From an optimization exercise on the open Yosys and OpenROAD flow, aimed at small area and a short achievable clock period; shortcuts taken in it are not production practice. Where RTL was checked, it was by simulation tests only, not by an equivalence proof against the original. Not every run is shown, and edits may drop behaviour that the tests do not exercise. Only the layout flow was run in runs 2 to 5; the RTL was not checked for function there. No activity file was given, so power comes from the tool's default toggle rates.

<file path="design.v">
`timescale 1ns / 1ps
module vec_multi_core #(
    parameter int LEN = 32,
    parameter int DATA_WIDTH = 8
) (
    input logic clk,
    input logic rst_n,
    input logic i_data_valid,
    input logic i_load_weight,
    input logic [LEN*DATA_WIDTH-1:0] i_data,
    input logic [2*LEN-1:0] i_weight,
    output logic o_data_ready,
    output logic signed [31:0] o_result
);
  logic [LEN-1:0] wp, wn;
  logic wv;
  always_ff @(posedge clk) begin
    if (i_load_weight) begin
      for (int i = 0; i < LEN; i++) begin
        wp[i] <= i_weight[2*i+1] & ~i_weight[2*i];
        wn[i] <= ~i_weight[2*i+1] & ~i_weight[2*i];
      end
    end
  end
  always_ff @(posedge clk or negedge rst_n) begin
    if (!rst_n) wv <= 1'b0;
    else if (i_load_weight) wv <= 1'b1;
  end
  logic [LEN*DATA_WIDTH-1:0] zq;
  always_comb begin
    for (int i = 0; i < LEN; i++) begin
      for (int j = 0; j < DATA_WIDTH; j++) begin
        if (j == DATA_WIDTH - 1) zq[8*i+j] = i_data[8*i+j] ? wp[i] : wn[i];
        else zq[8*i+j] = ~(i_data[8*i+j] ? wp[i] : wn[i]);
      end
    end
  end
  logic [134:0] r1;
  logic [49:0] r2;
  logic [22:0] r3;
  logic s1;
  logic c2;
  logic s3;
  logic c4;
  logic s5;
  logic c6;
  logic s7;
  logic c8;
  logic s9;
  logic c10;
  logic s11;
  logic c12;
  logic s13;
  logic c14;
  logic s15;
  logic c16;
  logic s17;
  logic c18;
  logic s19;
  logic c20;
  logic i21;
  logic s22;
  logic c23;
  logic s24;
  logic c25;
  logic s26;
  logic c27;
  logic s28;
  logic c29;
  logic s30;
  logic c31;
  logic s32;
  logic c33;
  logic s34;
  logic c35;
  logic s36;
  logic c37;
  logic s38;
  logic c39;
  logic s40;
  logic c41;
  logic s42;
  logic c43;
  logic s44;
  logic c45;
  logic s46;
  logic c47;
  logic s48;
  logic c49;
  logic s50;
  logic c51;
  logic s52;
  logic c53;
  logic s54;
  logic c55;
  logic s56;
  logic c57;
  logic s58;
  logic c59;
  logic s60;
  logic c61;
  logic s62;
  logic c63;
  logic s64;
  logic c65;
  logic s66;
  logic c67;
  logic s68;
  logic c69;
  logic s70;
  logic c71;
  logic s72;
  logic c73;
  logic s74;
  logic c75;
  logic i76;
  logic s77;
  logic c78;
  logic s79;
  logic c80;
  logic s81;
  logic c82;
  logic s83;
  logic c84;
  logic s85;
  logic c86;
  logic s87;
  logic c88;
  logic s89;
  logic c90;
  logic s91;
  logic c92;
  logic s93;
  logic c94;
  logic s95;
  logic c96;
  logic s97;
  logic c98;
  logic s99;
  logic c100;
  logic s101;
  logic c102;
  logic s103;
  logic c104;
  logic s105;
  logic c106;
  logic s107;
  logic c108;
  logic s109;
  logic c110;
  logic s111;
  logic c112;
  logic s113;
  logic c114;
  logic s115;
  logic c116;
  logic s117;
  logic c118;
  logic s119;
  logic c120;
  logic s121;
  logic c122;
  logic s123;
  logic c124;
  logic s125;
  logic c126;
  logic s127;
  logic c128;
  logic s129;
  logic c130;
  logic s131;
  logic c132;
  logic s133;
  logic c134;
  logic s135;
  logic c136;
  logic s137;
  logic c138;
  logic s139;
  logic c140;
  logic s141;
  logic c142;
  logic s143;
  logic c144;
  logic s145;
  logic c146;
  logic s147;
  logic c148;
  logic s149;
  logic c150;
  logic s151;
  logic c152;
  logic s153;
  logic c154;
  logic s155;
  logic c156;
  logic s157;
  logic c158;
  logic s159;
  logic c160;
  logic s161;
  logic c162;
  logic s163;
  logic c164;
  logic s165;
  logic c166;
  logic s167;
  logic c168;
  logic s169;
  logic c170;
  logic s171;
  logic c172;
  logic s173;
  logic c174;
  logic s175;
  logic c176;
  logic s177;
  logic c178;
  logic s179;
  logic c180;
  logic s181;
  logic c182;
  logic s183;
  logic c184;
  logic s185;
  logic c186;
  logic s187;
  logic c188;
  logic s189;
  logic c190;
  logic s191;
  logic c192;
  logic s193;
  logic c194;
  logic s195;
  logic c196;
  logic s197;
  logic c198;
  logic s199;
  logic c200;
  logic s201;
  logic c202;
  logic s203;
  logic c204;
  logic s205;
  logic c206;
  logic s207;
  logic c208;
  logic s209;
  logic c210;
  logic s211;
  logic c212;
  logic s213;
  logic c214;
  logic s215;
  logic c216;
  logic s217;
  logic c218;
  logic s219;
  logic c220;
  logic s221;
  logic c222;
  logic s223;
  logic c224;
  logic s225;
  logic c226;
  logic s227;
  logic c228;
  logic s229;
  logic c230;
  logic s231;
  logic c232;
  logic s233;
  logic c234;
  logic s235;
  logic c236;
  logic s237;
  logic c238;
  logic s239;
  logic c240;
  logic s241;
  logic c242;
  logic s243;
  logic c244;
  logic s245;
  logic c246;
  logic s247;
  logic c248;
  logic s249;
  logic c250;
  logic s251;
  logic c252;
  logic s253;
  logic c254;
  logic s255;
  logic c256;
  logic s257;
  logic c258;
  logic s259;
  logic c260;
  logic s261;
  logic c262;
  logic s263;
  logic c264;
  logic s265;
  logic c266;
  logic s267;
  logic c268;
  logic s269;
  logic c270;
  logic s271;
  logic c272;
  logic s273;
  logic c274;
  logic s275;
  logic c276;
  logic s277;
  logic c278;
  logic s279;
  logic c280;
  logic s281;
  logic c282;
  logic s283;
  logic c284;
  logic s285;
  logic c286;
  logic s287;
  logic c288;
  logic s289;
  logic c290;
  logic s291;
  logic c292;
  logic s293;
  logic c294;
  logic s295;
  logic c296;
  logic s297;
  logic c298;
  logic s299;
  logic c300;
  logic s301;
  logic c302;
  logic s303;
  logic c304;
  logic s305;
  logic c306;
  logic s307;
  logic c308;
  logic i309;
  logic s310;
  logic c311;
  logic s312;
  logic c313;
  logic s314;
  logic c315;
  logic i316;
  logic s317;
  logic c318;
  logic i319;
  logic s320;
  logic c321;
  logic s322;
  logic c323;
  logic s324;
  logic c325;
  logic s326;
  logic c327;
  logic s328;
  logic c329;
  logic s330;
  logic c331;
  logic i332;
  logic s333;
  logic c334;
  logic i335;
  logic s336;
  logic c337;
  logic s338;
  logic c339;
  logic s340;
  logic c341;
  logic s342;
  logic c343;
  logic s344;
  logic c345;
  logic s346;
  logic c347;
  logic s348;
  logic c349;
  logic s350;
  logic c351;
  logic s352;
  logic c353;
  logic s354;
  logic c355;
  logic s356;
  logic c357;
  logic s358;
  logic c359;
  logic s360;
  logic c361;
  logic s362;
  logic c363;
  logic s364;
  logic c365;
  logic s366;
  logic c367;
  logic s368;
  logic c369;
  logic s370;
  logic c371;
  logic s372;
  logic c373;
  logic i374;
  logic s375;
  logic c376;
  logic s377;
  logic c378;
  logic s379;
  logic c380;
  logic s381;
  logic c382;
  logic s383;
  logic c384;
  logic s385;
  logic c386;
  logic s387;
  logic c388;
  logic s389;
  logic c390;
  logic s391;
  logic c392;
  logic s393;
  logic c394;
  logic s395;
  logic c396;
  logic s397;
  logic c398;
  logic s399;
  logic c400;
  logic s401;
  logic c402;
  logic s403;
  logic c404;
  logic s405;
  logic c406;
  logic s407;
  logic c408;
  logic s409;
  logic c410;
  logic s411;
  logic c412;
  logic s413;
  logic c414;
  logic s415;
  logic c416;
  logic s417;
  logic c418;
  logic s419;
  logic c420;
  logic s421;
  logic c422;
  logic s423;
  logic c424;
  logic s425;
  logic c426;
  logic s427;
  logic c428;
  logic s429;
  logic c430;
  logic s431;
  logic c432;
  logic s433;
  logic c434;
  logic s435;
  logic c436;
  logic s437;
  logic c438;
  logic s439;
  logic c440;
  logic s441;
  logic c442;
  logic s443;
  logic c444;
  logic s445;
  logic c446;
  logic s447;
  logic c448;
  logic s449;
  logic c450;
  logic s451;
  logic c452;
  logic s453;
  logic c454;
  logic s455;
  logic c456;
  logic s457;
  logic c458;
  logic s459;
  logic c460;
  logic s461;
  logic c462;
  logic s463;
  logic c464;
  logic s465;
  logic c466;
  logic s467;
  logic c468;
  logic s469;
  logic c470;
  logic s471;
  logic c472;
  logic s473;
  logic c474;
  logic s475;
  logic c476;
  logic s477;
  logic c478;
  logic s479;
  logic c480;
  logic s481;
  logic c482;
  logic s483;
  logic c484;
  logic i485;
  logic s486;
  logic c487;
  logic i488;
  logic s489;
  logic c490;
  logic s491;
  logic c492;
  logic i493;
  logic s494;
  logic c495;
  logic s496;
  logic c497;
  logic i498;
  logic s499;
  logic c500;
  logic i501;
  logic s502;
  logic c503;
  logic s504;
  logic c505;
  logic s506;
  logic c507;
  logic s508;
  logic c509;
  logic s510;
  logic c511;
  logic s512;
  logic c513;
  logic s514;
  logic c515;
  logic s516;
  logic c517;
  logic s518;
  logic c519;
  logic s520;
  logic c521;
  logic s522;
  logic c523;
  logic s524;
  logic c525;
  logic s526;
  logic c527;
  logic s528;
  logic c529;
  logic s530;
  logic c531;
  logic s532;
  logic c533;
  logic s534;
  logic c535;
  logic s536;
  logic c537;
  logic s538;
  logic c539;
  logic s540;
  logic c541;
  logic s542;
  logic c543;
  logic i544;
  logic s545;
  logic c546;
  logic s547;
  logic c548;
  logic s549;
  logic c550;
  logic s551;
  logic c552;
  logic s553;
  logic c554;
  logic s555;
  logic c556;
  logic s557;
  logic c558;
  logic s559;
  logic c560;
  logic s561;
  logic c562;
  vmc_fa u_s1 (.a(wn[0]), .b(wn[1]), .c(wn[2]), .s(s1), .co(c2));
  vmc_fa u_s3 (.a(wn[3]), .b(wn[4]), .c(wn[5]), .s(s3), .co(c4));
  vmc_fa u_s5 (.a(wn[6]), .b(wn[7]), .c(wn[8]), .s(s5), .co(c6));
  vmc_fa u_s7 (.a(wn[9]), .b(wn[10]), .c(wn[11]), .s(s7), .co(c8));
  vmc_fa u_s9 (.a(wn[12]), .b(wn[13]), .c(wn[14]), .s(s9), .co(c10));
  vmc_fa u_s11 (.a(wn[15]), .b(wn[16]), .c(wn[17]), .s(s11), .co(c12));
  vmc_fa u_s13 (.a(wn[18]), .b(wn[19]), .c(wn[20]), .s(s13), .co(c14));
  vmc_fa u_s15 (.a(wn[21]), .b(wn[22]), .c(wn[23]), .s(s15), .co(c16));
  vmc_fa u_s17 (.a(wn[24]), .b(wn[25]), .c(wn[26]), .s(s17), .co(c18));
  vmc_fa u_s19 (.a(wn[27]), .b(wn[28]), .c(wn[29]), .s(s19), .co(c20));
  assign i21 = ~zq[0];
  vmc_fa u_s22 (.a(wn[30]), .b(wn[31]), .c(i21), .s(s22), .co(c23));
  vmc_fa u_s24 (.a(zq[8]), .b(zq[16]), .c(zq[24]), .s(s24), .co(c25));
  vmc_fa u_s26 (.a(zq[32]), .b(zq[40]), .c(zq[48]), .s(s26), .co(c27));
  vmc_fa u_s28 (.a(zq[56]), .b(zq[64]), .c(zq[72]), .s(s28), .co(c29));
  vmc_fa u_s30 (.a(zq[80]), .b(zq[88]), .c(zq[96]), .s(s30), .co(c31));
  vmc_fa u_s32 (.a(zq[104]), .b(zq[112]), .c(zq[120]), .s(s32), .co(c33));
  vmc_fa u_s34 (.a(zq[128]), .b(zq[136]), .c(zq[144]), .s(s34), .co(c35));
  vmc_fa u_s36 (.a(zq[152]), .b(zq[160]), .c(zq[168]), .s(s36), .co(c37));
  vmc_fa u_s38 (.a(zq[176]), .b(zq[184]), .c(zq[192]), .s(s38), .co(c39));
  vmc_fa u_s40 (.a(zq[200]), .b(zq[208]), .c(zq[216]), .s(s40), .co(c41));
  vmc_fa u_s42 (.a(zq[224]), .b(zq[232]), .c(zq[240]), .s(s42), .co(c43));
  vmc_fa u_s44 (.a(s1), .b(s3), .c(s5), .s(s44), .co(c45));
  vmc_fa u_s46 (.a(s7), .b(s9), .c(s11), .s(s46), .co(c47));
  vmc_fa u_s48 (.a(s13), .b(s15), .c(s17), .s(s48), .co(c49));
  vmc_fa u_s50 (.a(zq[248]), .b(s24), .c(s26), .s(s50), .co(c51));
  vmc_fa u_s52 (.a(s28), .b(s30), .c(s32), .s(s52), .co(c53));
  vmc_fa u_s54 (.a(s34), .b(s36), .c(s38), .s(s54), .co(c55));
  vmc_fa u_s56 (.a(zq[1]), .b(zq[9]), .c(zq[17]), .s(s56), .co(c57));
  vmc_fa u_s58 (.a(zq[25]), .b(zq[33]), .c(zq[41]), .s(s58), .co(c59));
  vmc_fa u_s60 (.a(zq[49]), .b(zq[57]), .c(zq[65]), .s(s60), .co(c61));
  vmc_fa u_s62 (.a(zq[73]), .b(zq[81]), .c(zq[89]), .s(s62), .co(c63));
  vmc_fa u_s64 (.a(zq[97]), .b(zq[105]), .c(zq[113]), .s(s64), .co(c65));
  vmc_fa u_s66 (.a(zq[121]), .b(zq[129]), .c(zq[137]), .s(s66), .co(c67));
  vmc_fa u_s68 (.a(zq[145]), .b(zq[153]), .c(zq[161]), .s(s68), .co(c69));
  vmc_fa u_s70 (.a(zq[169]), .b(zq[177]), .c(zq[185]), .s(s70), .co(c71));
  vmc_fa u_s72 (.a(zq[193]), .b(zq[201]), .c(zq[209]), .s(s72), .co(c73));
  vmc_fa u_s74 (.a(zq[217]), .b(zq[225]), .c(zq[233]), .s(s74), .co(c75));
  assign i76 = ~c2;
  vmc_fa u_s77 (.a(zq[241]), .b(zq[249]), .c(i76), .s(s77), .co(c78));
  vmc_fa u_s79 (.a(c4), .b(c6), .c(c8), .s(s79), .co(c80));
  vmc_fa u_s81 (.a(c10), .b(c12), .c(c14), .s(s81), .co(c82));
  vmc_fa u_s83 (.a(c16), .b(c18), .c(c20), .s(s83), .co(c84));
  vmc_fa u_s85 (.a(c25), .b(c27), .c(c29), .s(s85), .co(c86));
  vmc_fa u_s87 (.a(c31), .b(c33), .c(c35), .s(s87), .co(c88));
  vmc_fa u_s89 (.a(c37), .b(c39), .c(c41), .s(s89), .co(c90));
  vmc_fa u_s91 (.a(c43), .b(s56), .c(s58), .s(s91), .co(c92));
  vmc_fa u_s93 (.a(s60), .b(s62), .c(s64), .s(s93), .co(c94));
  vmc_fa u_s95 (.a(s66), .b(s68), .c(s70), .s(s95), .co(c96));
  vmc_fa u_s97 (.a(zq[2]), .b(zq[10]), .c(zq[18]), .s(s97), .co(c98));
  vmc_fa u_s99 (.a(zq[26]), .b(zq[34]), .c(zq[42]), .s(s99), .co(c100));
  vmc_fa u_s101 (.a(zq[50]), .b(zq[58]), .c(zq[66]), .s(s101), .co(c102));
  vmc_fa u_s103 (.a(zq[74]), .b(zq[82]), .c(zq[90]), .s(s103), .co(c104));
  vmc_fa u_s105 (.a(zq[98]), .b(zq[106]), .c(zq[114]), .s(s105), .co(c106));
  vmc_fa u_s107 (.a(zq[122]), .b(zq[130]), .c(zq[138]), .s(s107), .co(c108));
  vmc_fa u_s109 (.a(zq[146]), .b(zq[154]), .c(zq[162]), .s(s109), .co(c110));
  vmc_fa u_s111 (.a(zq[170]), .b(zq[178]), .c(zq[186]), .s(s111), .co(c112));
  vmc_fa u_s113 (.a(zq[194]), .b(zq[202]), .c(zq[210]), .s(s113), .co(c114));
  vmc_fa u_s115 (.a(zq[218]), .b(zq[226]), .c(zq[234]), .s(s115), .co(c116));
  vmc_fa u_s117 (.a(zq[242]), .b(zq[250]), .c(c57), .s(s117), .co(c118));
  vmc_fa u_s119 (.a(c59), .b(c61), .c(c63), .s(s119), .co(c120));
  vmc_fa u_s121 (.a(c65), .b(c67), .c(c69), .s(s121), .co(c122));
  vmc_fa u_s123 (.a(c71), .b(c73), .c(c75), .s(s123), .co(c124));
  vmc_fa u_s125 (.a(c80), .b(c82), .c(c84), .s(s125), .co(c126));
  vmc_fa u_s127 (.a(s97), .b(s99), .c(s101), .s(s127), .co(c128));
  vmc_fa u_s129 (.a(s103), .b(s105), .c(s107), .s(s129), .co(c130));
  vmc_fa u_s131 (.a(s109), .b(s111), .c(s113), .s(s131), .co(c132));
  vmc_fa u_s133 (.a(zq[3]), .b(zq[11]), .c(zq[19]), .s(s133), .co(c134));
  vmc_fa u_s135 (.a(zq[27]), .b(zq[35]), .c(zq[43]), .s(s135), .co(c136));
  vmc_fa u_s137 (.a(zq[51]), .b(zq[59]), .c(zq[67]), .s(s137), .co(c138));
  vmc_fa u_s139 (.a(zq[75]), .b(zq[83]), .c(zq[91]), .s(s139), .co(c140));
  vmc_fa u_s141 (.a(zq[99]), .b(zq[107]), .c(zq[115]), .s(s141), .co(c142));
  vmc_fa u_s143 (.a(zq[123]), .b(zq[131]), .c(zq[139]), .s(s143), .co(c144));
  vmc_fa u_s145 (.a(zq[147]), .b(zq[155]), .c(zq[163]), .s(s145), .co(c146));
  vmc_fa u_s147 (.a(zq[171]), .b(zq[179]), .c(zq[187]), .s(s147), .co(c148));
  vmc_fa u_s149 (.a(zq[195]), .b(zq[203]), .c(zq[211]), .s(s149), .co(c150));
  vmc_fa u_s151 (.a(zq[219]), .b(zq[227]), .c(zq[235]), .s(s151), .co(c152));
  vmc_fa u_s153 (.a(zq[243]), .b(zq[251]), .c(c98), .s(s153), .co(c154));
  vmc_fa u_s155 (.a(c100), .b(c102), .c(c104), .s(s155), .co(c156));
  vmc_fa u_s157 (.a(c106), .b(c108), .c(c110), .s(s157), .co(c158));
  vmc_fa u_s159 (.a(c112), .b(c114), .c(c116), .s(s159), .co(c160));
  vmc_fa u_s161 (.a(s133), .b(s135), .c(s137), .s(s161), .co(c162));
  vmc_fa u_s163 (.a(s139), .b(s141), .c(s143), .s(s163), .co(c164));
  vmc_fa u_s165 (.a(s145), .b(s147), .c(s149), .s(s165), .co(c166));
  vmc_fa u_s167 (.a(zq[4]), .b(zq[12]), .c(zq[20]), .s(s167), .co(c168));
  vmc_fa u_s169 (.a(zq[28]), .b(zq[36]), .c(zq[44]), .s(s169), .co(c170));
  vmc_fa u_s171 (.a(zq[52]), .b(zq[60]), .c(zq[68]), .s(s171), .co(c172));
  vmc_fa u_s173 (.a(zq[76]), .b(zq[84]), .c(zq[92]), .s(s173), .co(c174));
  vmc_fa u_s175 (.a(zq[100]), .b(zq[108]), .c(zq[116]), .s(s175), .co(c176));
  vmc_fa u_s177 (.a(zq[124]), .b(zq[132]), .c(zq[140]), .s(s177), .co(c178));
  vmc_fa u_s179 (.a(zq[148]), .b(zq[156]), .c(zq[164]), .s(s179), .co(c180));
  vmc_fa u_s181 (.a(zq[172]), .b(zq[180]), .c(zq[188]), .s(s181), .co(c182));
  vmc_fa u_s183 (.a(zq[196]), .b(zq[204]), .c(zq[212]), .s(s183), .co(c184));
  vmc_fa u_s185 (.a(zq[220]), .b(zq[228]), .c(zq[236]), .s(s185), .co(c186));
  vmc_fa u_s187 (.a(zq[244]), .b(zq[252]), .c(c134), .s(s187), .co(c188));
  vmc_fa u_s189 (.a(c136), .b(c138), .c(c140), .s(s189), .co(c190));
  vmc_fa u_s191 (.a(c142), .b(c144), .c(c146), .s(s191), .co(c192));
  vmc_fa u_s193 (.a(c148), .b(c150), .c(c152), .s(s193), .co(c194));
  vmc_fa u_s195 (.a(s167), .b(s169), .c(s171), .s(s195), .co(c196));
  vmc_fa u_s197 (.a(s173), .b(s175), .c(s177), .s(s197), .co(c198));
  vmc_fa u_s199 (.a(s179), .b(s181), .c(s183), .s(s199), .co(c200));
  vmc_fa u_s201 (.a(zq[5]), .b(zq[13]), .c(zq[21]), .s(s201), .co(c202));
  vmc_fa u_s203 (.a(zq[29]), .b(zq[37]), .c(zq[45]), .s(s203), .co(c204));
  vmc_fa u_s205 (.a(zq[53]), .b(zq[61]), .c(zq[69]), .s(s205), .co(c206));
  vmc_fa u_s207 (.a(zq[77]), .b(zq[85]), .c(zq[93]), .s(s207), .co(c208));
  vmc_fa u_s209 (.a(zq[101]), .b(zq[109]), .c(zq[117]), .s(s209), .co(c210));
  vmc_fa u_s211 (.a(zq[125]), .b(zq[133]), .c(zq[141]), .s(s211), .co(c212));
  vmc_fa u_s213 (.a(zq[149]), .b(zq[157]), .c(zq[165]), .s(s213), .co(c214));
  vmc_fa u_s215 (.a(zq[173]), .b(zq[181]), .c(zq[189]), .s(s215), .co(c216));
  vmc_fa u_s217 (.a(zq[197]), .b(zq[205]), .c(zq[213]), .s(s217), .co(c218));
  vmc_fa u_s219 (.a(zq[221]), .b(zq[229]), .c(zq[237]), .s(s219), .co(c220));
  vmc_fa u_s221 (.a(zq[245]), .b(zq[253]), .c(c168), .s(s221), .co(c222));
  vmc_fa u_s223 (.a(c170), .b(c172), .c(c174), .s(s223), .co(c224));
  vmc_fa u_s225 (.a(c176), .b(c178), .c(c180), .s(s225), .co(c226));
  vmc_fa u_s227 (.a(c182), .b(c184), .c(c186), .s(s227), .co(c228));
  vmc_fa u_s229 (.a(s201), .b(s203), .c(s205), .s(s229), .co(c230));
  vmc_fa u_s231 (.a(s207), .b(s209), .c(s211), .s(s231), .co(c232));
  vmc_fa u_s233 (.a(s213), .b(s215), .c(s217), .s(s233), .co(c234));
  vmc_fa u_s235 (.a(zq[6]), .b(zq[14]), .c(zq[22]), .s(s235), .co(c236));
  vmc_fa u_s237 (.a(zq[30]), .b(zq[38]), .c(zq[46]), .s(s237), .co(c238));
  vmc_fa u_s239 (.a(zq[54]), .b(zq[62]), .c(zq[70]), .s(s239), .co(c240));
  vmc_fa u_s241 (.a(zq[78]), .b(zq[86]), .c(zq[94]), .s(s241), .co(c242));
  vmc_fa u_s243 (.a(zq[102]), .b(zq[110]), .c(zq[118]), .s(s243), .co(c244));
  vmc_fa u_s245 (.a(zq[126]), .b(zq[134]), .c(zq[142]), .s(s245), .co(c246));
  vmc_fa u_s247 (.a(zq[150]), .b(zq[158]), .c(zq[166]), .s(s247), .co(c248));
  vmc_fa u_s249 (.a(zq[174]), .b(zq[182]), .c(zq[190]), .s(s249), .co(c250));
  vmc_fa u_s251 (.a(zq[198]), .b(zq[206]), .c(zq[214]), .s(s251), .co(c252));
  vmc_fa u_s253 (.a(zq[222]), .b(zq[230]), .c(zq[238]), .s(s253), .co(c254));
  vmc_fa u_s255 (.a(zq[246]), .b(zq[254]), .c(c202), .s(s255), .co(c256));
  vmc_fa u_s257 (.a(c204), .b(c206), .c(c208), .s(s257), .co(c258));
  vmc_fa u_s259 (.a(c210), .b(c212), .c(c214), .s(s259), .co(c260));
  vmc_fa u_s261 (.a(c216), .b(c218), .c(c220), .s(s261), .co(c262));
  vmc_fa u_s263 (.a(s235), .b(s237), .c(s239), .s(s263), .co(c264));
  vmc_fa u_s265 (.a(s241), .b(s243), .c(s245), .s(s265), .co(c266));
  vmc_fa u_s267 (.a(s247), .b(s249), .c(s251), .s(s267), .co(c268));
  vmc_fa u_s269 (.a(zq[7]), .b(zq[15]), .c(zq[23]), .s(s269), .co(c270));
  vmc_fa u_s271 (.a(zq[31]), .b(zq[39]), .c(zq[47]), .s(s271), .co(c272));
  vmc_fa u_s273 (.a(zq[55]), .b(zq[63]), .c(zq[71]), .s(s273), .co(c274));
  vmc_fa u_s275 (.a(zq[79]), .b(zq[87]), .c(zq[95]), .s(s275), .co(c276));
  vmc_fa u_s277 (.a(zq[103]), .b(zq[111]), .c(zq[119]), .s(s277), .co(c278));
  vmc_fa u_s279 (.a(zq[127]), .b(zq[135]), .c(zq[143]), .s(s279), .co(c280));
  vmc_fa u_s281 (.a(zq[151]), .b(zq[159]), .c(zq[167]), .s(s281), .co(c282));
  vmc_fa u_s283 (.a(zq[175]), .b(zq[183]), .c(zq[191]), .s(s283), .co(c284));
  vmc_fa u_s285 (.a(zq[199]), .b(zq[207]), .c(zq[215]), .s(s285), .co(c286));
  vmc_fa u_s287 (.a(zq[223]), .b(zq[231]), .c(zq[239]), .s(s287), .co(c288));
  vmc_fa u_s289 (.a(zq[247]), .b(zq[255]), .c(c236), .s(s289), .co(c290));
  vmc_fa u_s291 (.a(c238), .b(c240), .c(c242), .s(s291), .co(c292));
  vmc_fa u_s293 (.a(c244), .b(c246), .c(c248), .s(s293), .co(c294));
  vmc_fa u_s295 (.a(c250), .b(c252), .c(c254), .s(s295), .co(c296));
  vmc_fa u_s297 (.a(s269), .b(s271), .c(s273), .s(s297), .co(c298));
  vmc_fa u_s299 (.a(s275), .b(s277), .c(s279), .s(s299), .co(c300));
  vmc_fa u_s301 (.a(s281), .b(s283), .c(s285), .s(s301), .co(c302));
  vmc_fa u_s303 (.a(c270), .b(c272), .c(c274), .s(s303), .co(c304));
  vmc_fa u_s305 (.a(c276), .b(c278), .c(c280), .s(s305), .co(c306));
  vmc_fa u_s307 (.a(c282), .b(c284), .c(c286), .s(s307), .co(c308));
  assign i309 = ~r1[0];
  vmc_fa u_s310 (.a(i309), .b(r1[1]), .c(r1[2]), .s(s310), .co(c311));
  vmc_fa u_s312 (.a(r1[3]), .b(r1[4]), .c(r1[5]), .s(s312), .co(c313));
  vmc_fa u_s314 (.a(r1[7]), .b(r1[8]), .c(r1[9]), .s(s314), .co(c315));
  assign i316 = ~s314;
  vmc_fa u_s317 (.a(r1[6]), .b(s312), .c(i316), .s(s317), .co(c318));
  assign i319 = ~r1[12];
  vmc_fa u_s320 (.a(r1[10]), .b(r1[11]), .c(i319), .s(s320), .co(c321));
  vmc_fa u_s322 (.a(r1[13]), .b(r1[14]), .c(r1[15]), .s(s322), .co(c323));
  vmc_fa u_s324 (.a(r1[16]), .b(r1[17]), .c(r1[18]), .s(s324), .co(c325));
  vmc_fa u_s326 (.a(r1[19]), .b(r1[20]), .c(r1[21]), .s(s326), .co(c327));
  vmc_fa u_s328 (.a(r1[22]), .b(r1[23]), .c(r1[24]), .s(s328), .co(c329));
  vmc_fa u_s330 (.a(r1[25]), .b(r1[26]), .c(r1[27]), .s(s330), .co(c331));
  assign i332 = ~c313;
  vmc_fa u_s333 (.a(r1[28]), .b(i332), .c(c315), .s(s333), .co(c334));
  assign i335 = ~s326;
  vmc_fa u_s336 (.a(s322), .b(s324), .c(i335), .s(s336), .co(c337));
  vmc_fa u_s338 (.a(s328), .b(s330), .c(c311), .s(s338), .co(c339));
  vmc_fa u_s340 (.a(s320), .b(s333), .c(s338), .s(s340), .co(c341));
  vmc_fa u_s342 (.a(r1[29]), .b(r1[30]), .c(r1[31]), .s(s342), .co(c343));
  vmc_fa u_s344 (.a(r1[32]), .b(r1[33]), .c(r1[34]), .s(s344), .co(c345));
  vmc_fa u_s346 (.a(r1[35]), .b(r1[36]), .c(r1[37]), .s(s346), .co(c347));
  vmc_fa u_s348 (.a(r1[38]), .b(r1[39]), .c(r1[40]), .s(s348), .co(c349));
  vmc_fa u_s350 (.a(r1[42]), .b(r1[43]), .c(r1[44]), .s(s350), .co(c351));
  vmc_fa u_s352 (.a(r1[41]), .b(c323), .c(c325), .s(s352), .co(c353));
  vmc_fa u_s354 (.a(c327), .b(c329), .c(c331), .s(s354), .co(c355));
  vmc_fa u_s356 (.a(s342), .b(s344), .c(s346), .s(s356), .co(c357));
  vmc_fa u_s358 (.a(s348), .b(s350), .c(c321), .s(s358), .co(c359));
  vmc_fa u_s360 (.a(s354), .b(c334), .c(c339), .s(s360), .co(c361));
  vmc_fa u_s362 (.a(r1[45]), .b(r1[46]), .c(r1[47]), .s(s362), .co(c363));
  vmc_fa u_s364 (.a(r1[48]), .b(r1[49]), .c(r1[51]), .s(s364), .co(c365));
  vmc_fa u_s366 (.a(r1[52]), .b(r1[53]), .c(r1[54]), .s(s366), .co(c367));
  vmc_fa u_s368 (.a(r1[55]), .b(r1[56]), .c(r1[57]), .s(s368), .co(c369));
  vmc_fa u_s370 (.a(r1[58]), .b(r1[59]), .c(r1[60]), .s(s370), .co(c371));
  vmc_fa u_s372 (.a(c343), .b(c345), .c(c347), .s(s372), .co(c373));
  assign i374 = ~r1[50];
  vmc_fa u_s375 (.a(i374), .b(c349), .c(c351), .s(s375), .co(c376));
  vmc_fa u_s377 (.a(s362), .b(s364), .c(s366), .s(s377), .co(c378));
  vmc_fa u_s379 (.a(s368), .b(s370), .c(c355), .s(s379), .co(c380));
  vmc_fa u_s381 (.a(c357), .b(s372), .c(s375), .s(s381), .co(c382));
  vmc_fa u_s383 (.a(r1[61]), .b(r1[62]), .c(r1[63]), .s(s383), .co(c384));
  vmc_fa u_s385 (.a(r1[64]), .b(r1[65]), .c(r1[66]), .s(s385), .co(c386));
  vmc_fa u_s387 (.a(r1[67]), .b(r1[68]), .c(r1[69]), .s(s387), .co(c388));
  vmc_fa u_s389 (.a(r1[70]), .b(r1[71]), .c(r1[72]), .s(s389), .co(c390));
  vmc_fa u_s391 (.a(r1[73]), .b(r1[74]), .c(r1[75]), .s(s391), .co(c392));
  vmc_fa u_s393 (.a(c363), .b(c365), .c(c367), .s(s393), .co(c394));
  vmc_fa u_s395 (.a(c369), .b(c371), .c(s383), .s(s395), .co(c396));
  vmc_fa u_s397 (.a(s385), .b(s387), .c(s389), .s(s397), .co(c398));
  vmc_fa u_s399 (.a(s391), .b(c373), .c(c376), .s(s399), .co(c400));
  vmc_fa u_s401 (.a(c378), .b(s393), .c(s395), .s(s401), .co(c402));
  vmc_fa u_s403 (.a(r1[76]), .b(r1[77]), .c(r1[78]), .s(s403), .co(c404));
  vmc_fa u_s405 (.a(r1[79]), .b(r1[80]), .c(r1[81]), .s(s405), .co(c406));
  vmc_fa u_s407 (.a(r1[82]), .b(r1[83]), .c(r1[84]), .s(s407), .co(c408));
  vmc_fa u_s409 (.a(r1[85]), .b(r1[86]), .c(r1[87]), .s(s409), .co(c410));
  vmc_fa u_s411 (.a(r1[88]), .b(r1[89]), .c(r1[90]), .s(s411), .co(c412));
  vmc_fa u_s413 (.a(c384), .b(c386), .c(c388), .s(s413), .co(c414));
  vmc_fa u_s415 (.a(c390), .b(c392), .c(s403), .s(s415), .co(c416));
  vmc_fa u_s417 (.a(s405), .b(s407), .c(s409), .s(s417), .co(c418));
  vmc_fa u_s419 (.a(s411), .b(c394), .c(c396), .s(s419), .co(c420));
  vmc_fa u_s421 (.a(c398), .b(s413), .c(s415), .s(s421), .co(c422));
  vmc_fa u_s423 (.a(r1[91]), .b(r1[92]), .c(r1[93]), .s(s423), .co(c424));
  vmc_fa u_s425 (.a(r1[94]), .b(r1[95]), .c(r1[96]), .s(s425), .co(c426));
  vmc_fa u_s427 (.a(r1[97]), .b(r1[98]), .c(r1[99]), .s(s427), .co(c428));
  vmc_fa u_s429 (.a(r1[100]), .b(r1[101]), .c(r1[102]), .s(s429), .co(c430));
  vmc_fa u_s431 (.a(r1[103]), .b(r1[104]), .c(r1[105]), .s(s431), .co(c432));
  vmc_fa u_s433 (.a(c404), .b(c406), .c(c408), .s(s433), .co(c434));
  vmc_fa u_s435 (.a(c410), .b(c412), .c(s423), .s(s435), .co(c436));
  vmc_fa u_s437 (.a(s425), .b(s427), .c(s429), .s(s437), .co(c438));
  vmc_fa u_s439 (.a(s431), .b(c414), .c(c416), .s(s439), .co(c440));
  vmc_fa u_s441 (.a(c418), .b(s433), .c(s435), .s(s441), .co(c442));
  vmc_fa u_s443 (.a(r1[106]), .b(r1[107]), .c(r1[108]), .s(s443), .co(c444));
  vmc_fa u_s445 (.a(r1[109]), .b(r1[110]), .c(r1[111]), .s(s445), .co(c446));
  vmc_fa u_s447 (.a(r1[112]), .b(r1[113]), .c(r1[114]), .s(s447), .co(c448));
  vmc_fa u_s449 (.a(r1[115]), .b(r1[116]), .c(r1[117]), .s(s449), .co(c450));
  vmc_fa u_s451 (.a(r1[118]), .b(r1[119]), .c(r1[120]), .s(s451), .co(c452));
  vmc_fa u_s453 (.a(c424), .b(c426), .c(c428), .s(s453), .co(c454));
  vmc_fa u_s455 (.a(c430), .b(c432), .c(s443), .s(s455), .co(c456));
  vmc_fa u_s457 (.a(s445), .b(s447), .c(s449), .s(s457), .co(c458));
  vmc_fa u_s459 (.a(s451), .b(c434), .c(c436), .s(s459), .co(c460));
  vmc_fa u_s461 (.a(c438), .b(s453), .c(s455), .s(s461), .co(c462));
  vmc_fa u_s463 (.a(r1[121]), .b(r1[122]), .c(r1[123]), .s(s463), .co(c464));
  vmc_fa u_s465 (.a(r1[124]), .b(r1[125]), .c(r1[126]), .s(s465), .co(c466));
  vmc_fa u_s467 (.a(r1[127]), .b(r1[128]), .c(r1[129]), .s(s467), .co(c468));
  vmc_fa u_s469 (.a(r1[130]), .b(r1[131]), .c(c444), .s(s469), .co(c470));
  vmc_fa u_s471 (.a(c446), .b(c448), .c(c450), .s(s471), .co(c472));
  vmc_fa u_s473 (.a(c452), .b(s463), .c(s465), .s(s473), .co(c474));
  vmc_fa u_s475 (.a(s467), .b(c454), .c(c456), .s(s475), .co(c476));
  vmc_fa u_s477 (.a(c458), .b(s469), .c(s471), .s(s477), .co(c478));
  vmc_fa u_s479 (.a(r1[132]), .b(r1[133]), .c(r1[134]), .s(s479), .co(c480));
  vmc_fa u_s481 (.a(c464), .b(c466), .c(c468), .s(s481), .co(c482));
  vmc_fa u_s483 (.a(s479), .b(c470), .c(c472), .s(s483), .co(c484));
  assign i485 = ~r2[4];
  vmc_fa u_s486 (.a(r2[2]), .b(r2[3]), .c(i485), .s(s486), .co(c487));
  assign i488 = ~r2[6];
  vmc_fa u_s489 (.a(r2[5]), .b(i488), .c(r2[7]), .s(s489), .co(c490));
  vmc_fa u_s491 (.a(r2[8]), .b(r2[9]), .c(r2[10]), .s(s491), .co(c492));
  assign i493 = ~s491;
  vmc_fa u_s494 (.a(i493), .b(c487), .c(s489), .s(s494), .co(c495));
  vmc_fa u_s496 (.a(r2[12]), .b(r2[13]), .c(r2[14]), .s(s496), .co(c497));
  assign i498 = ~r2[11];
  vmc_fa u_s499 (.a(i498), .b(r2[15]), .c(r2[16]), .s(s499), .co(c500));
  assign i501 = ~c490;
  vmc_fa u_s502 (.a(c492), .b(s496), .c(i501), .s(s502), .co(c503));
  vmc_fa u_s504 (.a(r2[17]), .b(r2[18]), .c(r2[19]), .s(s504), .co(c505));
  vmc_fa u_s506 (.a(r2[20]), .b(r2[21]), .c(c497), .s(s506), .co(c507));
  vmc_fa u_s508 (.a(s504), .b(c500), .c(s506), .s(s508), .co(c509));
  vmc_fa u_s510 (.a(r2[22]), .b(r2[23]), .c(r2[24]), .s(s510), .co(c511));
  vmc_fa u_s512 (.a(r2[25]), .b(r2[26]), .c(c505), .s(s512), .co(c513));
  vmc_fa u_s514 (.a(s510), .b(c507), .c(s512), .s(s514), .co(c515));
  vmc_fa u_s516 (.a(r2[27]), .b(r2[28]), .c(r2[29]), .s(s516), .co(c517));
  vmc_fa u_s518 (.a(r2[30]), .b(r2[31]), .c(c511), .s(s518), .co(c519));
  vmc_fa u_s520 (.a(s516), .b(c513), .c(s518), .s(s520), .co(c521));
  vmc_fa u_s522 (.a(r2[32]), .b(r2[33]), .c(r2[34]), .s(s522), .co(c523));
  vmc_fa u_s524 (.a(r2[35]), .b(r2[36]), .c(c517), .s(s524), .co(c525));
  vmc_fa u_s526 (.a(s522), .b(c519), .c(s524), .s(s526), .co(c527));
  vmc_fa u_s528 (.a(r2[37]), .b(r2[38]), .c(r2[39]), .s(s528), .co(c529));
  vmc_fa u_s530 (.a(r2[40]), .b(r2[41]), .c(c523), .s(s530), .co(c531));
  vmc_fa u_s532 (.a(s528), .b(c525), .c(s530), .s(s532), .co(c533));
  vmc_fa u_s534 (.a(r2[42]), .b(r2[43]), .c(r2[44]), .s(s534), .co(c535));
  vmc_fa u_s536 (.a(r2[45]), .b(r2[46]), .c(c529), .s(s536), .co(c537));
  vmc_fa u_s538 (.a(s534), .b(c531), .c(s536), .s(s538), .co(c539));
  vmc_fa u_s540 (.a(r2[47]), .b(r2[48]), .c(r2[49]), .s(s540), .co(c541));
  vmc_fa u_s542 (.a(c535), .b(s540), .c(c537), .s(s542), .co(c543));
  assign i544 = ~r3[4];
  vmc_ha u_s545 (.a(i544), .b(r3[5]), .s(s545), .co(c546));
  assign s547 = ~(r3[7] ^ r3[8]);
  assign c548 = r3[7] | r3[8];
  assign s549 = ~(r3[9] ^ r3[10]);
  assign c550 = r3[9] | r3[10];
  assign s551 = ~(r3[11] ^ r3[12]);
  assign c552 = r3[11] | r3[12];
  assign s553 = ~(r3[13] ^ r3[14]);
  assign c554 = r3[13] | r3[14];
  assign s555 = ~(r3[15] ^ r3[16]);
  assign c556 = r3[15] | r3[16];
  assign s557 = ~(r3[17] ^ r3[18]);
  assign c558 = r3[17] | r3[18];
  assign s559 = ~(r3[19] ^ r3[20]);
  assign c560 = r3[19] | r3[20];
  assign s561 = ~(r3[21] ^ r3[22]);
  assign c562 = r3[21] | r3[22];
  logic [4:1] vld;
  logic [4:1] wvp;
  always_ff @(posedge clk or negedge rst_n) begin
    if (!rst_n) vld <= '0;
    else vld <= {vld[3:1], i_data_valid};
  end
  always_ff @(posedge clk) begin
    wvp <= {wvp[3:1], wv};
  end
  always_ff @(posedge clk) begin
      r1[0] <= s19;
      r1[1] <= s40;
      r1[2] <= s42;
      r1[3] <= s22;
      r1[4] <= s44;
      r1[5] <= s46;
      r1[6] <= s48;
      r1[7] <= s50;
      r1[8] <= s52;
      r1[9] <= s54;
      r1[10] <= s72;
      r1[11] <= s74;
      r1[12] <= c23;
      r1[13] <= c45;
      r1[14] <= c47;
      r1[15] <= c49;
      r1[16] <= s79;
      r1[17] <= s81;
      r1[18] <= s83;
      r1[19] <= s77;
      r1[20] <= c51;
      r1[21] <= c53;
      r1[22] <= c55;
      r1[23] <= s85;
      r1[24] <= s87;
      r1[25] <= s89;
      r1[26] <= s91;
      r1[27] <= s93;
      r1[28] <= s95;
      r1[29] <= s115;
      r1[30] <= c78;
      r1[31] <= c86;
      r1[32] <= c88;
      r1[33] <= c90;
      r1[34] <= c92;
      r1[35] <= c94;
      r1[36] <= c96;
      r1[37] <= s117;
      r1[38] <= s119;
      r1[39] <= s121;
      r1[40] <= s123;
      r1[41] <= s125;
      r1[42] <= s127;
      r1[43] <= s129;
      r1[44] <= s131;
      r1[45] <= s151;
      r1[46] <= c118;
      r1[47] <= c120;
      r1[48] <= c122;
      r1[49] <= c124;
      r1[50] <= c126;
      r1[51] <= c128;
      r1[52] <= c130;
      r1[53] <= c132;
      r1[54] <= s153;
      r1[55] <= s155;
      r1[56] <= s157;
      r1[57] <= s159;
      r1[58] <= s161;
      r1[59] <= s163;
      r1[60] <= s165;
      r1[61] <= s185;
      r1[62] <= c154;
      r1[63] <= c156;
      r1[64] <= c158;
      r1[65] <= c160;
      r1[66] <= c162;
      r1[67] <= c164;
      r1[68] <= c166;
      r1[69] <= s187;
      r1[70] <= s189;
      r1[71] <= s191;
      r1[72] <= s193;
      r1[73] <= s195;
      r1[74] <= s197;
      r1[75] <= s199;
      r1[76] <= s219;
      r1[77] <= c188;
      r1[78] <= c190;
      r1[79] <= c192;
      r1[80] <= c194;
      r1[81] <= c196;
      r1[82] <= c198;
      r1[83] <= c200;
      r1[84] <= s221;
      r1[85] <= s223;
      r1[86] <= s225;
      r1[87] <= s227;
      r1[88] <= s229;
      r1[89] <= s231;
      r1[90] <= s233;
      r1[91] <= s253;
      r1[92] <= c222;
      r1[93] <= c224;
      r1[94] <= c226;
      r1[95] <= c228;
      r1[96] <= c230;
      r1[97] <= c232;
      r1[98] <= c234;
      r1[99] <= s255;
      r1[100] <= s257;
      r1[101] <= s259;
      r1[102] <= s261;
      r1[103] <= s263;
      r1[104] <= s265;
      r1[105] <= s267;
      r1[106] <= s287;
      r1[107] <= c256;
      r1[108] <= c258;
      r1[109] <= c260;
      r1[110] <= c262;
      r1[111] <= c264;
      r1[112] <= c266;
      r1[113] <= c268;
      r1[114] <= s289;
      r1[115] <= s291;
      r1[116] <= s293;
      r1[117] <= s295;
      r1[118] <= s297;
      r1[119] <= s299;
      r1[120] <= s301;
      r1[121] <= c288;
      r1[122] <= c290;
      r1[123] <= c292;
      r1[124] <= c294;
      r1[125] <= c296;
      r1[126] <= c298;
      r1[127] <= c300;
      r1[128] <= c302;
      r1[129] <= s303;
      r1[130] <= s305;
      r1[131] <= s307;
      r1[132] <= c304;
      r1[133] <= c306;
      r1[134] <= c308;
  end
  always_ff @(posedge clk) begin
      r2[0] <= s310;
      r2[1] <= s317;
      r2[2] <= c318;
      r2[3] <= s336;
      r2[4] <= s340;
      r2[5] <= s352;
      r2[6] <= s356;
      r2[7] <= c337;
      r2[8] <= s358;
      r2[9] <= c341;
      r2[10] <= s360;
      r2[11] <= c353;
      r2[12] <= c359;
      r2[13] <= s377;
      r2[14] <= s379;
      r2[15] <= c361;
      r2[16] <= s381;
      r2[17] <= s397;
      r2[18] <= c380;
      r2[19] <= c382;
      r2[20] <= s399;
      r2[21] <= s401;
      r2[22] <= s417;
      r2[23] <= c400;
      r2[24] <= s419;
      r2[25] <= c402;
      r2[26] <= s421;
      r2[27] <= s437;
      r2[28] <= c420;
      r2[29] <= s439;
      r2[30] <= c422;
      r2[31] <= s441;
      r2[32] <= s457;
      r2[33] <= c440;
      r2[34] <= s459;
      r2[35] <= c442;
      r2[36] <= s461;
      r2[37] <= s473;
      r2[38] <= c460;
      r2[39] <= s475;
      r2[40] <= s477;
      r2[41] <= c462;
      r2[42] <= c474;
      r2[43] <= s481;
      r2[44] <= c476;
      r2[45] <= c478;
      r2[46] <= s483;
      r2[47] <= c480;
      r2[48] <= c482;
      r2[49] <= c484;
  end
  always_ff @(posedge clk) begin
      r3[0] <= r2[0];
      r3[1] <= r2[1];
      r3[2] <= s486;
      r3[3] <= s494;
      r3[4] <= s499;
      r3[5] <= c495;
      r3[6] <= s502;
      r3[7] <= c503;
      r3[8] <= s508;
      r3[9] <= c509;
      r3[10] <= s514;
      r3[11] <= c515;
      r3[12] <= s520;
      r3[13] <= c521;
      r3[14] <= s526;
      r3[15] <= c527;
      r3[16] <= s532;
      r3[17] <= c533;
      r3[18] <= s538;
      r3[19] <= c539;
      r3[20] <= s542;
      r3[21] <= c541;
      r3[22] <= c543;
  end
  logic [13:0] fa, fb, res;
  assign fa = {1'b1, 1'b1, ~s561, ~s559, ~s557, ~s555, ~s553, ~s551, ~s549, ~s547, ~r3[6], r3[3], r3[2], ~r3[0]};
  assign fb = {1'b0, ~c562, ~c560, ~c558, ~c556, ~c554, ~c552, ~c550, ~c548, c546, s545, 1'b0, 1'b0, r3[1]};
  always_ff @(posedge clk) res <= wvp[3] ? fa + fb : '0;
  assign o_result = {{18{res[13]}}, res};
  assign o_data_ready = vld[4];
endmodule
module vmc_fa (
    input  logic a,
    input  logic b,
    input  logic c,
    output logic s,
    output logic co
);
  assign s  = a ^ b ^ c;
  assign co = (a & b) | (a & c) | (b & c);
endmodule
module vmc_ha (
    input  logic a,
    input  logic b,
    output logic s,
    output logic co
);
  assign s  = a ^ b;
  assign co = a & b;
endmodule
</file>
<file path="flow/run.sh">
#!/bin/bash
# Standard layout, except that the port buffers are buf_2 cells instead of the delay cells
# buffer_ports picks by default.
export BUFFER_PORTS_ARGS="-buffer_cell sky130_fd_sc_hd__buf_2"
bash standard.sh > standard.log 2>&1
</file>
<file path="standard.sh">
#!/bin/bash
# synth_recipe.tcl (not shown) runs the flow's synth.tcl, then flattens the netlist and writes it again
# the make line also repeats each setting of config.mk as NAME=value (left out here)
make -C /OpenROAD-flow-scripts/flow DESIGN_CONFIG=/design/flow/config.mk WORK_HOME=/design/flow/orfs CLKGATE_MAP_FILE= SYNTH_SCRIPT=/design/flow/synth_recipe.tcl "${@:-finish}"
</file>
<file path="config.mk">
export PLATFORM = sky130hd
export DESIGN_NAME = vec_multi_core
export DESIGN_NICKNAME = vec_multi_core
export VERILOG_FILES = /design/flow/design.v
export SDC_FILE = /design/flow/constraint.sdc
export NUM_CORES = 4
export LEC_CHECK = 0
export CAP_MARGIN = 20
export CORE_MARGIN = 2
export CORE_UTILIZATION = 40
export SLEW_MARGIN = 20
export SYNTH_HIERARCHICAL = 1
</file>
<file path="constraint.sdc">
create_clock -name core_clock -period 3.0 [get_ports {clk}]
set_input_delay 0.6000 -clock core_clock [delete_from_list [all_inputs] [get_ports {clk}]]
set_output_delay 0.6000 -clock core_clock [all_outputs]
set_load 0.01 [all_outputs]
</file>
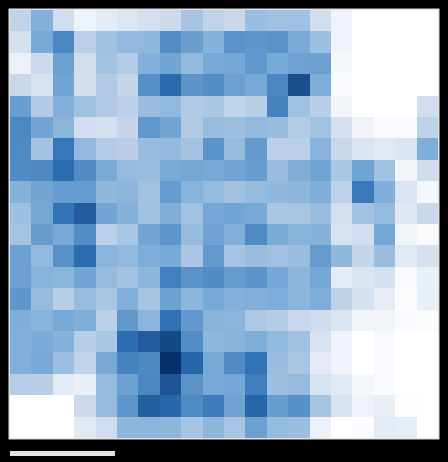
Fig. 1. Wire density map (run 1).
The bar under the picture is 50 um long. 20 x 20 tiles, from white (low) to dark blue (high), scaled to the fullest tile. Values are wire area over tile area, all layers added.
28% of the tiles are over half the peak. 9.5% of the tiles are nearly empty. The emptiest ninth of the die: bottom right. The mean over all tiles is 0.16. The densest ninth of the die: bottom middle. The fullest tile reaches 0.44.
global routing usage summed across all routing layers: 0.212
final WL: 42400 um
vias after detailed routing: 9079
post-detailed-route wirelength per cell: 21.8 um

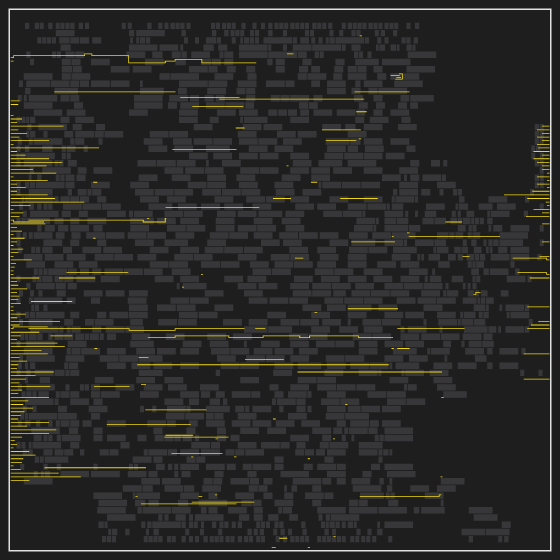
Fig. 2. Met3 routing (run 1).
Cells faint in the background.
The layer holds 5.1% of the routed length. The wires run mostly horizontal. The layer carries 2150 um of wire. 186 nets have wire on it. The longest straight run is 94.3 um.
fraction of met3 tracks used by global routing: 0.0414

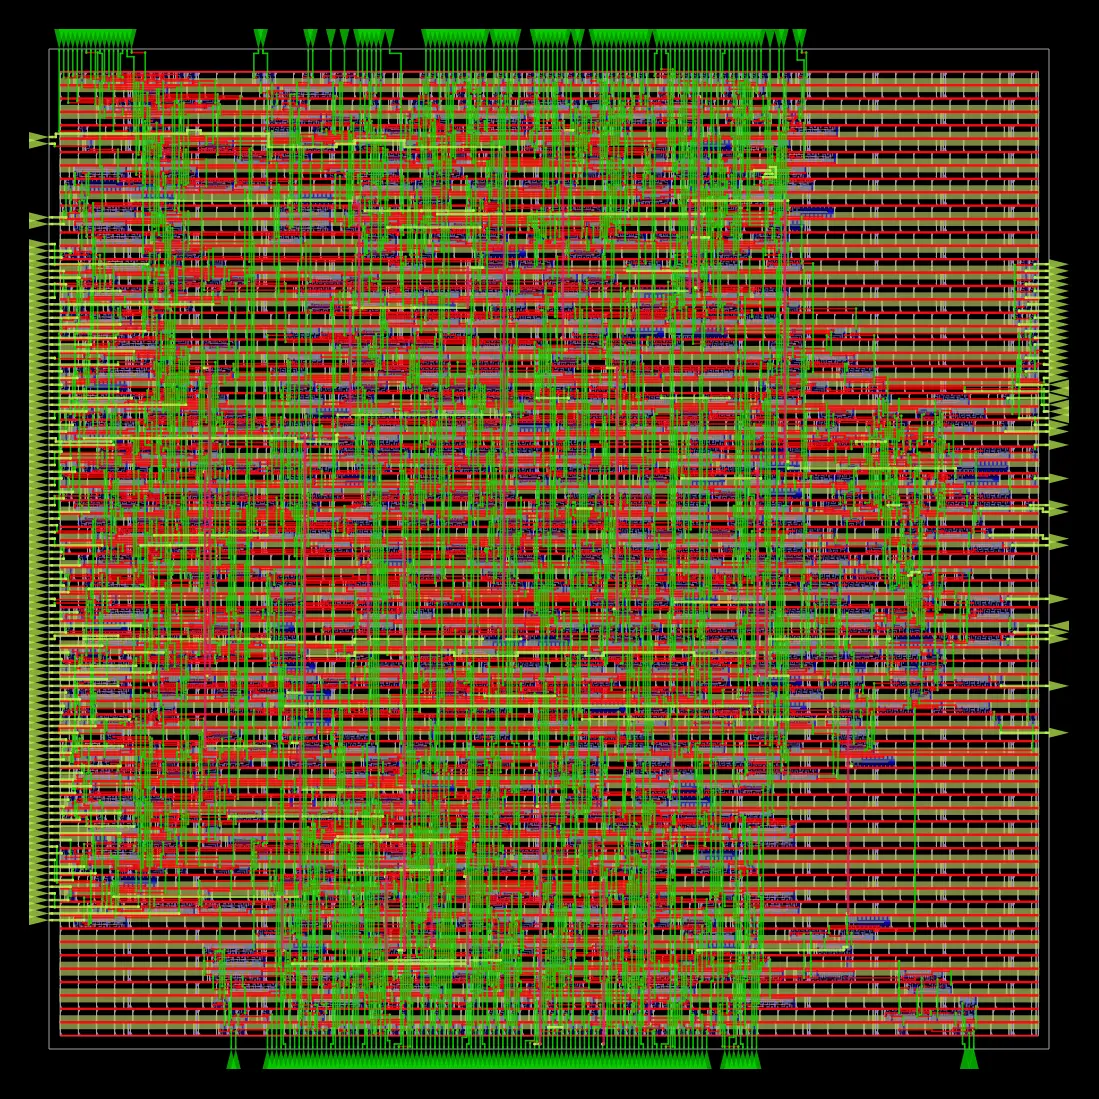
Fig. 3. Routing view (run 1).
top routing layer used: met4
post-route met1 wirelength: 17100 um
detailed route wirelength on metal3: 2150 um
WL met2: 22300 um

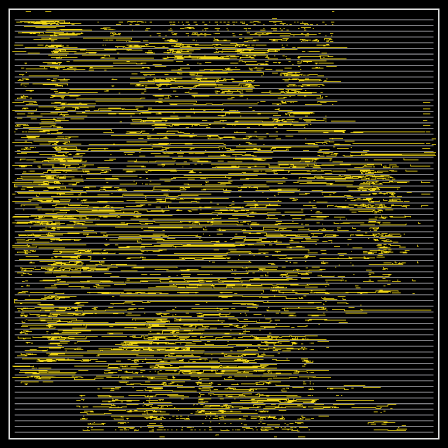
Fig. 4. Metal 1 (run 1).
Supply wires on this layer in gray.
The wires run mostly horizontal. The longest straight run is 87.4 um.
Global Route met1 Usage: 0.257

==> PnR_summary.wiki, run 1 <==
{| class="wikitable"
! Metric !! Value
|-
| Dominant synthesized flop cell || dfxtp_1
|-
| Worst Setup EP || r1[41]$_DFF_P_
|-
| Pre-CTS WS || 787 ps
|-
| Final hold violations || 0
|-
| Static Leak || about 8.6 nW
|-
| Required time at the endpoint of the critical path || roughly 3400 ps
|-
| Status || complete, no violations
|-
| Number of nets with antenna violations after detailed routing || 0
|-
| Fraction of layout cells with a size suffix above 1 || 0.317
|-
| Clk Latency, worst-skew pair || 520 ps
|-
| Average instance area after synthesis || ~15 sq um
|-
| Power in sequential cells || 6.96 mW
|-
| Setup-failing EPs final || 0
|-
| Share of the clock period used by the worst path after layout || 0.736
|-
| Share of synthesized flip-flops with an asynchronous set or reset || 0.0170
|-
| Buffers on Ports || approximately 360
|-
| Most frequent cell after synthesis || fa_1
|-
| Total congestion overflow after global routing || 0
|-
| Number of flops mapped to enable cells by yosys || 64
|-
| Post-synthesis compound-gate area fraction || 0.0101
|-
| Transition time at the pin with the least slew margin || about 530 ps
|-
| Post-layout instance count excluding filler cells || 1948
|-
| Highest net fanout along the worst path || 9
|-
| Category of the critical setup timing path || reg -> reg
|-
| Area share of fa/ha/maj cells after synthesis || 0.352
|-
| Switching share of power || 0.366
|-
| Power Total || just under 20 mW
|-
| Placed Area || between 0.015 and 0.02 sq mm
|-
| VDD IR-drop max || roughly 530 uV
|-
| Most instantiated cells after synthesis || 266 x fa_1, 225 x dfxtp_1, 225 x mux2i_1, 64 x edfxtp_1, 42 x nor2_1
|-
| DP Wirelength || 36200 um
|-
| Top cell type by total area after synthesis || fa_1
|-
| Total Die Area || 0.0413 sq mm
|-
| Synth-to-layout area growth || 21.7%
|-
| Ratio of total power to cell area || 1020 mW/mm^2
|-
| Worst-case clock skew || approximately 18 ps
|-
| Number of storage elements in the synthesis netlist || 294
|-
| Smallest setup slack after layout || 791 ps
|-
| Core outline area || slightly below 0.04 sq mm
|-
| Combinational family with the most area after synthesis || adder cells
|-
| Root Driver || clkbuf_16
|-
| Power Internal || 12.5 mW
|-
| Highest clock frequency the design can meet || around 450 MHz
|-
| Area share of the largest cell type after synthesis || 0.336
|-
| Startpoint kind of the worst setup timing path || flip-flop
|-
| Slack of the worst reg-to-reg path || 790 ps
|-
| Post-synthesis cell count || 1050
|-
| Number of core rows || 72
|-
| Cells taking the most area after synthesis || fa_1 34%, dfxtp_1 28%, mux2i_1 14%
|-
| Summed negative setup slack over all endpoints || 0 ps
|-
| Worst setup path startpoint || wn[3]$_DFFE_PP_
|-
| Final Cell Area || 0.0193 sq mm
|-
| # Max-Cap Violations || 0
|-
| Leading power group || combinational logic
|-
| Power share of the sequential group || 0.352
|-
| Worst hold slack across all endpoints || approximately 190 ps
|-
| Portion of total power attributed to the clock network || 0.221
|-
| Total number of H-tree levels || 2
|-
| Crit end category || flip-flop
|-
| Unrepaired setup endpoints after global routing || false
|-
| Post-Synth XOR/XNOR Area || 0.00386
|-
| Fin. max-slew vios || 0
|-
| Net Switching || just over 7 mW
|-
| Time the worst path needs with I/O delays and setup || roughly 2200 ps
|-
| Worst r2r dst || r1[41]$_DFF_P_
|-
| Worst hold path class || in -> reg
|-
| Multiplexer area fraction after synthesis || 0.165
|-
| DR iter-0 viols || 320
|}
## run 1: worst max-delay path, cell delays in order, from the launching register on
cell and delay (ps):
edfxtp_1 560, fa_1 540, fa_1 500, fa_1 490
## run 1: how the worst min path moves through the flow
stage | start | end | slack [ps] | cells after the start
after CTS | i_data_valid | vld[1]$_DFF_PN0_ | 170 | 1
after detailed placement | r2[0]$_DFF_P_ | r3[0]$_DFF_P_ | 310 | 0
final | i_data_valid | vld[1]$_DFF_PN0_ | 190 | 1
after global routing | i_data_valid | vld[1]$_DFF_PN0_ | 170 | 1
after floorplan | rst_n | vld[1]$_DFF_PN0_ | 300 | 0
after global placement | wvp[0]$_DFF_P_ | wvp[1]$_DFF_P_ | 310 | 0
## run 1: cells in the final DEF (no fill, tap or decap), types with 2 or more instances in the layout
master / instances
buf_2: 356
mux2_2: 33
o21ai_0: 3
clkinv_4: 4
xor2_1: 4
ha_1: 21
clkbuf_16: 40
nand2_1: 5
nor2b_1: 33
dfxtp_1: 225
a21oi_1: 5
edfxtp_1: 64
nor3_1: 5
fa_1: 266
inv_1: 33
o21a_1: 2
mux2i_1: 225
nor2_1: 42
clkinv_2: 3
dfrtp_1: 5
bufinv_16: 2
a2111oi_2: 2
clkbuf_8: 4
clkbuf_1: 7
and3_1: 2
a31oi_1: 2
and2_1: 3
xnor2_1: 3
nand2b_1: 3
diode_2: 8
a211oi_1: 2
## run 1: metal layers
layer  GRT usage  up-vias
li1            -     4193
met1       0.257     4565
met2       0.379      264
met3      0.0414       57
met4      0.0675        0
met5           0        -
## run 1: area by class of cell
| type | instances | area, sq um |
|---|---|---|
| well taps | 518 | 648 |
| inverters | 34 | 128 |
| clock inverters | 11 | 125 |
| fillers | 3422 | 19600 |
| diodes | 8 | 20.0 |
| flip-flops and latches | 294 | 6550 |
| multi-input cells | 673 | 8940 |
| clock buffers | 51 | 1080 |
| repair buffers | 359 | 1820 |
## run 1: what timing repair did
action,CTS,global route
resized for setup,0,0
hold buffers,1,0
endpoints found under the hold margin,5,0
setup endpoints to repair,0,0
## run 1: modules after synthesis (local to each module, per instance)
module          area (sq um)  copies in the design  flip-flops and latches
vec_multi_core         10600                     1                     294
vmc_fa                  20.0                   265                       0
vmc_ha                  12.5                     1                       0
## run 1: flip-flops by register name (all words and copies together) (netlist names), 3 cells and up
name and flops:
r1 135, r2 50, wn 32, wp 32
r3 23, res 14, vld 4, wvp 3
Fig. 5: run 1, sequential cells grouped by signal name
The bar under the picture is 50 um long. Other sequential cells in the stronger gray, the rest of the logic in the fainter gray.
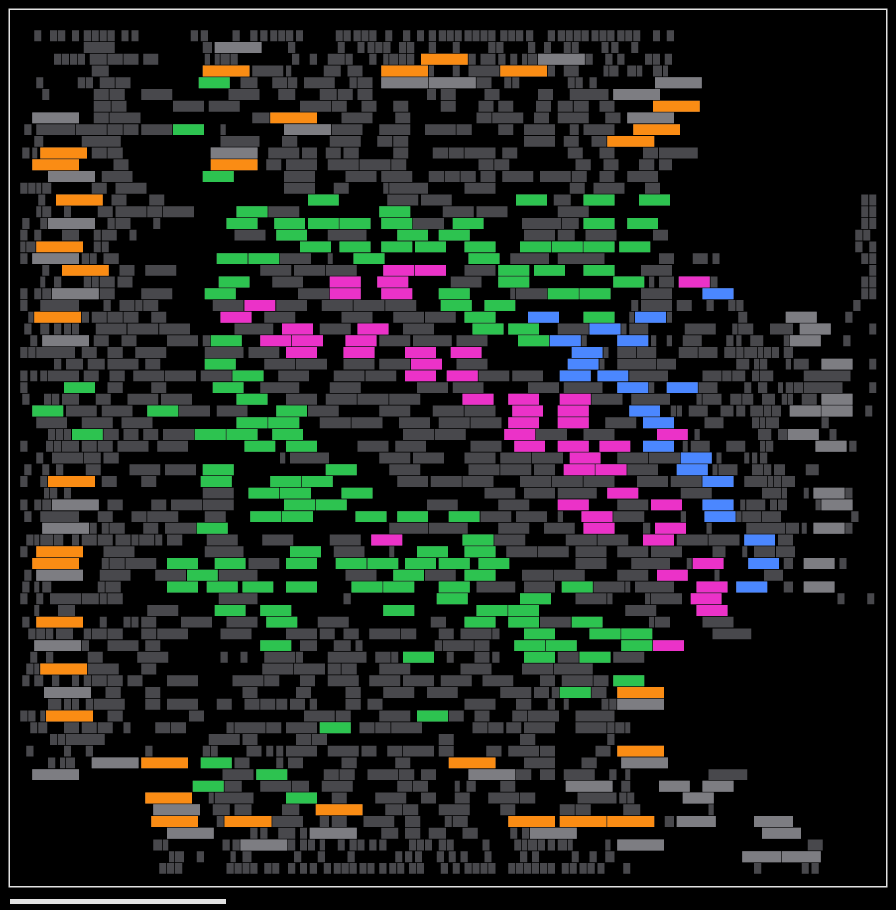

## Run 2: files that changed since run 1, shown whole
==> design.v <==
`timescale 1ns / 1ps
module vec_multi_core #(
    parameter int LEN = 32,
    parameter int DATA_WIDTH = 8
) (
    input logic clk,
    input logic rst_n,
    input logic i_data_valid,
    input logic i_load_weight,
    input logic [LEN*DATA_WIDTH-1:0] i_data,
    input logic [2*LEN-1:0] i_weight,
    output logic o_data_ready,
    output logic signed [31:0] o_result
);
  logic [LEN-1:0] wp, wn;
  logic wv;
  always_ff @(posedge clk) begin
    if (i_load_weight) begin
      for (int i = 0; i < LEN; i++) begin
        wp[i] <= i_weight[2*i+1] & ~i_weight[2*i];
        wn[i] <= ~i_weight[2*i+1] & ~i_weight[2*i];
      end
    end
  end
  always_ff @(posedge clk or negedge rst_n) begin
    if (!rst_n) wv <= 1'b0;
    else if (i_load_weight) wv <= 1'b1;
  end
  logic [LEN*DATA_WIDTH-1:0] zq;
  always_comb begin
    for (int i = 0; i < LEN; i++) begin
      for (int j = 0; j < DATA_WIDTH; j++) begin
        if (j == DATA_WIDTH - 1) zq[8*i+j] = i_data[8*i+j] ? wp[i] : wn[i];
        else zq[8*i+j] = ~(i_data[8*i+j] ? wp[i] : wn[i]);
      end
    end
  end
  logic [133:0] r1;
  logic [47:0] r2;
  logic [24:0] r3;
  logic s1;
  logic c2;
  logic s3;
  logic c4;
  logic s5;
  logic c6;
  logic s7;
  logic c8;
  logic s9;
  logic c10;
  logic s11;
  logic c12;
  logic s13;
  logic c14;
  logic s15;
  logic c16;
  logic s17;
  logic c18;
  logic s19;
  logic c20;
  logic i21;
  logic s22;
  logic c23;
  logic s24;
  logic c25;
  logic s26;
  logic c27;
  logic s28;
  logic c29;
  logic s30;
  logic c31;
  logic s32;
  logic c33;
  logic s34;
  logic c35;
  logic s36;
  logic c37;
  logic s38;
  logic c39;
  logic s40;
  logic c41;
  logic s42;
  logic c43;
  logic s44;
  logic c45;
  logic s46;
  logic c47;
  logic s48;
  logic c49;
  logic s50;
  logic c51;
  logic s52;
  logic c53;
  logic s54;
  logic c55;
  logic i56;
  logic s57;
  logic c58;
  logic s59;
  logic c60;
  logic s61;
  logic c62;
  logic s63;
  logic c64;
  logic s65;
  logic c66;
  logic s67;
  logic c68;
  logic s69;
  logic c70;
  logic s71;
  logic c72;
  logic s73;
  logic c74;
  logic s75;
  logic c76;
  logic s77;
  logic c78;
  logic i79;
  logic s80;
  logic c81;
  logic s82;
  logic c83;
  logic s84;
  logic c85;
  logic s86;
  logic c87;
  logic s88;
  logic c89;
  logic s90;
  logic c91;
  logic s92;
  logic c93;
  logic s94;
  logic c95;
  logic s96;
  logic c97;
  logic s98;
  logic c99;
  logic i100;
  logic s101;
  logic c102;
  logic s103;
  logic c104;
  logic s105;
  logic c106;
  logic s107;
  logic c108;
  logic s109;
  logic c110;
  logic s111;
  logic c112;
  logic s113;
  logic c114;
  logic s115;
  logic c116;
  logic s117;
  logic c118;
  logic s119;
  logic c120;
  logic s121;
  logic c122;
  logic s123;
  logic c124;
  logic s125;
  logic c126;
  logic s127;
  logic c128;
  logic s129;
  logic c130;
  logic s131;
  logic c132;
  logic s133;
  logic c134;
  logic s135;
  logic c136;
  logic s137;
  logic c138;
  logic s139;
  logic c140;
  logic s141;
  logic c142;
  logic s143;
  logic c144;
  logic s145;
  logic c146;
  logic s147;
  logic c148;
  logic s149;
  logic c150;
  logic s151;
  logic c152;
  logic s153;
  logic c154;
  logic s155;
  logic c156;
  logic s157;
  logic c158;
  logic s159;
  logic c160;
  logic s161;
  logic c162;
  logic s163;
  logic c164;
  logic s165;
  logic c166;
  logic s167;
  logic c168;
  logic s169;
  logic c170;
  logic s171;
  logic c172;
  logic s173;
  logic c174;
  logic s175;
  logic c176;
  logic s177;
  logic c178;
  logic s179;
  logic c180;
  logic s181;
  logic c182;
  logic s183;
  logic c184;
  logic s185;
  logic c186;
  logic s187;
  logic c188;
  logic s189;
  logic c190;
  logic s191;
  logic c192;
  logic s193;
  logic c194;
  logic s195;
  logic c196;
  logic s197;
  logic c198;
  logic s199;
  logic c200;
  logic s201;
  logic c202;
  logic s203;
  logic c204;
  logic s205;
  logic c206;
  logic s207;
  logic c208;
  logic s209;
  logic c210;
  logic s211;
  logic c212;
  logic s213;
  logic c214;
  logic s215;
  logic c216;
  logic s217;
  logic c218;
  logic s219;
  logic c220;
  logic s221;
  logic c222;
  logic s223;
  logic c224;
  logic s225;
  logic c226;
  logic s227;
  logic c228;
  logic s229;
  logic c230;
  logic s231;
  logic c232;
  logic s233;
  logic c234;
  logic s235;
  logic c236;
  logic s237;
  logic c238;
  logic s239;
  logic c240;
  logic s241;
  logic c242;
  logic s243;
  logic c244;
  logic s245;
  logic c246;
  logic s247;
  logic c248;
  logic s249;
  logic c250;
  logic s251;
  logic c252;
  logic s253;
  logic c254;
  logic s255;
  logic c256;
  logic s257;
  logic c258;
  logic s259;
  logic c260;
  logic s261;
  logic c262;
  logic s263;
  logic c264;
  logic s265;
  logic c266;
  logic s267;
  logic c268;
  logic s269;
  logic c270;
  logic s271;
  logic c272;
  logic s273;
  logic c274;
  logic s275;
  logic c276;
  logic s277;
  logic c278;
  logic s279;
  logic c280;
  logic s281;
  logic c282;
  logic s283;
  logic c284;
  logic s285;
  logic c286;
  logic s287;
  logic c288;
  logic s289;
  logic c290;
  logic s291;
  logic c292;
  logic s293;
  logic c294;
  logic s295;
  logic c296;
  logic s297;
  logic c298;
  logic s299;
  logic c300;
  logic s301;
  logic c302;
  logic s303;
  logic c304;
  logic s305;
  logic c306;
  logic s307;
  logic c308;
  logic s309;
  logic c310;
  logic s311;
  logic c312;
  logic s313;
  logic c314;
  logic s315;
  logic c316;
  logic i317;
  logic s318;
  logic c319;
  logic s320;
  logic c321;
  logic s322;
  logic c323;
  logic s324;
  logic c325;
  logic s326;
  logic c327;
  logic s328;
  logic c329;
  logic s330;
  logic c331;
  logic s332;
  logic c333;
  logic s334;
  logic c335;
  logic i336;
  logic s337;
  logic c338;
  logic s339;
  logic c340;
  logic s341;
  logic c342;
  logic s343;
  logic c344;
  logic s345;
  logic c346;
  logic s347;
  logic c348;
  logic s349;
  logic c350;
  logic i351;
  logic s352;
  logic c353;
  logic s354;
  logic c355;
  logic s356;
  logic c357;
  logic s358;
  logic c359;
  logic s360;
  logic c361;
  logic s362;
  logic c363;
  logic s364;
  logic c365;
  logic s366;
  logic c367;
  logic s368;
  logic c369;
  logic s370;
  logic c371;
  logic s372;
  logic c373;
  logic s374;
  logic c375;
  logic s376;
  logic c377;
  logic s378;
  logic c379;
  logic i380;
  logic s381;
  logic c382;
  logic s383;
  logic c384;
  logic s385;
  logic c386;
  logic s387;
  logic c388;
  logic s389;
  logic c390;
  logic s391;
  logic c392;
  logic s393;
  logic c394;
  logic s395;
  logic c396;
  logic s397;
  logic c398;
  logic s399;
  logic c400;
  logic s401;
  logic c402;
  logic s403;
  logic c404;
  logic s405;
  logic c406;
  logic s407;
  logic c408;
  logic s409;
  logic c410;
  logic s411;
  logic c412;
  logic s413;
  logic c414;
  logic s415;
  logic c416;
  logic s417;
  logic c418;
  logic s419;
  logic c420;
  logic s421;
  logic c422;
  logic s423;
  logic c424;
  logic s425;
  logic c426;
  logic s427;
  logic c428;
  logic s429;
  logic c430;
  logic s431;
  logic c432;
  logic s433;
  logic c434;
  logic s435;
  logic c436;
  logic s437;
  logic c438;
  logic s439;
  logic c440;
  logic s441;
  logic c442;
  logic s443;
  logic c444;
  logic s445;
  logic c446;
  logic s447;
  logic c448;
  logic s449;
  logic c450;
  logic s451;
  logic c452;
  logic s453;
  logic c454;
  logic s455;
  logic c456;
  logic s457;
  logic c458;
  logic s459;
  logic c460;
  logic s461;
  logic c462;
  logic s463;
  logic c464;
  logic s465;
  logic c466;
  logic s467;
  logic c468;
  logic s469;
  logic c470;
  logic s471;
  logic c472;
  logic s473;
  logic c474;
  logic s475;
  logic c476;
  logic s477;
  logic c478;
  logic s479;
  logic c480;
  logic s481;
  logic c482;
  logic s483;
  logic c484;
  logic s485;
  logic c486;
  logic s487;
  logic c488;
  logic i489;
  logic s490;
  logic c491;
  logic i492;
  logic s493;
  logic c494;
  logic s495;
  logic c496;
  logic s497;
  logic c498;
  logic s499;
  logic c500;
  logic s501;
  logic c502;
  logic s503;
  logic c504;
  logic s505;
  logic c506;
  logic s507;
  logic c508;
  logic s509;
  logic c510;
  logic s511;
  logic c512;
  logic s513;
  logic c514;
  logic s515;
  logic c516;
  logic s517;
  logic c518;
  logic i519;
  logic s520;
  logic c521;
  logic i522;
  logic s523;
  logic c524;
  logic s525;
  logic c526;
  logic s527;
  logic c528;
  logic s529;
  logic c530;
  logic s531;
  logic c532;
  logic s533;
  logic c534;
  logic s535;
  logic c536;
  logic s537;
  logic c538;
  logic i539;
  logic s540;
  logic c541;
  logic i542;
  logic s543;
  logic c544;
  logic i545;
  logic s546;
  logic c547;
  logic s548;
  logic c549;
  logic s550;
  logic c551;
  logic s552;
  logic c553;
  logic s554;
  logic c555;
  logic s556;
  logic c557;
  logic s558;
  logic c559;
  logic s560;
  logic c561;
  logic s562;
  logic c563;
  vmc_fa u_s1 (.a(wn[0]), .b(wn[1]), .c(wn[2]), .s(s1), .co(c2));
  vmc_fa u_s3 (.a(wn[3]), .b(wn[4]), .c(wn[5]), .s(s3), .co(c4));
  vmc_fa u_s5 (.a(wn[6]), .b(wn[7]), .c(wn[8]), .s(s5), .co(c6));
  vmc_fa u_s7 (.a(wn[9]), .b(wn[10]), .c(wn[11]), .s(s7), .co(c8));
  vmc_fa u_s9 (.a(wn[12]), .b(wn[13]), .c(wn[14]), .s(s9), .co(c10));
  vmc_fa u_s11 (.a(wn[15]), .b(wn[16]), .c(wn[17]), .s(s11), .co(c12));
  vmc_fa u_s13 (.a(wn[18]), .b(wn[19]), .c(wn[20]), .s(s13), .co(c14));
  vmc_fa u_s15 (.a(wn[21]), .b(wn[22]), .c(wn[23]), .s(s15), .co(c16));
  vmc_fa u_s17 (.a(wn[24]), .b(wn[25]), .c(wn[26]), .s(s17), .co(c18));
  vmc_fa u_s19 (.a(wn[27]), .b(wn[28]), .c(wn[29]), .s(s19), .co(c20));
  assign i21 = ~zq[0];
  vmc_fa u_s22 (.a(wn[30]), .b(wn[31]), .c(i21), .s(s22), .co(c23));
  vmc_fa u_s24 (.a(zq[8]), .b(zq[16]), .c(zq[24]), .s(s24), .co(c25));
  vmc_fa u_s26 (.a(zq[32]), .b(zq[40]), .c(zq[48]), .s(s26), .co(c27));
  vmc_fa u_s28 (.a(zq[56]), .b(zq[64]), .c(zq[72]), .s(s28), .co(c29));
  vmc_fa u_s30 (.a(zq[80]), .b(zq[88]), .c(zq[96]), .s(s30), .co(c31));
  vmc_fa u_s32 (.a(zq[104]), .b(zq[112]), .c(zq[120]), .s(s32), .co(c33));
  vmc_fa u_s34 (.a(zq[128]), .b(zq[136]), .c(zq[144]), .s(s34), .co(c35));
  vmc_fa u_s36 (.a(zq[152]), .b(zq[160]), .c(zq[168]), .s(s36), .co(c37));
  vmc_fa u_s38 (.a(zq[176]), .b(zq[184]), .c(zq[192]), .s(s38), .co(c39));
  vmc_fa u_s40 (.a(zq[200]), .b(zq[208]), .c(zq[216]), .s(s40), .co(c41));
  vmc_fa u_s42 (.a(zq[224]), .b(zq[232]), .c(zq[240]), .s(s42), .co(c43));
  vmc_fa u_s44 (.a(s1), .b(s3), .c(s5), .s(s44), .co(c45));
  vmc_fa u_s46 (.a(s7), .b(s9), .c(s11), .s(s46), .co(c47));
  vmc_fa u_s48 (.a(s13), .b(s15), .c(s17), .s(s48), .co(c49));
  vmc_fa u_s50 (.a(zq[248]), .b(s24), .c(s26), .s(s50), .co(c51));
  vmc_fa u_s52 (.a(s28), .b(s30), .c(s32), .s(s52), .co(c53));
  vmc_fa u_s54 (.a(s34), .b(s36), .c(s38), .s(s54), .co(c55));
  assign i56 = ~s19;
  vmc_fa u_s57 (.a(i56), .b(s40), .c(s42), .s(s57), .co(c58));
  vmc_fa u_s59 (.a(zq[1]), .b(zq[9]), .c(zq[17]), .s(s59), .co(c60));
  vmc_fa u_s61 (.a(zq[25]), .b(zq[33]), .c(zq[41]), .s(s61), .co(c62));
  vmc_fa u_s63 (.a(zq[49]), .b(zq[57]), .c(zq[65]), .s(s63), .co(c64));
  vmc_fa u_s65 (.a(zq[73]), .b(zq[81]), .c(zq[89]), .s(s65), .co(c66));
  vmc_fa u_s67 (.a(zq[97]), .b(zq[105]), .c(zq[113]), .s(s67), .co(c68));
  vmc_fa u_s69 (.a(zq[121]), .b(zq[129]), .c(zq[137]), .s(s69), .co(c70));
  vmc_fa u_s71 (.a(zq[145]), .b(zq[153]), .c(zq[161]), .s(s71), .co(c72));
  vmc_fa u_s73 (.a(zq[169]), .b(zq[177]), .c(zq[185]), .s(s73), .co(c74));
  vmc_fa u_s75 (.a(zq[193]), .b(zq[201]), .c(zq[209]), .s(s75), .co(c76));
  vmc_fa u_s77 (.a(zq[217]), .b(zq[225]), .c(zq[233]), .s(s77), .co(c78));
  assign i79 = ~c2;
  vmc_fa u_s80 (.a(zq[241]), .b(zq[249]), .c(i79), .s(s80), .co(c81));
  vmc_fa u_s82 (.a(c4), .b(c6), .c(c8), .s(s82), .co(c83));
  vmc_fa u_s84 (.a(c10), .b(c12), .c(c14), .s(s84), .co(c85));
  vmc_fa u_s86 (.a(c16), .b(c18), .c(c20), .s(s86), .co(c87));
  vmc_fa u_s88 (.a(c25), .b(c27), .c(c29), .s(s88), .co(c89));
  vmc_fa u_s90 (.a(c31), .b(c33), .c(c35), .s(s90), .co(c91));
  vmc_fa u_s92 (.a(c37), .b(c39), .c(c41), .s(s92), .co(c93));
  vmc_fa u_s94 (.a(c43), .b(s59), .c(s61), .s(s94), .co(c95));
  vmc_fa u_s96 (.a(s63), .b(s65), .c(s67), .s(s96), .co(c97));
  vmc_fa u_s98 (.a(s69), .b(s71), .c(s73), .s(s98), .co(c99));
  assign i100 = ~c23;
  vmc_fa u_s101 (.a(s75), .b(s77), .c(i100), .s(s101), .co(c102));
  vmc_fa u_s103 (.a(zq[2]), .b(zq[10]), .c(zq[18]), .s(s103), .co(c104));
  vmc_fa u_s105 (.a(zq[26]), .b(zq[34]), .c(zq[42]), .s(s105), .co(c106));
  vmc_fa u_s107 (.a(zq[50]), .b(zq[58]), .c(zq[66]), .s(s107), .co(c108));
  vmc_fa u_s109 (.a(zq[74]), .b(zq[82]), .c(zq[90]), .s(s109), .co(c110));
  vmc_fa u_s111 (.a(zq[98]), .b(zq[106]), .c(zq[114]), .s(s111), .co(c112));
  vmc_fa u_s113 (.a(zq[122]), .b(zq[130]), .c(zq[138]), .s(s113), .co(c114));
  vmc_fa u_s115 (.a(zq[146]), .b(zq[154]), .c(zq[162]), .s(s115), .co(c116));
  vmc_fa u_s117 (.a(zq[170]), .b(zq[178]), .c(zq[186]), .s(s117), .co(c118));
  vmc_fa u_s119 (.a(zq[194]), .b(zq[202]), .c(zq[210]), .s(s119), .co(c120));
  vmc_fa u_s121 (.a(zq[218]), .b(zq[226]), .c(zq[234]), .s(s121), .co(c122));
  vmc_fa u_s123 (.a(zq[242]), .b(zq[250]), .c(c60), .s(s123), .co(c124));
  vmc_fa u_s125 (.a(c62), .b(c64), .c(c66), .s(s125), .co(c126));
  vmc_fa u_s127 (.a(c68), .b(c70), .c(c72), .s(s127), .co(c128));
  vmc_fa u_s129 (.a(c74), .b(c76), .c(c78), .s(s129), .co(c130));
  vmc_fa u_s131 (.a(s103), .b(s105), .c(s107), .s(s131), .co(c132));
  vmc_fa u_s133 (.a(s109), .b(s111), .c(s113), .s(s133), .co(c134));
  vmc_fa u_s135 (.a(s115), .b(s117), .c(s119), .s(s135), .co(c136));
  vmc_fa u_s137 (.a(zq[3]), .b(zq[11]), .c(zq[19]), .s(s137), .co(c138));
  vmc_fa u_s139 (.a(zq[27]), .b(zq[35]), .c(zq[43]), .s(s139), .co(c140));
  vmc_fa u_s141 (.a(zq[51]), .b(zq[59]), .c(zq[67]), .s(s141), .co(c142));
  vmc_fa u_s143 (.a(zq[75]), .b(zq[83]), .c(zq[91]), .s(s143), .co(c144));
  vmc_fa u_s145 (.a(zq[99]), .b(zq[107]), .c(zq[115]), .s(s145), .co(c146));
  vmc_fa u_s147 (.a(zq[123]), .b(zq[131]), .c(zq[139]), .s(s147), .co(c148));
  vmc_fa u_s149 (.a(zq[147]), .b(zq[155]), .c(zq[163]), .s(s149), .co(c150));
  vmc_fa u_s151 (.a(zq[171]), .b(zq[179]), .c(zq[187]), .s(s151), .co(c152));
  vmc_fa u_s153 (.a(zq[195]), .b(zq[203]), .c(zq[211]), .s(s153), .co(c154));
  vmc_fa u_s155 (.a(zq[219]), .b(zq[227]), .c(zq[235]), .s(s155), .co(c156));
  vmc_fa u_s157 (.a(zq[243]), .b(zq[251]), .c(c104), .s(s157), .co(c158));
  vmc_fa u_s159 (.a(c106), .b(c108), .c(c110), .s(s159), .co(c160));
  vmc_fa u_s161 (.a(c112), .b(c114), .c(c116), .s(s161), .co(c162));
  vmc_fa u_s163 (.a(c118), .b(c120), .c(c122), .s(s163), .co(c164));
  vmc_fa u_s165 (.a(s137), .b(s139), .c(s141), .s(s165), .co(c166));
  vmc_fa u_s167 (.a(s143), .b(s145), .c(s147), .s(s167), .co(c168));
  vmc_fa u_s169 (.a(s149), .b(s151), .c(s153), .s(s169), .co(c170));
  vmc_fa u_s171 (.a(zq[4]), .b(zq[12]), .c(zq[20]), .s(s171), .co(c172));
  vmc_fa u_s173 (.a(zq[28]), .b(zq[36]), .c(zq[44]), .s(s173), .co(c174));
  vmc_fa u_s175 (.a(zq[52]), .b(zq[60]), .c(zq[68]), .s(s175), .co(c176));
  vmc_fa u_s177 (.a(zq[76]), .b(zq[84]), .c(zq[92]), .s(s177), .co(c178));
  vmc_fa u_s179 (.a(zq[100]), .b(zq[108]), .c(zq[116]), .s(s179), .co(c180));
  vmc_fa u_s181 (.a(zq[124]), .b(zq[132]), .c(zq[140]), .s(s181), .co(c182));
  vmc_fa u_s183 (.a(zq[148]), .b(zq[156]), .c(zq[164]), .s(s183), .co(c184));
  vmc_fa u_s185 (.a(zq[172]), .b(zq[180]), .c(zq[188]), .s(s185), .co(c186));
  vmc_fa u_s187 (.a(zq[196]), .b(zq[204]), .c(zq[212]), .s(s187), .co(c188));
  vmc_fa u_s189 (.a(zq[220]), .b(zq[228]), .c(zq[236]), .s(s189), .co(c190));
  vmc_fa u_s191 (.a(zq[244]), .b(zq[252]), .c(c138), .s(s191), .co(c192));
  vmc_fa u_s193 (.a(c140), .b(c142), .c(c144), .s(s193), .co(c194));
  vmc_fa u_s195 (.a(c146), .b(c148), .c(c150), .s(s195), .co(c196));
  vmc_fa u_s197 (.a(c152), .b(c154), .c(c156), .s(s197), .co(c198));
  vmc_fa u_s199 (.a(s171), .b(s173), .c(s175), .s(s199), .co(c200));
  vmc_fa u_s201 (.a(s177), .b(s179), .c(s181), .s(s201), .co(c202));
  vmc_fa u_s203 (.a(s183), .b(s185), .c(s187), .s(s203), .co(c204));
  vmc_fa u_s205 (.a(zq[5]), .b(zq[13]), .c(zq[21]), .s(s205), .co(c206));
  vmc_fa u_s207 (.a(zq[29]), .b(zq[37]), .c(zq[45]), .s(s207), .co(c208));
  vmc_fa u_s209 (.a(zq[53]), .b(zq[61]), .c(zq[69]), .s(s209), .co(c210));
  vmc_fa u_s211 (.a(zq[77]), .b(zq[85]), .c(zq[93]), .s(s211), .co(c212));
  vmc_fa u_s213 (.a(zq[101]), .b(zq[109]), .c(zq[117]), .s(s213), .co(c214));
  vmc_fa u_s215 (.a(zq[125]), .b(zq[133]), .c(zq[141]), .s(s215), .co(c216));
  vmc_fa u_s217 (.a(zq[149]), .b(zq[157]), .c(zq[165]), .s(s217), .co(c218));
  vmc_fa u_s219 (.a(zq[173]), .b(zq[181]), .c(zq[189]), .s(s219), .co(c220));
  vmc_fa u_s221 (.a(zq[197]), .b(zq[205]), .c(zq[213]), .s(s221), .co(c222));
  vmc_fa u_s223 (.a(zq[221]), .b(zq[229]), .c(zq[237]), .s(s223), .co(c224));
  vmc_fa u_s225 (.a(zq[245]), .b(zq[253]), .c(c172), .s(s225), .co(c226));
  vmc_fa u_s227 (.a(c174), .b(c176), .c(c178), .s(s227), .co(c228));
  vmc_fa u_s229 (.a(c180), .b(c182), .c(c184), .s(s229), .co(c230));
  vmc_fa u_s231 (.a(c186), .b(c188), .c(c190), .s(s231), .co(c232));
  vmc_fa u_s233 (.a(s205), .b(s207), .c(s209), .s(s233), .co(c234));
  vmc_fa u_s235 (.a(s211), .b(s213), .c(s215), .s(s235), .co(c236));
  vmc_fa u_s237 (.a(s217), .b(s219), .c(s221), .s(s237), .co(c238));
  vmc_fa u_s239 (.a(zq[6]), .b(zq[14]), .c(zq[22]), .s(s239), .co(c240));
  vmc_fa u_s241 (.a(zq[30]), .b(zq[38]), .c(zq[46]), .s(s241), .co(c242));
  vmc_fa u_s243 (.a(zq[54]), .b(zq[62]), .c(zq[70]), .s(s243), .co(c244));
  vmc_fa u_s245 (.a(zq[78]), .b(zq[86]), .c(zq[94]), .s(s245), .co(c246));
  vmc_fa u_s247 (.a(zq[102]), .b(zq[110]), .c(zq[118]), .s(s247), .co(c248));
  vmc_fa u_s249 (.a(zq[126]), .b(zq[134]), .c(zq[142]), .s(s249), .co(c250));
  vmc_fa u_s251 (.a(zq[150]), .b(zq[158]), .c(zq[166]), .s(s251), .co(c252));
  vmc_fa u_s253 (.a(zq[174]), .b(zq[182]), .c(zq[190]), .s(s253), .co(c254));
  vmc_fa u_s255 (.a(zq[198]), .b(zq[206]), .c(zq[214]), .s(s255), .co(c256));
  vmc_fa u_s257 (.a(zq[222]), .b(zq[230]), .c(zq[238]), .s(s257), .co(c258));
  vmc_fa u_s259 (.a(zq[246]), .b(zq[254]), .c(c206), .s(s259), .co(c260));
  vmc_fa u_s261 (.a(c208), .b(c210), .c(c212), .s(s261), .co(c262));
  vmc_fa u_s263 (.a(c214), .b(c216), .c(c218), .s(s263), .co(c264));
  vmc_fa u_s265 (.a(c220), .b(c222), .c(c224), .s(s265), .co(c266));
  vmc_fa u_s267 (.a(s239), .b(s241), .c(s243), .s(s267), .co(c268));
  vmc_fa u_s269 (.a(s245), .b(s247), .c(s249), .s(s269), .co(c270));
  vmc_fa u_s271 (.a(s251), .b(s253), .c(s255), .s(s271), .co(c272));
  vmc_fa u_s273 (.a(zq[7]), .b(zq[15]), .c(zq[23]), .s(s273), .co(c274));
  vmc_fa u_s275 (.a(zq[31]), .b(zq[39]), .c(zq[47]), .s(s275), .co(c276));
  vmc_fa u_s277 (.a(zq[55]), .b(zq[63]), .c(zq[71]), .s(s277), .co(c278));
  vmc_fa u_s279 (.a(zq[79]), .b(zq[87]), .c(zq[95]), .s(s279), .co(c280));
  vmc_fa u_s281 (.a(zq[103]), .b(zq[111]), .c(zq[119]), .s(s281), .co(c282));
  vmc_fa u_s283 (.a(zq[127]), .b(zq[135]), .c(zq[143]), .s(s283), .co(c284));
  vmc_fa u_s285 (.a(zq[151]), .b(zq[159]), .c(zq[167]), .s(s285), .co(c286));
  vmc_fa u_s287 (.a(zq[175]), .b(zq[183]), .c(zq[191]), .s(s287), .co(c288));
  vmc_fa u_s289 (.a(zq[199]), .b(zq[207]), .c(zq[215]), .s(s289), .co(c290));
  vmc_fa u_s291 (.a(zq[223]), .b(zq[231]), .c(zq[239]), .s(s291), .co(c292));
  vmc_fa u_s293 (.a(zq[247]), .b(zq[255]), .c(c240), .s(s293), .co(c294));
  vmc_fa u_s295 (.a(c242), .b(c244), .c(c246), .s(s295), .co(c296));
  vmc_fa u_s297 (.a(c248), .b(c250), .c(c252), .s(s297), .co(c298));
  vmc_fa u_s299 (.a(c254), .b(c256), .c(c258), .s(s299), .co(c300));
  vmc_fa u_s301 (.a(s273), .b(s275), .c(s277), .s(s301), .co(c302));
  vmc_fa u_s303 (.a(s279), .b(s281), .c(s283), .s(s303), .co(c304));
  vmc_fa u_s305 (.a(s285), .b(s287), .c(s289), .s(s305), .co(c306));
  vmc_fa u_s307 (.a(c274), .b(c276), .c(c278), .s(s307), .co(c308));
  vmc_fa u_s309 (.a(c280), .b(c282), .c(c284), .s(s309), .co(c310));
  vmc_fa u_s311 (.a(c286), .b(c288), .c(c290), .s(s311), .co(c312));
  vmc_fa u_s313 (.a(r1[0]), .b(r1[1]), .c(r1[2]), .s(s313), .co(c314));
  vmc_fa u_s315 (.a(r1[4]), .b(r1[5]), .c(r1[6]), .s(s315), .co(c316));
  assign i317 = ~r1[7];
  vmc_fa u_s318 (.a(r1[3]), .b(i317), .c(s313), .s(s318), .co(c319));
  vmc_fa u_s320 (.a(r1[8]), .b(r1[9]), .c(r1[10]), .s(s320), .co(c321));
  vmc_fa u_s322 (.a(r1[11]), .b(r1[12]), .c(r1[13]), .s(s322), .co(c323));
  vmc_fa u_s324 (.a(r1[14]), .b(r1[15]), .c(r1[16]), .s(s324), .co(c325));
  vmc_fa u_s326 (.a(r1[17]), .b(r1[18]), .c(r1[19]), .s(s326), .co(c327));
  vmc_fa u_s328 (.a(r1[20]), .b(r1[21]), .c(r1[22]), .s(s328), .co(c329));
  vmc_fa u_s330 (.a(r1[23]), .b(r1[24]), .c(r1[25]), .s(s330), .co(c331));
  vmc_fa u_s332 (.a(c314), .b(s320), .c(s322), .s(s332), .co(c333));
  vmc_fa u_s334 (.a(c316), .b(s324), .c(s326), .s(s334), .co(c335));
  assign i336 = ~c319;
  vmc_fa u_s337 (.a(s328), .b(s330), .c(i336), .s(s337), .co(c338));
  vmc_fa u_s339 (.a(r1[27]), .b(r1[28]), .c(r1[29]), .s(s339), .co(c340));
  vmc_fa u_s341 (.a(r1[26]), .b(r1[30]), .c(r1[31]), .s(s341), .co(c342));
  vmc_fa u_s343 (.a(r1[32]), .b(r1[33]), .c(r1[34]), .s(s343), .co(c344));
  vmc_fa u_s345 (.a(r1[35]), .b(r1[36]), .c(r1[37]), .s(s345), .co(c346));
  vmc_fa u_s347 (.a(r1[38]), .b(r1[39]), .c(r1[40]), .s(s347), .co(c348));
  vmc_fa u_s349 (.a(r1[41]), .b(r1[42]), .c(r1[43]), .s(s349), .co(c350));
  assign i351 = ~r1[44];
  vmc_fa u_s352 (.a(i351), .b(c321), .c(c323), .s(s352), .co(c353));
  vmc_fa u_s354 (.a(c325), .b(c327), .c(c329), .s(s354), .co(c355));
  vmc_fa u_s356 (.a(c331), .b(s341), .c(s343), .s(s356), .co(c357));
  vmc_fa u_s358 (.a(s345), .b(s347), .c(s349), .s(s358), .co(c359));
  vmc_fa u_s360 (.a(s339), .b(c333), .c(s352), .s(s360), .co(c361));
  vmc_fa u_s362 (.a(c335), .b(s354), .c(s356), .s(s362), .co(c363));
  vmc_fa u_s364 (.a(r1[45]), .b(r1[46]), .c(r1[47]), .s(s364), .co(c365));
  vmc_fa u_s366 (.a(r1[48]), .b(r1[49]), .c(r1[50]), .s(s366), .co(c367));
  vmc_fa u_s368 (.a(r1[51]), .b(r1[52]), .c(r1[53]), .s(s368), .co(c369));
  vmc_fa u_s370 (.a(r1[54]), .b(r1[55]), .c(r1[56]), .s(s370), .co(c371));
  vmc_fa u_s372 (.a(r1[57]), .b(r1[58]), .c(r1[59]), .s(s372), .co(c373));
  vmc_fa u_s374 (.a(c342), .b(c344), .c(c346), .s(s374), .co(c375));
  vmc_fa u_s376 (.a(c348), .b(c350), .c(s364), .s(s376), .co(c377));
  vmc_fa u_s378 (.a(s366), .b(s368), .c(s370), .s(s378), .co(c379));
  assign i380 = ~s372;
  vmc_fa u_s381 (.a(c340), .b(i380), .c(c353), .s(s381), .co(c382));
  vmc_fa u_s383 (.a(c355), .b(c357), .c(c359), .s(s383), .co(c384));
  vmc_fa u_s385 (.a(s374), .b(s376), .c(s378), .s(s385), .co(c386));
  vmc_fa u_s387 (.a(r1[60]), .b(r1[61]), .c(r1[62]), .s(s387), .co(c388));
  vmc_fa u_s389 (.a(r1[63]), .b(r1[64]), .c(r1[65]), .s(s389), .co(c390));
  vmc_fa u_s391 (.a(r1[66]), .b(r1[67]), .c(r1[68]), .s(s391), .co(c392));
  vmc_fa u_s393 (.a(r1[69]), .b(r1[70]), .c(r1[71]), .s(s393), .co(c394));
  vmc_fa u_s395 (.a(r1[72]), .b(r1[73]), .c(r1[74]), .s(s395), .co(c396));
  vmc_fa u_s397 (.a(c365), .b(c367), .c(c369), .s(s397), .co(c398));
  vmc_fa u_s399 (.a(c371), .b(c373), .c(s387), .s(s399), .co(c400));
  vmc_fa u_s401 (.a(s389), .b(s391), .c(s393), .s(s401), .co(c402));
  vmc_fa u_s403 (.a(s395), .b(c375), .c(c377), .s(s403), .co(c404));
  vmc_fa u_s405 (.a(c379), .b(s397), .c(s399), .s(s405), .co(c406));
  vmc_fa u_s407 (.a(r1[75]), .b(r1[76]), .c(r1[77]), .s(s407), .co(c408));
  vmc_fa u_s409 (.a(r1[78]), .b(r1[79]), .c(r1[80]), .s(s409), .co(c410));
  vmc_fa u_s411 (.a(r1[81]), .b(r1[82]), .c(r1[83]), .s(s411), .co(c412));
  vmc_fa u_s413 (.a(r1[84]), .b(r1[85]), .c(r1[86]), .s(s413), .co(c414));
  vmc_fa u_s415 (.a(r1[87]), .b(r1[88]), .c(r1[89]), .s(s415), .co(c416));
  vmc_fa u_s417 (.a(c388), .b(c390), .c(c392), .s(s417), .co(c418));
  vmc_fa u_s419 (.a(c394), .b(c396), .c(s407), .s(s419), .co(c420));
  vmc_fa u_s421 (.a(s409), .b(s411), .c(s413), .s(s421), .co(c422));
  vmc_fa u_s423 (.a(s415), .b(c398), .c(c400), .s(s423), .co(c424));
  vmc_fa u_s425 (.a(c402), .b(s417), .c(s419), .s(s425), .co(c426));
  vmc_fa u_s427 (.a(r1[90]), .b(r1[91]), .c(r1[92]), .s(s427), .co(c428));
  vmc_fa u_s429 (.a(r1[93]), .b(r1[94]), .c(r1[95]), .s(s429), .co(c430));
  vmc_fa u_s431 (.a(r1[96]), .b(r1[97]), .c(r1[98]), .s(s431), .co(c432));
  vmc_fa u_s433 (.a(r1[99]), .b(r1[100]), .c(r1[101]), .s(s433), .co(c434));
  vmc_fa u_s435 (.a(r1[102]), .b(r1[103]), .c(r1[104]), .s(s435), .co(c436));
  vmc_fa u_s437 (.a(c408), .b(c410), .c(c412), .s(s437), .co(c438));
  vmc_fa u_s439 (.a(c414), .b(c416), .c(s427), .s(s439), .co(c440));
  vmc_fa u_s441 (.a(s429), .b(s431), .c(s433), .s(s441), .co(c442));
  vmc_fa u_s443 (.a(s435), .b(c418), .c(c420), .s(s443), .co(c444));
  vmc_fa u_s445 (.a(c422), .b(s437), .c(s439), .s(s445), .co(c446));
  vmc_fa u_s447 (.a(r1[105]), .b(r1[106]), .c(r1[107]), .s(s447), .co(c448));
  vmc_fa u_s449 (.a(r1[108]), .b(r1[109]), .c(r1[110]), .s(s449), .co(c450));
  vmc_fa u_s451 (.a(r1[111]), .b(r1[112]), .c(r1[113]), .s(s451), .co(c452));
  vmc_fa u_s453 (.a(r1[114]), .b(r1[115]), .c(r1[116]), .s(s453), .co(c454));
  vmc_fa u_s455 (.a(r1[117]), .b(r1[118]), .c(r1[119]), .s(s455), .co(c456));
  vmc_fa u_s457 (.a(c428), .b(c430), .c(c432), .s(s457), .co(c458));
  vmc_fa u_s459 (.a(c434), .b(c436), .c(s447), .s(s459), .co(c460));
  vmc_fa u_s461 (.a(s449), .b(s451), .c(s453), .s(s461), .co(c462));
  vmc_fa u_s463 (.a(s455), .b(c438), .c(c440), .s(s463), .co(c464));
  vmc_fa u_s465 (.a(c442), .b(s457), .c(s459), .s(s465), .co(c466));
  vmc_fa u_s467 (.a(r1[120]), .b(r1[121]), .c(r1[122]), .s(s467), .co(c468));
  vmc_fa u_s469 (.a(r1[123]), .b(r1[124]), .c(r1[125]), .s(s469), .co(c470));
  vmc_fa u_s471 (.a(r1[126]), .b(r1[127]), .c(r1[128]), .s(s471), .co(c472));
  vmc_fa u_s473 (.a(r1[129]), .b(r1[130]), .c(c448), .s(s473), .co(c474));
  vmc_fa u_s475 (.a(c450), .b(c452), .c(c454), .s(s475), .co(c476));
  vmc_fa u_s477 (.a(c456), .b(s467), .c(s469), .s(s477), .co(c478));
  vmc_fa u_s479 (.a(s471), .b(c458), .c(c460), .s(s479), .co(c480));
  vmc_fa u_s481 (.a(c462), .b(s473), .c(s475), .s(s481), .co(c482));
  vmc_fa u_s483 (.a(r1[131]), .b(r1[132]), .c(r1[133]), .s(s483), .co(c484));
  vmc_fa u_s485 (.a(c468), .b(c470), .c(c472), .s(s485), .co(c486));
  vmc_fa u_s487 (.a(s483), .b(c474), .c(c476), .s(s487), .co(c488));
  assign i489 = ~r2[9];
  assign s490 = ~(i489 ^ r2[10]);
  assign c491 = i489 | r2[10];
  assign i492 = ~r2[15];
  vmc_fa u_s493 (.a(r2[14]), .b(i492), .c(r2[16]), .s(s493), .co(c494));
  assign s495 = ~(r2[17] ^ r2[18]);
  assign c496 = r2[17] | r2[18];
  vmc_fa u_s497 (.a(r2[20]), .b(r2[21]), .c(r2[22]), .s(s497), .co(c498));
  assign s499 = ~(r2[23] ^ r2[24]);
  assign c500 = r2[23] | r2[24];
  vmc_fa u_s501 (.a(r2[25]), .b(r2[26]), .c(r2[27]), .s(s501), .co(c502));
  assign s503 = ~(r2[28] ^ r2[29]);
  assign c504 = r2[28] | r2[29];
  vmc_fa u_s505 (.a(r2[30]), .b(r2[31]), .c(r2[32]), .s(s505), .co(c506));
  assign s507 = ~(r2[33] ^ r2[34]);
  assign c508 = r2[33] | r2[34];
  vmc_fa u_s509 (.a(r2[35]), .b(r2[36]), .c(r2[37]), .s(s509), .co(c510));
  assign s511 = ~(r2[38] ^ r2[39]);
  assign c512 = r2[38] | r2[39];
  vmc_fa u_s513 (.a(r2[40]), .b(r2[41]), .c(r2[42]), .s(s513), .co(c514));
  assign s515 = ~(r2[43] ^ r2[44]);
  assign c516 = r2[43] | r2[44];
  assign s517 = ~(r2[45] ^ r2[46]);
  assign c518 = r2[45] | r2[46];
  assign i519 = ~r2[5];
  vmc_ha u_s520 (.a(i519), .b(r2[6]), .s(s520), .co(c521));
  assign i522 = ~r2[11];
  vmc_fa u_s523 (.a(i522), .b(r2[12]), .c(r2[13]), .s(s523), .co(c524));
  vmc_fa u_s525 (.a(r2[19]), .b(s495), .c(c491), .s(s525), .co(c526));
  vmc_fa u_s527 (.a(s499), .b(c496), .c(s497), .s(s527), .co(c528));
  vmc_fa u_s529 (.a(s503), .b(c500), .c(s501), .s(s529), .co(c530));
  vmc_fa u_s531 (.a(s507), .b(c504), .c(s505), .s(s531), .co(c532));
  vmc_fa u_s533 (.a(s511), .b(c508), .c(s509), .s(s533), .co(c534));
  vmc_fa u_s535 (.a(s515), .b(c512), .c(s513), .s(s535), .co(c536));
  vmc_fa u_s537 (.a(r2[47]), .b(s517), .c(c516), .s(s537), .co(c538));
  assign i539 = ~r2[2];
  assign s540 = ~(i539 ^ r2[3]);
  assign c541 = i539 | r2[3];
  assign i542 = ~s520;
  vmc_fa u_s543 (.a(r2[7]), .b(r2[8]), .c(i542), .s(s543), .co(c544));
  assign i545 = ~c521;
  vmc_fa u_s546 (.a(s490), .b(i545), .c(s523), .s(s546), .co(c547));
  vmc_fa u_s548 (.a(s493), .b(c524), .c(s525), .s(s548), .co(c549));
  vmc_fa u_s550 (.a(c494), .b(c526), .c(s527), .s(s550), .co(c551));
  vmc_fa u_s552 (.a(c498), .b(s529), .c(c528), .s(s552), .co(c553));
  vmc_fa u_s554 (.a(c502), .b(s531), .c(c530), .s(s554), .co(c555));
  vmc_fa u_s556 (.a(c506), .b(s533), .c(c532), .s(s556), .co(c557));
  vmc_fa u_s558 (.a(c510), .b(s535), .c(c534), .s(s558), .co(c559));
  vmc_fa u_s560 (.a(c514), .b(s537), .c(c536), .s(s560), .co(c561));
  assign s562 = ~(c518 ^ c538);
  assign c563 = c518 | c538;
  logic [4:1] vld;
  logic [4:1] wvp;
  always_ff @(posedge clk or negedge rst_n) begin
    if (!rst_n) vld <= '0;
    else vld <= {vld[3:1], i_data_valid};
  end
  always_ff @(posedge clk) begin
    wvp <= {wvp[3:1], wv};
  end
  always_ff @(posedge clk) begin
      r1[0] <= s22;
      r1[1] <= s44;
      r1[2] <= s46;
      r1[3] <= s48;
      r1[4] <= s50;
      r1[5] <= s52;
      r1[6] <= s54;
      r1[7] <= s57;
      r1[8] <= c45;
      r1[9] <= c47;
      r1[10] <= c49;
      r1[11] <= s82;
      r1[12] <= s84;
      r1[13] <= s86;
      r1[14] <= s80;
      r1[15] <= c51;
      r1[16] <= c53;
      r1[17] <= c55;
      r1[18] <= c58;
      r1[19] <= s88;
      r1[20] <= s90;
      r1[21] <= s92;
      r1[22] <= s94;
      r1[23] <= s96;
      r1[24] <= s98;
      r1[25] <= s101;
      r1[26] <= s121;
      r1[27] <= c83;
      r1[28] <= c85;
      r1[29] <= c87;
      r1[30] <= c81;
      r1[31] <= c89;
      r1[32] <= c91;
      r1[33] <= c93;
      r1[34] <= c95;
      r1[35] <= c97;
      r1[36] <= c99;
      r1[37] <= s123;
      r1[38] <= s125;
      r1[39] <= s127;
      r1[40] <= s129;
      r1[41] <= s131;
      r1[42] <= s133;
      r1[43] <= s135;
      r1[44] <= c102;
      r1[45] <= s155;
      r1[46] <= c124;
      r1[47] <= c126;
      r1[48] <= c128;
      r1[49] <= c130;
      r1[50] <= c132;
      r1[51] <= c134;
      r1[52] <= c136;
      r1[53] <= s157;
      r1[54] <= s159;
      r1[55] <= s161;
      r1[56] <= s163;
      r1[57] <= s165;
      r1[58] <= s167;
      r1[59] <= s169;
      r1[60] <= s189;
      r1[61] <= c158;
      r1[62] <= c160;
      r1[63] <= c162;
      r1[64] <= c164;
      r1[65] <= c166;
      r1[66] <= c168;
      r1[67] <= c170;
      r1[68] <= s191;
      r1[69] <= s193;
      r1[70] <= s195;
      r1[71] <= s197;
      r1[72] <= s199;
      r1[73] <= s201;
      r1[74] <= s203;
      r1[75] <= s223;
      r1[76] <= c192;
      r1[77] <= c194;
      r1[78] <= c196;
      r1[79] <= c198;
      r1[80] <= c200;
      r1[81] <= c202;
      r1[82] <= c204;
      r1[83] <= s225;
      r1[84] <= s227;
      r1[85] <= s229;
      r1[86] <= s231;
      r1[87] <= s233;
      r1[88] <= s235;
      r1[89] <= s237;
      r1[90] <= s257;
      r1[91] <= c226;
      r1[92] <= c228;
      r1[93] <= c230;
      r1[94] <= c232;
      r1[95] <= c234;
      r1[96] <= c236;
      r1[97] <= c238;
      r1[98] <= s259;
      r1[99] <= s261;
      r1[100] <= s263;
      r1[101] <= s265;
      r1[102] <= s267;
      r1[103] <= s269;
      r1[104] <= s271;
      r1[105] <= s291;
      r1[106] <= c260;
      r1[107] <= c262;
      r1[108] <= c264;
      r1[109] <= c266;
      r1[110] <= c268;
      r1[111] <= c270;
      r1[112] <= c272;
      r1[113] <= s293;
      r1[114] <= s295;
      r1[115] <= s297;
      r1[116] <= s299;
      r1[117] <= s301;
      r1[118] <= s303;
      r1[119] <= s305;
      r1[120] <= c292;
      r1[121] <= c294;
      r1[122] <= c296;
      r1[123] <= c298;
      r1[124] <= c300;
      r1[125] <= c302;
      r1[126] <= c304;
      r1[127] <= c306;
      r1[128] <= s307;
      r1[129] <= s309;
      r1[130] <= s311;
      r1[131] <= c308;
      r1[132] <= c310;
      r1[133] <= c312;
  end
  always_ff @(posedge clk) begin
      r2[0] <= s315;
      r2[1] <= s318;
      r2[2] <= s332;
      r2[3] <= s334;
      r2[4] <= s337;
      r2[5] <= s358;
      r2[6] <= s360;
      r2[7] <= s362;
      r2[8] <= c338;
      r2[9] <= c361;
      r2[10] <= c363;
      r2[11] <= s381;
      r2[12] <= s383;
      r2[13] <= s385;
      r2[14] <= s401;
      r2[15] <= c382;
      r2[16] <= c384;
      r2[17] <= c386;
      r2[18] <= s403;
      r2[19] <= s405;
      r2[20] <= s421;
      r2[21] <= c404;
      r2[22] <= c406;
      r2[23] <= s423;
      r2[24] <= s425;
      r2[25] <= s441;
      r2[26] <= c424;
      r2[27] <= c426;
      r2[28] <= s443;
      r2[29] <= s445;
      r2[30] <= s461;
      r2[31] <= c444;
      r2[32] <= c446;
      r2[33] <= s463;
      r2[34] <= s465;
      r2[35] <= s477;
      r2[36] <= c464;
      r2[37] <= c466;
      r2[38] <= s479;
      r2[39] <= s481;
      r2[40] <= c478;
      r2[41] <= s485;
      r2[42] <= c480;
      r2[43] <= c482;
      r2[44] <= s487;
      r2[45] <= c484;
      r2[46] <= c486;
      r2[47] <= c488;
  end
  always_ff @(posedge clk) begin
      r3[0] <= r2[0];
      r3[1] <= r2[1];
      r3[2] <= r2[4];
      r3[3] <= s540;
      r3[4] <= s543;
      r3[5] <= c541;
      r3[6] <= s546;
      r3[7] <= c544;
      r3[8] <= s548;
      r3[9] <= c547;
      r3[10] <= s550;
      r3[11] <= c549;
      r3[12] <= s552;
      r3[13] <= c551;
      r3[14] <= s554;
      r3[15] <= c553;
      r3[16] <= s556;
      r3[17] <= c555;
      r3[18] <= s558;
      r3[19] <= c557;
      r3[20] <= s560;
      r3[21] <= c559;
      r3[22] <= s562;
      r3[23] <= c561;
      r3[24] <= c563;
  end
  logic [13:0] fa, fb, res;
  assign fa = {1'b1, 1'b1, ~r3[22], ~r3[20], ~r3[18], ~r3[16], ~r3[14], ~r3[12], ~r3[10], ~r3[8], ~r3[6], ~r3[4], ~r3[2], ~r3[0]};
  assign fb = {1'b0, ~r3[24], ~r3[23], ~r3[21], ~r3[19], ~r3[17], ~r3[15], ~r3[13], ~r3[11], ~r3[9], ~r3[7], ~r3[5], ~r3[3], r3[1]};
  always_ff @(posedge clk) res <= wvp[3] ? fa + fb : '0;
  assign o_result = {{18{res[13]}}, res};
  assign o_data_ready = vld[4];
endmodule
module vmc_fa (
    input  logic a,
    input  logic b,
    input  logic c,
    output logic s,
    output logic co
);
  assign s  = a ^ b ^ c;
  assign co = (a & b) | (a & c) | (b & c);
endmodule
module vmc_ha (
    input  logic a,
    input  logic b,
    output logic s,
    output logic co
);
  assign s  = a ^ b;
  assign co = a & b;
endmodule
==> flow/run.sh <==
#!/bin/bash
# Standard layout (standard.sh, unchanged synthesis) with two changes:
#  - the port buffers are buf_1 cells rather than the clkdlybuf4s50 delay cells
#    that buffer_ports picks by default (every port still gets its own buffer);
#  - clock tree synthesis runs without dummy loads, with the buffers listed below.
export BUFFER_PORTS_ARGS="-buffer_cell sky130_fd_sc_hd__buf_1"
export CTS_ARGS="-sink_clustering_enable -repair_clock_nets -dont_use_dummy_load -buf_list sky130_fd_sc_hd__clkbuf_8"
bash standard.sh > standard.log 2>&1
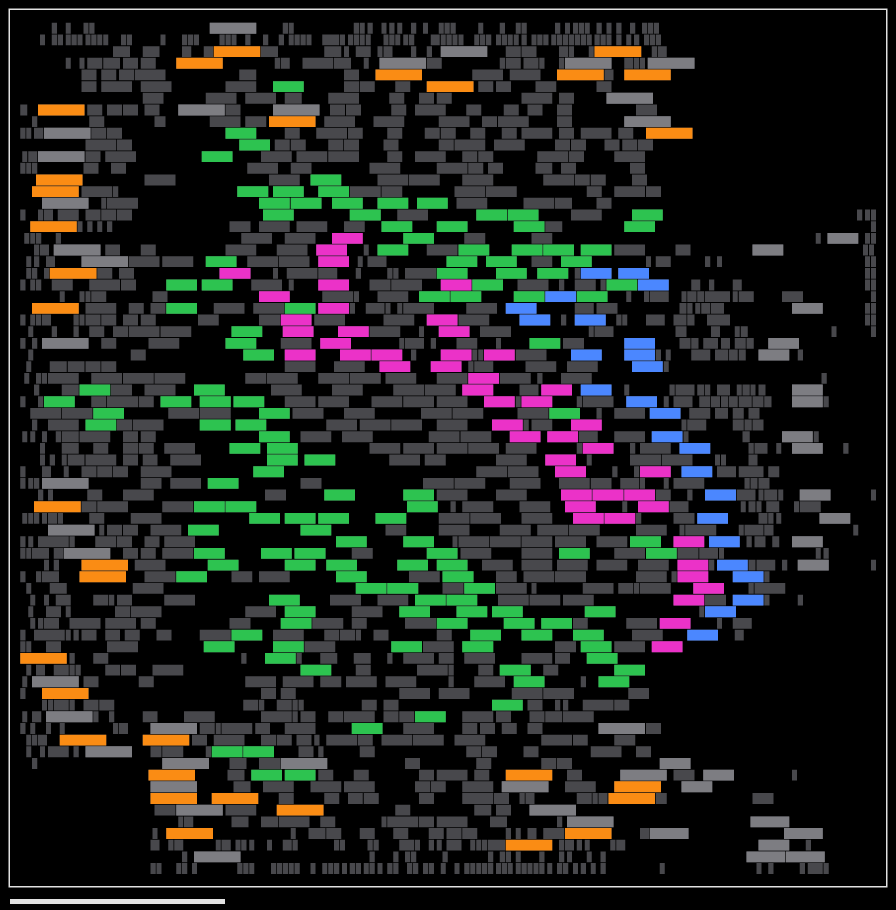
Fig. 6. Sequential cells grouped by signal name (run 2).
The bar under the picture is 50 um long. Other sequential cells in the stronger gray, the rest of the logic in the fainter gray.
Key: blue = r3 [sequential cells 25, where right middle]; magenta = r2 [sequential cells 48]; orange = wn [sequential cells 32, where all over the die]; green = r1 [sequential cells 134]
power in sequential cells: 6.94 mW
Seq. cell area: 0.00653 sq mm
final standard cell utilization of the core: 0.467
register share of the cell area: 0.353

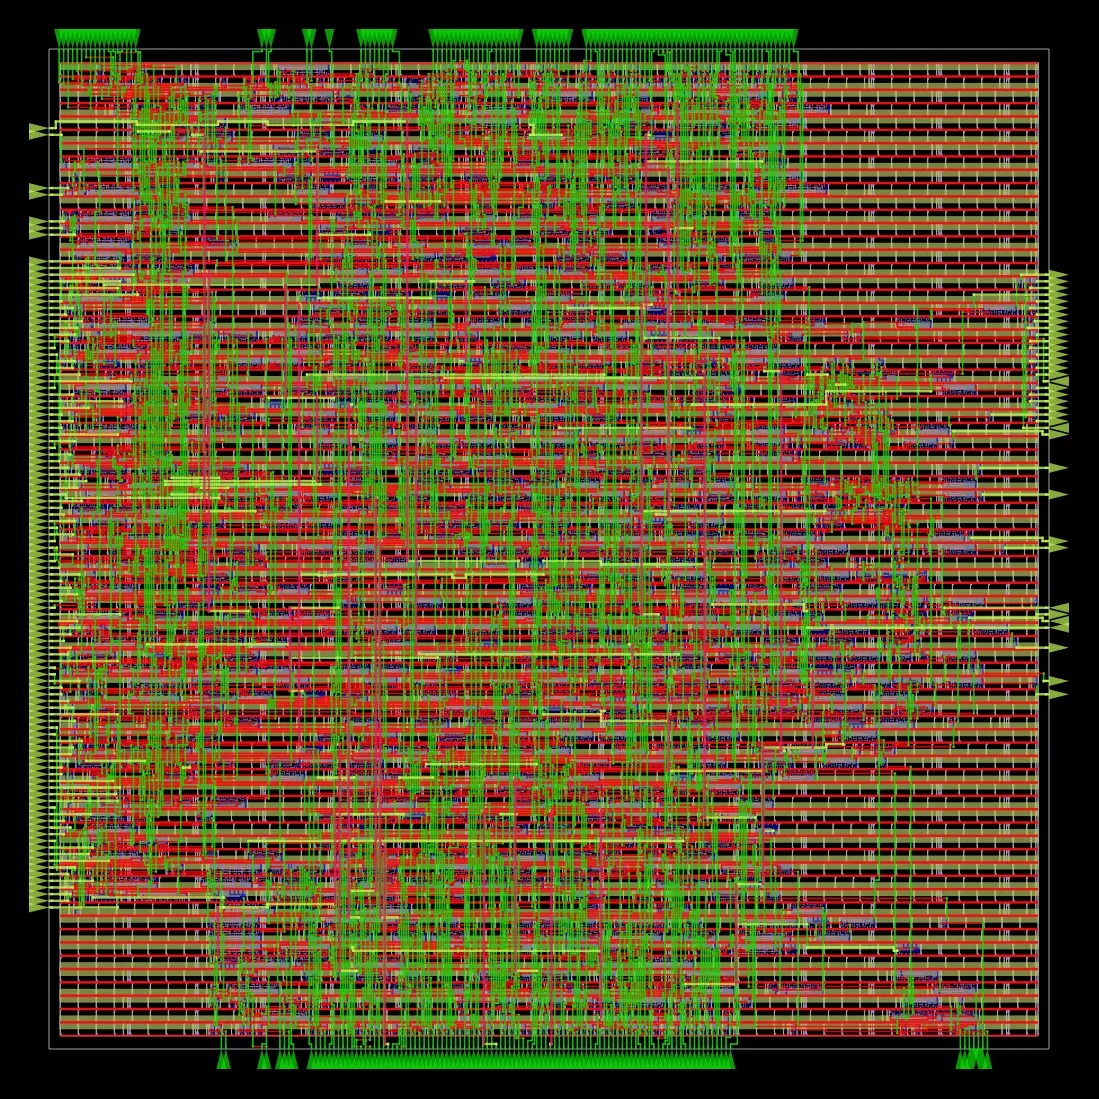
Fig. 7. Routing view (run 2).
WL met2: 22200 um
post-route met1 wirelength: 17300 um
post-detailed-route wirelength per cell: 21.7 um

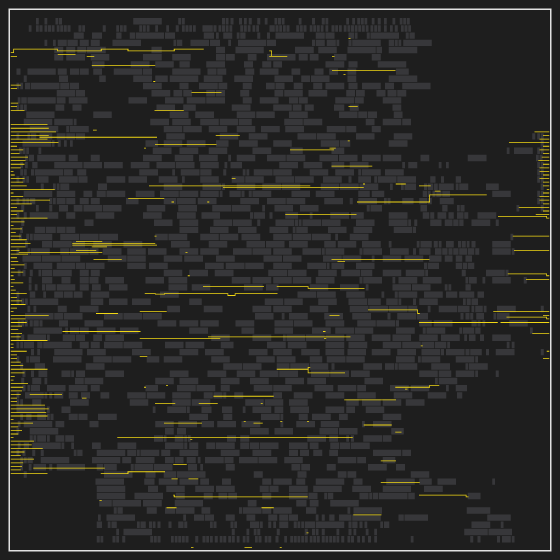
Fig. 8. Met3 routing (run 2).
Cells faint in the background.
183 nets have wire on it. The longest straight run is 88.8 um.
fraction of met3 tracks used by global routing: 0.0407
final WL: 43100 um
vias after detailed routing: 9352

==> run 2 against run 1 <==
Worst hold slack worse by 79 ps. Critical path type unchanged. Sequential share of layout area up 1.3 points. Die area rose by 0.98%. Final cell count up 1.8%. Still clean on timing, DRC and antenna. Largest power group unchanged. Highest routed layer unchanged.
==> PnR_summary.wiki, run 2 <==
{| class="wikitable"
! Metric !! Value
|-
| Clk Latency, worst-skew pair || around 590 ps
|-
| Hold Crit Start || i_data_valid
|-
| YS warnings || 7
|-
| Initial antenna violation count || 0
|-
| Top cell type by total area after synthesis || fa_1
|-
| Transition time at the pin with the least slew margin || between 600 and 700 ps
|-
| Worst-case clock skew || 26.8 ps
|-
| Root Driver || clkbuf_8
|-
| 1st-pass router iterations || 4
|-
| Buffer count from post-CTS setup fixing || 0
|-
| # Max-Cap Violations || 0
|-
| Via count of the first global-routing pass || about 11000
|-
| Number of core rows || 73
|-
| Worst endpoint data arrival time || between 2000 and 3000 ps
|-
| DR iter-0 viols || 265
|-
| Global routing usage summed across all routing layers || 0.213
|-
| Power Total || around 18 mW
|-
| Cells taking the most area after synthesis || fa_1 33%, dfxtp_1 28%, mux2i_1 14%
|-
| Endpoint with the worst hold slack || vld[1]$_DFF_PN0_
|-
| Synth-to-layout area growth || 15.5%
|-
| Final net count || slightly above 2000
|-
| Ant diodes || 0
|-
| Share of the clock period used by the worst path after layout || 0.711
|-
| Wire length of the first global-routing pass || between 60000 and 70000 um
|-
| Share of synthesized flip-flops with an asynchronous set or reset || 0.0171
|-
| Highest clock frequency the design can meet || 469 MHz
|-
| Number of unique standard cell types used by synthesis || 42
|-
| Seq/Total Area, Yosys || 0.407
|-
| Category of the critical setup timing path || reg -> reg
|-
| RR Startpoint || r3[0]$_DFF_P_
|-
| Setup-failing EPs final || 0
|-
| DP Wirelength || around 37000 um
|-
| Leading cell types in the layout, fill and taps excluded || 355 x buf_1, 264 x fa_1, 224 x mux2i_1, 224 x dfxtp_1, 72 x inv_1
|-
| Buffers on Ports || roughly 360
|-
| Crit end category || flip-flop
|-
| Required time at the endpoint of the critical path || 3430 ps
|-
| DR DRC count || 0
|-
| Post-synthesis cell count || about 1100
|-
| Time the worst path needs with I/O delays and setup || ~2100 ps
|-
| Buffers from clock root to sink, at most || 3
|-
| Total number of H-tree levels || 2
|-
| Number of clock buffers inserted by TritonCTS || 52
|-
| Number of nets with antenna violations after detailed routing || 0
|-
| Worst hold path class || in -> reg
|-
| Unrepaired setup endpoints after global routing || false
|-
| Clock transition at the registers of the reported paths || about 60 ps
|-
| Fraction of layout cells with a size suffix above 1 || 0.0651
|-
| Clk sink count || just under 300
|-
| Maximum number of pins on one net before global-route repair || 28
|-
| Total congestion overflow after global routing || 0
|-
| Startpoint kind of the worst setup timing path || flip-flop
|-
| Average instance area after synthesis || between 10 and 15 sq um
|-
| Core outline area || 0.0396 sq mm
|-
| Global placer's final weighted congestion || 0.855
|-
| Highest net fanout along the worst path || 3
|-
| Die outline height || between 200 and 250 um
|-
| TritonCTS clock tree || yes
|-
| Die outline width || approximately 200 um
|-
| Vias per std cell || 4.71
|-
| Status || complete, no violations
|-
| Count of boundary I/O pins || 357
|-
| Ratio of total power to cell area || between 900 and 1000 mW/mm^2
|-
| Most frequent cell after synthesis || fa_1
|-
| Slack of the worst reg-to-reg path || 870 ps
|-
| Number of flops mapped to enable cells by yosys || 64
|-
| Worst r2r dst || res[8]$_SDFF_PN0_
|-
| Most common cell after layout, fill and taps aside || buf_1
|-
| Number of flip-flops under the largest register name || 134
|-
| Summed negative setup slack over all endpoints || 0 ps
|-
| VDD IR-drop max || around 440 uV
|-
| Most instantiated cells after synthesis || 264 x fa_1, 224 x dfxtp_1, 224 x mux2i_1, 72 x inv_1, 64 x edfxtp_1
|-
| Final hold violations || 0
|-
| Total Die Area || ~0.042 sq mm
|-
| Number of gates given a new drive strength after cts || 0
|-
| Number of storage elements in the synthesis netlist || ~300
|-
| Worst hold slack across all endpoints || approximately 110 ps
|-
| Area share of the largest cell type after synthesis || 0.330
|-
| Registers with the highest flip-flop counts || r1: 134 flops, r2: 48 flops
|-
| Effective utilization at floorplan || 0.404
|-
| Largest Register || r1
|-
| Cell area after synthesis || between 0.015 and 0.02 sq mm
|-
| Slew HR || 0.598
|-
| Fin. max-slew vios || 0
|-
| Worst Reg2Reg Path Length in Cells || 9
|-
| Dominant synthesized flop cell || dfxtp_1
|-
| Hold Path Stages || 1
|-
| Static Leak || about 7.6 nW
|-
| CTS hold repair buffers || 1
|}
[run 2: per-stage QoR]
step	util	setup slack, ps	cell area, sq um	cells
floorplan	-	982	16000	1096
global placement	0.449	742	17800	1931
detailed placement	0.449	765	17800	1931
CTS	0.467	848	18500	1984
global route	0.467	689	18500	1984
finish	0.467	866	18500	1984
[run 2: logic make-up (layout without fill, tap and decap cells)]
kind of cell               Yosys count  after routing  share of synthesized area
adders and majority gates          287            287                      0.348
and+or+nand+nor                    106            106                     0.0333
DFF                                293            293                      0.407
xor gates and xnor gates             3              3                    0.00164
buffers and inverters              122            485                     0.0328
AOI/OAI and AO/OA                   28             28                     0.0141
muxes                              257            257                      0.163
[run 2: report_power, final]
group / total, mW / switching, mW / internal [mW]
clock: 2.96 / 1.44 / 1.52
combinational: 8.51 / 4.51 / 3.99
sequential: 6.94 / 1.15 / 5.79
total: 18.4 / 7.10 / 11.3
[run 2: worst max path at each step]
stage	depth (start not counted)	to	from	slack (ps)
4_1_cts	9	res[8]$_SDFF_PN0_	r3[0]$_DFF_P_	850
6_report	9	res[8]$_SDFF_PN0_	r3[0]$_DFF_P_	870
3_5_place_dp	4	r1[6]$_DFF_P_	i_data[152]	770
3_3_place_gp	4	r1[6]$_DFF_P_	i_data[152]	740
2_1_floorplan	3	r1[117]$_DFF_P_	i_data[7]	980
5_1_grt	9	res[8]$_SDFF_PN0_	r3[0]$_DFF_P_	690
[run 2: cell type report]
class                      instances  area (sq um)
sequential                       293          6530
fill                            3634         21100
multi-input combinational        681          8970
inverter                          73           274
timing repair buffer             360          1370
tap                              525           657
clock buffer                      52           716
[run 2: per-layer routing]
metal / vias up / GRT usage / share of wire
met5: - / 0 / 0
met4: 0 / 0.0849 / 0.034
met3: 75 / 0.0407 / 0.050
met2: 280 / 0.373 / 0.52
met1: 4687 / 0.259 / 0.40
li1: 4310 / - / -
[run 2: modules after synthesis (local to each module, per instance)]
| module | cells | area [sq um] |
|---|---|---|
| vec_multi_core | 832 | 10800 |
| vmc_fa | 1 | 20.0 |
| vmc_ha | 1 | 12.5 |
[run 2: critical path: stages, from the launching register on]
cell       delay, ps
dfxtp_1          290
inv_1             50
ha_1             170
inv_1             60
fa_1             370
and2b_1          250
o211ai_1         140
nand2_1          110
a2111oi_0        100
a2111oi_0        450
Fig. 9: run 2, metal 1
Supply wires on this layer in gray.
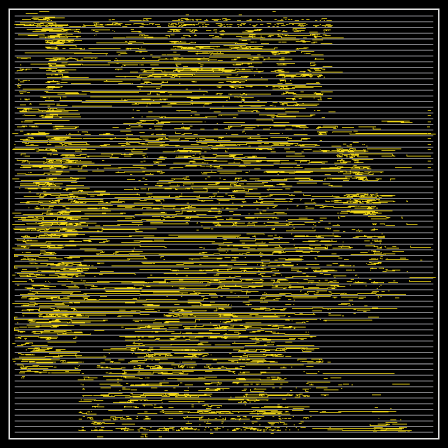

==> run 3, diff against run 2 <==
--- a/config.mk
+++ b/config.mk
@@ -8,5 +8,6 @@
 export CAP_MARGIN = 20
 export CORE_MARGIN = 2
 export CORE_UTILIZATION = 40
+export SETUP_SLACK_MARGIN = 0.9
 export SLEW_MARGIN = 20
 export SYNTH_HIERARCHICAL = 1
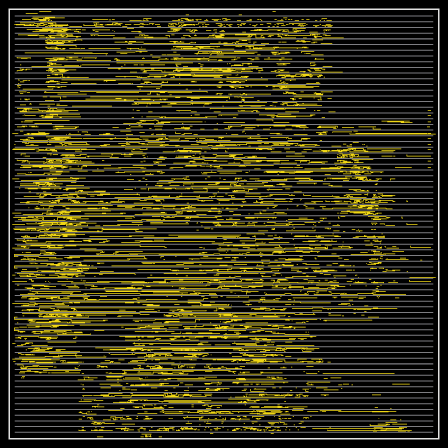
Fig. 10. Metal 1 (run 3).
Supply wires on this layer in gray.
The layer carries 17400 um of wire. The wires run mostly horizontal. 1838 nets have wire on it.
vias after detailed routing: 9386
final WL: 43200 um

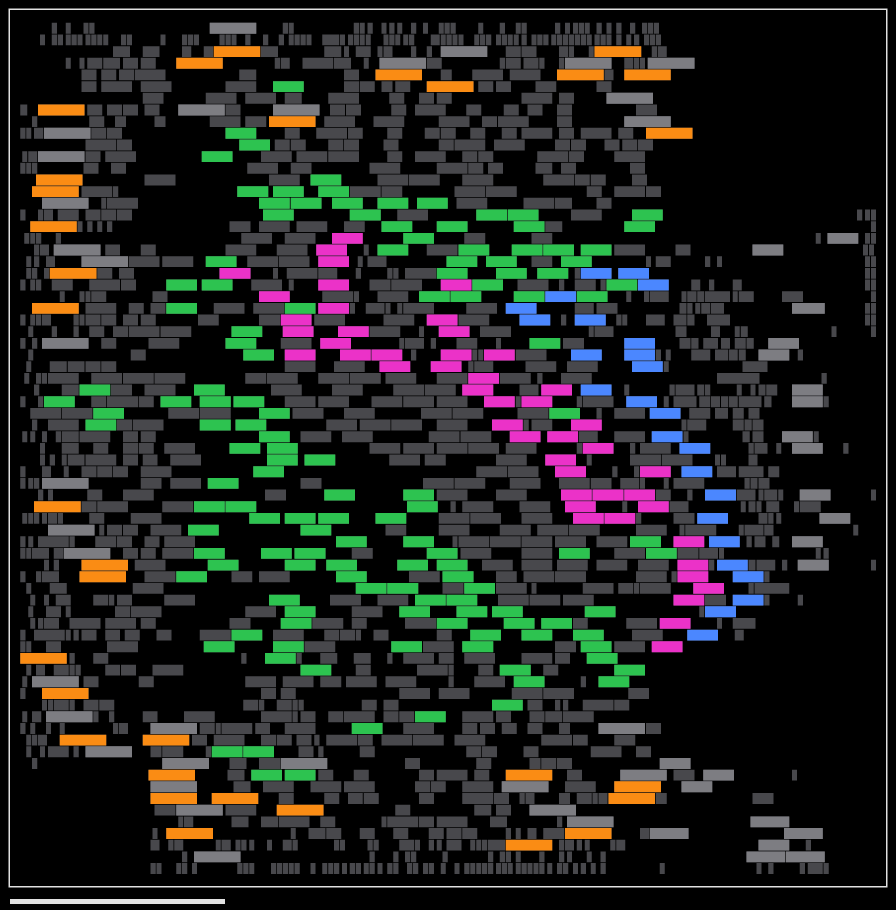
Fig. 11. Sequential cells grouped by signal name (run 3).
The bar under the picture is 50 um long. Other sequential cells in the stronger gray, the rest of the logic in the fainter gray.
Key: orange = wn [sequential cells 32, where all over the die]; green = r1 [sequential cells 134]; blue = r3 [sequential cells 25, where right middle]; magenta = r2 [sequential cells 48]
register share of the cell area: 0.351
final standard cell utilization of the core: 0.470

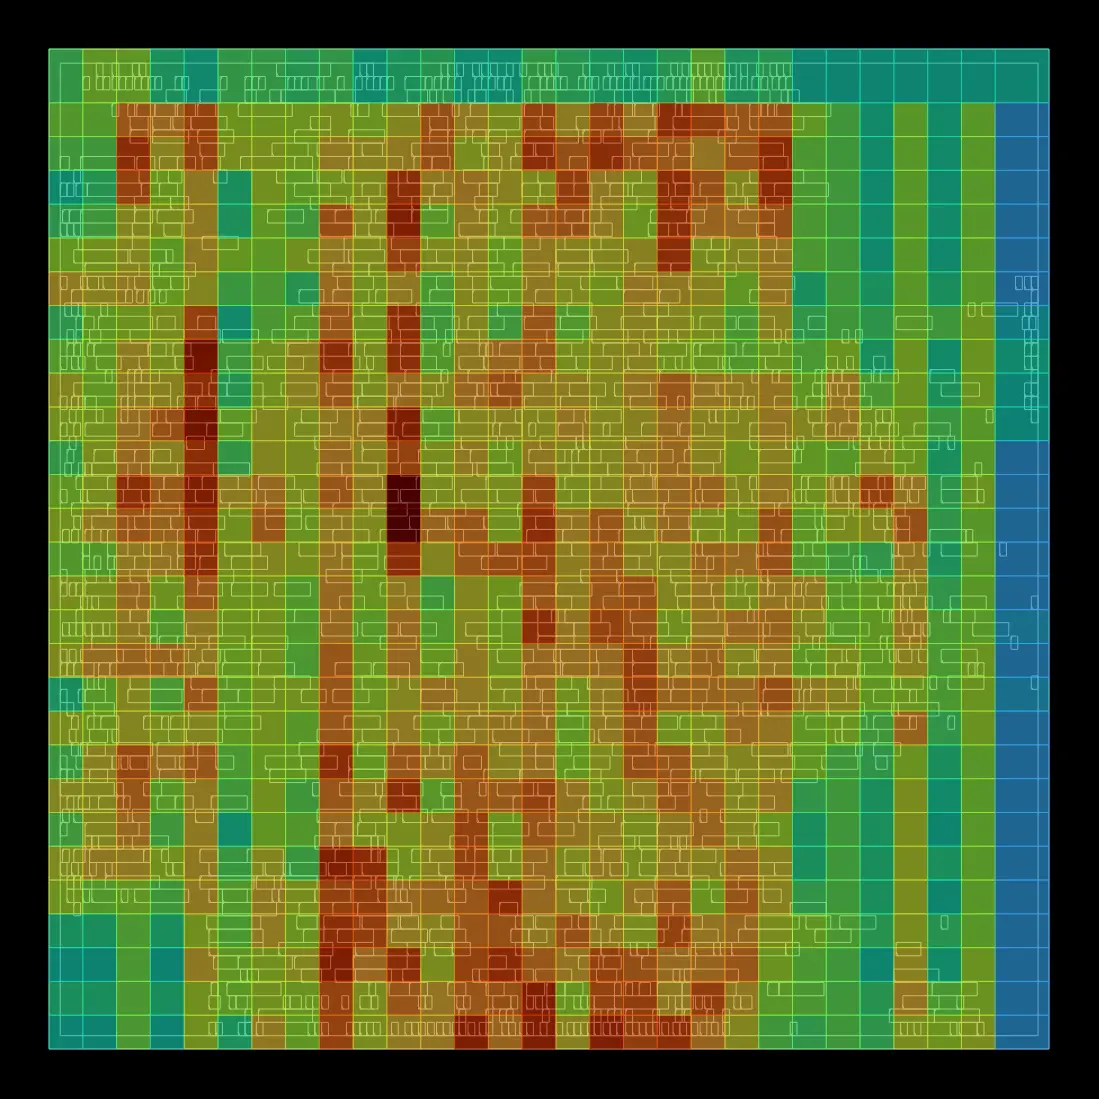
Fig. 12. Routing congestion (run 3).
post-detailed-route wirelength per cell: 21.7 um
most utilized layer in the global route result: met2
GR Util met2: 0.373
global routing usage summed across all routing layers: 0.213

==> run 3 against run 2 <==
Still clean on timing, DRC and antenna. Worst hold slack is essentially flat. Design area grew 0.53%. Core utilization grew 0.25 points. Power grew 0.72%. Critical path type unchanged. Largest cell class unchanged. Highest routed layer unchanged.
==> PnR_summary.wiki, run 3 <==
{| class="wikitable"
! Metric !! Value
|-
| Post-layout instance count excluding filler cells || between 1500 and 2000
|-
| Number of flip-flops under the largest register name || 134
|-
| Count of boundary I/O pins || roughly 360
|-
| Number of unique standard cell types used by synthesis || 42
|-
| Area share of the largest cell type after synthesis || 0.330
|-
| Number of storage elements in the synthesis netlist || roughly 290
|-
| DR DRC count || 0
|-
| Number of core rows || 73
|-
| Final Cell Area || 0.0186 sq mm
|-
| Vias per std cell || approximately 4.7
|-
| Highest net fanout along the worst path || 3
|-
| Most common cell after layout, fill and taps aside || buf_1
|-
| Worst path max stage delay || 390 ps
|-
| Most instantiated cells after synthesis || 264 x fa_1, 224 x dfxtp_1, 224 x mux2i_1, 72 x inv_1, 64 x edfxtp_1
|-
| Synth-to-layout area growth || 16.2%
|-
| Power share of the sequential group || 0.374
|-
| TritonCTS clock tree || yes
|-
| Hold Crit Start || i_data_valid
|-
| RR Startpoint || r3[0]$_DFF_P_
|-
| Global placer's final weighted congestion || roughly 0.86
|-
| Power Total || ~19 mW
|-
| Post-synthesis cell count || 1096
|-
| Buf/Inv on CP || 2
|-
| Average instance area after synthesis || 14.6 sq um
|-
| Worst hold path class || in -> reg
|-
| Power Internal || around 11 mW
|-
| Clock transition at the registers of the reported paths || ~60 ps
|-
| Dominant synthesized flop cell || dfxtp_1
|-
| Ratio of total power to cell area || 995 mW/mm^2
|-
| Master of the slowest instance on the critical path || a2111oi_4
|-
| Time the worst path needs with I/O delays and setup || 2040 ps
|-
| Status || complete, no violations
|-
| VDD IR-drop max || ~440 uV
|-
| Effective utilization at floorplan || 0.404
|-
| Placed Area || ~0.018 sq mm
|-
| Worst setup path startpoint || r3[0]$_DFF_P_
|-
| Net Switching || 7.17 mW
|-
| Static Leak || ~7.6 nW
|-
| Ant diodes || 0
|-
| Number of flops mapped to enable cells by yosys || 64
|-
| Wire length of the first global-routing pass || between 60000 and 70000 um
|-
| Number of clock buffers inserted by TritonCTS || 52
|-
| Worst Reg2Reg Path Length in Cells || 9
|-
| Core outline area || slightly below 0.04 sq mm
|}
==> run 3: Yosys stat by module (local to each module, per instance) <==
module | area [sq um] | flip-flops and latches | cells
vec_multi_core | 10800 | 293 | 832
vmc_fa | 20.0 | 0 | 1
vmc_ha | 12.5 | 0 | 1
==> run 3: routing by layer <==
metal	vias to the layer above	GRT usage	part of all wire
met5	-	0	0
met4	0	0.0849	0.034
met3	72	0.0407	0.049
met2	283	0.373	0.52
met1	4708	0.259	0.40
li1	4323	-	-
==> run 3: cell type report <==
| cell class | instances | area [sq um] |
|---|---|---|
| Timing Repair Buffer | 367 | 1420 |
| Multi-Input combinational cell | 681 | 9010 |
| Clock buffer | 52 | 716 |
| Sequential cell | 293 | 6530 |
| Inverter | 73 | 274 |
| Tap cell | 525 | 657 |
| Fill cell | 3632 | 21000 |
==> run 3: repair_timing <==
action	CTS	global route
setup endpoints to repair	1	27
buffers inserted	0	7
hold buffers	1	0
resized for setup	0	12
pin swaps	1	6
endpoints found under the hold margin	5	0
==> run 3: kinds of logic (layout without fill, tap and decap cells) <==
family	Yosys count	in the layout	synth area share
flip-flops	293	293	0.407
adder cells (fa/ha/maj)	287	287	0.348
multiplexers	257	257	0.163
buffers and inverters	122	492	0.0328
AND/OR/NAND/NOR	106	106	0.0333
AO/OA/AOI/OAI	28	28	0.0141
XOR/XNOR	3	3	0.00164
==> run 3: through the flow <==
stage,util,setup slack (ps)
4_1_cts,0.467,939
2_1_floorplan,-,982
3_3_place_gp,0.449,742
6_report,0.470,965
3_5_place_dp,0.449,765
5_1_grt,0.470,843
==> run 3: how the worst min path moves through the flow <==
stage	to	slack [ps]	cells after the start
4_1_cts	vld[1]$_DFF_PN0_	40	1
3_3_place_gp	r3[0]$_DFF_P_	310	0
6_report	vld[1]$_DFF_PN0_	110	1
2_1_floorplan	vld[1]$_DFF_PN0_	300	0
3_5_place_dp	wvp[2]$_DFF_P_	310	0
5_1_grt	vld[1]$_DFF_PN0_	60	1
==> run 3: power groups by stage <==
stage | Sequential (mW) | Combinational [mW] | Clock, mW
global placement | 7.06 | 8.36 | 0
CTS | 6.99 | 8.65 | 3.08
finish | 6.94 | 8.64 | 2.96
global route | 7.09 | 10.0 | 3.23
floorplan | 6.49 | 5.79 | 0
detailed placement | 7.07 | 8.63 | 0
Fig. 13: run 3, met3 routing
Cells faint in the background.
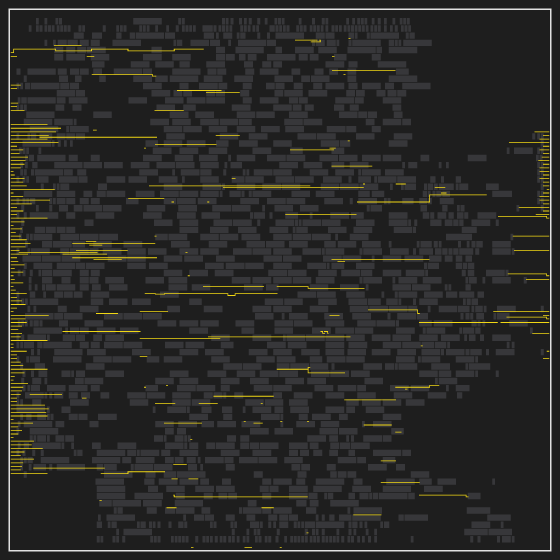

==> run 4, diff against run 3 <==
==> flow/run.sh (replaced) <==
#!/bin/bash
# Standard layout (standard.sh, unchanged synthesis) with two changes:
#  - the port buffers are buf_1 cells rather than the clkdlybuf4s50 delay cells
#    that buffer_ports picks by default (every port still gets its own buffer);
#  - clock tree synthesis runs without dummy loads, with the buffers listed below.
export BUFFER_PORTS_ARGS="-buffer_cell sky130_fd_sc_hd__buf_1"
export CTS_ARGS="-sink_clustering_enable -repair_clock_nets -dont_use_dummy_load -buf_list sky130_fd_sc_hd__clkbuf_8 -sink_clustering_size 16 -sink_clustering_max_diameter 80"
bash standard.sh > standard.log 2>&1
--- a/config.mk
+++ b/config.mk
@@ -8,6 +8,5 @@
 export CAP_MARGIN = 20
 export CORE_MARGIN = 2
 export CORE_UTILIZATION = 40
-export SETUP_SLACK_MARGIN = 0.9
 export SLEW_MARGIN = 20
 export SYNTH_HIERARCHICAL = 1
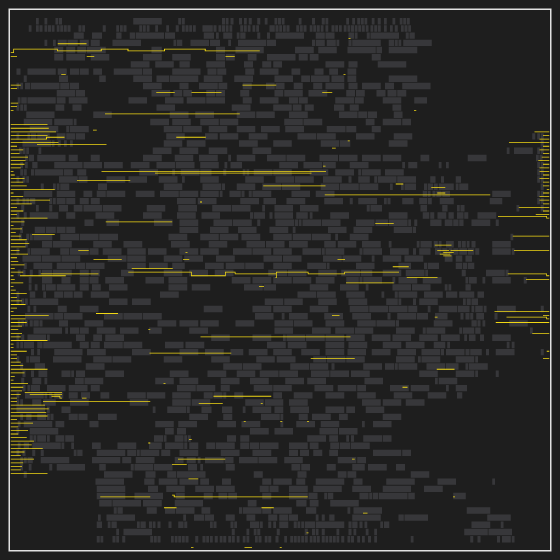
Fig. 14. Met3 routing (run 4).
Cells faint in the background.
188 nets have wire on it. The wires run mostly horizontal. The longest straight run is 84.6 um. The layer carries 1920 um of wire. The layer holds 4.5% of the routed length.
final WL: 42700 um
fraction of met3 tracks used by global routing: 0.0330
vias after detailed routing: 9271

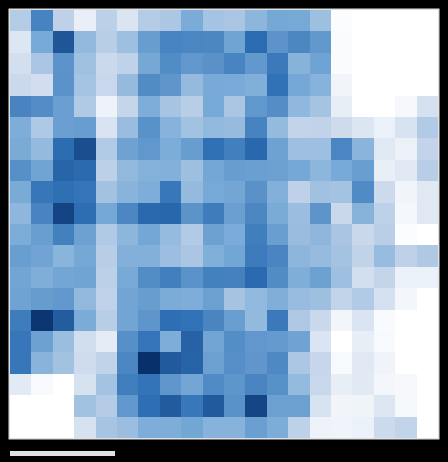
Fig. 15. Wire density map (run 4).
The bar under the picture is 50 um long. 20 x 20 tiles, from white (low) to dark blue (high), scaled to the fullest tile. Values are wire area over tile area, all layers added.
The fullest tile reaches 0.40. The densest ninth of the die: bottom middle. 39% of the tiles are over half the peak. The emptiest ninth of the die: bottom right. The mean over all tiles is 0.16. 9.8% of the tiles are nearly empty.
global routing usage summed across all routing layers: 0.209
post-detailed-route wirelength per cell: 21.8 um

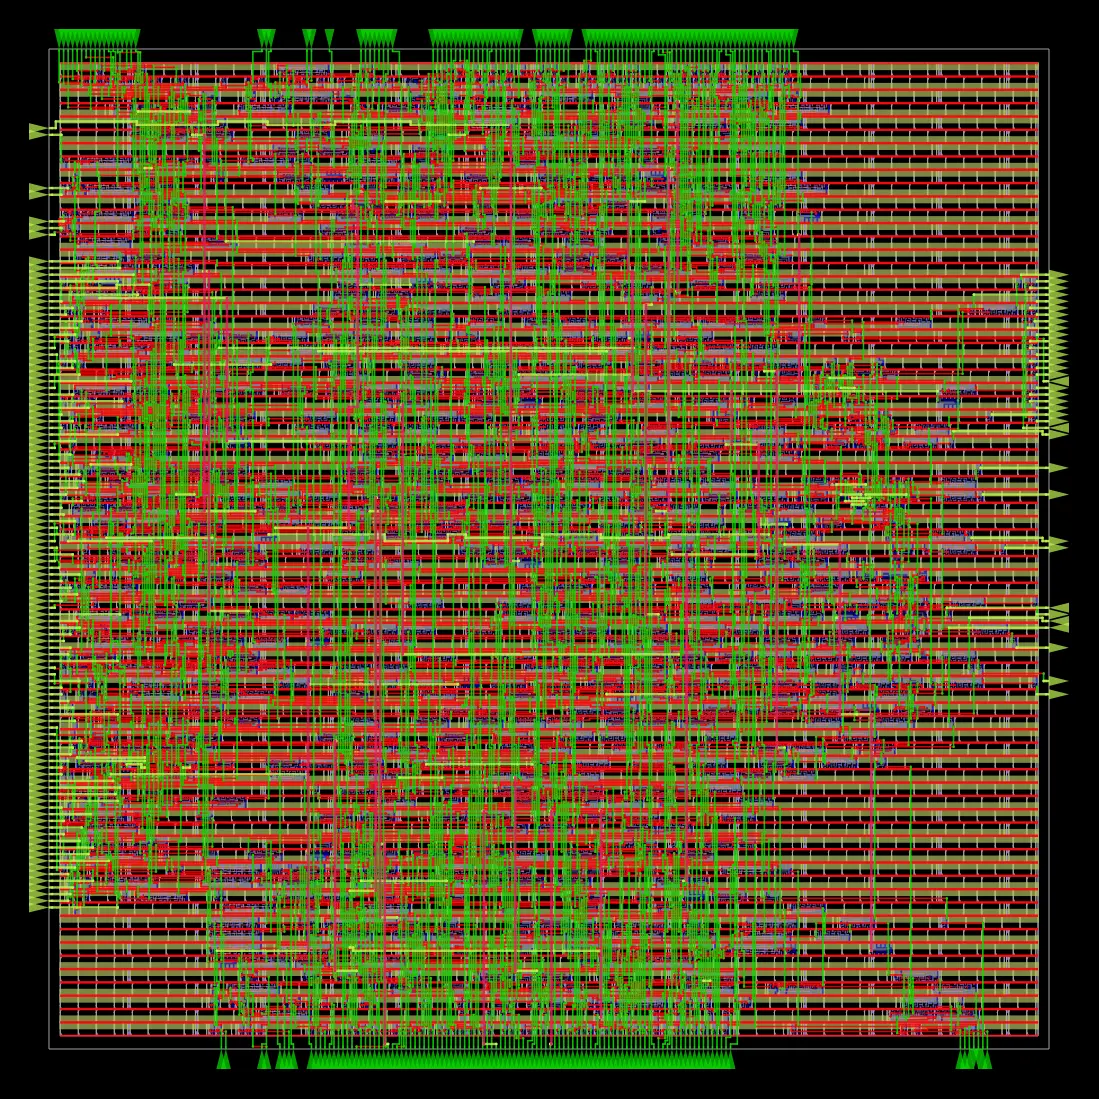
Fig. 16. Routing view (run 4).
post-route met1 wirelength: 17100 um
WL met2: 22200 um
detailed route wirelength on metal3: 1920 um

==> run 4 against run 3 <==
Synthesized cell count did not move. Maximum frequency shrank 4.2%. Still clean. Non-clock buffer count down 7. Critical path depth unchanged. Clock power fell by 32%. Critical path type unchanged. Die area stayed put. Global-route usage fell by 0.39 points.
==> PnR_summary.wiki, run 4 <==
{| class="wikitable"
! Metric !! Value
|-
| Worst-case clock skew || slightly below 80 ps
|-
| Worst setup path startpoint || r3[0]$_DFF_P_
|-
| Transition time at the pin with the least slew margin || between 600 and 700 ps
|-
| Cell area after synthesis || approximately 0.016 sq mm
|-
| DP Wirelength || about 37000 um
|-
| Summed negative setup slack over all endpoints || 0 ps
|-
| Buffers on Ports || about 360
|-
| Seq. cell area || approximately 0.0065 sq mm
|-
| Via count of the first global-routing pass || 10400
|-
| Count of boundary I/O pins || roughly 360
|-
| Status || complete, no violations
|-
| Required time at the endpoint of the critical path || approximately 3400 ps
|-
| # Max-Cap Violations || 0
|-
| YS warnings || 7
|-
| Ant diodes || 0
|-
| Average instance area after synthesis || 14.6 sq um
|-
| Largest Register || r1
|-
| Root Driver || clkbuf_8
|-
| Hold Crit Start || i_data_valid
|-
| Total Die Area || approximately 0.042 sq mm
|-
| Most instantiated cells after synthesis || 264 x fa_1, 224 x dfxtp_1, 224 x mux2i_1, 72 x inv_1, 64 x edfxtp_1
|-
| Effective utilization at floorplan || 0.404
|-
| Share of the clock period used by the worst path after layout || 0.708
|-
| Highest clock frequency the design can meet || between 400 and 500 MHz
|-
| Worst r2r dst || res[8]$_SDFF_PN0_
|-
| Number of flip-flops under the largest register name || between 100 and 150
|-
| Core outline area || just under 0.04 sq mm
|-
| Buffers from clock root to sink, at most || 3
|-
| Post-synthesis cell count || between 1000 and 1500
|-
| Area share of the largest cell type after synthesis || 0.330
|-
| Total congestion overflow after global routing || 0
|-
| Endpoint with the worst hold slack || vld[1]$_DFF_PN0_
|-
| Number of unique standard cell types used by synthesis || between 40 and 50
|-
| Time the worst path needs with I/O delays and setup || around 2100 ps
|-
| Clk Latency, worst-skew pair || 620 ps
|-
| Final net count || roughly 2000
|-
| Number of core rows || 73
|-
| Die outline height || about 200 um
|-
| Number of clock buffers inserted by TritonCTS || 25
|-
| Placed Area || between 0.015 and 0.02 sq mm
|-
| Highest net fanout along the worst path || 3
|-
| Initial antenna violation count || 0
|-
| Number of storage elements in the synthesis netlist || approximately 300
|-
| Worst hold path class || in -> reg
|-
| Seq/Total Area, Yosys || 0.407
|-
| Worst Reg2Reg Path Length in Cells || 9
|-
| Synth-to-layout area growth || 13.2%
|-
| Global placer's final weighted congestion || 0.855
|-
| RR Startpoint || r3[0]$_DFF_P_
|-
| Fin. max-slew vios || 0
|-
| Die outline width || about 200 um
|-
| Maximum number of pins on one net before global-route repair || 28
|-
| Share of synthesized flip-flops with an asynchronous set or reset || 0.0171
|-
| VDD IR-drop max || between 300 and 400 uV
|-
| Unrepaired setup endpoints after global routing || false
|-
| Vias per std cell || roughly 4.7
|-
| Startpoint kind of the worst setup timing path || flip-flop
|-
| Clk sink count || ~290
|-
| Number of gates given a new drive strength after cts || 0
|-
| Top cell type by total area after synthesis || fa_1
|-
| Fraction of layout cells with a size suffix above 1 || 0.0475
|-
| Number of flops mapped to enable cells by yosys || 64
|-
| Most common cell after layout, fill and taps aside || buf_1
|-
| Ratio of total power to cell area || about 960 mW/mm^2
|-
| 1st-pass router iterations || 4
|-
| Dominant synthesized flop cell || dfxtp_1
|-
| Worst endpoint data arrival time || 2560 ps
|-
| Total number of H-tree levels || 1
|-
| Hold Path Stages || 1
|-
| Most frequent cell after synthesis || fa_1
|-
| Category of the critical setup timing path || reg -> reg
|-
| DR iter-0 viols || approximately 290
|-
| Wire length of the first global-routing pass || between 60000 and 70000 um
|-
| Clock transition at the registers of the reported paths || ~70 ps
|-
| Number of nets with antenna violations after detailed routing || 0
|-
| TritonCTS clock tree || yes
|-
| Registers with the highest flip-flop counts || r1: 134 flops, r2: 48 flops
|-
| Final Cell Area || around 0.018 sq mm
|-
| Final hold violations || 0
|-
| DR DRC count || 0
|-
| Slack of the worst reg-to-reg path || ~900 ps
|-
| Crit end category || flip-flop
|-
| Area of the multi-input gates || 0.00897 sq mm
|-
| Static Leak || around 7.4 nW
|-
| Slew HR || 0.580
|-
| FILL cells || 3668
|-
| Buffer count from post-CTS setup fixing || 0
|-
| Leading cell types in the layout, fill and taps excluded || 355 x buf_1, 264 x fa_1, 224 x mux2i_1, 224 x dfxtp_1, 72 x inv_1
|-
| Setup-failing EPs final || 0
|-
| Cells taking the most area after synthesis || fa_1 33%, dfxtp_1 28%, mux2i_1 14%
|}
## run 4: cell counts after synthesis
No cell type changed its count.
## run 4: metrics by stage
stage	utilization	power, mW	cells	setup slack, ps	hold slack [ps]
finish	0.458	17.4	1957	876	119
global route	0.458	19.2	1957	683	75.4
detailed placement	0.449	15.7	1931	765	314
global placement	0.449	15.4	1931	742	313
CTS	0.458	17.7	1957	848	66.8
floorplan	-	12.3	1096	982	304
## run 4: timing repair
item | in CTS | in global routing
hold endpoints to repair | 5 | 0
hold buffers | 1 | 0
endpoints found under the setup margin | 0 | 0
## run 4: per-module statistics from Yosys, one instance, submodules excluded
module          cells inside  cell area (sq um)
vec_multi_core           832              10800
vmc_fa                     1               20.0
vmc_ha                     1               12.5
## run 4: cell type report
type	count	area share
multi-input combinational	681	0.494
sequential	293	0.360
timing repair buffer	360	0.0755
tap	525	0.0362
clock buffer	25	0.0190
inverter	73	0.0151
## run 4: worst max-delay path by stage
stage	endpoint	slack, ps	cells after the start
finish	res[8]$_SDFF_PN0_	880	9
CTS	res[8]$_SDFF_PN0_	850	9
floorplan	r1[117]$_DFF_P_	980	3
global placement	r1[6]$_DFF_P_	740	4
detailed placement	r1[6]$_DFF_P_	770	4
global route	res[8]$_SDFF_PN0_	680	9
## run 4: routing by layer
layer	GRT usage	vias up	part of all wire
li1	-	4254	-
met1	0.260	4694	0.40
met2	0.374	260	0.52
met3	0.0330	63	0.045
met4	0.0634	0	0.033
met5	0	-	0
## run 4: power breakdown
part	total (mW)	internal, mW	leakage (nW)	switching [mW]
Combinational	8.51	3.99	4.68	4.51
Sequential	6.93	5.77	2.56	1.15
Clock	2.00	0.743	0.180	1.26
## run 4: cells by family (layout without fill, tap and decap cells)
| group | count (synthesis) | after routing | share of synthesized area |
|---|---|---|---|
| flops | 293 | 293 | 0.407 |
| fa+ha+maj | 287 | 287 | 0.348 |
| mux | 257 | 257 | 0.163 |
| buf+inv | 122 | 458 | 0.0328 |
| simple gates | 106 | 106 | 0.0333 |
| compound gates | 28 | 28 | 0.0141 |
| xor+xnor | 3 | 3 | 0.00164 |
## run 4: worst max-delay path, stage by stage, from the launching register on
cell and delay (ps):
dfxtp_1 300, inv_1 50, ha_1 170, inv_1 60
fa_1 370, and2b_1 250, o211ai_1 140, nand2_1 110
a2111oi_0 100, a2111oi_0 440
Fig. 17: run 4, metal 1
Supply wires on this layer in gray.
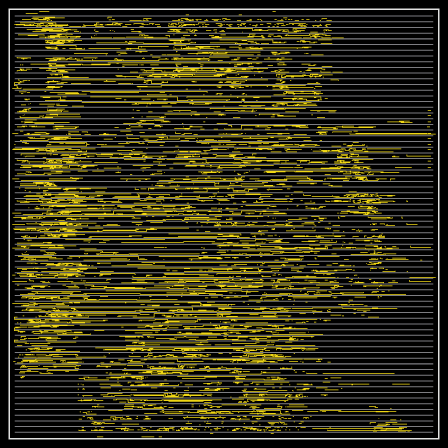

==> run 5, diff against run 4 <==
==> flow/run.sh (replaced) <==
#!/bin/bash
# Standard layout (standard.sh, unchanged synthesis) with two changes:
#  - the port buffers are buf_1 cells rather than the clkdlybuf4s50 delay cells
#    that buffer_ports picks by default (every port still gets its own buffer);
#  - clock tree synthesis runs without dummy loads, with the buffers listed below.
export BUFFER_PORTS_ARGS="-buffer_cell sky130_fd_sc_hd__buf_1"
export CTS_ARGS="-sink_clustering_enable -repair_clock_nets -dont_use_dummy_load -buf_list sky130_fd_sc_hd__clkbuf_16 -sink_clustering_size 30 -sink_clustering_max_diameter 100"
bash standard.sh > standard.log 2>&1
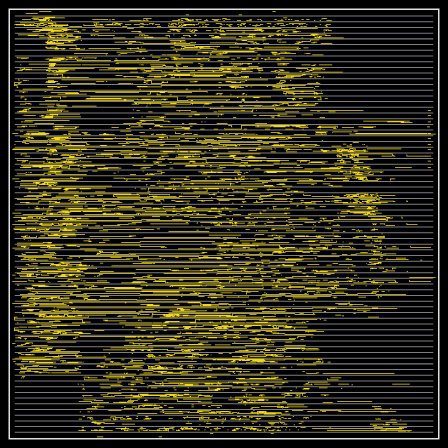
Fig. 18. Metal 1 (run 5).
Supply wires on this layer in gray.
final WL: 42200 um
vias after detailed routing: 9155
Global Route met1 Usage: 0.259

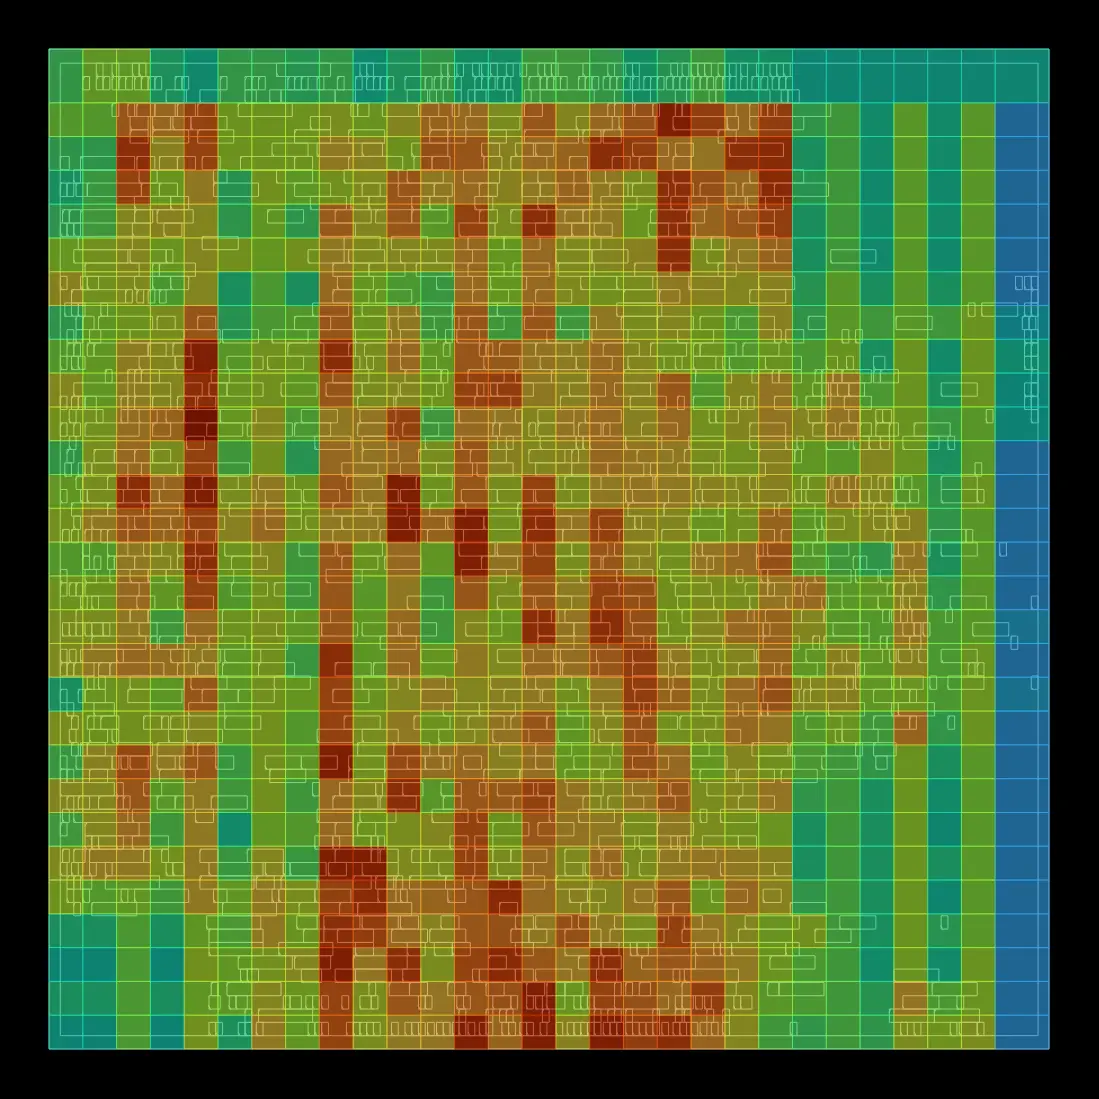
Fig. 19. Routing congestion (run 5).
fraction of met3 tracks used by global routing: 0.0273
post-detailed-route wirelength per cell: 21.7 um

==> run 5 against run 4 <==
Routed wire length is 1.1% lower. Critical path depth did not move. Design area grew 0.17%. Area after synthesis stayed put. Critical endpoint unchanged. Core utilization rose by 0.079 points. Flip-flop and latch count is the same. Clock power increased by 6%. Register-to-register slack is essentially flat. Largest power group unchanged.
==> PnR_summary.wiki, run 5 <==
{| class="wikitable"
! Metric !! Value
|-
| Status || complete, no violations
|-
| Number of flip-flops under the largest register name || about 130
|-
| Buffers from clock root to sink, at most || 3
|-
| Ant diodes || 0
|-
| Number of nets with antenna violations after detailed routing || 0
|-
| Average instance area after synthesis || 14.6 sq um
|-
| Worst path max stage delay || around 430 ps
|-
| Cells taking the most area after synthesis || fa_1 33%, dfxtp_1 28%, mux2i_1 14%
|-
| # Max-Cap Violations || 0
|-
| Total number of H-tree levels || 1
|-
| Startpoint kind of the worst setup timing path || flip-flop
|-
| Post-Place Cells || ~1900
|-
| Most frequent cell after synthesis || fa_1
|-
| Worst-case clock skew || roughly 63 ps
|-
| Die outline width || around 200 um
|-
| Number of unique standard cell types used by synthesis || 42
|-
| Smallest setup slack after layout || approximately 890 ps
|-
| Setup-failing EPs final || 0
|-
| Summed negative setup slack over all endpoints || 0 ps
|-
| Fraction of layout cells with a size suffix above 1 || 0.0408
|-
| Synth-to-layout area growth || 13.4%
|-
| Worst hold path class || in -> reg
|-
| Power Total || around 18 mW
|-
| Post-layout instance count excluding filler cells || about 1900
|-
| Most instantiated cells after synthesis || 264 x fa_1, 224 x dfxtp_1, 224 x mux2i_1, 72 x inv_1, 64 x edfxtp_1
|-
| Transition time at the pin with the least slew margin || 599 ps
|-
| Crit end category || flip-flop
|-
| 1st-pass router iterations || 4
|-
| Worst hold slack across all endpoints || 204 ps
|-
| Static Leak || between 7 and 8 nW
|-
| Number of storage elements in the synthesis netlist || between 200 and 300
|-
| Clock transition at the registers of the reported paths || roughly 110 ps
|-
| VDD IR-drop max || around 400 uV
|-
| Initial antenna violation count || 0
|-
| Unrepaired setup endpoints after global routing || false
|-
| Buffers on Ports || ~360
|-
| Number of clock buffers inserted by TritonCTS || 15
|-
| Clk Latency, worst-skew pair || between 500 and 600 ps
|-
| RR Startpoint || r3[0]$_DFF_P_
|-
| Cell area after synthesis || approximately 0.016 sq mm
|-
| DR DRC count || 0
|-
| Master of the slowest instance on the critical path || a2111oi_0
|-
| Registers with the highest flip-flop counts || r1: 134 flops, r2: 48 flops
|-
| Dominant synthesized flop cell || dfxtp_1
|-
| Worst endpoint data arrival time || around 2500 ps
|-
| Slew HR || 0.601
|-
| Highest net fanout along the worst path || 3
|-
| Total Die Area || ~0.042 sq mm
|-
| Hold Crit Start || i_data_valid
|-
| Buffer count from post-CTS setup fixing || 0
|-
| DP Wirelength || ~37000 um
|-
| Clk sink count || around 300
|-
| Global placer's final weighted congestion || around 0.86
|-
| Number of flops mapped to enable cells by yosys || 64
|-
| DR iter-0 viols || 320
|-
| Number of core rows || between 70 and 80
|-
| Root Driver || clkbuf_16
|-
| Fin. max-slew vios || 0
|-
| Highest clock frequency the design can meet || 474 MHz
|-
| TritonCTS clock tree || yes
|-
| Largest Register || r1
|-
| Most common cell after layout, fill and taps aside || buf_1
|-
| Ratio of total power to cell area || a little under 1000 mW/mm^2
|-
| Final net count || 2035
|-
| Die outline height || around 200 um
|-
| Total congestion overflow after global routing || 0
|-
| Count of boundary I/O pins || 357
|-
| Via count of the first global-routing pass || 10300
|-
| FILL cells || 3659
|-
| Leading cell types in the layout, fill and taps excluded || 355 x buf_1, 264 x fa_1, 224 x mux2i_1, 224 x dfxtp_1, 72 x inv_1
|-
| Required time at the endpoint of the critical path || 3380 ps
|-
| Pre-CTS WS || around 770 ps
|-
| Worst setup path startpoint || r3[0]$_DFF_P_
|-
| Share of the clock period used by the worst path after layout || 0.703
|-
| Share of synthesized flip-flops with an asynchronous set or reset || 0.0171
|-
| Time the worst path needs with I/O delays and setup || 2110 ps
|-
| Maximum number of pins on one net before global-route repair || 31
|-
| Wire length of the first global-routing pass || ~62000 um
|-
| Top cell type by total area after synthesis || fa_1
|-
| Core outline area || between 0.03 and 0.04 sq mm
|-
| Global routing usage summed across all routing layers || 0.207
|-
| Vias per std cell || ~4.7
|-
| Worst path cell trace || inv_1 -> ha_1 -> inv_1 -> fa_1 -> and2b_1 -> o211ai_1 -> nand2_1 -> a2111oi_0 -> a2111oi_0
|-
| YS warnings || 7
|-
| Category of the critical setup timing path || reg -> reg
|-
| Seq/Total Area, Yosys || 0.407
|-
| Area share of the largest cell type after synthesis || 0.330
|-
| Effective utilization at floorplan || 0.404
|-
| Final hold violations || 0
|-
| Post-synthesis cell count || about 1100
|}
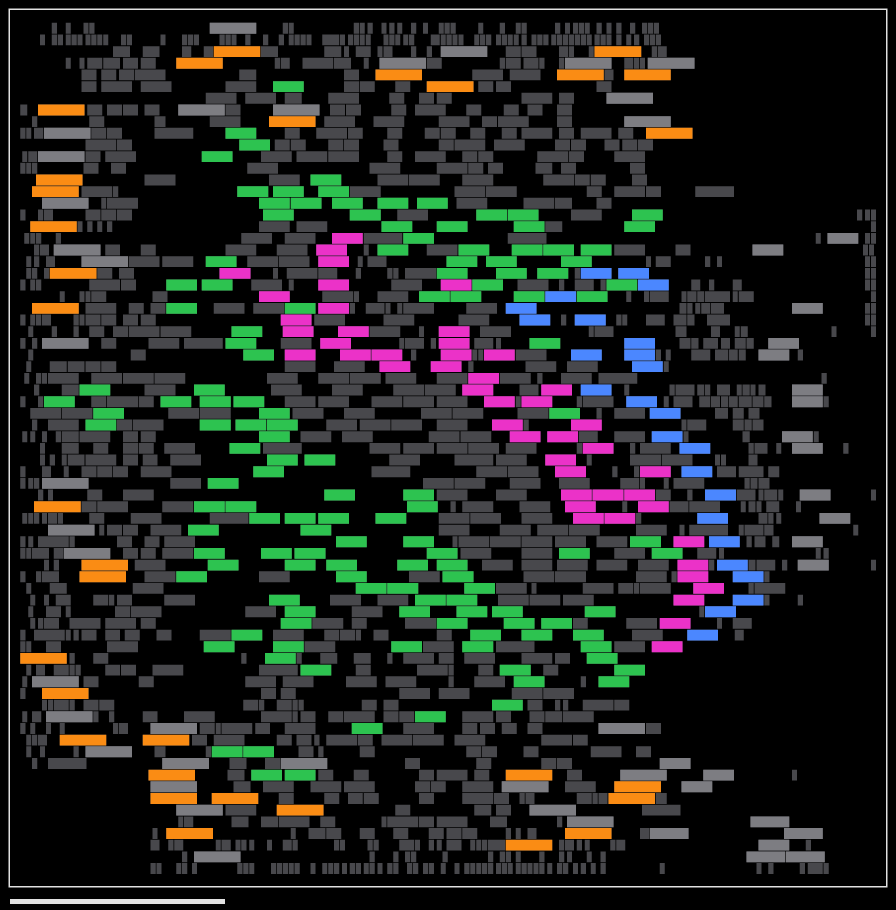
Fig. 20. Sequential cells grouped by signal name (run 5).
The bar under the picture is 50 um long. Other sequential cells in the stronger gray, the rest of the logic in the fainter gray.
Key: green = r1 [sequential cells 134]; blue = r3 [sequential cells 25, where right middle]; magenta = r2 [sequential cells 48]; orange = wn [sequential cells 32, where all over the die]
Another 54 sequential cells are not colored.
final standard cell utilization of the core: 0.459
power in sequential cells: 6.92 mW
register share of the cell area: 0.359

## run 5: cell counts after synthesis
No cell type changed its count.
## run 5: worst paths after layout
path	endpoint	slack, ps	cells after the start
min in group asynchronous	vld[4]$_DFF_PN0_	490	2
hold reg to reg	wvp[2]$_DFF_P_	330	0
setup reg to reg	res[8]$_SDFF_PN0_	890	9
hold / removal	vld[1]$_DFF_PN0_	200	1
max in group asynchronous	wv$_DFFE_PN0P_	2290	2
setup / recovery	res[8]$_SDFF_PN0_	890	9
## run 5: where the power goes
group,leakage (nW),internal [mW],switching [mW]
combinational,4.68,4.00,4.51
clock,0.185,0.902,1.22
sequential,2.56,5.77,1.15
## run 5: area by class of cell
class | instances | area (sq um) | area share
sequential | 293 | 6530 | 0.359
clock buffer | 15 | 375 | 0.0206
timing repair buffer | 360 | 1370 | 0.0754
inverter | 73 | 274 | 0.0151
multi-input combinational | 681 | 8970 | 0.493
tap | 525 | 657 | 0.0361
## run 5: Yosys stat by module, one instance, submodules excluded
module,copies in the design,cells
vec_multi_core,1,832
vmc_fa,263,1
vmc_ha,1,1
## run 5: metal layers
layer / up-vias / track usage / wire length, um
met4: 0 / 0.0613 / 1320
met5: - / 0 / 0
li1: 4240 / - / -
met3: 54 / 0.0273 / 1730
met1: 4620 / 0.259 / 17100
met2: 241 / 0.373 / 22000
## run 5: kinds of logic (layout without fill, tap and decap cells)
group | after synthesis | count (layout) | share of synthesized area
flip-flops | 293 | 293 | 0.407
adder cells (fa/ha/maj) | 287 | 287 | 0.348
multiplexers | 257 | 257 | 0.163
buffers and inverters | 122 | 448 | 0.0328
AND/OR/NAND/NOR | 106 | 106 | 0.0333
AO/OA/AOI/OAI | 28 | 28 | 0.0141
XOR/XNOR | 3 | 3 | 0.00164
## run 5: worst max-delay path: cells and delay by family, from the launching register on
| kind | cells | cell delay, ps |
|---|---|---|
| AO/OA/AOI/OAI | 3 | 670 |
| adder cells (fa/ha/maj) | 2 | 540 |
| buffers and inverters | 2 | 110 |
| flip-flops | 1 | 310 |
| AND/OR/NAND/NOR | 2 | 360 |
## run 5: through the flow
stage / cell area, sq um / utilization
global route: 18200 / 0.459
global placement: 17800 / 0.449
floorplan: 16000 / -
CTS: 18200 / 0.459
finish: 18200 / 0.459
detailed placement: 17800 / 0.449
## run 5: repair_timing
item	in CTS	in global routing
hold endpoints to repair	5	0
hold buffers	1	0
resized for setup	0	0
Fig. 21: run 5, met3 routing
Cells faint in the background.
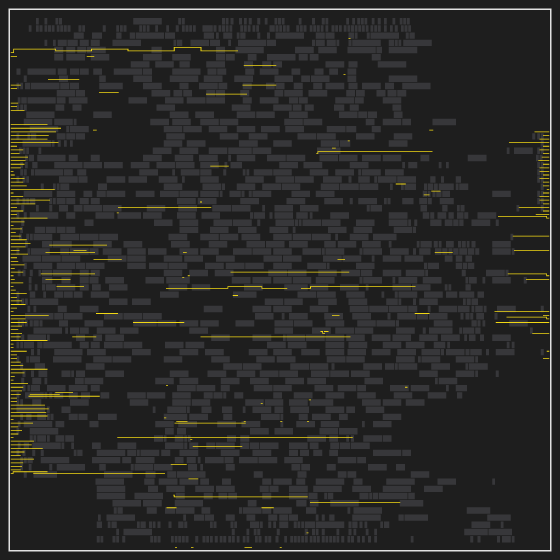

==> run 6, diff against run 5 <==
--- a/design.v
+++ b/design.v
@@ -1122,10 +1122,11 @@
       r3[23] <= c561;
       r3[24] <= c563;
   end
-  logic [13:0] fa, fb, res;
+  logic [13:0] fa, fb, sum, res;
   assign fa = {1'b1, 1'b1, ~r3[22], ~r3[20], ~r3[18], ~r3[16], ~r3[14], ~r3[12], ~r3[10], ~r3[8], ~r3[6], ~r3[4], ~r3[2], ~r3[0]};
   assign fb = {1'b0, ~r3[24], ~r3[23], ~r3[21], ~r3[19], ~r3[17], ~r3[15], ~r3[13], ~r3[11], ~r3[9], ~r3[7], ~r3[5], ~r3[3], r3[1]};
-  always_ff @(posedge clk) res <= wvp[3] ? fa + fb : '0;
+  assign sum = fa + fb;
+  always_ff @(posedge clk) res <= wvp[3] ? sum : '0;
   assign o_result = {{18{res[13]}}, res};
   assign o_data_ready = vld[4];
 endmodule
--- a/config.mk
+++ b/config.mk
@@ -8,5 +8,6 @@
 export CAP_MARGIN = 20
 export CORE_MARGIN = 2
 export CORE_UTILIZATION = 40
+export SETUP_SLACK_MARGIN = 1.0
 export SLEW_MARGIN = 20
 export SYNTH_HIERARCHICAL = 1
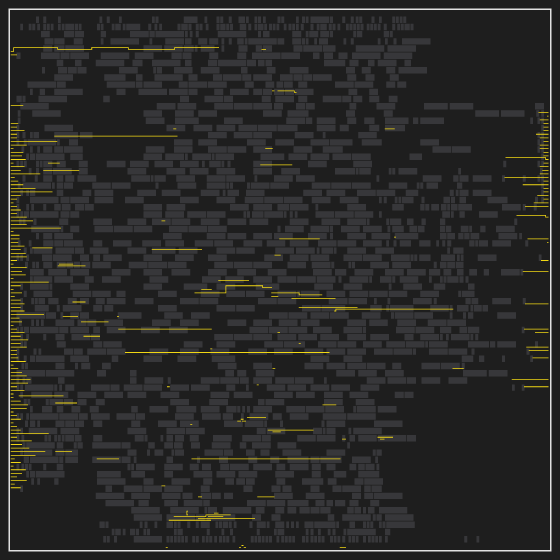
Fig. 22. Met3 routing (run 6).
Cells faint in the background.
The wires run mostly horizontal. The longest straight run is 76.8 um. The layer carries 1400 um of wire. The layer holds 3.3% of the routed length. 186 nets have wire on it.
vias after detailed routing: 9295
final WL: 42700 um
fraction of met3 tracks used by global routing: 0.0200

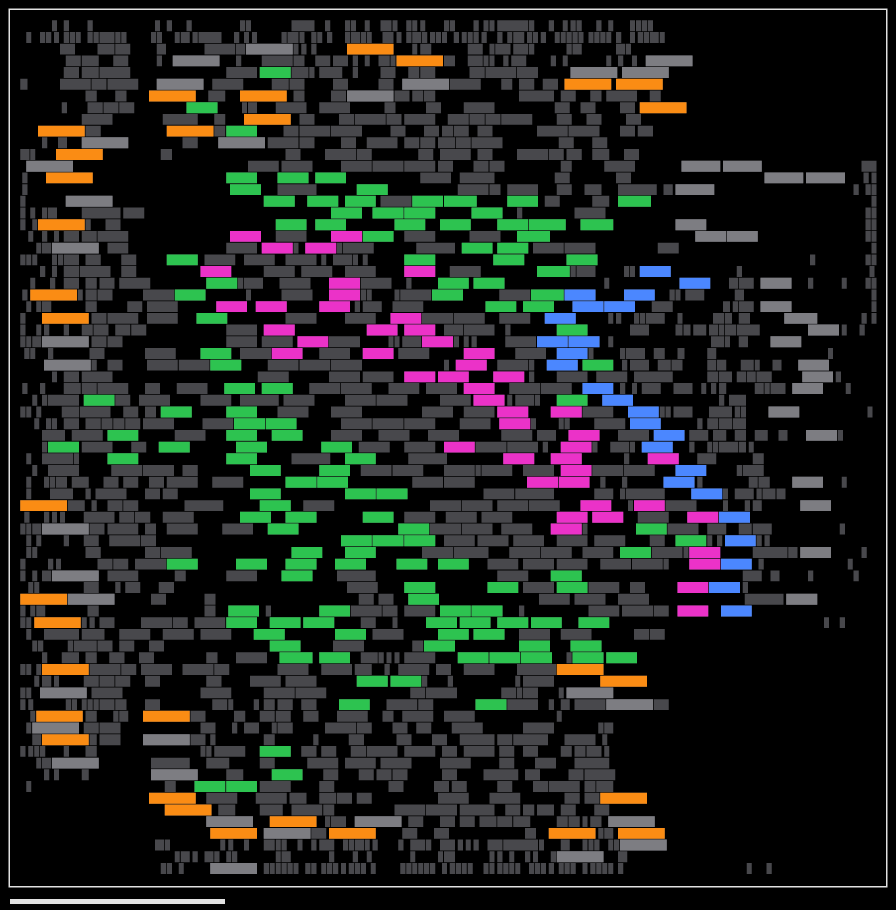
Fig. 23. Sequential cells grouped by signal name (run 6).
The bar under the picture is 50 um long. Other sequential cells in the stronger gray, the rest of the logic in the fainter gray.
Key: magenta = r2 [sequential cells 48]; green = r1 [sequential cells 134]; blue = r3 [sequential cells 25, where right middle]; orange = wn [sequential cells 32, where all over the die]
Another 54 sequential cells are not colored.
power in sequential cells: 6.87 mW
Seq. cell area: 0.00655 sq mm

==> run 6 against run 5 <==
Global-route usage increased by 0.40 points. Synthesized cell count decreased by 3.0%. Final cell count grew 2.9%. Critical path depth shrank 6. Largest power group unchanged. Critical path type unchanged. Still clean. Core utilization rose by 1.6 points. Via count up 1.5%.
==> PnR_summary.wiki, run 6 <==
{| class="wikitable"
! Metric !! Value
|-
| Status || complete, no violations
|-
| Core outline area || 0.0395 sq mm
|-
| Initial antenna violation count || 1
|-
| Category of the critical setup timing path || reg -> reg
|-
| Highest clock frequency the design can meet || about 500 MHz
|-
| Total Die Area || between 0.04 and 0.05 sq mm
|-
| Net Switching || 6.90 mW
|-
| Smallest setup slack after layout || slightly above 1000 ps
|-
| Largest Register || r1
|-
| YS warnings || 7
|-
| Number of unique standard cell types used by synthesis || 43
|-
| Average instance area after synthesis || about 15 sq um
|-
| Crit end category || flip-flop
|-
| Most common cell after layout, fill and taps aside || buf_1
|-
| Global placer's final weighted congestion || about 0.9
|-
| Power Internal || approximately 11 mW
|-
| Dominant synthesized flop cell || dfxtp_1
|-
| Number of nets with antenna violations after detailed routing || 0
|-
| TritonCTS clock tree || yes
|-
| Post-layout instance count excluding filler cells || 2004
|-
| Cells taking the most area after synthesis || fa_1 33%, dfxtp_1 28%, mux2i_1 14%
|-
| Master of the slowest instance on the critical path || fa_2
|-
| Final standard cell utilization of the core || 0.475
|-
| Switching share of power || 0.389
|-
| Total congestion overflow after global routing || 0
|-
| Clk sink count || approximately 290
|-
| Leading cell types in the layout, fill and taps excluded || 355 x buf_1, 255 x fa_1, 215 x mux2i_1, 215 x dfxtp_1, 74 x inv_1
|-
| Leading power group || combinational logic
|-
| Post-Place Cells || 1927
|-
| Worst path cell trace || mux2_2 -> fa_2 -> fa_1
|-
| Clock transition at the registers of the reported paths || about 110 ps
|-
| Worst Reg2Reg Path Length in Cells || 3
|-
| RR Startpoint || wp[1]$_DFFE_PP_
|-
| Area share of the largest cell type after synthesis || 0.332
|-
| Worst r2r dst || r1[117]$_DFF_P_
|-
| Part of the total power dissipated in combinational logic || 0.493
|-
| Top cell type by total area after synthesis || fa_1
|-
| Number of storage elements in the synthesis netlist || between 200 and 300
|-
| Synth-to-layout area growth || 17.9%
|-
| Fin. max-slew vios || 0
|-
| Hold Crit Start || i_data_valid
|-
| Combinational Power || between 8 and 9 mW
|-
| DR DRC count || 0
|-
| Clk Latency, worst-skew pair || 510 ps
|-
| Via count of the first global-routing pass || roughly 11000
|-
| Count of boundary I/O pins || 357
|-
| Final Cell Area || roughly 0.019 sq mm
|-
| Endpoint with the worst hold slack || vld[1]$_DFF_PN0_
|-
| Slew HR || 0.538
|-
| Unrepaired setup endpoints after global routing || true
|-
| Most frequent cell after synthesis || fa_1
|-
| Number of core rows || between 70 and 80
|-
| Post-synthesis cell count || between 1000 and 1500
|-
| Buffers from clock root to sink, at most || 3
|-
| Wire length of the first global-routing pass || roughly 63000 um
|-
| Clock Power || ~2.1 mW
|-
| Final net count || approximately 2100
|-
| Power share of the sequential group || 0.387
|-
| Die outline height || slightly above 200 um
|-
| Placed Area || 0.0178 sq mm
|-
| Static Leak || slightly below 8 nW
|-
| Most instantiated cells after synthesis || 264 x fa_1, 227 x mux2i_1, 224 x dfxtp_1, 74 x inv_1, 64 x edfxtp_1
|-
| Setup-failing EPs final || 0
|-
| # Max-Cap Violations || 0
|}
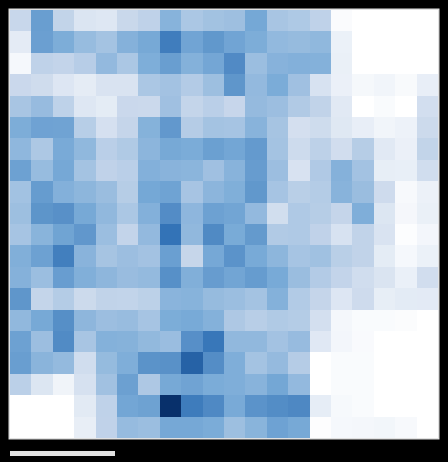
Fig. 24. Wire density map (run 6).
The bar under the picture is 50 um long. 20 x 20 tiles, from white (low) to dark blue (high), scaled to the fullest tile. Values are wire area over tile area, all layers added.
post-detailed-route wirelength per cell: 21.3 um
global routing usage summed across all routing layers: 0.211

[run 6: changes by cell type in the layout (fill, tap and decap cells not counted), sizes merged, moves of 3 or more]
cell	change
buf	+57
xnor2	+3
o21ai	+4
a31oi	+3
o21a	-3
nor2	-4
and2	+4
nor3	-7
mux2i	+3
nand3	-3
[run 6: how the worst max path moves through the flow]
stage	end	from	depth (start not counted)	slack, ps
final	r1[117]$_DFF_P_	wp[1]$_DFFE_PP_	3	1010
after global routing	r1[24]$_DFF_P_	wn[21]$_DFFE_PP_	3	940
after CTS	r1[117]$_DFF_P_	wn[0]$_DFFE_PP_	3	980
after detailed placement	r1[118]$_DFF_P_	i_data[95]	4	730
after global placement	r1[6]$_DFF_P_	i_data[160]	4	730
after floorplan	r1[117]$_DFF_P_	i_data[63]	3	1000
[run 6: repair_timing]
| item | 4_1_cts | 5_1_grt |
|---|---|---|
| setup endpoints to repair | 11 | 55 |
| endpoints found under the hold margin | 5 | 0 |
| pin swaps | 0 | 18 |
| hold buffers | 1 | 0 |
| gates resized for setup | 8 | 31 |
| cloned | 0 | 0 |
| setup buffers | 21 | 39 |
[run 6: modules after synthesis, one instance, submodules excluded]
module | cell area, sq um | times used | cells
vec_multi_core | 10700 | 1 | 799
vmc_fa | 20.0 | 263 | 1
vmc_ha | 12.5 | 1 | 1
[run 6: kinds of logic (layout without fill, tap and decap cells)]
logic type / Yosys count / count (layout) / synth area share
other: 0 / 1 / 0
muxes: 260 / 260 / 0.166
xor gates and xnor gates: 4 / 4 / 0.00220
DFF: 293 / 293 / 0.410
adders and majority gates: 287 / 287 / 0.350
buffers and inverters: 93 / 508 / 0.0262
AOI/OAI and AO/OA: 28 / 28 / 0.0138
and+or+nand+nor: 98 / 98 / 0.0322
[run 6: routing by layer]
metal  global-route usage  routed length [um]
met1                0.270               17700
met2                0.389               22600
met3               0.0200                1400
met4               0.0428                 922
met5                    0                   0
[run 6: cell type report]
cell class | instances | area (sq um) | share of cell area
Timing Repair Buffer | 419 | 1810 | 0.0964
Clock buffer | 15 | 375 | 0.0200
Tap cell | 525 | 657 | 0.0350
Antenna cell | 1 | 2.50 | 0.000133
Sequential cell | 293 | 6550 | 0.348
Multi-Input combinational cell | 677 | 9120 | 0.485
Inverter | 74 | 278 | 0.0148
[run 6: critical path: cells and delay by family, from the launching register on]
kind | cells | cell delay, ps
DFF | 1 | 530
adders and majority gates | 2 | 990
muxes | 1 | 340
Fig. 25: run 6, metal 1
Supply wires on this layer in gray.
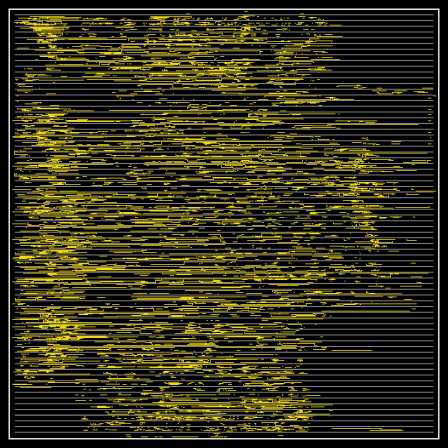

==> run 7, diff against run 6 <==
--- a/config.mk
+++ b/config.mk
@@ -8,6 +8,6 @@
 export CAP_MARGIN = 20
 export CORE_MARGIN = 2
 export CORE_UTILIZATION = 40
-export SETUP_SLACK_MARGIN = 1.0
+export SETUP_SLACK_MARGIN = 0.9
 export SLEW_MARGIN = 20
 export SYNTH_HIERARCHICAL = 1
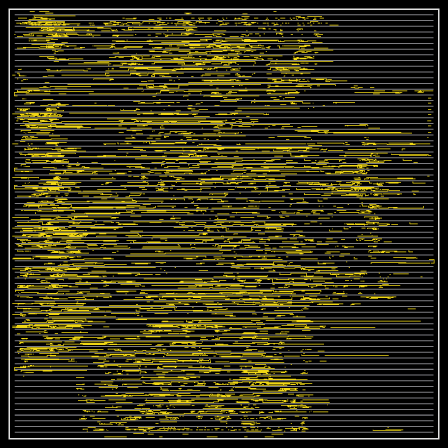
Fig. 26. Metal 1 (run 7).
Supply wires on this layer in gray.
The layer holds 41% of the routed length. The layer carries 17000 um of wire. The wires run mostly horizontal. 1780 nets have wire on it. The longest straight run is 85.1 um.
vias after detailed routing: 9185
Global Route met1 Usage: 0.260
final WL: 41800 um

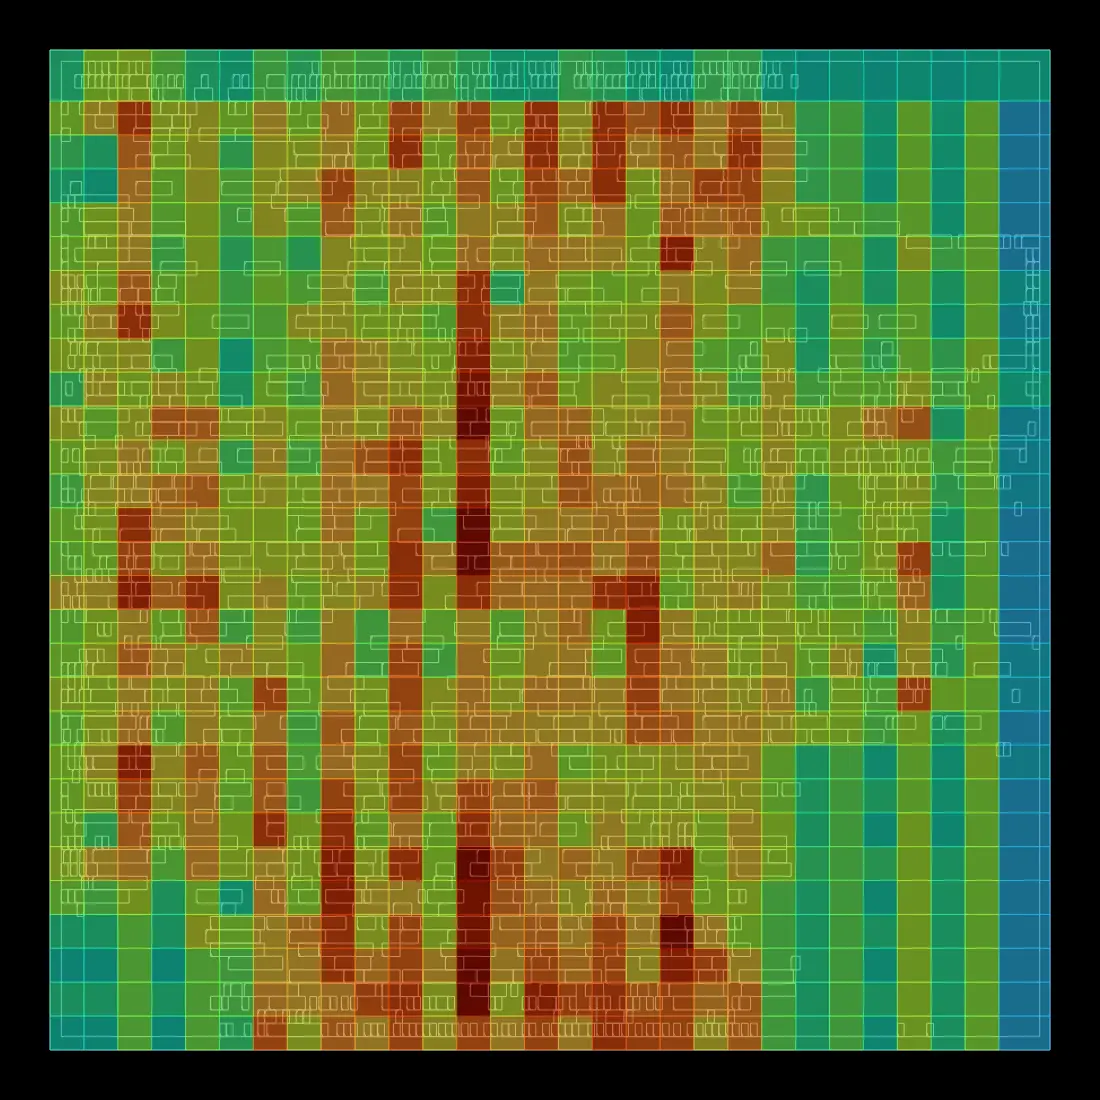
Fig. 27. Routing congestion (run 7).
global routing usage summed across all routing layers: 0.206
GR Util met2: 0.376
fraction of met3 tracks used by global routing: 0.0244
final standard cell utilization of the core: 0.462

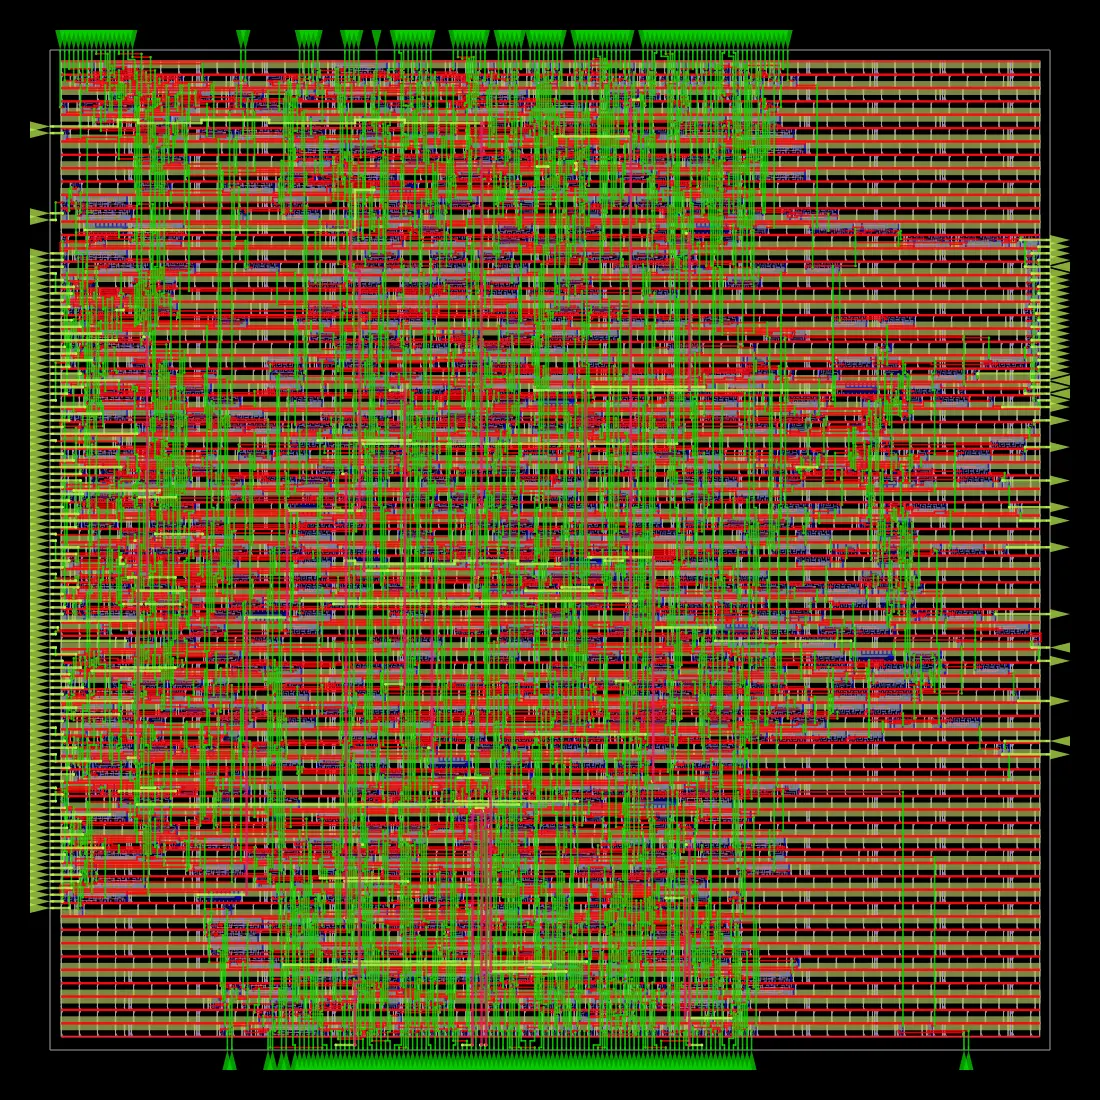
Fig. 28. Routing view (run 7).
post-route met1 wirelength: 17000 um
post-detailed-route wirelength per cell: 21.4 um
WL met2: 22100 um
detailed route wirelength on metal3: 1690 um

==> run 7 against run 6 <==
Still clean. Combinational power fell by 1%. Via count decreased by 1.2%. Critical path depth is the same. Design area is 2.8% lower. Clock power barely moved. Clock skew decreased by 16 ps. Critical path type unchanged. Largest cell class unchanged. Largest power group unchanged.
==> PnR_summary.wiki, run 7 <==
{| class="wikitable"
! Metric !! Value
|-
| Share of synthesized flip-flops with an asynchronous set or reset || 0.0171
|-
| Worst path cell trace || mux2_2 -> fa_1 -> fa_1
|-
| Pre-CTS WS || 743 ps
|-
| Static Leak || between 7 and 8 nW
|-
| Top delay family on crit path || adder cells
|-
| Core outline area || just under 0.04 sq mm
|-
| TritonCTS clock tree || yes
|-
| Number of gates given a new drive strength after cts || 0
|-
| Total number of H-tree levels || 1
|-
| Highest net fanout along the worst path || 9
|-
| Buf/Inv on CP || 0
|-
| Final Cell Area || 0.0183 sq mm
|-
| Effective utilization at floorplan || 0.403
|-
| Ratio of total power to cell area || approximately 970 mW/mm^2
|-
| Die outline width || slightly above 200 um
|-
| Largest Register || r1
|-
| Area share of the largest cell type after synthesis || 0.332
|-
| Most instantiated cells after synthesis || 264 x fa_1, 227 x mux2i_1, 224 x dfxtp_1, 74 x inv_1, 64 x edfxtp_1
|-
| Buffer count from post-CTS setup fixing || 0
|-
| Registers with the highest flip-flop counts || r1: 134 flops, r2: 48 flops
|-
| Number of core rows || 73
|-
| YS warnings || 7
|-
| Buffers from clock root to sink, at most || 3
|-
| Synth-to-layout area growth || 14.6%
|-
| Cell area after synthesis || 0.0159 sq mm
|-
| Number of flops mapped to enable cells by yosys || 64
|-
| Cells taking the most area after synthesis || fa_1 33%, dfxtp_1 28%, mux2i_1 14%
|-
| Clk sink count || roughly 290
|-
| Final net count || approximately 2000
|-
| Worst hold path class || in -> reg
|-
| Required time at the endpoint of the critical path || ~3400 ps
|-
| Total congestion overflow after global routing || 0
|-
| Buffers on Ports || ~360
|-
| Maximum number of pins on one net before global-route repair || 32
|-
| Fin. max-slew vios || 0
|-
| Post-synthesis cell count || between 1000 and 1500
|-
| Unrepaired setup endpoints after global routing || true
|-
| Transition time at the pin with the least slew margin || between 600 and 700 ps
|-
| Total Die Area || 0.0414 sq mm
|-
| Clk Latency, worst-skew pair || between 500 and 600 ps
|-
| Most frequent cell after synthesis || fa_1
|-
| DR DRC count || 0
|-
| Master of the slowest instance on the critical path || edfxtp_1
|-
| Smallest setup slack after layout || roughly 950 ps
|-
| Number of unique standard cell types used by synthesis || 43
|-
| Clock transition at the registers of the reported paths || 110 ps
|-
| Wire length of the first global-routing pass || roughly 62000 um
|-
| Worst endpoint data arrival time || approximately 2500 ps
|-
| Summed negative setup slack over all endpoints || 0 ps
|-
| Fraction of layout cells with a size suffix above 1 || 0.0512
|-
| Share of the clock period used by the worst path after layout || 0.685
|-
| DR iter-0 viols || approximately 400
|-
| Slew HR || 0.535
|-
| Dominant synthesized flop cell || dfxtp_1
|-
| Number of flip-flops under the largest register name || between 100 and 150
|-
| Time the worst path needs with I/O delays and setup || approximately 2000 ps
|-
| Number of clock buffers inserted by TritonCTS || 15
|-
| Initial antenna violation count || 1
|-
| Number of nets with antenna violations after detailed routing || 0
|-
| Die outline height || about 200 um
|-
| Worst-case clock skew || about 41 ps
|-
| Via count of the first global-routing pass || 10300
|-
| Worst path max stage delay || around 570 ps
|-
| Number of storage elements in the synthesis netlist || 293
|-
| Global placer's final weighted congestion || around 0.88
|-
| Highest clock frequency the design can meet || between 400 and 500 MHz
|-
| Placed Area || 0.0178 sq mm
|-
| Most common cell after layout, fill and taps aside || buf_1
|-
| Crit end category || flip-flop
|-
| VDD IR-drop max || between 600 and 700 uV
|-
| Top cell type by total area after synthesis || fa_1
|-
| DP Wirelength || approximately 36000 um
|-
| Vias per std cell || 4.70
|-
| Status || complete, no violations
|-
| Seq/Total Area, Yosys || 0.410
|}
-- run 7: final timing paths --
kind                                        from                to  slack, ps  depth (start not counted)
worst min-delay path                i_data_valid  vld[1]$_DFF_PN0_        240                          1
worst max-delay path             wn[9]$_DFFE_PP_   r1[118]$_DFF_P_        950                          3
worst max register to register   wn[9]$_DFFE_PP_   r1[118]$_DFF_P_        950                          3
max in group asynchronous                  rst_n  vld[1]$_DFF_PN0_       2300                          2
min in group asynchronous                  rst_n  vld[4]$_DFF_PN0_        460                          2
worst min register to register  vld[1]$_DFF_PN0_  vld[2]$_DFF_PN0_        320                          0
-- run 7: report_power, final --
part	leakage, nW	total [mW]	internal [mW]	switching [mW]
logic	4.73	8.62	4.07	4.55
clock network	0.185	2.14	0.904	1.24
registers	2.56	6.91	5.77	1.14
total	7.47	17.7	10.7	6.93
-- run 7: metal layers --
layer | GRT usage | share of wire | up-vias
met1 | 0.260 | 0.41 | 4664
met5 | 0 | 0 | -
li1 | - | - | 4230
met3 | 0.0244 | 0.040 | 43
met4 | 0.0514 | 0.025 | 0
met2 | 0.376 | 0.53 | 248
-- run 7: final cells by class --
cell class / count / area [sq um]
Sequential cell: 293 / 6530
Fill cell: 3566 / 21300
Clock buffer: 15 / 375
Antenna cell: 1 / 2.50
Multi-Input combinational cell: 677 / 8990
Tap cell: 525 / 657
Timing Repair Buffer: 368 / 1430
Inverter: 74 / 278
-- run 7: cells by family after synthesis --
logic type / after synthesis / synth area share
buf+inv: 93 / 0.0262
mux: 260 / 0.166
compound gates: 28 / 0.0138
simple gates: 98 / 0.0322
fa+ha+maj: 287 / 0.350
xor+xnor: 4 / 0.00220
flops: 293 / 0.410
-- run 7: worst register-to-register path: stages (launching register included) --
cell and delay, ps:
edfxtp_1 570, mux2_2 360, fa_1 560, fa_1 500
-- run 7: metrics by stage --
step           std cells  power (mW)  hold slack, ps   util
2_1_floorplan       1063        12.3             304      -
4_1_cts             1943        17.9             245  0.460
5_1_grt             1952        19.4             231  0.462
3_5_place_dp        1927        15.7             312  0.450
3_3_place_gp        1927        15.5             314  0.450
6_report            1953        17.7             243  0.462
-- run 7: Yosys stat by module, one instance, submodules excluded --
| module | cells inside | flip-flops and latches | times used |
|---|---|---|---|
| vec_multi_core | 799 | 293 | 1 |
| vmc_fa | 1 | 0 | 263 |
| vmc_ha | 1 | 0 | 1 |
Fig. 29: run 7, sequential cells grouped by signal name
The bar under the picture is 50 um long. Other sequential cells in the stronger gray, the rest of the logic in the fainter gray.
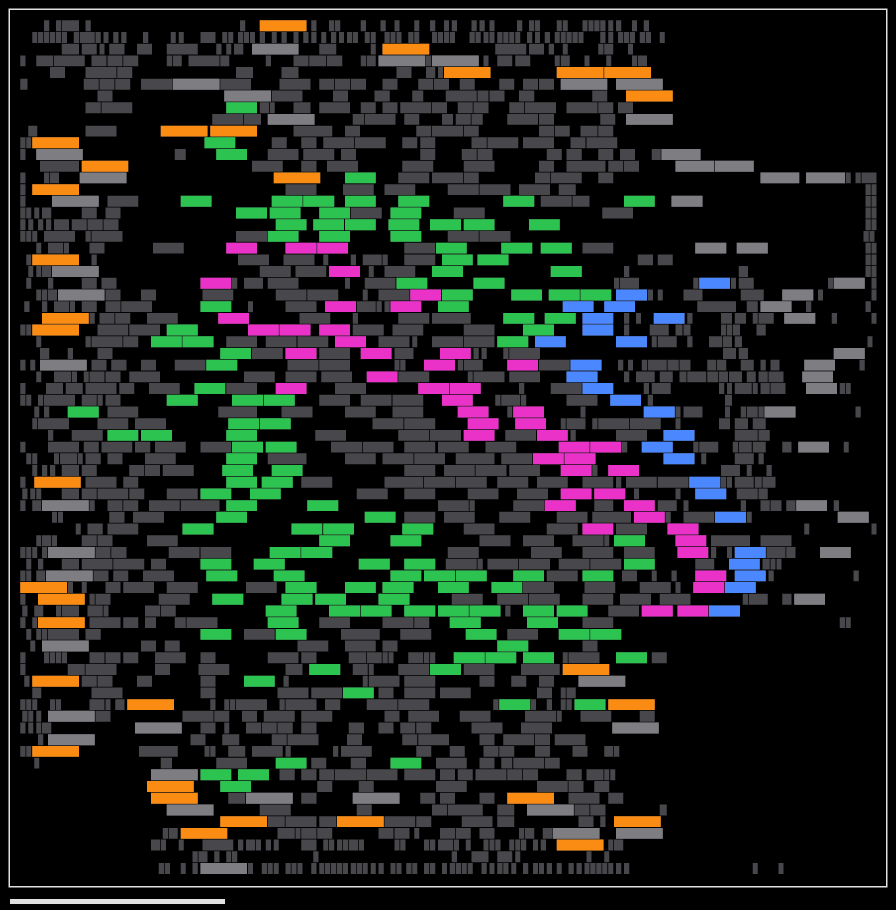

==> run 8, diff against run 7 <==
--- a/config.mk
+++ b/config.mk
@@ -7,7 +7,7 @@
 export LEC_CHECK = 0
 export CAP_MARGIN = 20
 export CORE_MARGIN = 2
-export CORE_UTILIZATION = 40
+export CORE_UTILIZATION = 60
 export SETUP_SLACK_MARGIN = 0.9
 export SLEW_MARGIN = 20
 export SYNTH_HIERARCHICAL = 1
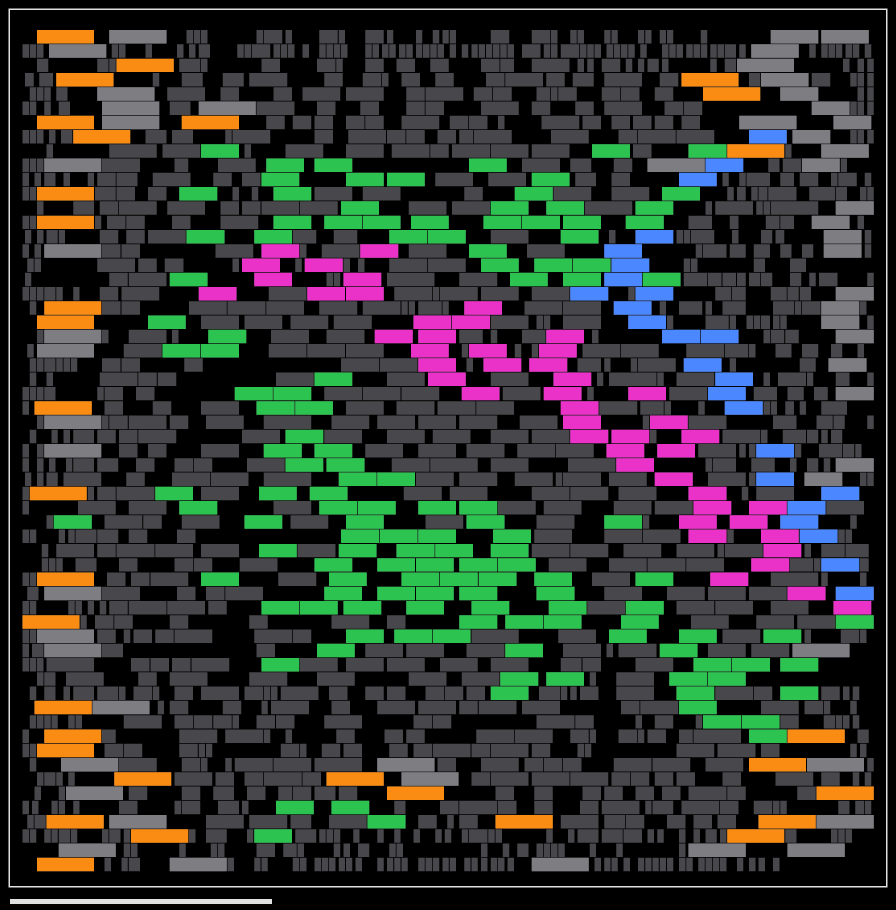
Fig. 30. Sequential cells grouped by signal name (run 8).
The bar under the picture is 50 um long. Other sequential cells in the stronger gray, the rest of the logic in the fainter gray.
Key: blue = r3 [sequential cells 25]; orange = wn [sequential cells 32, where all over the die]; magenta = r2 [sequential cells 48]; green = r1 [sequential cells 134]
Another 54 sequential cells are not colored.
Seq. cell area: 0.00653 sq mm
register share of the cell area: 0.363

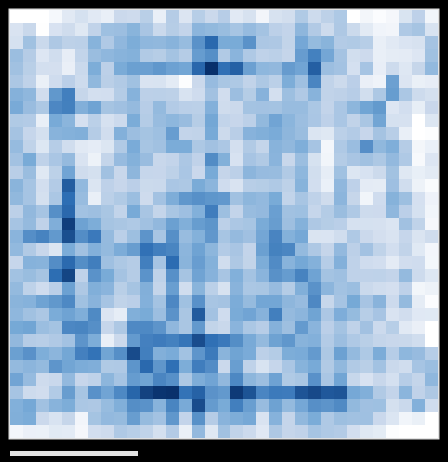
Fig. 31. Wire density map (run 8).
The bar under the picture is 50 um long. 33 x 33 tiles, from white (low) to dark blue (high), scaled to the fullest tile. Values are wire area over tile area, all layers added.
The densest ninth of the die: bottom middle. The mean over all tiles is 0.22. 1.7% of the tiles are nearly empty.
vias after detailed routing: 9192
final WL: 38300 um
global routing usage summed across all routing layers: 0.280

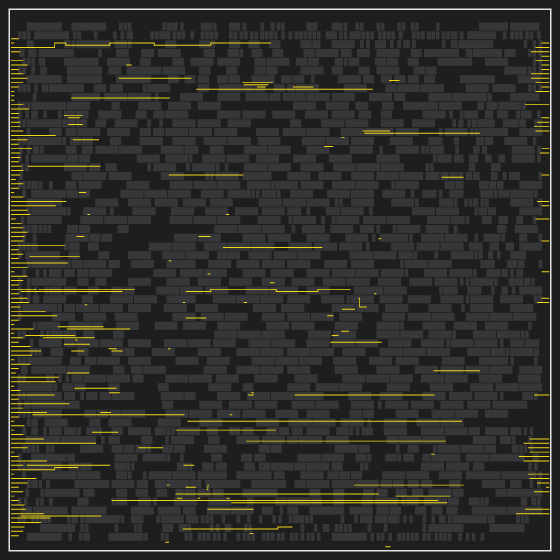
Fig. 32. Met3 routing (run 8).
Cells faint in the background.
216 nets have wire on it. The longest straight run is 101 um.
fraction of met3 tracks used by global routing: 0.0511

==> run 8 against run 7 <==
Still clean. Global-route usage grew 7.4 points. Flip-flop and latch count did not move. Sequential power decreased by 0.6%. Register-to-register slack hardly changed. Sequential share of layout area grew 0.54 points. Routed wire length shrank 8.6%. Power shrank 2.1%. Via count barely moved. Core utilization increased by 23 points. Synthesized cell count unchanged. Largest power group unchanged.
==> PnR_summary.wiki, run 8 <==
{| class="wikitable"
! Metric !! Value
|-
| Status || complete, no violations
|-
| Time the worst path needs with I/O delays and setup || 2050 ps
|-
| Worst Reg2Reg Path Length in Cells || 3
|-
| Multiplexer area fraction after synthesis || 0.166
|-
| Worst endpoint data arrival time || around 2400 ps
|-
| RR Startpoint || wn[9]$_DFFE_PP_
|-
| Placed Area || 0.0176 sq mm
|-
| Unrepaired setup endpoints after global routing || true
|-
| Wire length of the first global-routing pass || 57500 um
|-
| Library cell appearing most often on the critical path || fa_1
|-
| Core outline area || 0.0261 sq mm
|-
| Post-detailed-route wirelength per cell || around 22 um
|-
| Number of flip-flops under the largest register name || 134
|-
| Final Cell Area || between 0.015 and 0.02 sq mm
|-
| # Max-Cap Violations || 0
|-
| Registers with the highest flip-flop counts || r1: 134 flops, r2: 48 flops
|-
| Setup-failing EPs final || 0
|-
| Master of the slowest instance on the critical path || edfxtp_1
|-
| Number of unique standard cell types used by synthesis || 43
|-
| Clk Latency, worst-skew pair || 490 ps
|-
| Global placer's final weighted congestion || approximately 0.86
|-
| Most instantiated cells after synthesis || 264 x fa_1, 227 x mux2i_1, 224 x dfxtp_1, 74 x inv_1, 64 x edfxtp_1
|-
| Most frequent cell after synthesis || fa_1
|-
| Category of the critical setup timing path || reg -> reg
|-
| Synthesized-area fraction occupied by and/or/nand/nor cells || 0.0322
|-
| Cell area after synthesis || roughly 0.016 sq mm
|-
| Share of the clock period used by the worst path after layout || 0.683
|-
| Most common cell after layout, fill and taps aside || buf_1
|-
| Transition time at the pin with the least slew margin || 511 ps
|-
| Summed negative setup slack over all endpoints || 0 ps
|-
| Worst path max stage delay || 560 ps
|-
| Crit end category || flip-flop
|-
| DP Wirelength || approximately 33000 um
|-
| Post-synthesis cell count || approximately 1100
|-
| Share of synthesized flip-flops with an asynchronous set or reset || 0.0171
|-
| 1st-pass router iterations || 5
|-
| Static Leak || 7.46 nW
|-
| Clk sink count || just under 300
|-
| Hold Crit Start || i_data_valid
|-
| Maximum number of pins on one net before global-route repair || 31
|-
| Average instance area after synthesis || 15.0 sq um
|-
| FILL cells || 1924
|-
| Post-Synth XOR/XNOR Area || 0.00220
|-
| Total Die Area || 0.0279 sq mm
|-
| Count of boundary I/O pins || 357
|-
| Hold Path Stages || 1
|-
| DR DRC count || 0
|-
| Clock transition at the registers of the reported paths || roughly 100 ps
|-
| Number of core rows || 59
|-
| Buffers on Ports || about 360
|-
| Leading cell types in the layout, fill and taps excluded || 355 x buf_1, 264 x fa_1, 226 x mux2i_1
|-
| Top delay family on crit path || adder cells
|-
| YS warnings || 7
|-
| Endpoint with the worst hold slack || vld[1]$_DFF_PN0_
|-
| Number of storage elements in the synthesis netlist || about 290
|-
| Slew HR || 0.659
|-
| Crit. path cell count || 3
|-
| Dominant synthesized flop cell || dfxtp_1
|-
| Initial antenna violation count || 0
|-
| Effective utilization at floorplan || 0.611
|-
| Total congestion overflow after global routing || 0
|-
| VDD IR-drop max || just under 900 uV
|-
| Ant diodes || 0
|-
| Area share of the largest cell type after synthesis || 0.332
|-
| Worst hold path class || in -> reg
|-
| DR iter-0 viols || roughly 500
|-
| Synth-to-layout area growth || 12.9%
|-
| TritonCTS clock tree || yes
|-
| Via count of the first global-routing pass || about 10000
|-
| Startpoint kind of the worst setup timing path || flip-flop
|-
| Worst-case clock skew || between 30 and 40 ps
|-
| Fraction of layout cells with a size suffix above 1 || 0.0498
|-
| Number of nets with antenna violations after detailed routing || 0
|-
| Cells taking the most area after synthesis || fa_1 33%, dfxtp_1 28%, mux2i_1 14%
|-
| Highest clock frequency the design can meet || around 490 MHz
|-
| Worst path cell trace || mux2_2 -> fa_1 -> fa_1
|-
| Highest net fanout along the worst path || 9
|}
-- run 8: worst max path at each step --
stage | endpoint | start
floorplan | r1[117]$_DFF_P_ | i_data[7]
global placement | r1[7]$_DFF_P_ | i_data[224]
detailed placement | r1[7]$_DFF_P_ | i_data[224]
CTS | r1[7]$_DFF_P_ | wn[28]$_DFFE_PP_
global route | r1[72]$_DFF_P_ | wn[1]$_DFFE_PP_
finish | r1[118]$_DFF_P_ | wn[9]$_DFFE_PP_
-- run 8: what timing repair did --
item | in CTS | in global routing
gates resized for setup | 0 | 1
hold buffers | 1 | 0
setup buffers | 0 | 8
endpoints found under the hold margin | 5 | 0
endpoints found under the setup margin | 0 | 5
-- run 8: kinds of logic (layout without fill, tap and decap cells) --
| kind of cell | Yosys count | after routing |
|---|---|---|
| AND/OR/NAND/NOR | 98 | 98 |
| AO/OA/AOI/OAI | 28 | 28 |
| XOR/XNOR | 4 | 4 |
| buffers and inverters | 93 | 455 |
| adder cells (fa/ha/maj) | 287 | 287 |
| multiplexers | 260 | 260 |
| flip-flops | 293 | 293 |
-- run 8: metal layers --
layer	up-vias	global-route usage	part of all wire
li1	4233	-	-
met5	-	0	0
met3	45	0.0511	0.054
met2	295	0.477	0.50
met1	4619	0.377	0.42
met4	0	0.0648	0.025
-- run 8: stage by stage --
stage	utilization	hold WS (ps)	power, mW	instances	worst slack, ps
after CTS	0.688	189	17.5	1752	923
after detailed placement	0.674	312	15.5	1737	757
after global routing	0.690	195	19.0	1760	889
final	0.690	208	17.3	1760	951
after global placement	0.674	313	15.2	1737	799
after floorplan	-	304	12.3	1063	982
-- run 8: final cells by class --
cell class	count	share of cell area
Clock buffer	14	0.0195
Inverter	74	0.0154
Multi-Input combinational cell	677	0.500
Timing Repair Buffer	367	0.0790
Sequential cell	293	0.363
Tap cell	335	0.0233
-- run 8: modules after synthesis (local to each module, per instance) --
module          cells inside  flops+latches  cell area (sq um)  copies in the design
vec_multi_core           799            293              10700                     1
vmc_fa                     1              0               20.0                   263
vmc_ha                     1              0               12.5                     1
-- run 8: power breakdown --
group / internal [mW] / switching, mW / leakage, nW
combinational: 4.00 / 4.41 / 4.72
sequential: 5.77 / 1.10 / 2.56
clock: 0.846 / 1.18 / 0.173
total: 10.6 / 6.69 / 7.46
Fig. 33: run 8, metal 1
Supply wires on this layer in gray.
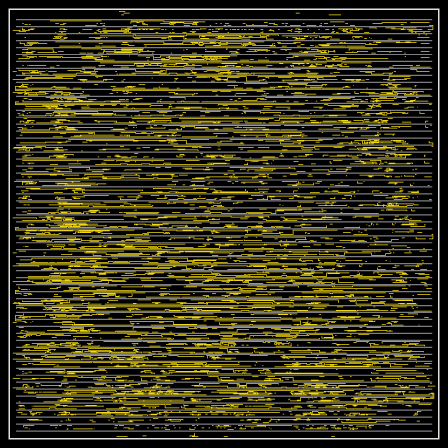

==> run 9, diff against run 8 <==
--- a/design.v
+++ b/design.v
@@ -850,29 +850,21 @@
   vmc_fa u_s485 (.a(c468), .b(c470), .c(c472), .s(s485), .co(c486));
   vmc_fa u_s487 (.a(s483), .b(c474), .c(c476), .s(s487), .co(c488));
   assign i489 = ~r2[9];
-  assign s490 = ~(i489 ^ r2[10]);
-  assign c491 = i489 | r2[10];
+  vmc_fa u_s490 (.a(i489), .b(r2[10]), .c(1'b1), .s(s490), .co(c491));
   assign i492 = ~r2[15];
   vmc_fa u_s493 (.a(r2[14]), .b(i492), .c(r2[16]), .s(s493), .co(c494));
-  assign s495 = ~(r2[17] ^ r2[18]);
-  assign c496 = r2[17] | r2[18];
+  vmc_fa u_s495 (.a(r2[17]), .b(r2[18]), .c(1'b1), .s(s495), .co(c496));
   vmc_fa u_s497 (.a(r2[20]), .b(r2[21]), .c(r2[22]), .s(s497), .co(c498));
-  assign s499 = ~(r2[23] ^ r2[24]);
-  assign c500 = r2[23] | r2[24];
+  vmc_fa u_s499 (.a(r2[23]), .b(r2[24]), .c(1'b1), .s(s499), .co(c500));
   vmc_fa u_s501 (.a(r2[25]), .b(r2[26]), .c(r2[27]), .s(s501), .co(c502));
-  assign s503 = ~(r2[28] ^ r2[29]);
-  assign c504 = r2[28] | r2[29];
+  vmc_fa u_s503 (.a(r2[28]), .b(r2[29]), .c(1'b1), .s(s503), .co(c504));
   vmc_fa u_s505 (.a(r2[30]), .b(r2[31]), .c(r2[32]), .s(s505), .co(c506));
-  assign s507 = ~(r2[33] ^ r2[34]);
-  assign c508 = r2[33] | r2[34];
+  vmc_fa u_s507 (.a(r2[33]), .b(r2[34]), .c(1'b1), .s(s507), .co(c508));
   vmc_fa u_s509 (.a(r2[35]), .b(r2[36]), .c(r2[37]), .s(s509), .co(c510));
-  assign s511 = ~(r2[38] ^ r2[39]);
-  assign c512 = r2[38] | r2[39];
+  vmc_fa u_s511 (.a(r2[38]), .b(r2[39]), .c(1'b1), .s(s511), .co(c512));
   vmc_fa u_s513 (.a(r2[40]), .b(r2[41]), .c(r2[42]), .s(s513), .co(c514));
-  assign s515 = ~(r2[43] ^ r2[44]);
-  assign c516 = r2[43] | r2[44];
-  assign s517 = ~(r2[45] ^ r2[46]);
-  assign c518 = r2[45] | r2[46];
+  vmc_fa u_s515 (.a(r2[43]), .b(r2[44]), .c(1'b1), .s(s515), .co(c516));
+  vmc_fa u_s517 (.a(r2[45]), .b(r2[46]), .c(1'b1), .s(s517), .co(c518));
   assign i519 = ~r2[5];
   vmc_ha u_s520 (.a(i519), .b(r2[6]), .s(s520), .co(c521));
   assign i522 = ~r2[11];
@@ -885,8 +877,7 @@
   vmc_fa u_s535 (.a(s515), .b(c512), .c(s513), .s(s535), .co(c536));
   vmc_fa u_s537 (.a(r2[47]), .b(s517), .c(c516), .s(s537), .co(c538));
   assign i539 = ~r2[2];
-  assign s540 = ~(i539 ^ r2[3]);
-  assign c541 = i539 | r2[3];
+  vmc_fa u_s540 (.a(i539), .b(r2[3]), .c(1'b1), .s(s540), .co(c541));
   assign i542 = ~s520;
   vmc_fa u_s543 (.a(r2[7]), .b(r2[8]), .c(i542), .s(s543), .co(c544));
   assign i545 = ~c521;
@@ -898,8 +889,7 @@
   vmc_fa u_s556 (.a(c506), .b(s533), .c(c532), .s(s556), .co(c557));
   vmc_fa u_s558 (.a(c510), .b(s535), .c(c534), .s(s558), .co(c559));
   vmc_fa u_s560 (.a(c514), .b(s537), .c(c536), .s(s560), .co(c561));
-  assign s562 = ~(c518 ^ c538);
-  assign c563 = c518 | c538;
+  vmc_fa u_s562 (.a(c518), .b(c538), .c(1'b1), .s(s562), .co(c563));
   logic [4:1] vld;
   logic [4:1] wvp;
   always_ff @(posedge clk or negedge rst_n) begin
--- a/config.mk
+++ b/config.mk
@@ -7,7 +7,7 @@
 export LEC_CHECK = 0
 export CAP_MARGIN = 20
 export CORE_MARGIN = 2
-export CORE_UTILIZATION = 60
-export SETUP_SLACK_MARGIN = 0.9
+export CORE_UTILIZATION = 40
+export SETUP_SLACK_MARGIN = 0.8
 export SLEW_MARGIN = 20
 export SYNTH_HIERARCHICAL = 1
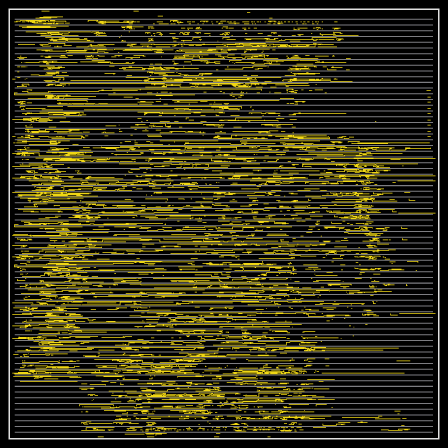
Fig. 34. Metal 1 (run 9).
Supply wires on this layer in gray.
The longest straight run is 82.3 um. The layer holds 42% of the routed length. The layer carries 17700 um of wire. 1772 nets have wire on it. The wires run mostly horizontal.
Global Route met1 Usage: 0.269
final WL: 42300 um
vias after detailed routing: 9050

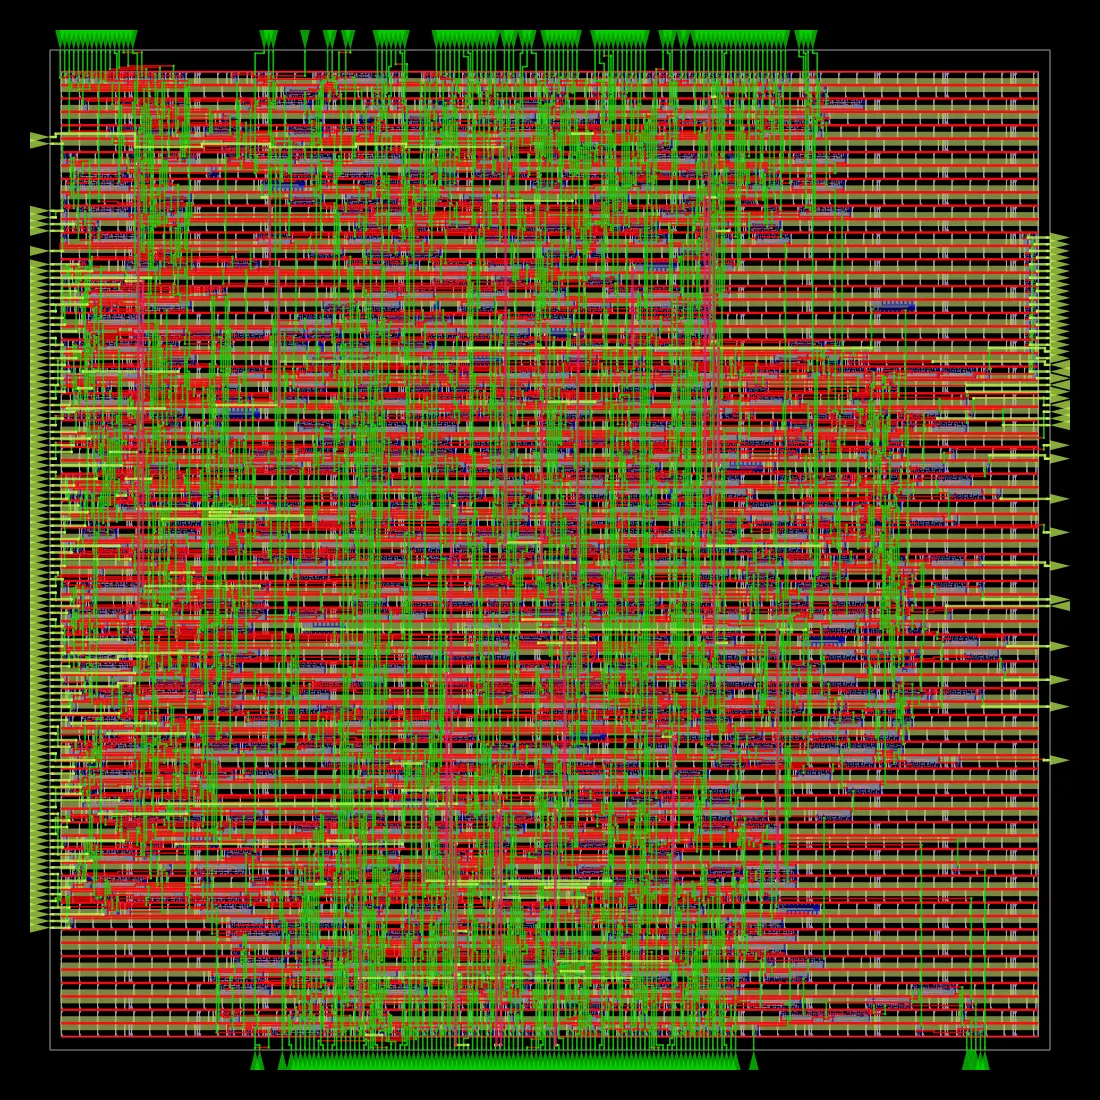
Fig. 35. Routing view (run 9).
WL met2: 21700 um
global routing usage summed across all routing layers: 0.209
post-route met1 wirelength: 17700 um

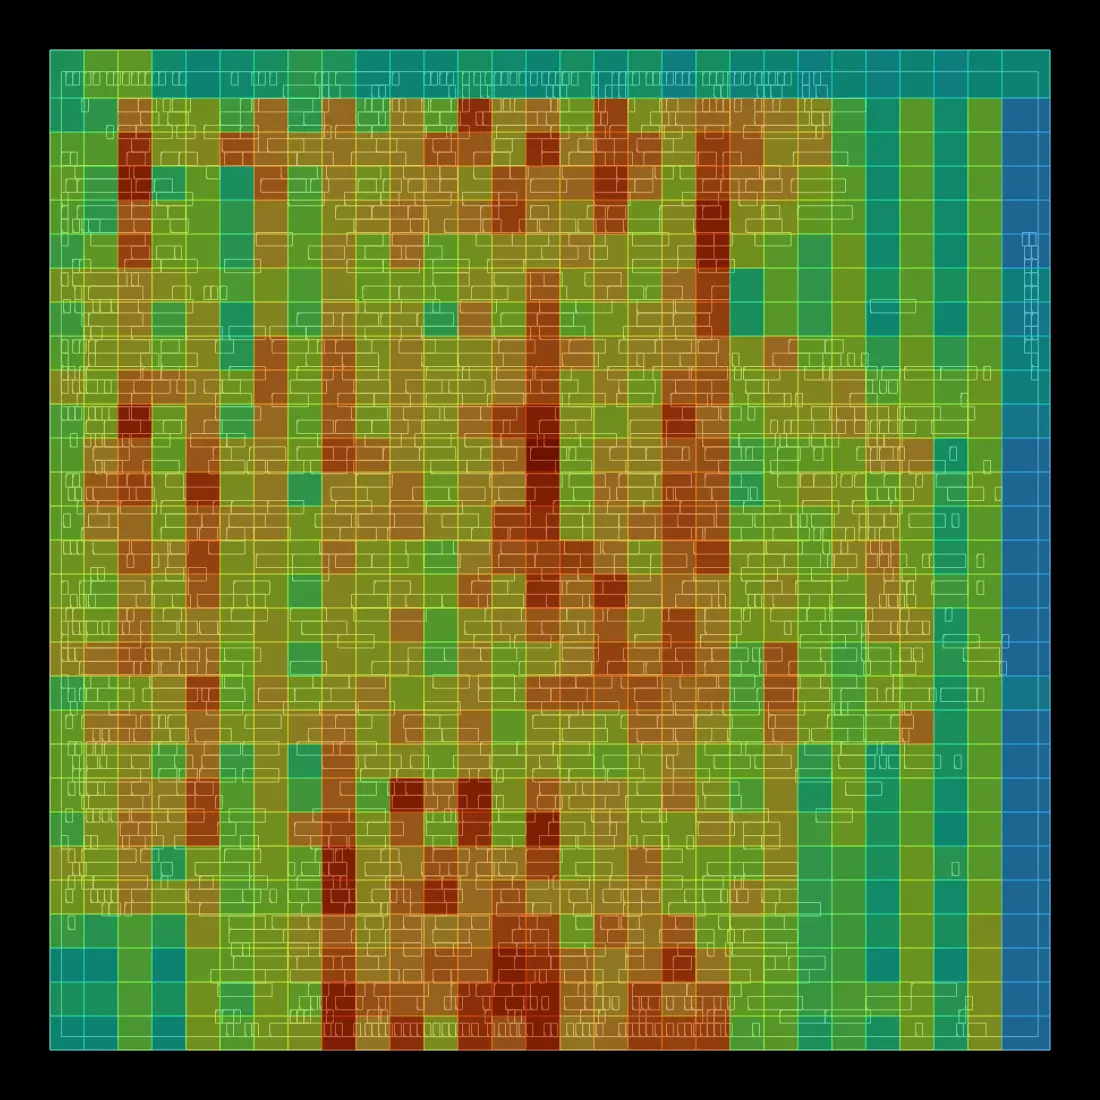
Fig. 36. Routing congestion (run 9).
post-detailed-route wirelength per cell: 22.2 um
fraction of met3 tracks used by global routing: 0.0287

==> run 9 against run 8 <==
Still clean. Setup slack lost 41 ps. Power up 0.75%. Non-clock buffer count is 8 lower. Design area up 0.72%. Worst hold slack worse by 4.5 ps. Sequential share of layout area is 0.26 points lower. Synthesized cell count shrank 3.3%. Critical path type unchanged. Critical endpoint is now r1[24]$_DFF_P_. Largest cell class unchanged.
==> PnR_summary.wiki, run 9 <==
{| class="wikitable"
! Metric !! Value
|-
| Buffers on Ports || roughly 360
|-
| Highest net fanout along the worst path || 9
|-
| Seq. cell area || around 0.0065 sq mm
|-
| Total Die Area || 0.0412 sq mm
|-
| Maximum number of pins on one net before global-route repair || 31
|-
| Die outline width || ~200 um
|-
| Synth-to-layout area growth || 14.4%
|-
| Number of gates given a new drive strength after cts || 0
|-
| TritonCTS clock tree || yes
|-
| Number of flip-flops under the largest register name || ~130
|-
| Worst endpoint data arrival time || 2490 ps
|-
| Summed negative setup slack over all endpoints || 0 ps
|-
| Number of nets with antenna violations after detailed routing || 0
|-
| Most frequent cell after synthesis || fa_1
|-
| Number of flops mapped to enable cells by yosys || 64
|-
| Time the worst path needs with I/O delays and setup || approximately 2100 ps
|-
| Buffers from clock root to sink, at most || 3
|-
| Leading cell types in the layout, fill and taps excluded || 355 x buf_1, 274 x fa_1, 227 x mux2i_1
|-
| Total congestion overflow after global routing || 0
|-
| Most instantiated cells after synthesis || 274 x fa_1, 227 x mux2i_1, 224 x dfxtp_1, 64 x edfxtp_1, 41 x inv_1
|-
| Most common cell after layout, fill and taps aside || buf_1
|-
| Share of the clock period used by the worst path after layout || 0.697
|-
| Via count of the first global-routing pass || approximately 10000
|-
| Post-synthesis cell count || around 1000
|-
| Clk sink count || 293
|-
| Status || complete, no violations
|-
| Global placer's final weighted congestion || between 0.8 and 0.9
|-
| Static Leak || around 7.3 nW
|-
| Area of the multi-input gates || 0.00904 sq mm
|-
| Category of the critical setup timing path || reg -> reg
|-
| Initial antenna violation count || 1
|-
| Ratio of total power to cell area || ~960 mW/mm^2
|-
| Fraction of layout cells with a size suffix above 1 || 0.0424
|-
| Effective utilization at floorplan || 0.408
|-
| Seq/Total Area, Yosys || 0.412
|-
| Share of synthesized flip-flops with an asynchronous set or reset || 0.0171
|-
| Registers with the highest flip-flop counts || r1: 134 flops, r2: 48 flops
|-
| Startpoint kind of the worst setup timing path || flip-flop
|-
| Number of core rows || between 70 and 80
|-
| Wire length of the first global-routing pass || between 60000 and 70000 um
|-
| Core outline area || a little under 0.04 sq mm
|-
| Number of clock buffers inserted by TritonCTS || 15
|-
| Buffer count from post-CTS setup fixing || 0
|-
| Worst hold path class || in -> reg
|-
| VDD IR-drop max || ~400 uV
|-
| DP Wirelength || around 36000 um
|-
| Highest clock frequency the design can meet || around 480 MHz
|-
| Setup-failing EPs final || 0
|-
| Number of unique standard cell types used by synthesis || 39
|-
| Cells taking the most area after synthesis || fa_1 35%, dfxtp_1 28%, mux2i_1 14%
|-
| Final Cell Area || ~0.018 sq mm
|-
| DR DRC count || 0
|-
| Transition time at the pin with the least slew margin || 622 ps
|-
| Area share of the largest cell type after synthesis || 0.346
|-
| # Max-Cap Violations || 0
|}
-- run 9: final timing paths --
check	from	end	slack [ps]	depth (start not counted)
setup / recovery	wn[18]$_DFFE_PP_	r1[24]$_DFF_P_	910	3
setup reg to reg	wn[18]$_DFFE_PP_	r1[24]$_DFF_P_	910	3
max in group asynchronous	rst_n	wv$_DFFE_PN0P_	2310	2
min in group asynchronous	rst_n	vld[4]$_DFF_PN0_	480	2
hold reg to reg	wvp[1]$_DFF_P_	wvp[2]$_DFF_P_	340	0
hold / removal	i_data_valid	vld[1]$_DFF_PN0_	200	1
-- run 9: area by class of cell --
class                           instances  area share
Inverter                               41     0.00849
Timing Repair Buffer                  359      0.0752
Antenna cell                            1    0.000138
Multi-Input combinational cell        684       0.499
Tap cell                              518      0.0358
Sequential cell                       293       0.360
Clock buffer                           15      0.0207
-- run 9: report_power, final --
group,internal [mW],switching [mW]
sequential,5.77,1.19
combinational,3.96,4.37
clock,0.904,1.25
-- run 9: cells by family (layout without fill, tap and decap cells) --
logic type | count (synthesis) | count (layout) | synth area share
flip-flops | 293 | 293 | 0.412
adder cells (fa/ha/maj) | 287 | 287 | 0.357
multiplexers | 260 | 260 | 0.167
AND/OR/NAND/NOR | 97 | 97 | 0.0316
buffers and inverters | 60 | 415 | 0.0185
AO/OA/AOI/OAI | 27 | 27 | 0.0119
XOR/XNOR | 3 | 3 | 0.00166
other | 1 | 11 | 0.000237
-- run 9: Yosys stat by module (local to each module, per instance) --
module,flops+latches,times used
vmc_fa,0,273
vmc_ha,0,1
vec_multi_core,293,1
-- run 9: metal layers --
layer  track usage  up-vias  part of all wire
met1         0.269     4611              0.42
met2         0.369      255              0.51
met4        0.0581        0             0.027
met3        0.0287       48             0.043
li1              -     4136                 -
met5             0        -                 0
-- run 9: critical path, stage by stage, from the launching register on --
cell and delay (ps):
edfxtp_1 580, mux2i_1 170, fa_1 760, fa_1 470
-- run 9: through the flow --
step                      setup slack, ps  std cells  power [mW]  hold WS, ps
after detailed placement              729       1894        15.6          314
after global routing                  854       1911        19.1          176
after global placement                722       1894        15.3          314
final                                 910       1911        17.4          203
after floorplan                       982       1037        12.2          304
after CTS                             914       1910        17.7          184
Fig. 37: run 9, met3 routing
Cells faint in the background.
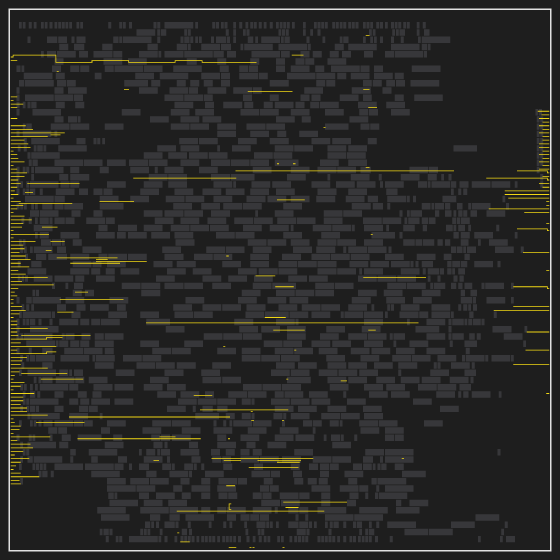

==> run 10, diff against run 9 <==
--- a/config.mk
+++ b/config.mk
@@ -8,6 +8,6 @@
 export CAP_MARGIN = 20
 export CORE_MARGIN = 2
 export CORE_UTILIZATION = 40
-export SETUP_SLACK_MARGIN = 0.8
+export SETUP_SLACK_MARGIN = 0.95
 export SLEW_MARGIN = 20
 export SYNTH_HIERARCHICAL = 1
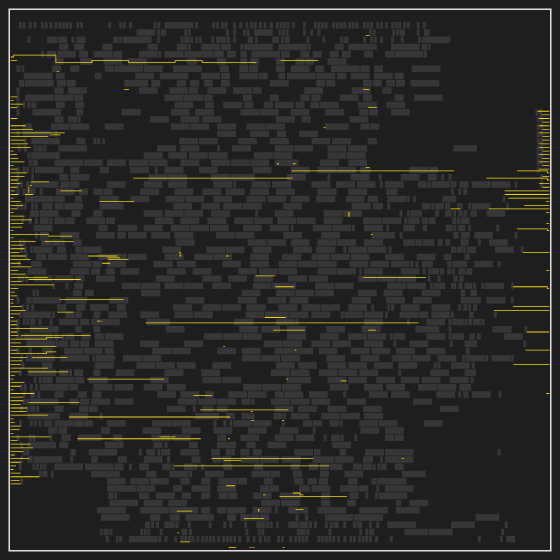
Fig. 38. Met3 routing (run 10).
Cells faint in the background.
The layer holds 4.1% of the routed length. The longest straight run is 102 um. The wires run mostly horizontal. The layer carries 1750 um of wire.
vias after detailed routing: 9080
final WL: 42500 um

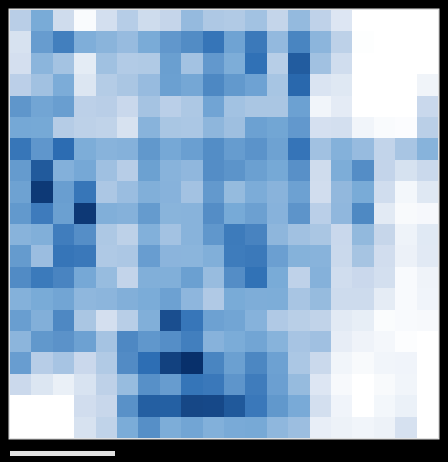
Fig. 39. Wire density map (run 10).
The bar under the picture is 50 um long. 20 x 20 tiles, from white (low) to dark blue (high), scaled to the fullest tile. Values are wire area over tile area, all layers added.
post-detailed-route wirelength per cell: 22.1 um
global routing usage summed across all routing layers: 0.209

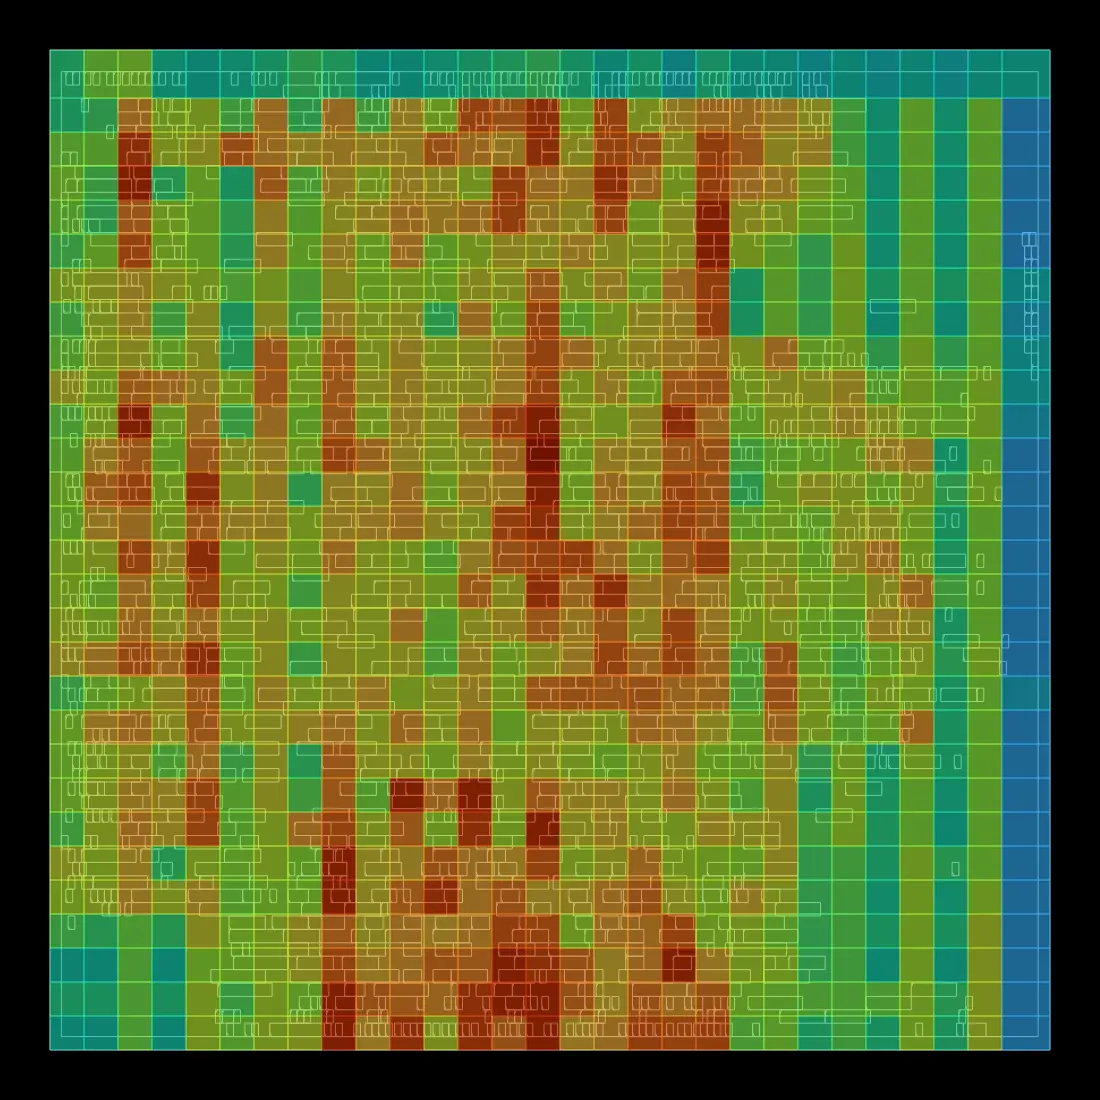
Fig. 40. Routing congestion (run 10).
Global Route met1 Usage: 0.269
GR Util met2: 0.369
final standard cell utilization of the core: 0.470

==> run 10 against run 9 <==
Global-route usage is essentially flat. Core utilization grew 0.36 points. Via count grew 0.33%. Clock power is essentially flat. Count of clock-buffer cells in the layout is the same. Critical path depth is the same. Area after synthesis is the same. Register-to-register slack gained 30 ps. Sequential power is essentially flat. Design area grew 0.78%. Power grew 0.43%. First-iteration DRC count shrank 0.92%.
==> PnR_summary.wiki, run 10 <==
{| class="wikitable"
! Metric !! Value
|-
| Pre-CTS WS || approximately 730 ps
|-
| Via count of the first global-routing pass || about 10000
|-
| Number of core rows || between 70 and 80
|-
| Highest clock frequency the design can meet || 486 MHz
|-
| Cell area after synthesis || ~0.016 sq mm
|-
| Number of nets with antenna violations after detailed routing || 0
|-
| DP Wirelength || approximately 36000 um
|-
| Required time at the endpoint of the critical path || 3370 ps
|-
| Buffers from clock root to sink, at most || 3
|-
| Number of flops mapped to enable cells by yosys || 64
|-
| Worst hold path class || in -> reg
|-
| Registers with the highest flip-flop counts || r1: 134 flops, r2: 48 flops
|-
| Most common cell after layout, fill and taps aside || buf_1
|-
| Buffers on Ports || between 300 and 400
|-
| WL met2 || approximately 22000 um
|-
| Worst hold slack across all endpoints || roughly 200 ps
|-
| Area share of the largest cell type after synthesis || 0.346
|-
| DR DRC count || 0
|-
| Worst endpoint data arrival time || approximately 2400 ps
|-
| Hold Path Stages || 1
|-
| 1st-pass router iterations || 4
|-
| Setup-failing EPs final || 0
|-
| Initial antenna violation count || 1
|-
| Most frequent cell after synthesis || fa_1
|-
| Slew HR || 0.586
|-
| YS warnings || 7
|-
| Number of gates given a new drive strength after cts || 0
|-
| Fraction of layout cells with a size suffix above 1 || 0.0561
|-
| # Max-Cap Violations || 0
|-
| Power Internal || 10.7 mW
|-
| Wire length of the first global-routing pass || between 60000 and 70000 um
|-
| Hold Crit Start || i_data_valid
|-
| Part of the total power dissipated in combinational logic || 0.480
|-
| Core outline area || ~0.039 sq mm
|-
| Final net count || a little over 2000
|-
| Slack of the worst reg-to-reg path || 940 ps
|-
| Portion of total power attributed to the clock network || 0.123
|-
| Number of flip-flops under the largest register name || 134
|-
| Final hold violations || 0
|-
| RR Startpoint || wn[0]$_DFFE_PP_
|-
| Buffer count from post-CTS setup fixing || 4
|-
| Number of storage elements in the synthesis netlist || ~290
|-
| Share of synthesized flip-flops with an asynchronous set or reset || 0.0171
|-
| CTS hold repair buffers || 1
|-
| Die outline width || 203 um
|-
| Top cell type by total area after synthesis || fa_1
|-
| Vias per std cell || ~4.7
|-
| Smallest setup slack after layout || between 900 and 1000 ps
|-
| Net Switching || ~6.8 mW
|-
| Power share of the sequential group || 0.397
|-
| Status || complete, no violations
|-
| Highest net fanout along the worst path || 9
|-
| DR iter-0 viols || 323
|-
| Share of the clock period used by the worst path after layout || 0.686
|-
| Crit end category || flip-flop
|-
| VDD IR-drop max || between 300 and 400 uV
|-
| Ratio of total power to cell area || ~960 mW/mm^2
|-
| Average instance area after synthesis || about 15 sq um
|-
| Total Die Area || between 0.04 and 0.05 sq mm
|-
| Detailed route wirelength on metal3 || between 1500 and 2000 um
|-
| Unrepaired setup endpoints after global routing || true
|-
| Most instantiated cells after synthesis || 274 x fa_1, 227 x mux2i_1, 224 x dfxtp_1, 64 x edfxtp_1, 41 x inv_1
|-
| Die outline height || roughly 200 um
|}
## run 10: cell counts after synthesis
Identical to the previous run, type by type.
## run 10: metrics by stage
stage	util	instance area, sq um
after floorplan	-	15900
after global placement	0.457	17700
after detailed placement	0.457	17700
after CTS	0.467	18100
after global routing	0.470	18300
final	0.470	18300
## run 10: modules after synthesis (local to each module, per instance)
| module | cells inside | area [sq um] |
|---|---|---|
| vmc_ha | 1 | 12.5 |
| vec_multi_core | 754 | 10400 |
| vmc_fa | 1 | 20.0 |
## run 10: logic make-up (layout without fill, tap and decap cells)
kind of cell | after synthesis | in the layout | synth area share
mux | 260 | 260 | 0.167
simple gates | 97 | 97 | 0.0316
compound gates | 27 | 27 | 0.0119
other cells | 1 | 11 | 0.000237
flops | 293 | 293 | 0.412
fa+ha+maj | 287 | 287 | 0.357
xor+xnor | 3 | 3 | 0.00166
buf+inv | 60 | 430 | 0.0185
## run 10: worst max-delay path by stage
| stage | start | endpoint | slack (ps) | cells after the start |
|---|---|---|---|---|
| after floorplan | i_data[7] | r1[117]$_DFF_P_ | 980 | 3 |
| after global placement | i_data[160] | r1[6]$_DFF_P_ | 720 | 4 |
| after detailed placement | i_data[160] | r1[6]$_DFF_P_ | 730 | 4 |
| after CTS | wp[0]$_DFFE_PP_ | r1[117]$_DFF_P_ | 940 | 3 |
| after global routing | wp[0]$_DFFE_PP_ | r1[117]$_DFF_P_ | 910 | 3 |
| final | wn[0]$_DFFE_PP_ | r1[117]$_DFF_P_ | 940 | 3 |
## run 10: metal layers
metal,vias to the layer above,global-route usage
met3,52,0.0287
met5,-,0
met2,257,0.369
met1,4605,0.269
li1,4166,-
met4,0,0.0581
## run 10: power groups by stage
stage / clock, mW / combinational, mW / sequential [mW]
after floorplan: 0 / 5.67 / 6.57
after global placement: 0 / 8.21 / 7.11
after detailed placement: 0 / 8.43 / 7.12
after CTS: 2.21 / 8.45 / 7.02
after global routing: 2.37 / 9.75 / 7.11
final: 2.15 / 8.40 / 6.95
## run 10: final cells by class
type / count / area, sq um
fill: 3534 / 20600
multi-input combinational: 684 / 9070
sequential: 293 / 6530
timing repair buffer: 374 / 1470
tap: 518 / 648
clock buffer: 15 / 375
inverter: 41 / 154
antenna: 1 / 2.50
## run 10: worst max-delay path, stage by stage (launching register included)
cell and delay [ps]:
edfxtp_1 560, mux2_2 350, fa_2 620, fa_1 390
Fig. 41: run 10, metal 1
Supply wires on this layer in gray.
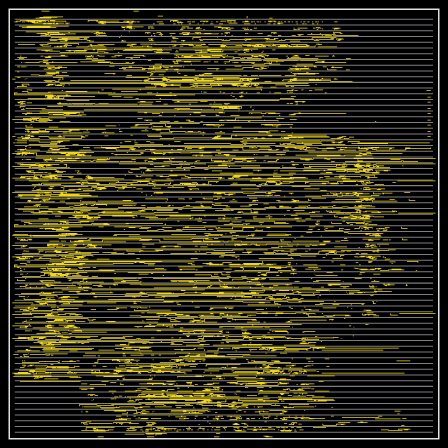

==> run 11, diff against run 10 <==
--- a/config.mk
+++ b/config.mk
@@ -7,7 +7,7 @@
 export LEC_CHECK = 0
 export CAP_MARGIN = 20
 export CORE_MARGIN = 2
-export CORE_UTILIZATION = 40
-export SETUP_SLACK_MARGIN = 0.95
+export CORE_UTILIZATION = 55
+export SETUP_SLACK_MARGIN = 0.9
 export SLEW_MARGIN = 20
 export SYNTH_HIERARCHICAL = 1
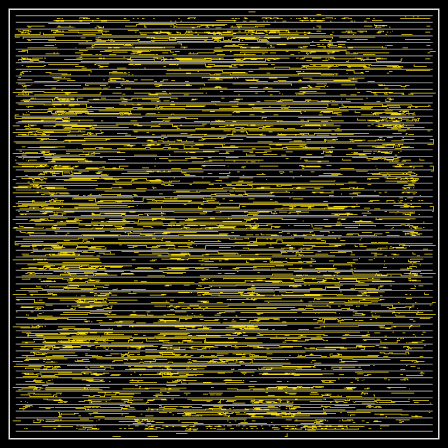
Fig. 42. Metal 1 (run 11).
Supply wires on this layer in gray.
The layer carries 17100 um of wire. 1755 nets have wire on it. The wires run mostly horizontal. The longest straight run is 115 um.
vias after detailed routing: 9079
final WL: 40000 um

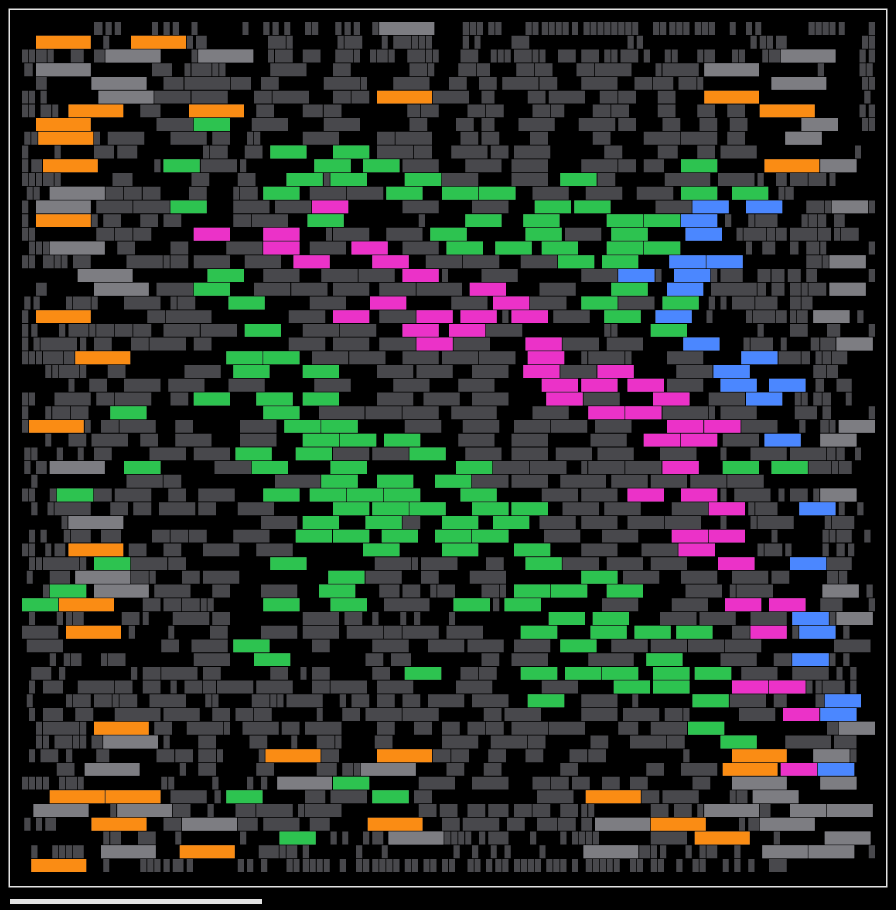
Fig. 43. Sequential cells grouped by signal name (run 11).
The bar under the picture is 50 um long. Other sequential cells in the stronger gray, the rest of the logic in the fainter gray.
Key: orange = wn [sequential cells 32, where all over the die]; green = r1 [sequential cells 134]; magenta = r2 [sequential cells 48]; blue = r3 [sequential cells 25]
final standard cell utilization of the core: 0.630
power in sequential cells: 6.94 mW

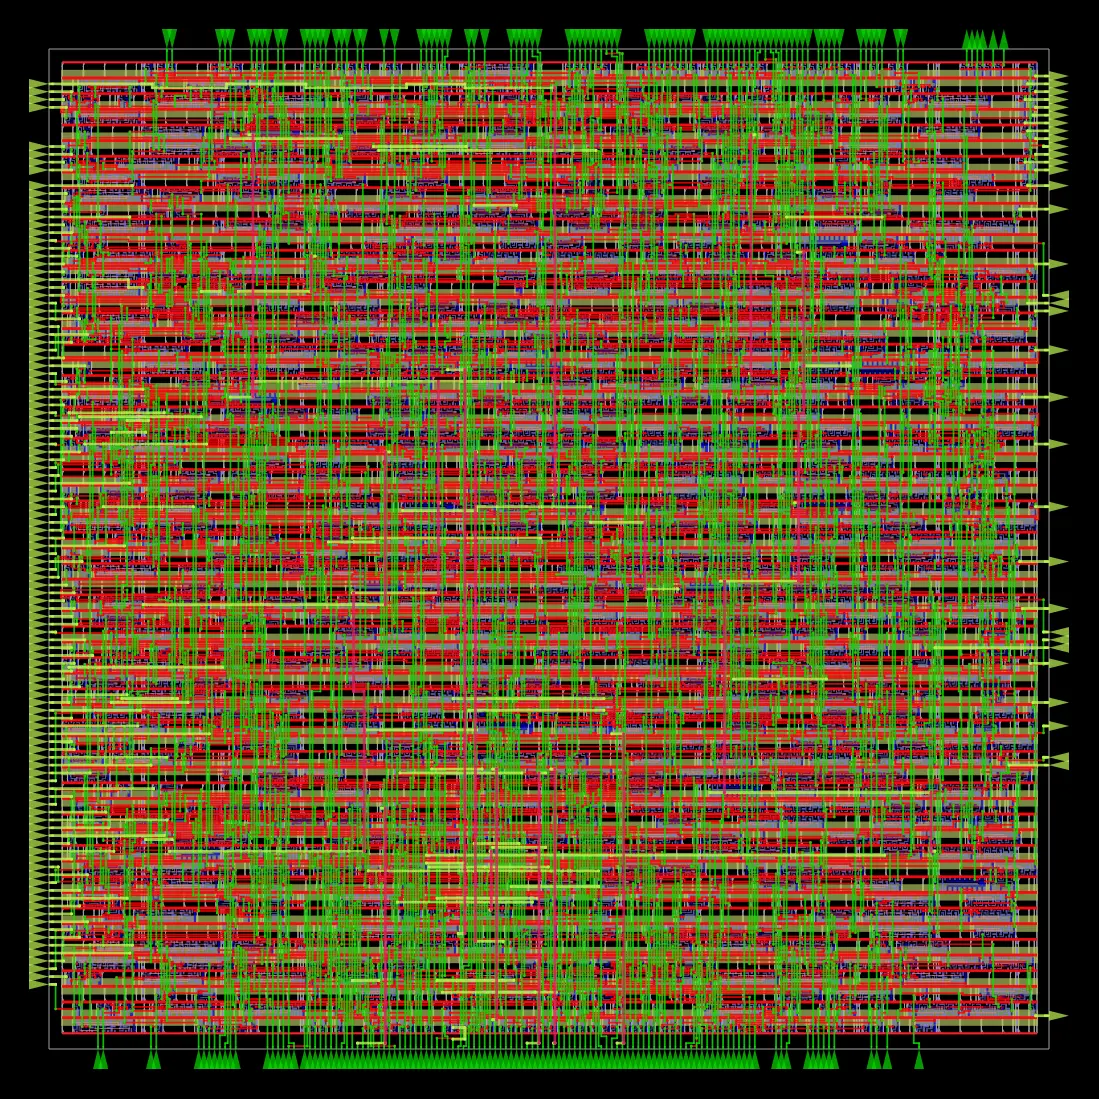
Fig. 44. Routing view (run 11).
WL met2: 20300 um
post-route met1 wirelength: 17100 um
global routing usage summed across all routing layers: 0.271
post-detailed-route wirelength per cell: 22.4 um

==> run 11 against run 10 <==
Still clean on timing, DRC and antenna. Clock skew down 25 ps. Critical path depth unchanged. Power down 0.97%. Count of clock-buffer cells in the layout down 1. Core utilization up 16 points. Via count about the same. Clock power down 5%. Area after synthesis unchanged. Register-to-register slack about the same. Flip-flop and latch count unchanged. First-iteration DRC count up 12%. Largest cell class unchanged. Largest power group unchanged.
==> PnR_summary.wiki, run 11 <==
{| class="wikitable"
! Metric !! Value
|-
| VDD IR-drop max || ~480 uV
|-
| Maximum number of pins on one net before global-route repair || 31
|-
| Category of the critical setup timing path || reg -> reg
|-
| Power share of the sequential group || 0.400
|-
| Hold Path Stages || 1
|-
| Buffers on Ports || between 300 and 400
|-
| Number of gates given a new drive strength after cts || 0
|-
| Via count of the first global-routing pass || 10200
|-
| Largest Register || r1
|-
| Area share of the largest cell type after synthesis || 0.346
|-
| # Max-Cap Violations || 0
|-
| Count of boundary I/O pins || between 300 and 400
|-
| RR Startpoint || wn[21]$_DFFE_PP_
|-
| Wire length of the first global-routing pass || about 60000 um
|-
| Final hold violations || 0
|-
| Summed negative setup slack over all endpoints || 0 ps
|-
| Root Driver || clkbuf_16
|-
| Number of flip-flops under the largest register name || 134
|-
| Average instance area after synthesis || 15.4 sq um
|-
| Switching share of power || 0.388
|-
| Initial antenna violation count || 3
|-
| Net Switching || roughly 6.7 mW
|-
| Crit end category || flip-flop
|-
| Post-layout instance count excluding filler cells || 1786
|-
| Time the worst path needs with I/O delays and setup || between 2000 and 2500 ps
|-
| Top cell type by total area after synthesis || fa_1
|-
| Worst Setup EP || r1[6]$_DFF_P_
|-
| Static Leak || between 7 and 8 nW
|-
| Fin. max-slew vios || 0
|-
| 1st-pass router iterations || 4
|-
| Total number of H-tree levels || 1
|-
| Worst hold path class || in -> reg
|-
| Most utilized layer in the global route result || met2
|-
| Die outline width || about 170 um
|-
| Ratio of total power to cell area || 964 mW/mm^2
|-
| Highest clock frequency the design can meet || 483 MHz
|-
| Setup-failing EPs final || 0
|-
| DR DRC count || 0
|-
| Number of core rows || 62
|-
| Registers with the highest flip-flop counts || r1: 134 flops, r2: 48 flops
|-
| Slew HR || 0.607
|-
| Fraction of layout cells with a size suffix above 1 || 0.0472
|-
| Status || complete, no violations
|-
| Slack of the worst reg-to-reg path || between 900 and 1000 ps
|-
| Global placer's final weighted congestion || between 0.8 and 0.9
|-
| Fraction of met3 tracks used by global routing || 0.0320
|-
| Cell area after synthesis || 0.0158 sq mm
|-
| Seq/Total Area, Yosys || 0.412
|-
| Share of the clock period used by the worst path after layout || 0.690
|-
| Portion of total power attributed to the clock network || 0.118
|-
| Post-synthesis cell count || 1028
|-
| Transition time at the pin with the least slew margin || 589 ps
|-
| Core outline area || about 0.029 sq mm
|-
| YS warnings || 7
|-
| Worst endpoint data arrival time || 2440 ps
|-
| Part of the total power dissipated in combinational logic || 0.482
|-
| Clock transition at the registers of the reported paths || 110 ps
|-
| Number of storage elements in the synthesis netlist || roughly 290
|-
| Most common cell after layout, fill and taps aside || buf_1
|-
| Global Route met1 Usage || 0.369
|-
| Die outline height || approximately 170 um
|-
| Final net count || 2012
|-
| Cells taking the most area after synthesis || fa_1 35%, dfxtp_1 28%, mux2i_1 14%
|-
| Worst-case clock skew || roughly 26 ps
|-
| Worst r2r dst || r1[6]$_DFF_P_
|-
| Effective utilization at floorplan || 0.555
|-
| Startpoint kind of the worst setup timing path || flip-flop
|-
| Dominant synthesized flop cell || dfxtp_1
|-
| GR Util met2 || 0.474
|-
| Unrepaired setup endpoints after global routing || false
|-
| Highest net fanout along the worst path || 9
|-
| Share of synthesized flip-flops with an asynchronous set or reset || 0.0171
|-
| Required time at the endpoint of the critical path || roughly 3400 ps
|-
| Number of clock buffers inserted by TritonCTS || 14
|-
| Number of nets with antenna violations after detailed routing || 0
|-
| Most frequent cell after synthesis || fa_1
|-
| Power Internal || roughly 11 mW
|-
| Number of unique standard cell types used by synthesis || 39
|-
| Worst Reg2Reg Path Length in Cells || 3
|-
| Clk Latency, worst-skew pair || 500 ps
|-
| Number of flops mapped to enable cells by yosys || 64
|-
| Endpoint with the worst hold slack || vld[1]$_DFF_PN0_
|-
| DP Wirelength || about 34000 um
|-
| Clk sink count || 293
|-
| Total congestion overflow after global routing || 0
|-
| Total Die Area || roughly 0.030 sq mm
|-
| Buffers from clock root to sink, at most || 3
|-
| Post-Place Cells || 1761
|-
| Worst setup path startpoint || wn[21]$_DFFE_PP_
|-
| DR iter-0 viols || roughly 360
|-
| Leading cell types in the layout, fill and taps excluded || 355 x buf_1, 274 x fa_1, 227 x mux2i_1
|}
[run 11: cell families after synthesis]
logic type | Yosys count | share of synthesized area
flip-flops | 293 | 0.412
adder cells (fa/ha/maj) | 287 | 0.357
multiplexers | 260 | 0.167
AND/OR/NAND/NOR | 97 | 0.0316
buffers and inverters | 60 | 0.0185
AO/OA/AOI/OAI | 27 | 0.0119
XOR/XNOR | 3 | 0.00166
other | 1 | 0.000237
[run 11: metal layers]
metal,vias up,part of all wire,wire length [um]
li1,4158,-,-
met1,4618,0.43,17100
met2,260,0.51,20300
met3,43,0.043,1720
met4,0,0.020,816
met5,-,0,0
[run 11: per-module statistics from Yosys (local to each module, per instance)]
module / cells / times used / cell area, sq um / flip-flops and latches
vec_multi_core: 754 / 1 / 10400 / 293
vmc_fa: 1 / 273 / 20.0 / 0
vmc_ha: 1 / 1 / 12.5 / 0
[run 11: critical path: stages (launching register included)]
cell and delay (ps):
edfxtp_1 560, mux2i_1 310, fa_1 540, fa_1 530
[run 11: power by group through the flow]
stage               Sequential [mW]  Combinational [mW]  Clock [mW]
floorplan                      6.57                5.67           0
finish                         6.94                8.36        2.05
CTS                            6.98                8.50        2.10
detailed placement             7.07                8.47           0
global placement               7.07                8.23           0
global route                   7.09                9.65        2.23
[run 11: timing repair]
item,CTS,global route
buffers inserted,1,6
endpoints found under the hold margin,5,0
endpoints found under the setup margin,1,2
hold buffers,1,0
gates cloned,0,0
[run 11: metrics by stage]
step                cell area, sq um  hold slack (ps)  worst slack, ps  power [mW]  utilization
floorplan                      15900              304              982        12.2            -
global placement               17600              313              772        15.3        0.615
detailed placement             17600              312              760        15.5        0.615
CTS                            17900              203              914        17.6        0.628
global route                   18000              192              896        19.0        0.630
finish                         18000              213              930        17.3        0.630
[run 11: cell type report]
cell class / count / area (sq um)
Clock buffer: 14 / 350
Inverter: 41 / 154
Antenna cell: 3 / 7.51
Timing Repair Buffer: 367 / 1420
Sequential cell: 293 / 6530
Tap cell: 384 / 480
Multi-Input combinational cell: 684 / 9040
Fill cell: 2274 / 10600
Fig. 45: run 11, met3 routing
Cells faint in the background.
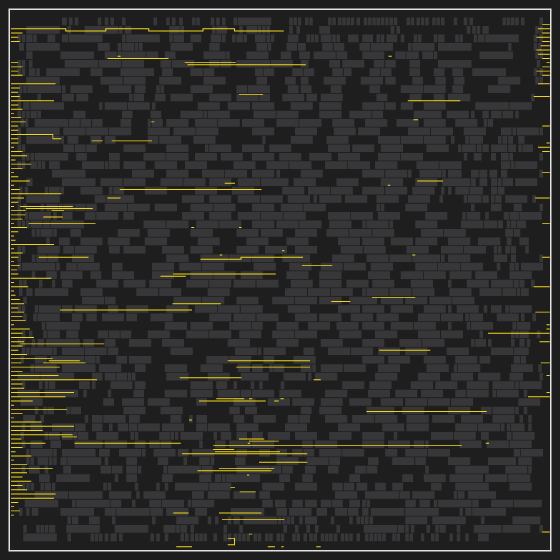

==> run 12, diff against run 11 <==
--- a/config.mk
+++ b/config.mk
@@ -7,7 +7,7 @@
 export LEC_CHECK = 0
 export CAP_MARGIN = 20
 export CORE_MARGIN = 2
-export CORE_UTILIZATION = 55
+export CORE_UTILIZATION = 70
 export SETUP_SLACK_MARGIN = 0.9
 export SLEW_MARGIN = 20
 export SYNTH_HIERARCHICAL = 1
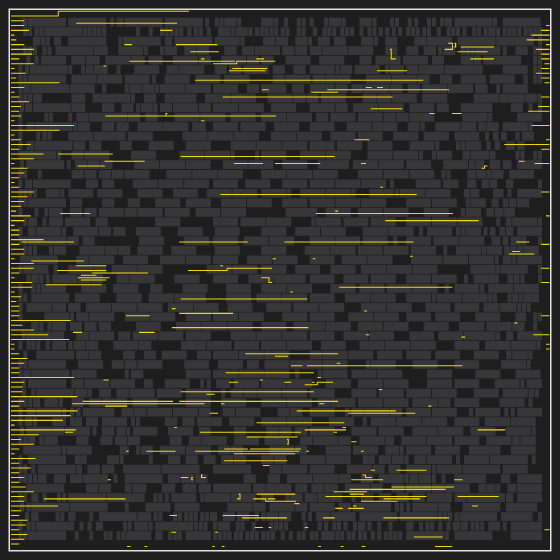
Fig. 46. Met3 routing (run 12).
Cells faint in the background.
The layer holds 5.9% of the routed length. The layer carries 2400 um of wire.
final WL: 40700 um
vias after detailed routing: 9606
fraction of met3 tracks used by global routing: 0.0493

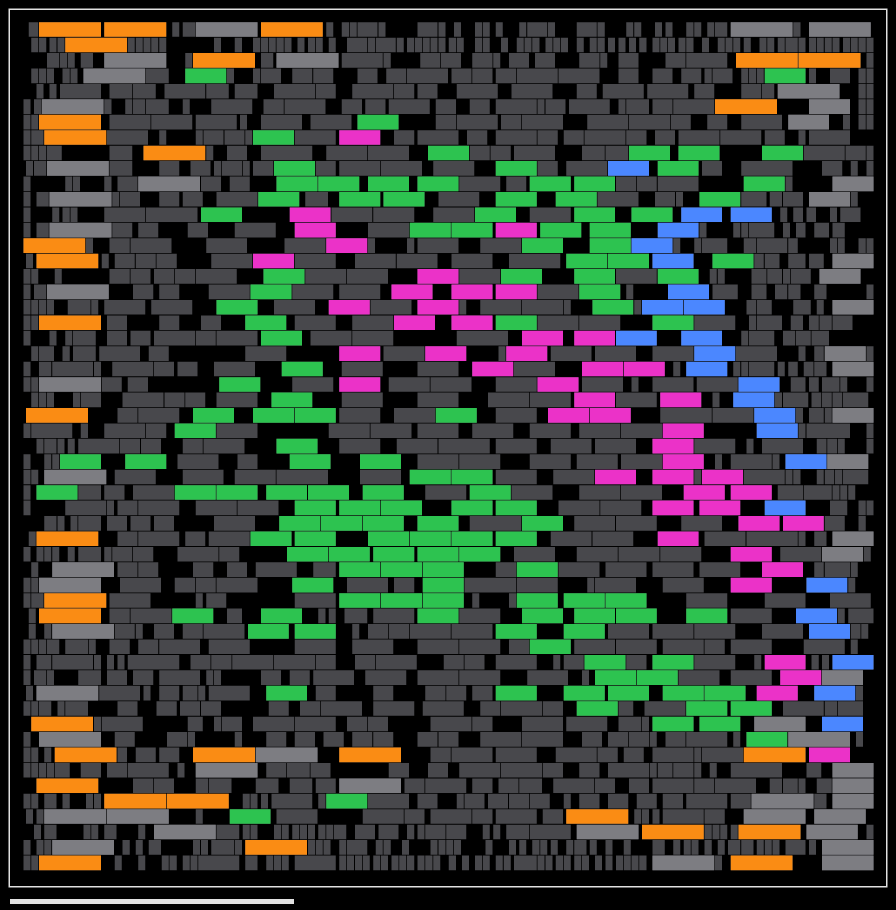
Fig. 47. Sequential cells grouped by signal name (run 12).
The bar under the picture is 50 um long. Other sequential cells in the stronger gray, the rest of the logic in the fainter gray.
Key: orange = wn [sequential cells 32, where all over the die]; green = r1 [sequential cells 134]; magenta = r2 [sequential cells 48]; blue = r3 [sequential cells 25]
Another 54 sequential cells are not colored.
register share of the cell area: 0.365
final standard cell utilization of the core: 0.797
power in sequential cells: 6.95 mW

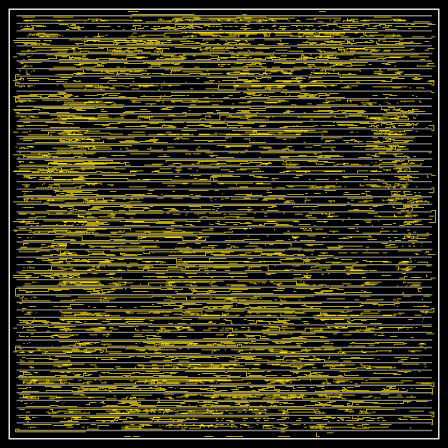
Fig. 48. Metal 1 (run 12).
Supply wires on this layer in gray.
1757 nets have wire on it. The layer carries 15200 um of wire. The wires run mostly horizontal.
Global Route met1 Usage: 0.448

==> run 12 against run 11 <==
Maximum frequency grew 0.31%. Still clean. Setup slack gained 6.4 ps. Combinational power grew 3.6%. Largest cell class unchanged. Final cell count shrank 5.5%. Global-route usage grew 8.6 points. Sequential share of layout area grew 0.21 points.
==> PnR_summary.wiki, run 12 <==
{| class="wikitable"
! Metric !! Value
|-
| Status || complete, no violations
|-
| Clock transition at the registers of the reported paths || around 110 ps
|-
| Required time at the endpoint of the critical path || ~3400 ps
|-
| Share of final layout cell area taken by non-clock buffers || 0.0818
|-
| Post-synthesis cell count || between 1000 and 1500
|-
| Time the worst path needs with I/O delays and setup || just over 2000 ps
|-
| Global routing usage summed across all routing layers || 0.357
|-
| Wire length of the first global-routing pass || around 62000 um
|-
| Dominant synthesized flop cell || dfxtp_1
|-
| Worst path cell trace || mux2_2 -> fa_1 -> fa_1
|-
| Number of clock buffers inserted by TritonCTS || 13
|-
| Seq/Total Area, Yosys || 0.412
|-
| Crit end category || flip-flop
|-
| 1st-pass router iterations || 5
|-
| Total Die Area || around 0.024 sq mm
|-
| Worst hold slack across all endpoints || 226 ps
|-
| Global placer's final weighted congestion || 0.924
|-
| Top cell type by total area after synthesis || fa_1
|-
| Master of the slowest instance on the critical path || edfxtp_1
|-
| Die outline height || roughly 150 um
|-
| Buffers from clock root to sink, at most || 3
|-
| Highest net fanout along the worst path || 9
|-
| Summed negative setup slack over all endpoints || 0 ps
|-
| Slew HR || 0.441
|-
| Sequential cell count of the final layout || roughly 300
|-
| Category of the critical setup timing path || reg -> reg
|-
| Highest clock frequency the design can meet || 484 MHz
|-
| Setup-failing EPs final || 0
|-
| TritonCTS clock tree || yes
|-
| Root Driver || clkbuf_16
|-
| Worst-case clock skew || roughly 18 ps
|-
| Worst endpoint data arrival time || between 2000 and 2500 ps
|-
| Slack of the worst reg-to-reg path || approximately 940 ps
|-
| Number of unique standard cell types used by synthesis || 39
|-
| Count of boundary I/O pins || roughly 360
|-
| Hold Crit Start || i_data_valid
|-
| Total congestion overflow after global routing || 0
|-
| Initial antenna violation count || 0
|-
| Synth-to-layout area growth || 12.9%
|-
| Final hold violations || 0
|-
| YS warnings || 7
|-
| Effective utilization at floorplan || 0.706
|-
| Ratio of total power to cell area || between 900 and 1000 mW/mm^2
|-
| Worst r2r dst || r1[119]$_DFF_P_
|-
| Average instance area after synthesis || approximately 15 sq um
|-
| Multi-input comb cells || ~680
|-
| Share of synthesized flip-flops with an asynchronous set or reset || 0.0171
|-
| Largest Register || r1
|-
| Number of storage elements in the synthesis netlist || slightly below 300
|}
[run 12: cell counts after synthesis]
No cell type changed its count.
[run 12: layer usage]
metal,track usage,vias up,part of all wire
met1,0.448,4928,0.37
met2,0.652,426,0.53
met3,0.0493,85,0.059
met5,0,-,0
met4,0.104,0,0.033
li1,-,4167,-
[run 12: cell families after synthesis]
| family | synth area share |
|---|---|
| flip-flops | 0.412 |
| adder cells (fa/ha/maj) | 0.357 |
| multiplexers | 0.167 |
| AND/OR/NAND/NOR | 0.0316 |
| buffers and inverters | 0.0185 |
| AO/OA/AOI/OAI | 0.0119 |
| XOR/XNOR | 0.00166 |
| other | 0.000237 |
[run 12: critical path, delay by kind of cell (launching register included)]
family / cells / cell delay [ps]
fa+ha+maj: 2 / 980
mux: 1 / 370
flops: 1 / 600
[run 12: where the power goes]
group,switching (mW),internal (mW)
combinational,4.56,4.10
clock,1.15,0.788
sequential,1.17,5.77
[run 12: Yosys stat by module (local to each module, per instance)]
| module | copies in the design | cells | area, sq um |
|---|---|---|---|
| vec_multi_core | 1 | 754 | 10400 |
| vmc_ha | 1 | 1 | 12.5 |
| vmc_fa | 273 | 1 | 20.0 |
[run 12: what timing repair did]
item | CTS | global route
buffers inserted | 2 | 6
resized for setup | 0 | 1
hold buffers | 1 | 0
setup endpoints to repair | 2 | 4
hold endpoints to repair | 5 | 0
[run 12: how the worst max path moves through the flow]
stage                            endpoint  depth (start not counted)  slack, ps        startpoint
after global placement     r1[24]$_DFF_P_                          4        770       i_data[137]
after CTS                 r1[118]$_DFF_P_                          3        920   wn[9]$_DFFE_PP_
after floorplan           r1[117]$_DFF_P_                          3        980         i_data[7]
after global routing      r1[118]$_DFF_P_                          3        900   wp[9]$_DFFE_PP_
final                     r1[119]$_DFF_P_                          3        940  wn[21]$_DFFE_PP_
after detailed placement   r1[24]$_DFF_P_                          4        790       i_data[137]
[run 12: per-stage QoR]
step / cells / setup WS [ps] / utilization / power (mW) / cell area (sq um)
global route: 1687 / 899 / 0.797 / 19.0 / 17900
detailed placement: 1665 / 786 / 0.779 / 15.5 / 17500
CTS: 1681 / 916 / 0.795 / 17.6 / 17800
finish: 1687 / 936 / 0.797 / 17.5 / 17900
global placement: 1665 / 774 / 0.779 / 14.9 / 17500
floorplan: 1037 / 982 / - / 12.2 / 15900

==> layout pictures side by side <==
Routing congestion.
(a)
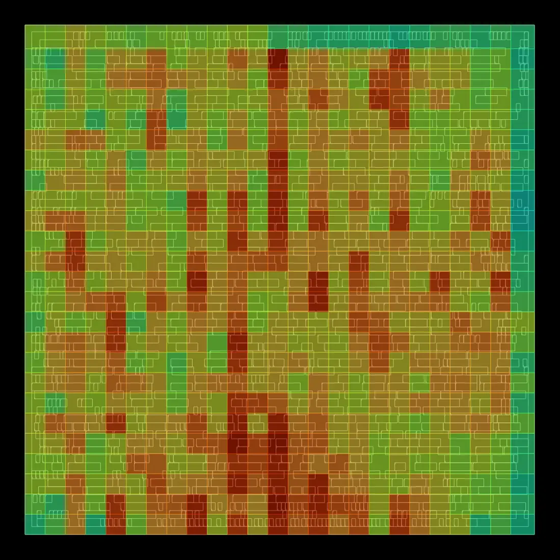
(b)
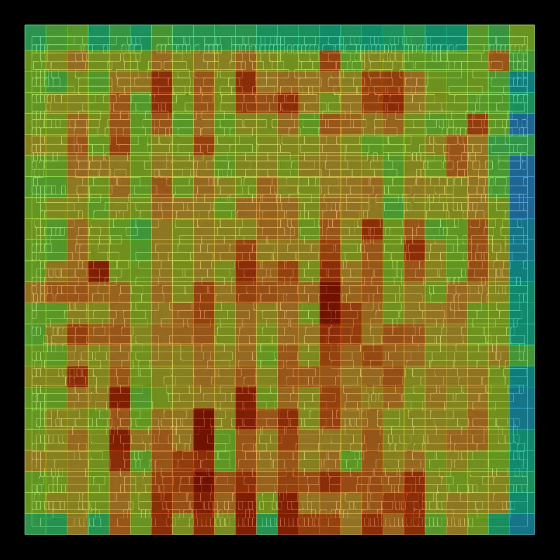
(c)
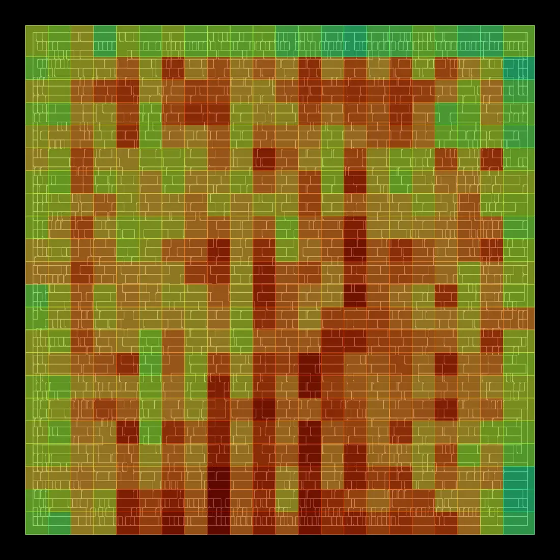
(d)
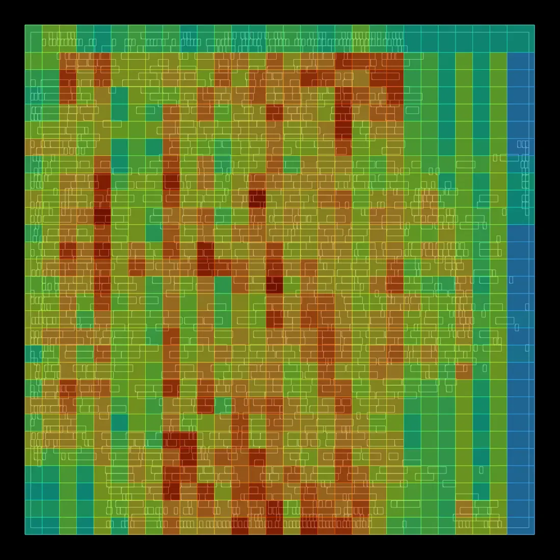
- lowest track usage: (d)
- lowest utilization: (d)
run 11 -> (a)
run 8 -> (b)
run 12 -> (c)
run 4 -> (d)

==> port drivers added, routing unchanged <==
The flow's constraints put no driver on any port. The routed layouts listed below were extracted and timed again, unchanged, in two steps. Step 1 (the two cells are an assumption about what drives the block):
set clk [get_ports {clk}]
set_driving_cell -lib_cell sky130_fd_sc_hd__clkbuf_16 $clk
set_driving_cell -lib_cell sky130_fd_sc_hd__buf_2 [delete_from_list [all_inputs] $clk]
Step 2, shift: input delay + t, output delay - t, t = (earliest + latest rising clock arrival at the registers) / 2. This alone moves slack from input paths to output paths. a / b / c = ideal ports / drivers / drivers and shift; a / b = the first two.
| run | t (ns) | setup WS [ns] | hold slack, ns | worst setup path at the end | cell pins on the clock port's net |
|---|---|---|---|---|---|
| run 1 | 0.570 | 0.791 / 0.791 / 0.783 | 0.192 / 0.164 / 0.325 | input to register | 1 |
| run 2 | 0.631 | 0.866 / 0.866 / 0.749 | 0.113 / 0.098 / 0.321 | input to register | 1 |
| run 3 | 0.629 | 0.965 / 0.965 / 0.738 | 0.113 / 0.098 / 0.321 | input to register | 1 |
| run 4 | 0.628 | 0.876 / 0.876 / 0.779 | 0.119 / 0.105 / 0.327 | input to register | 1 |
| run 5 | 0.531 | 0.891 / 0.891 / 0.805 | 0.204 / 0.184 / 0.333 | input to register | 1 |
| run 6 | 0.532 | 1.007 / 1.007 / 0.778 | 0.208 / 0.175 / 0.339 | input to register | 1 |
| run 7 | 0.542 | 0.946 / 0.946 / 0.756 | 0.243 / 0.209 / 0.319 | input to register | 1 |
| run 8 | 0.530 | 0.951 / 0.951 / 0.791 | 0.208 / 0.180 / 0.336 | input to register | 1 |
| run 9 | 0.540 | 0.910 / 0.910 / 0.763 | 0.203 / 0.168 / 0.336 | input to register | 1 |
| run 10 | 0.541 | 0.943 / 0.943 / 0.758 | 0.205 / 0.170 / 0.335 | input to register | 1 |
| run 11 | 0.539 | 0.930 / 0.930 / 0.780 | 0.213 / 0.182 / 0.338 | input to register | 1 |
| run 12 | 0.528 | 0.936 / 0.936 / 0.736 | 0.226 / 0.198 / 0.341 | input to register | 1 |
After both steps setup and hold are still met in every run listed. The setup slack of run 6, which loses most, moves by 0.000 ns with the drivers and by -0.229 ns with both steps.
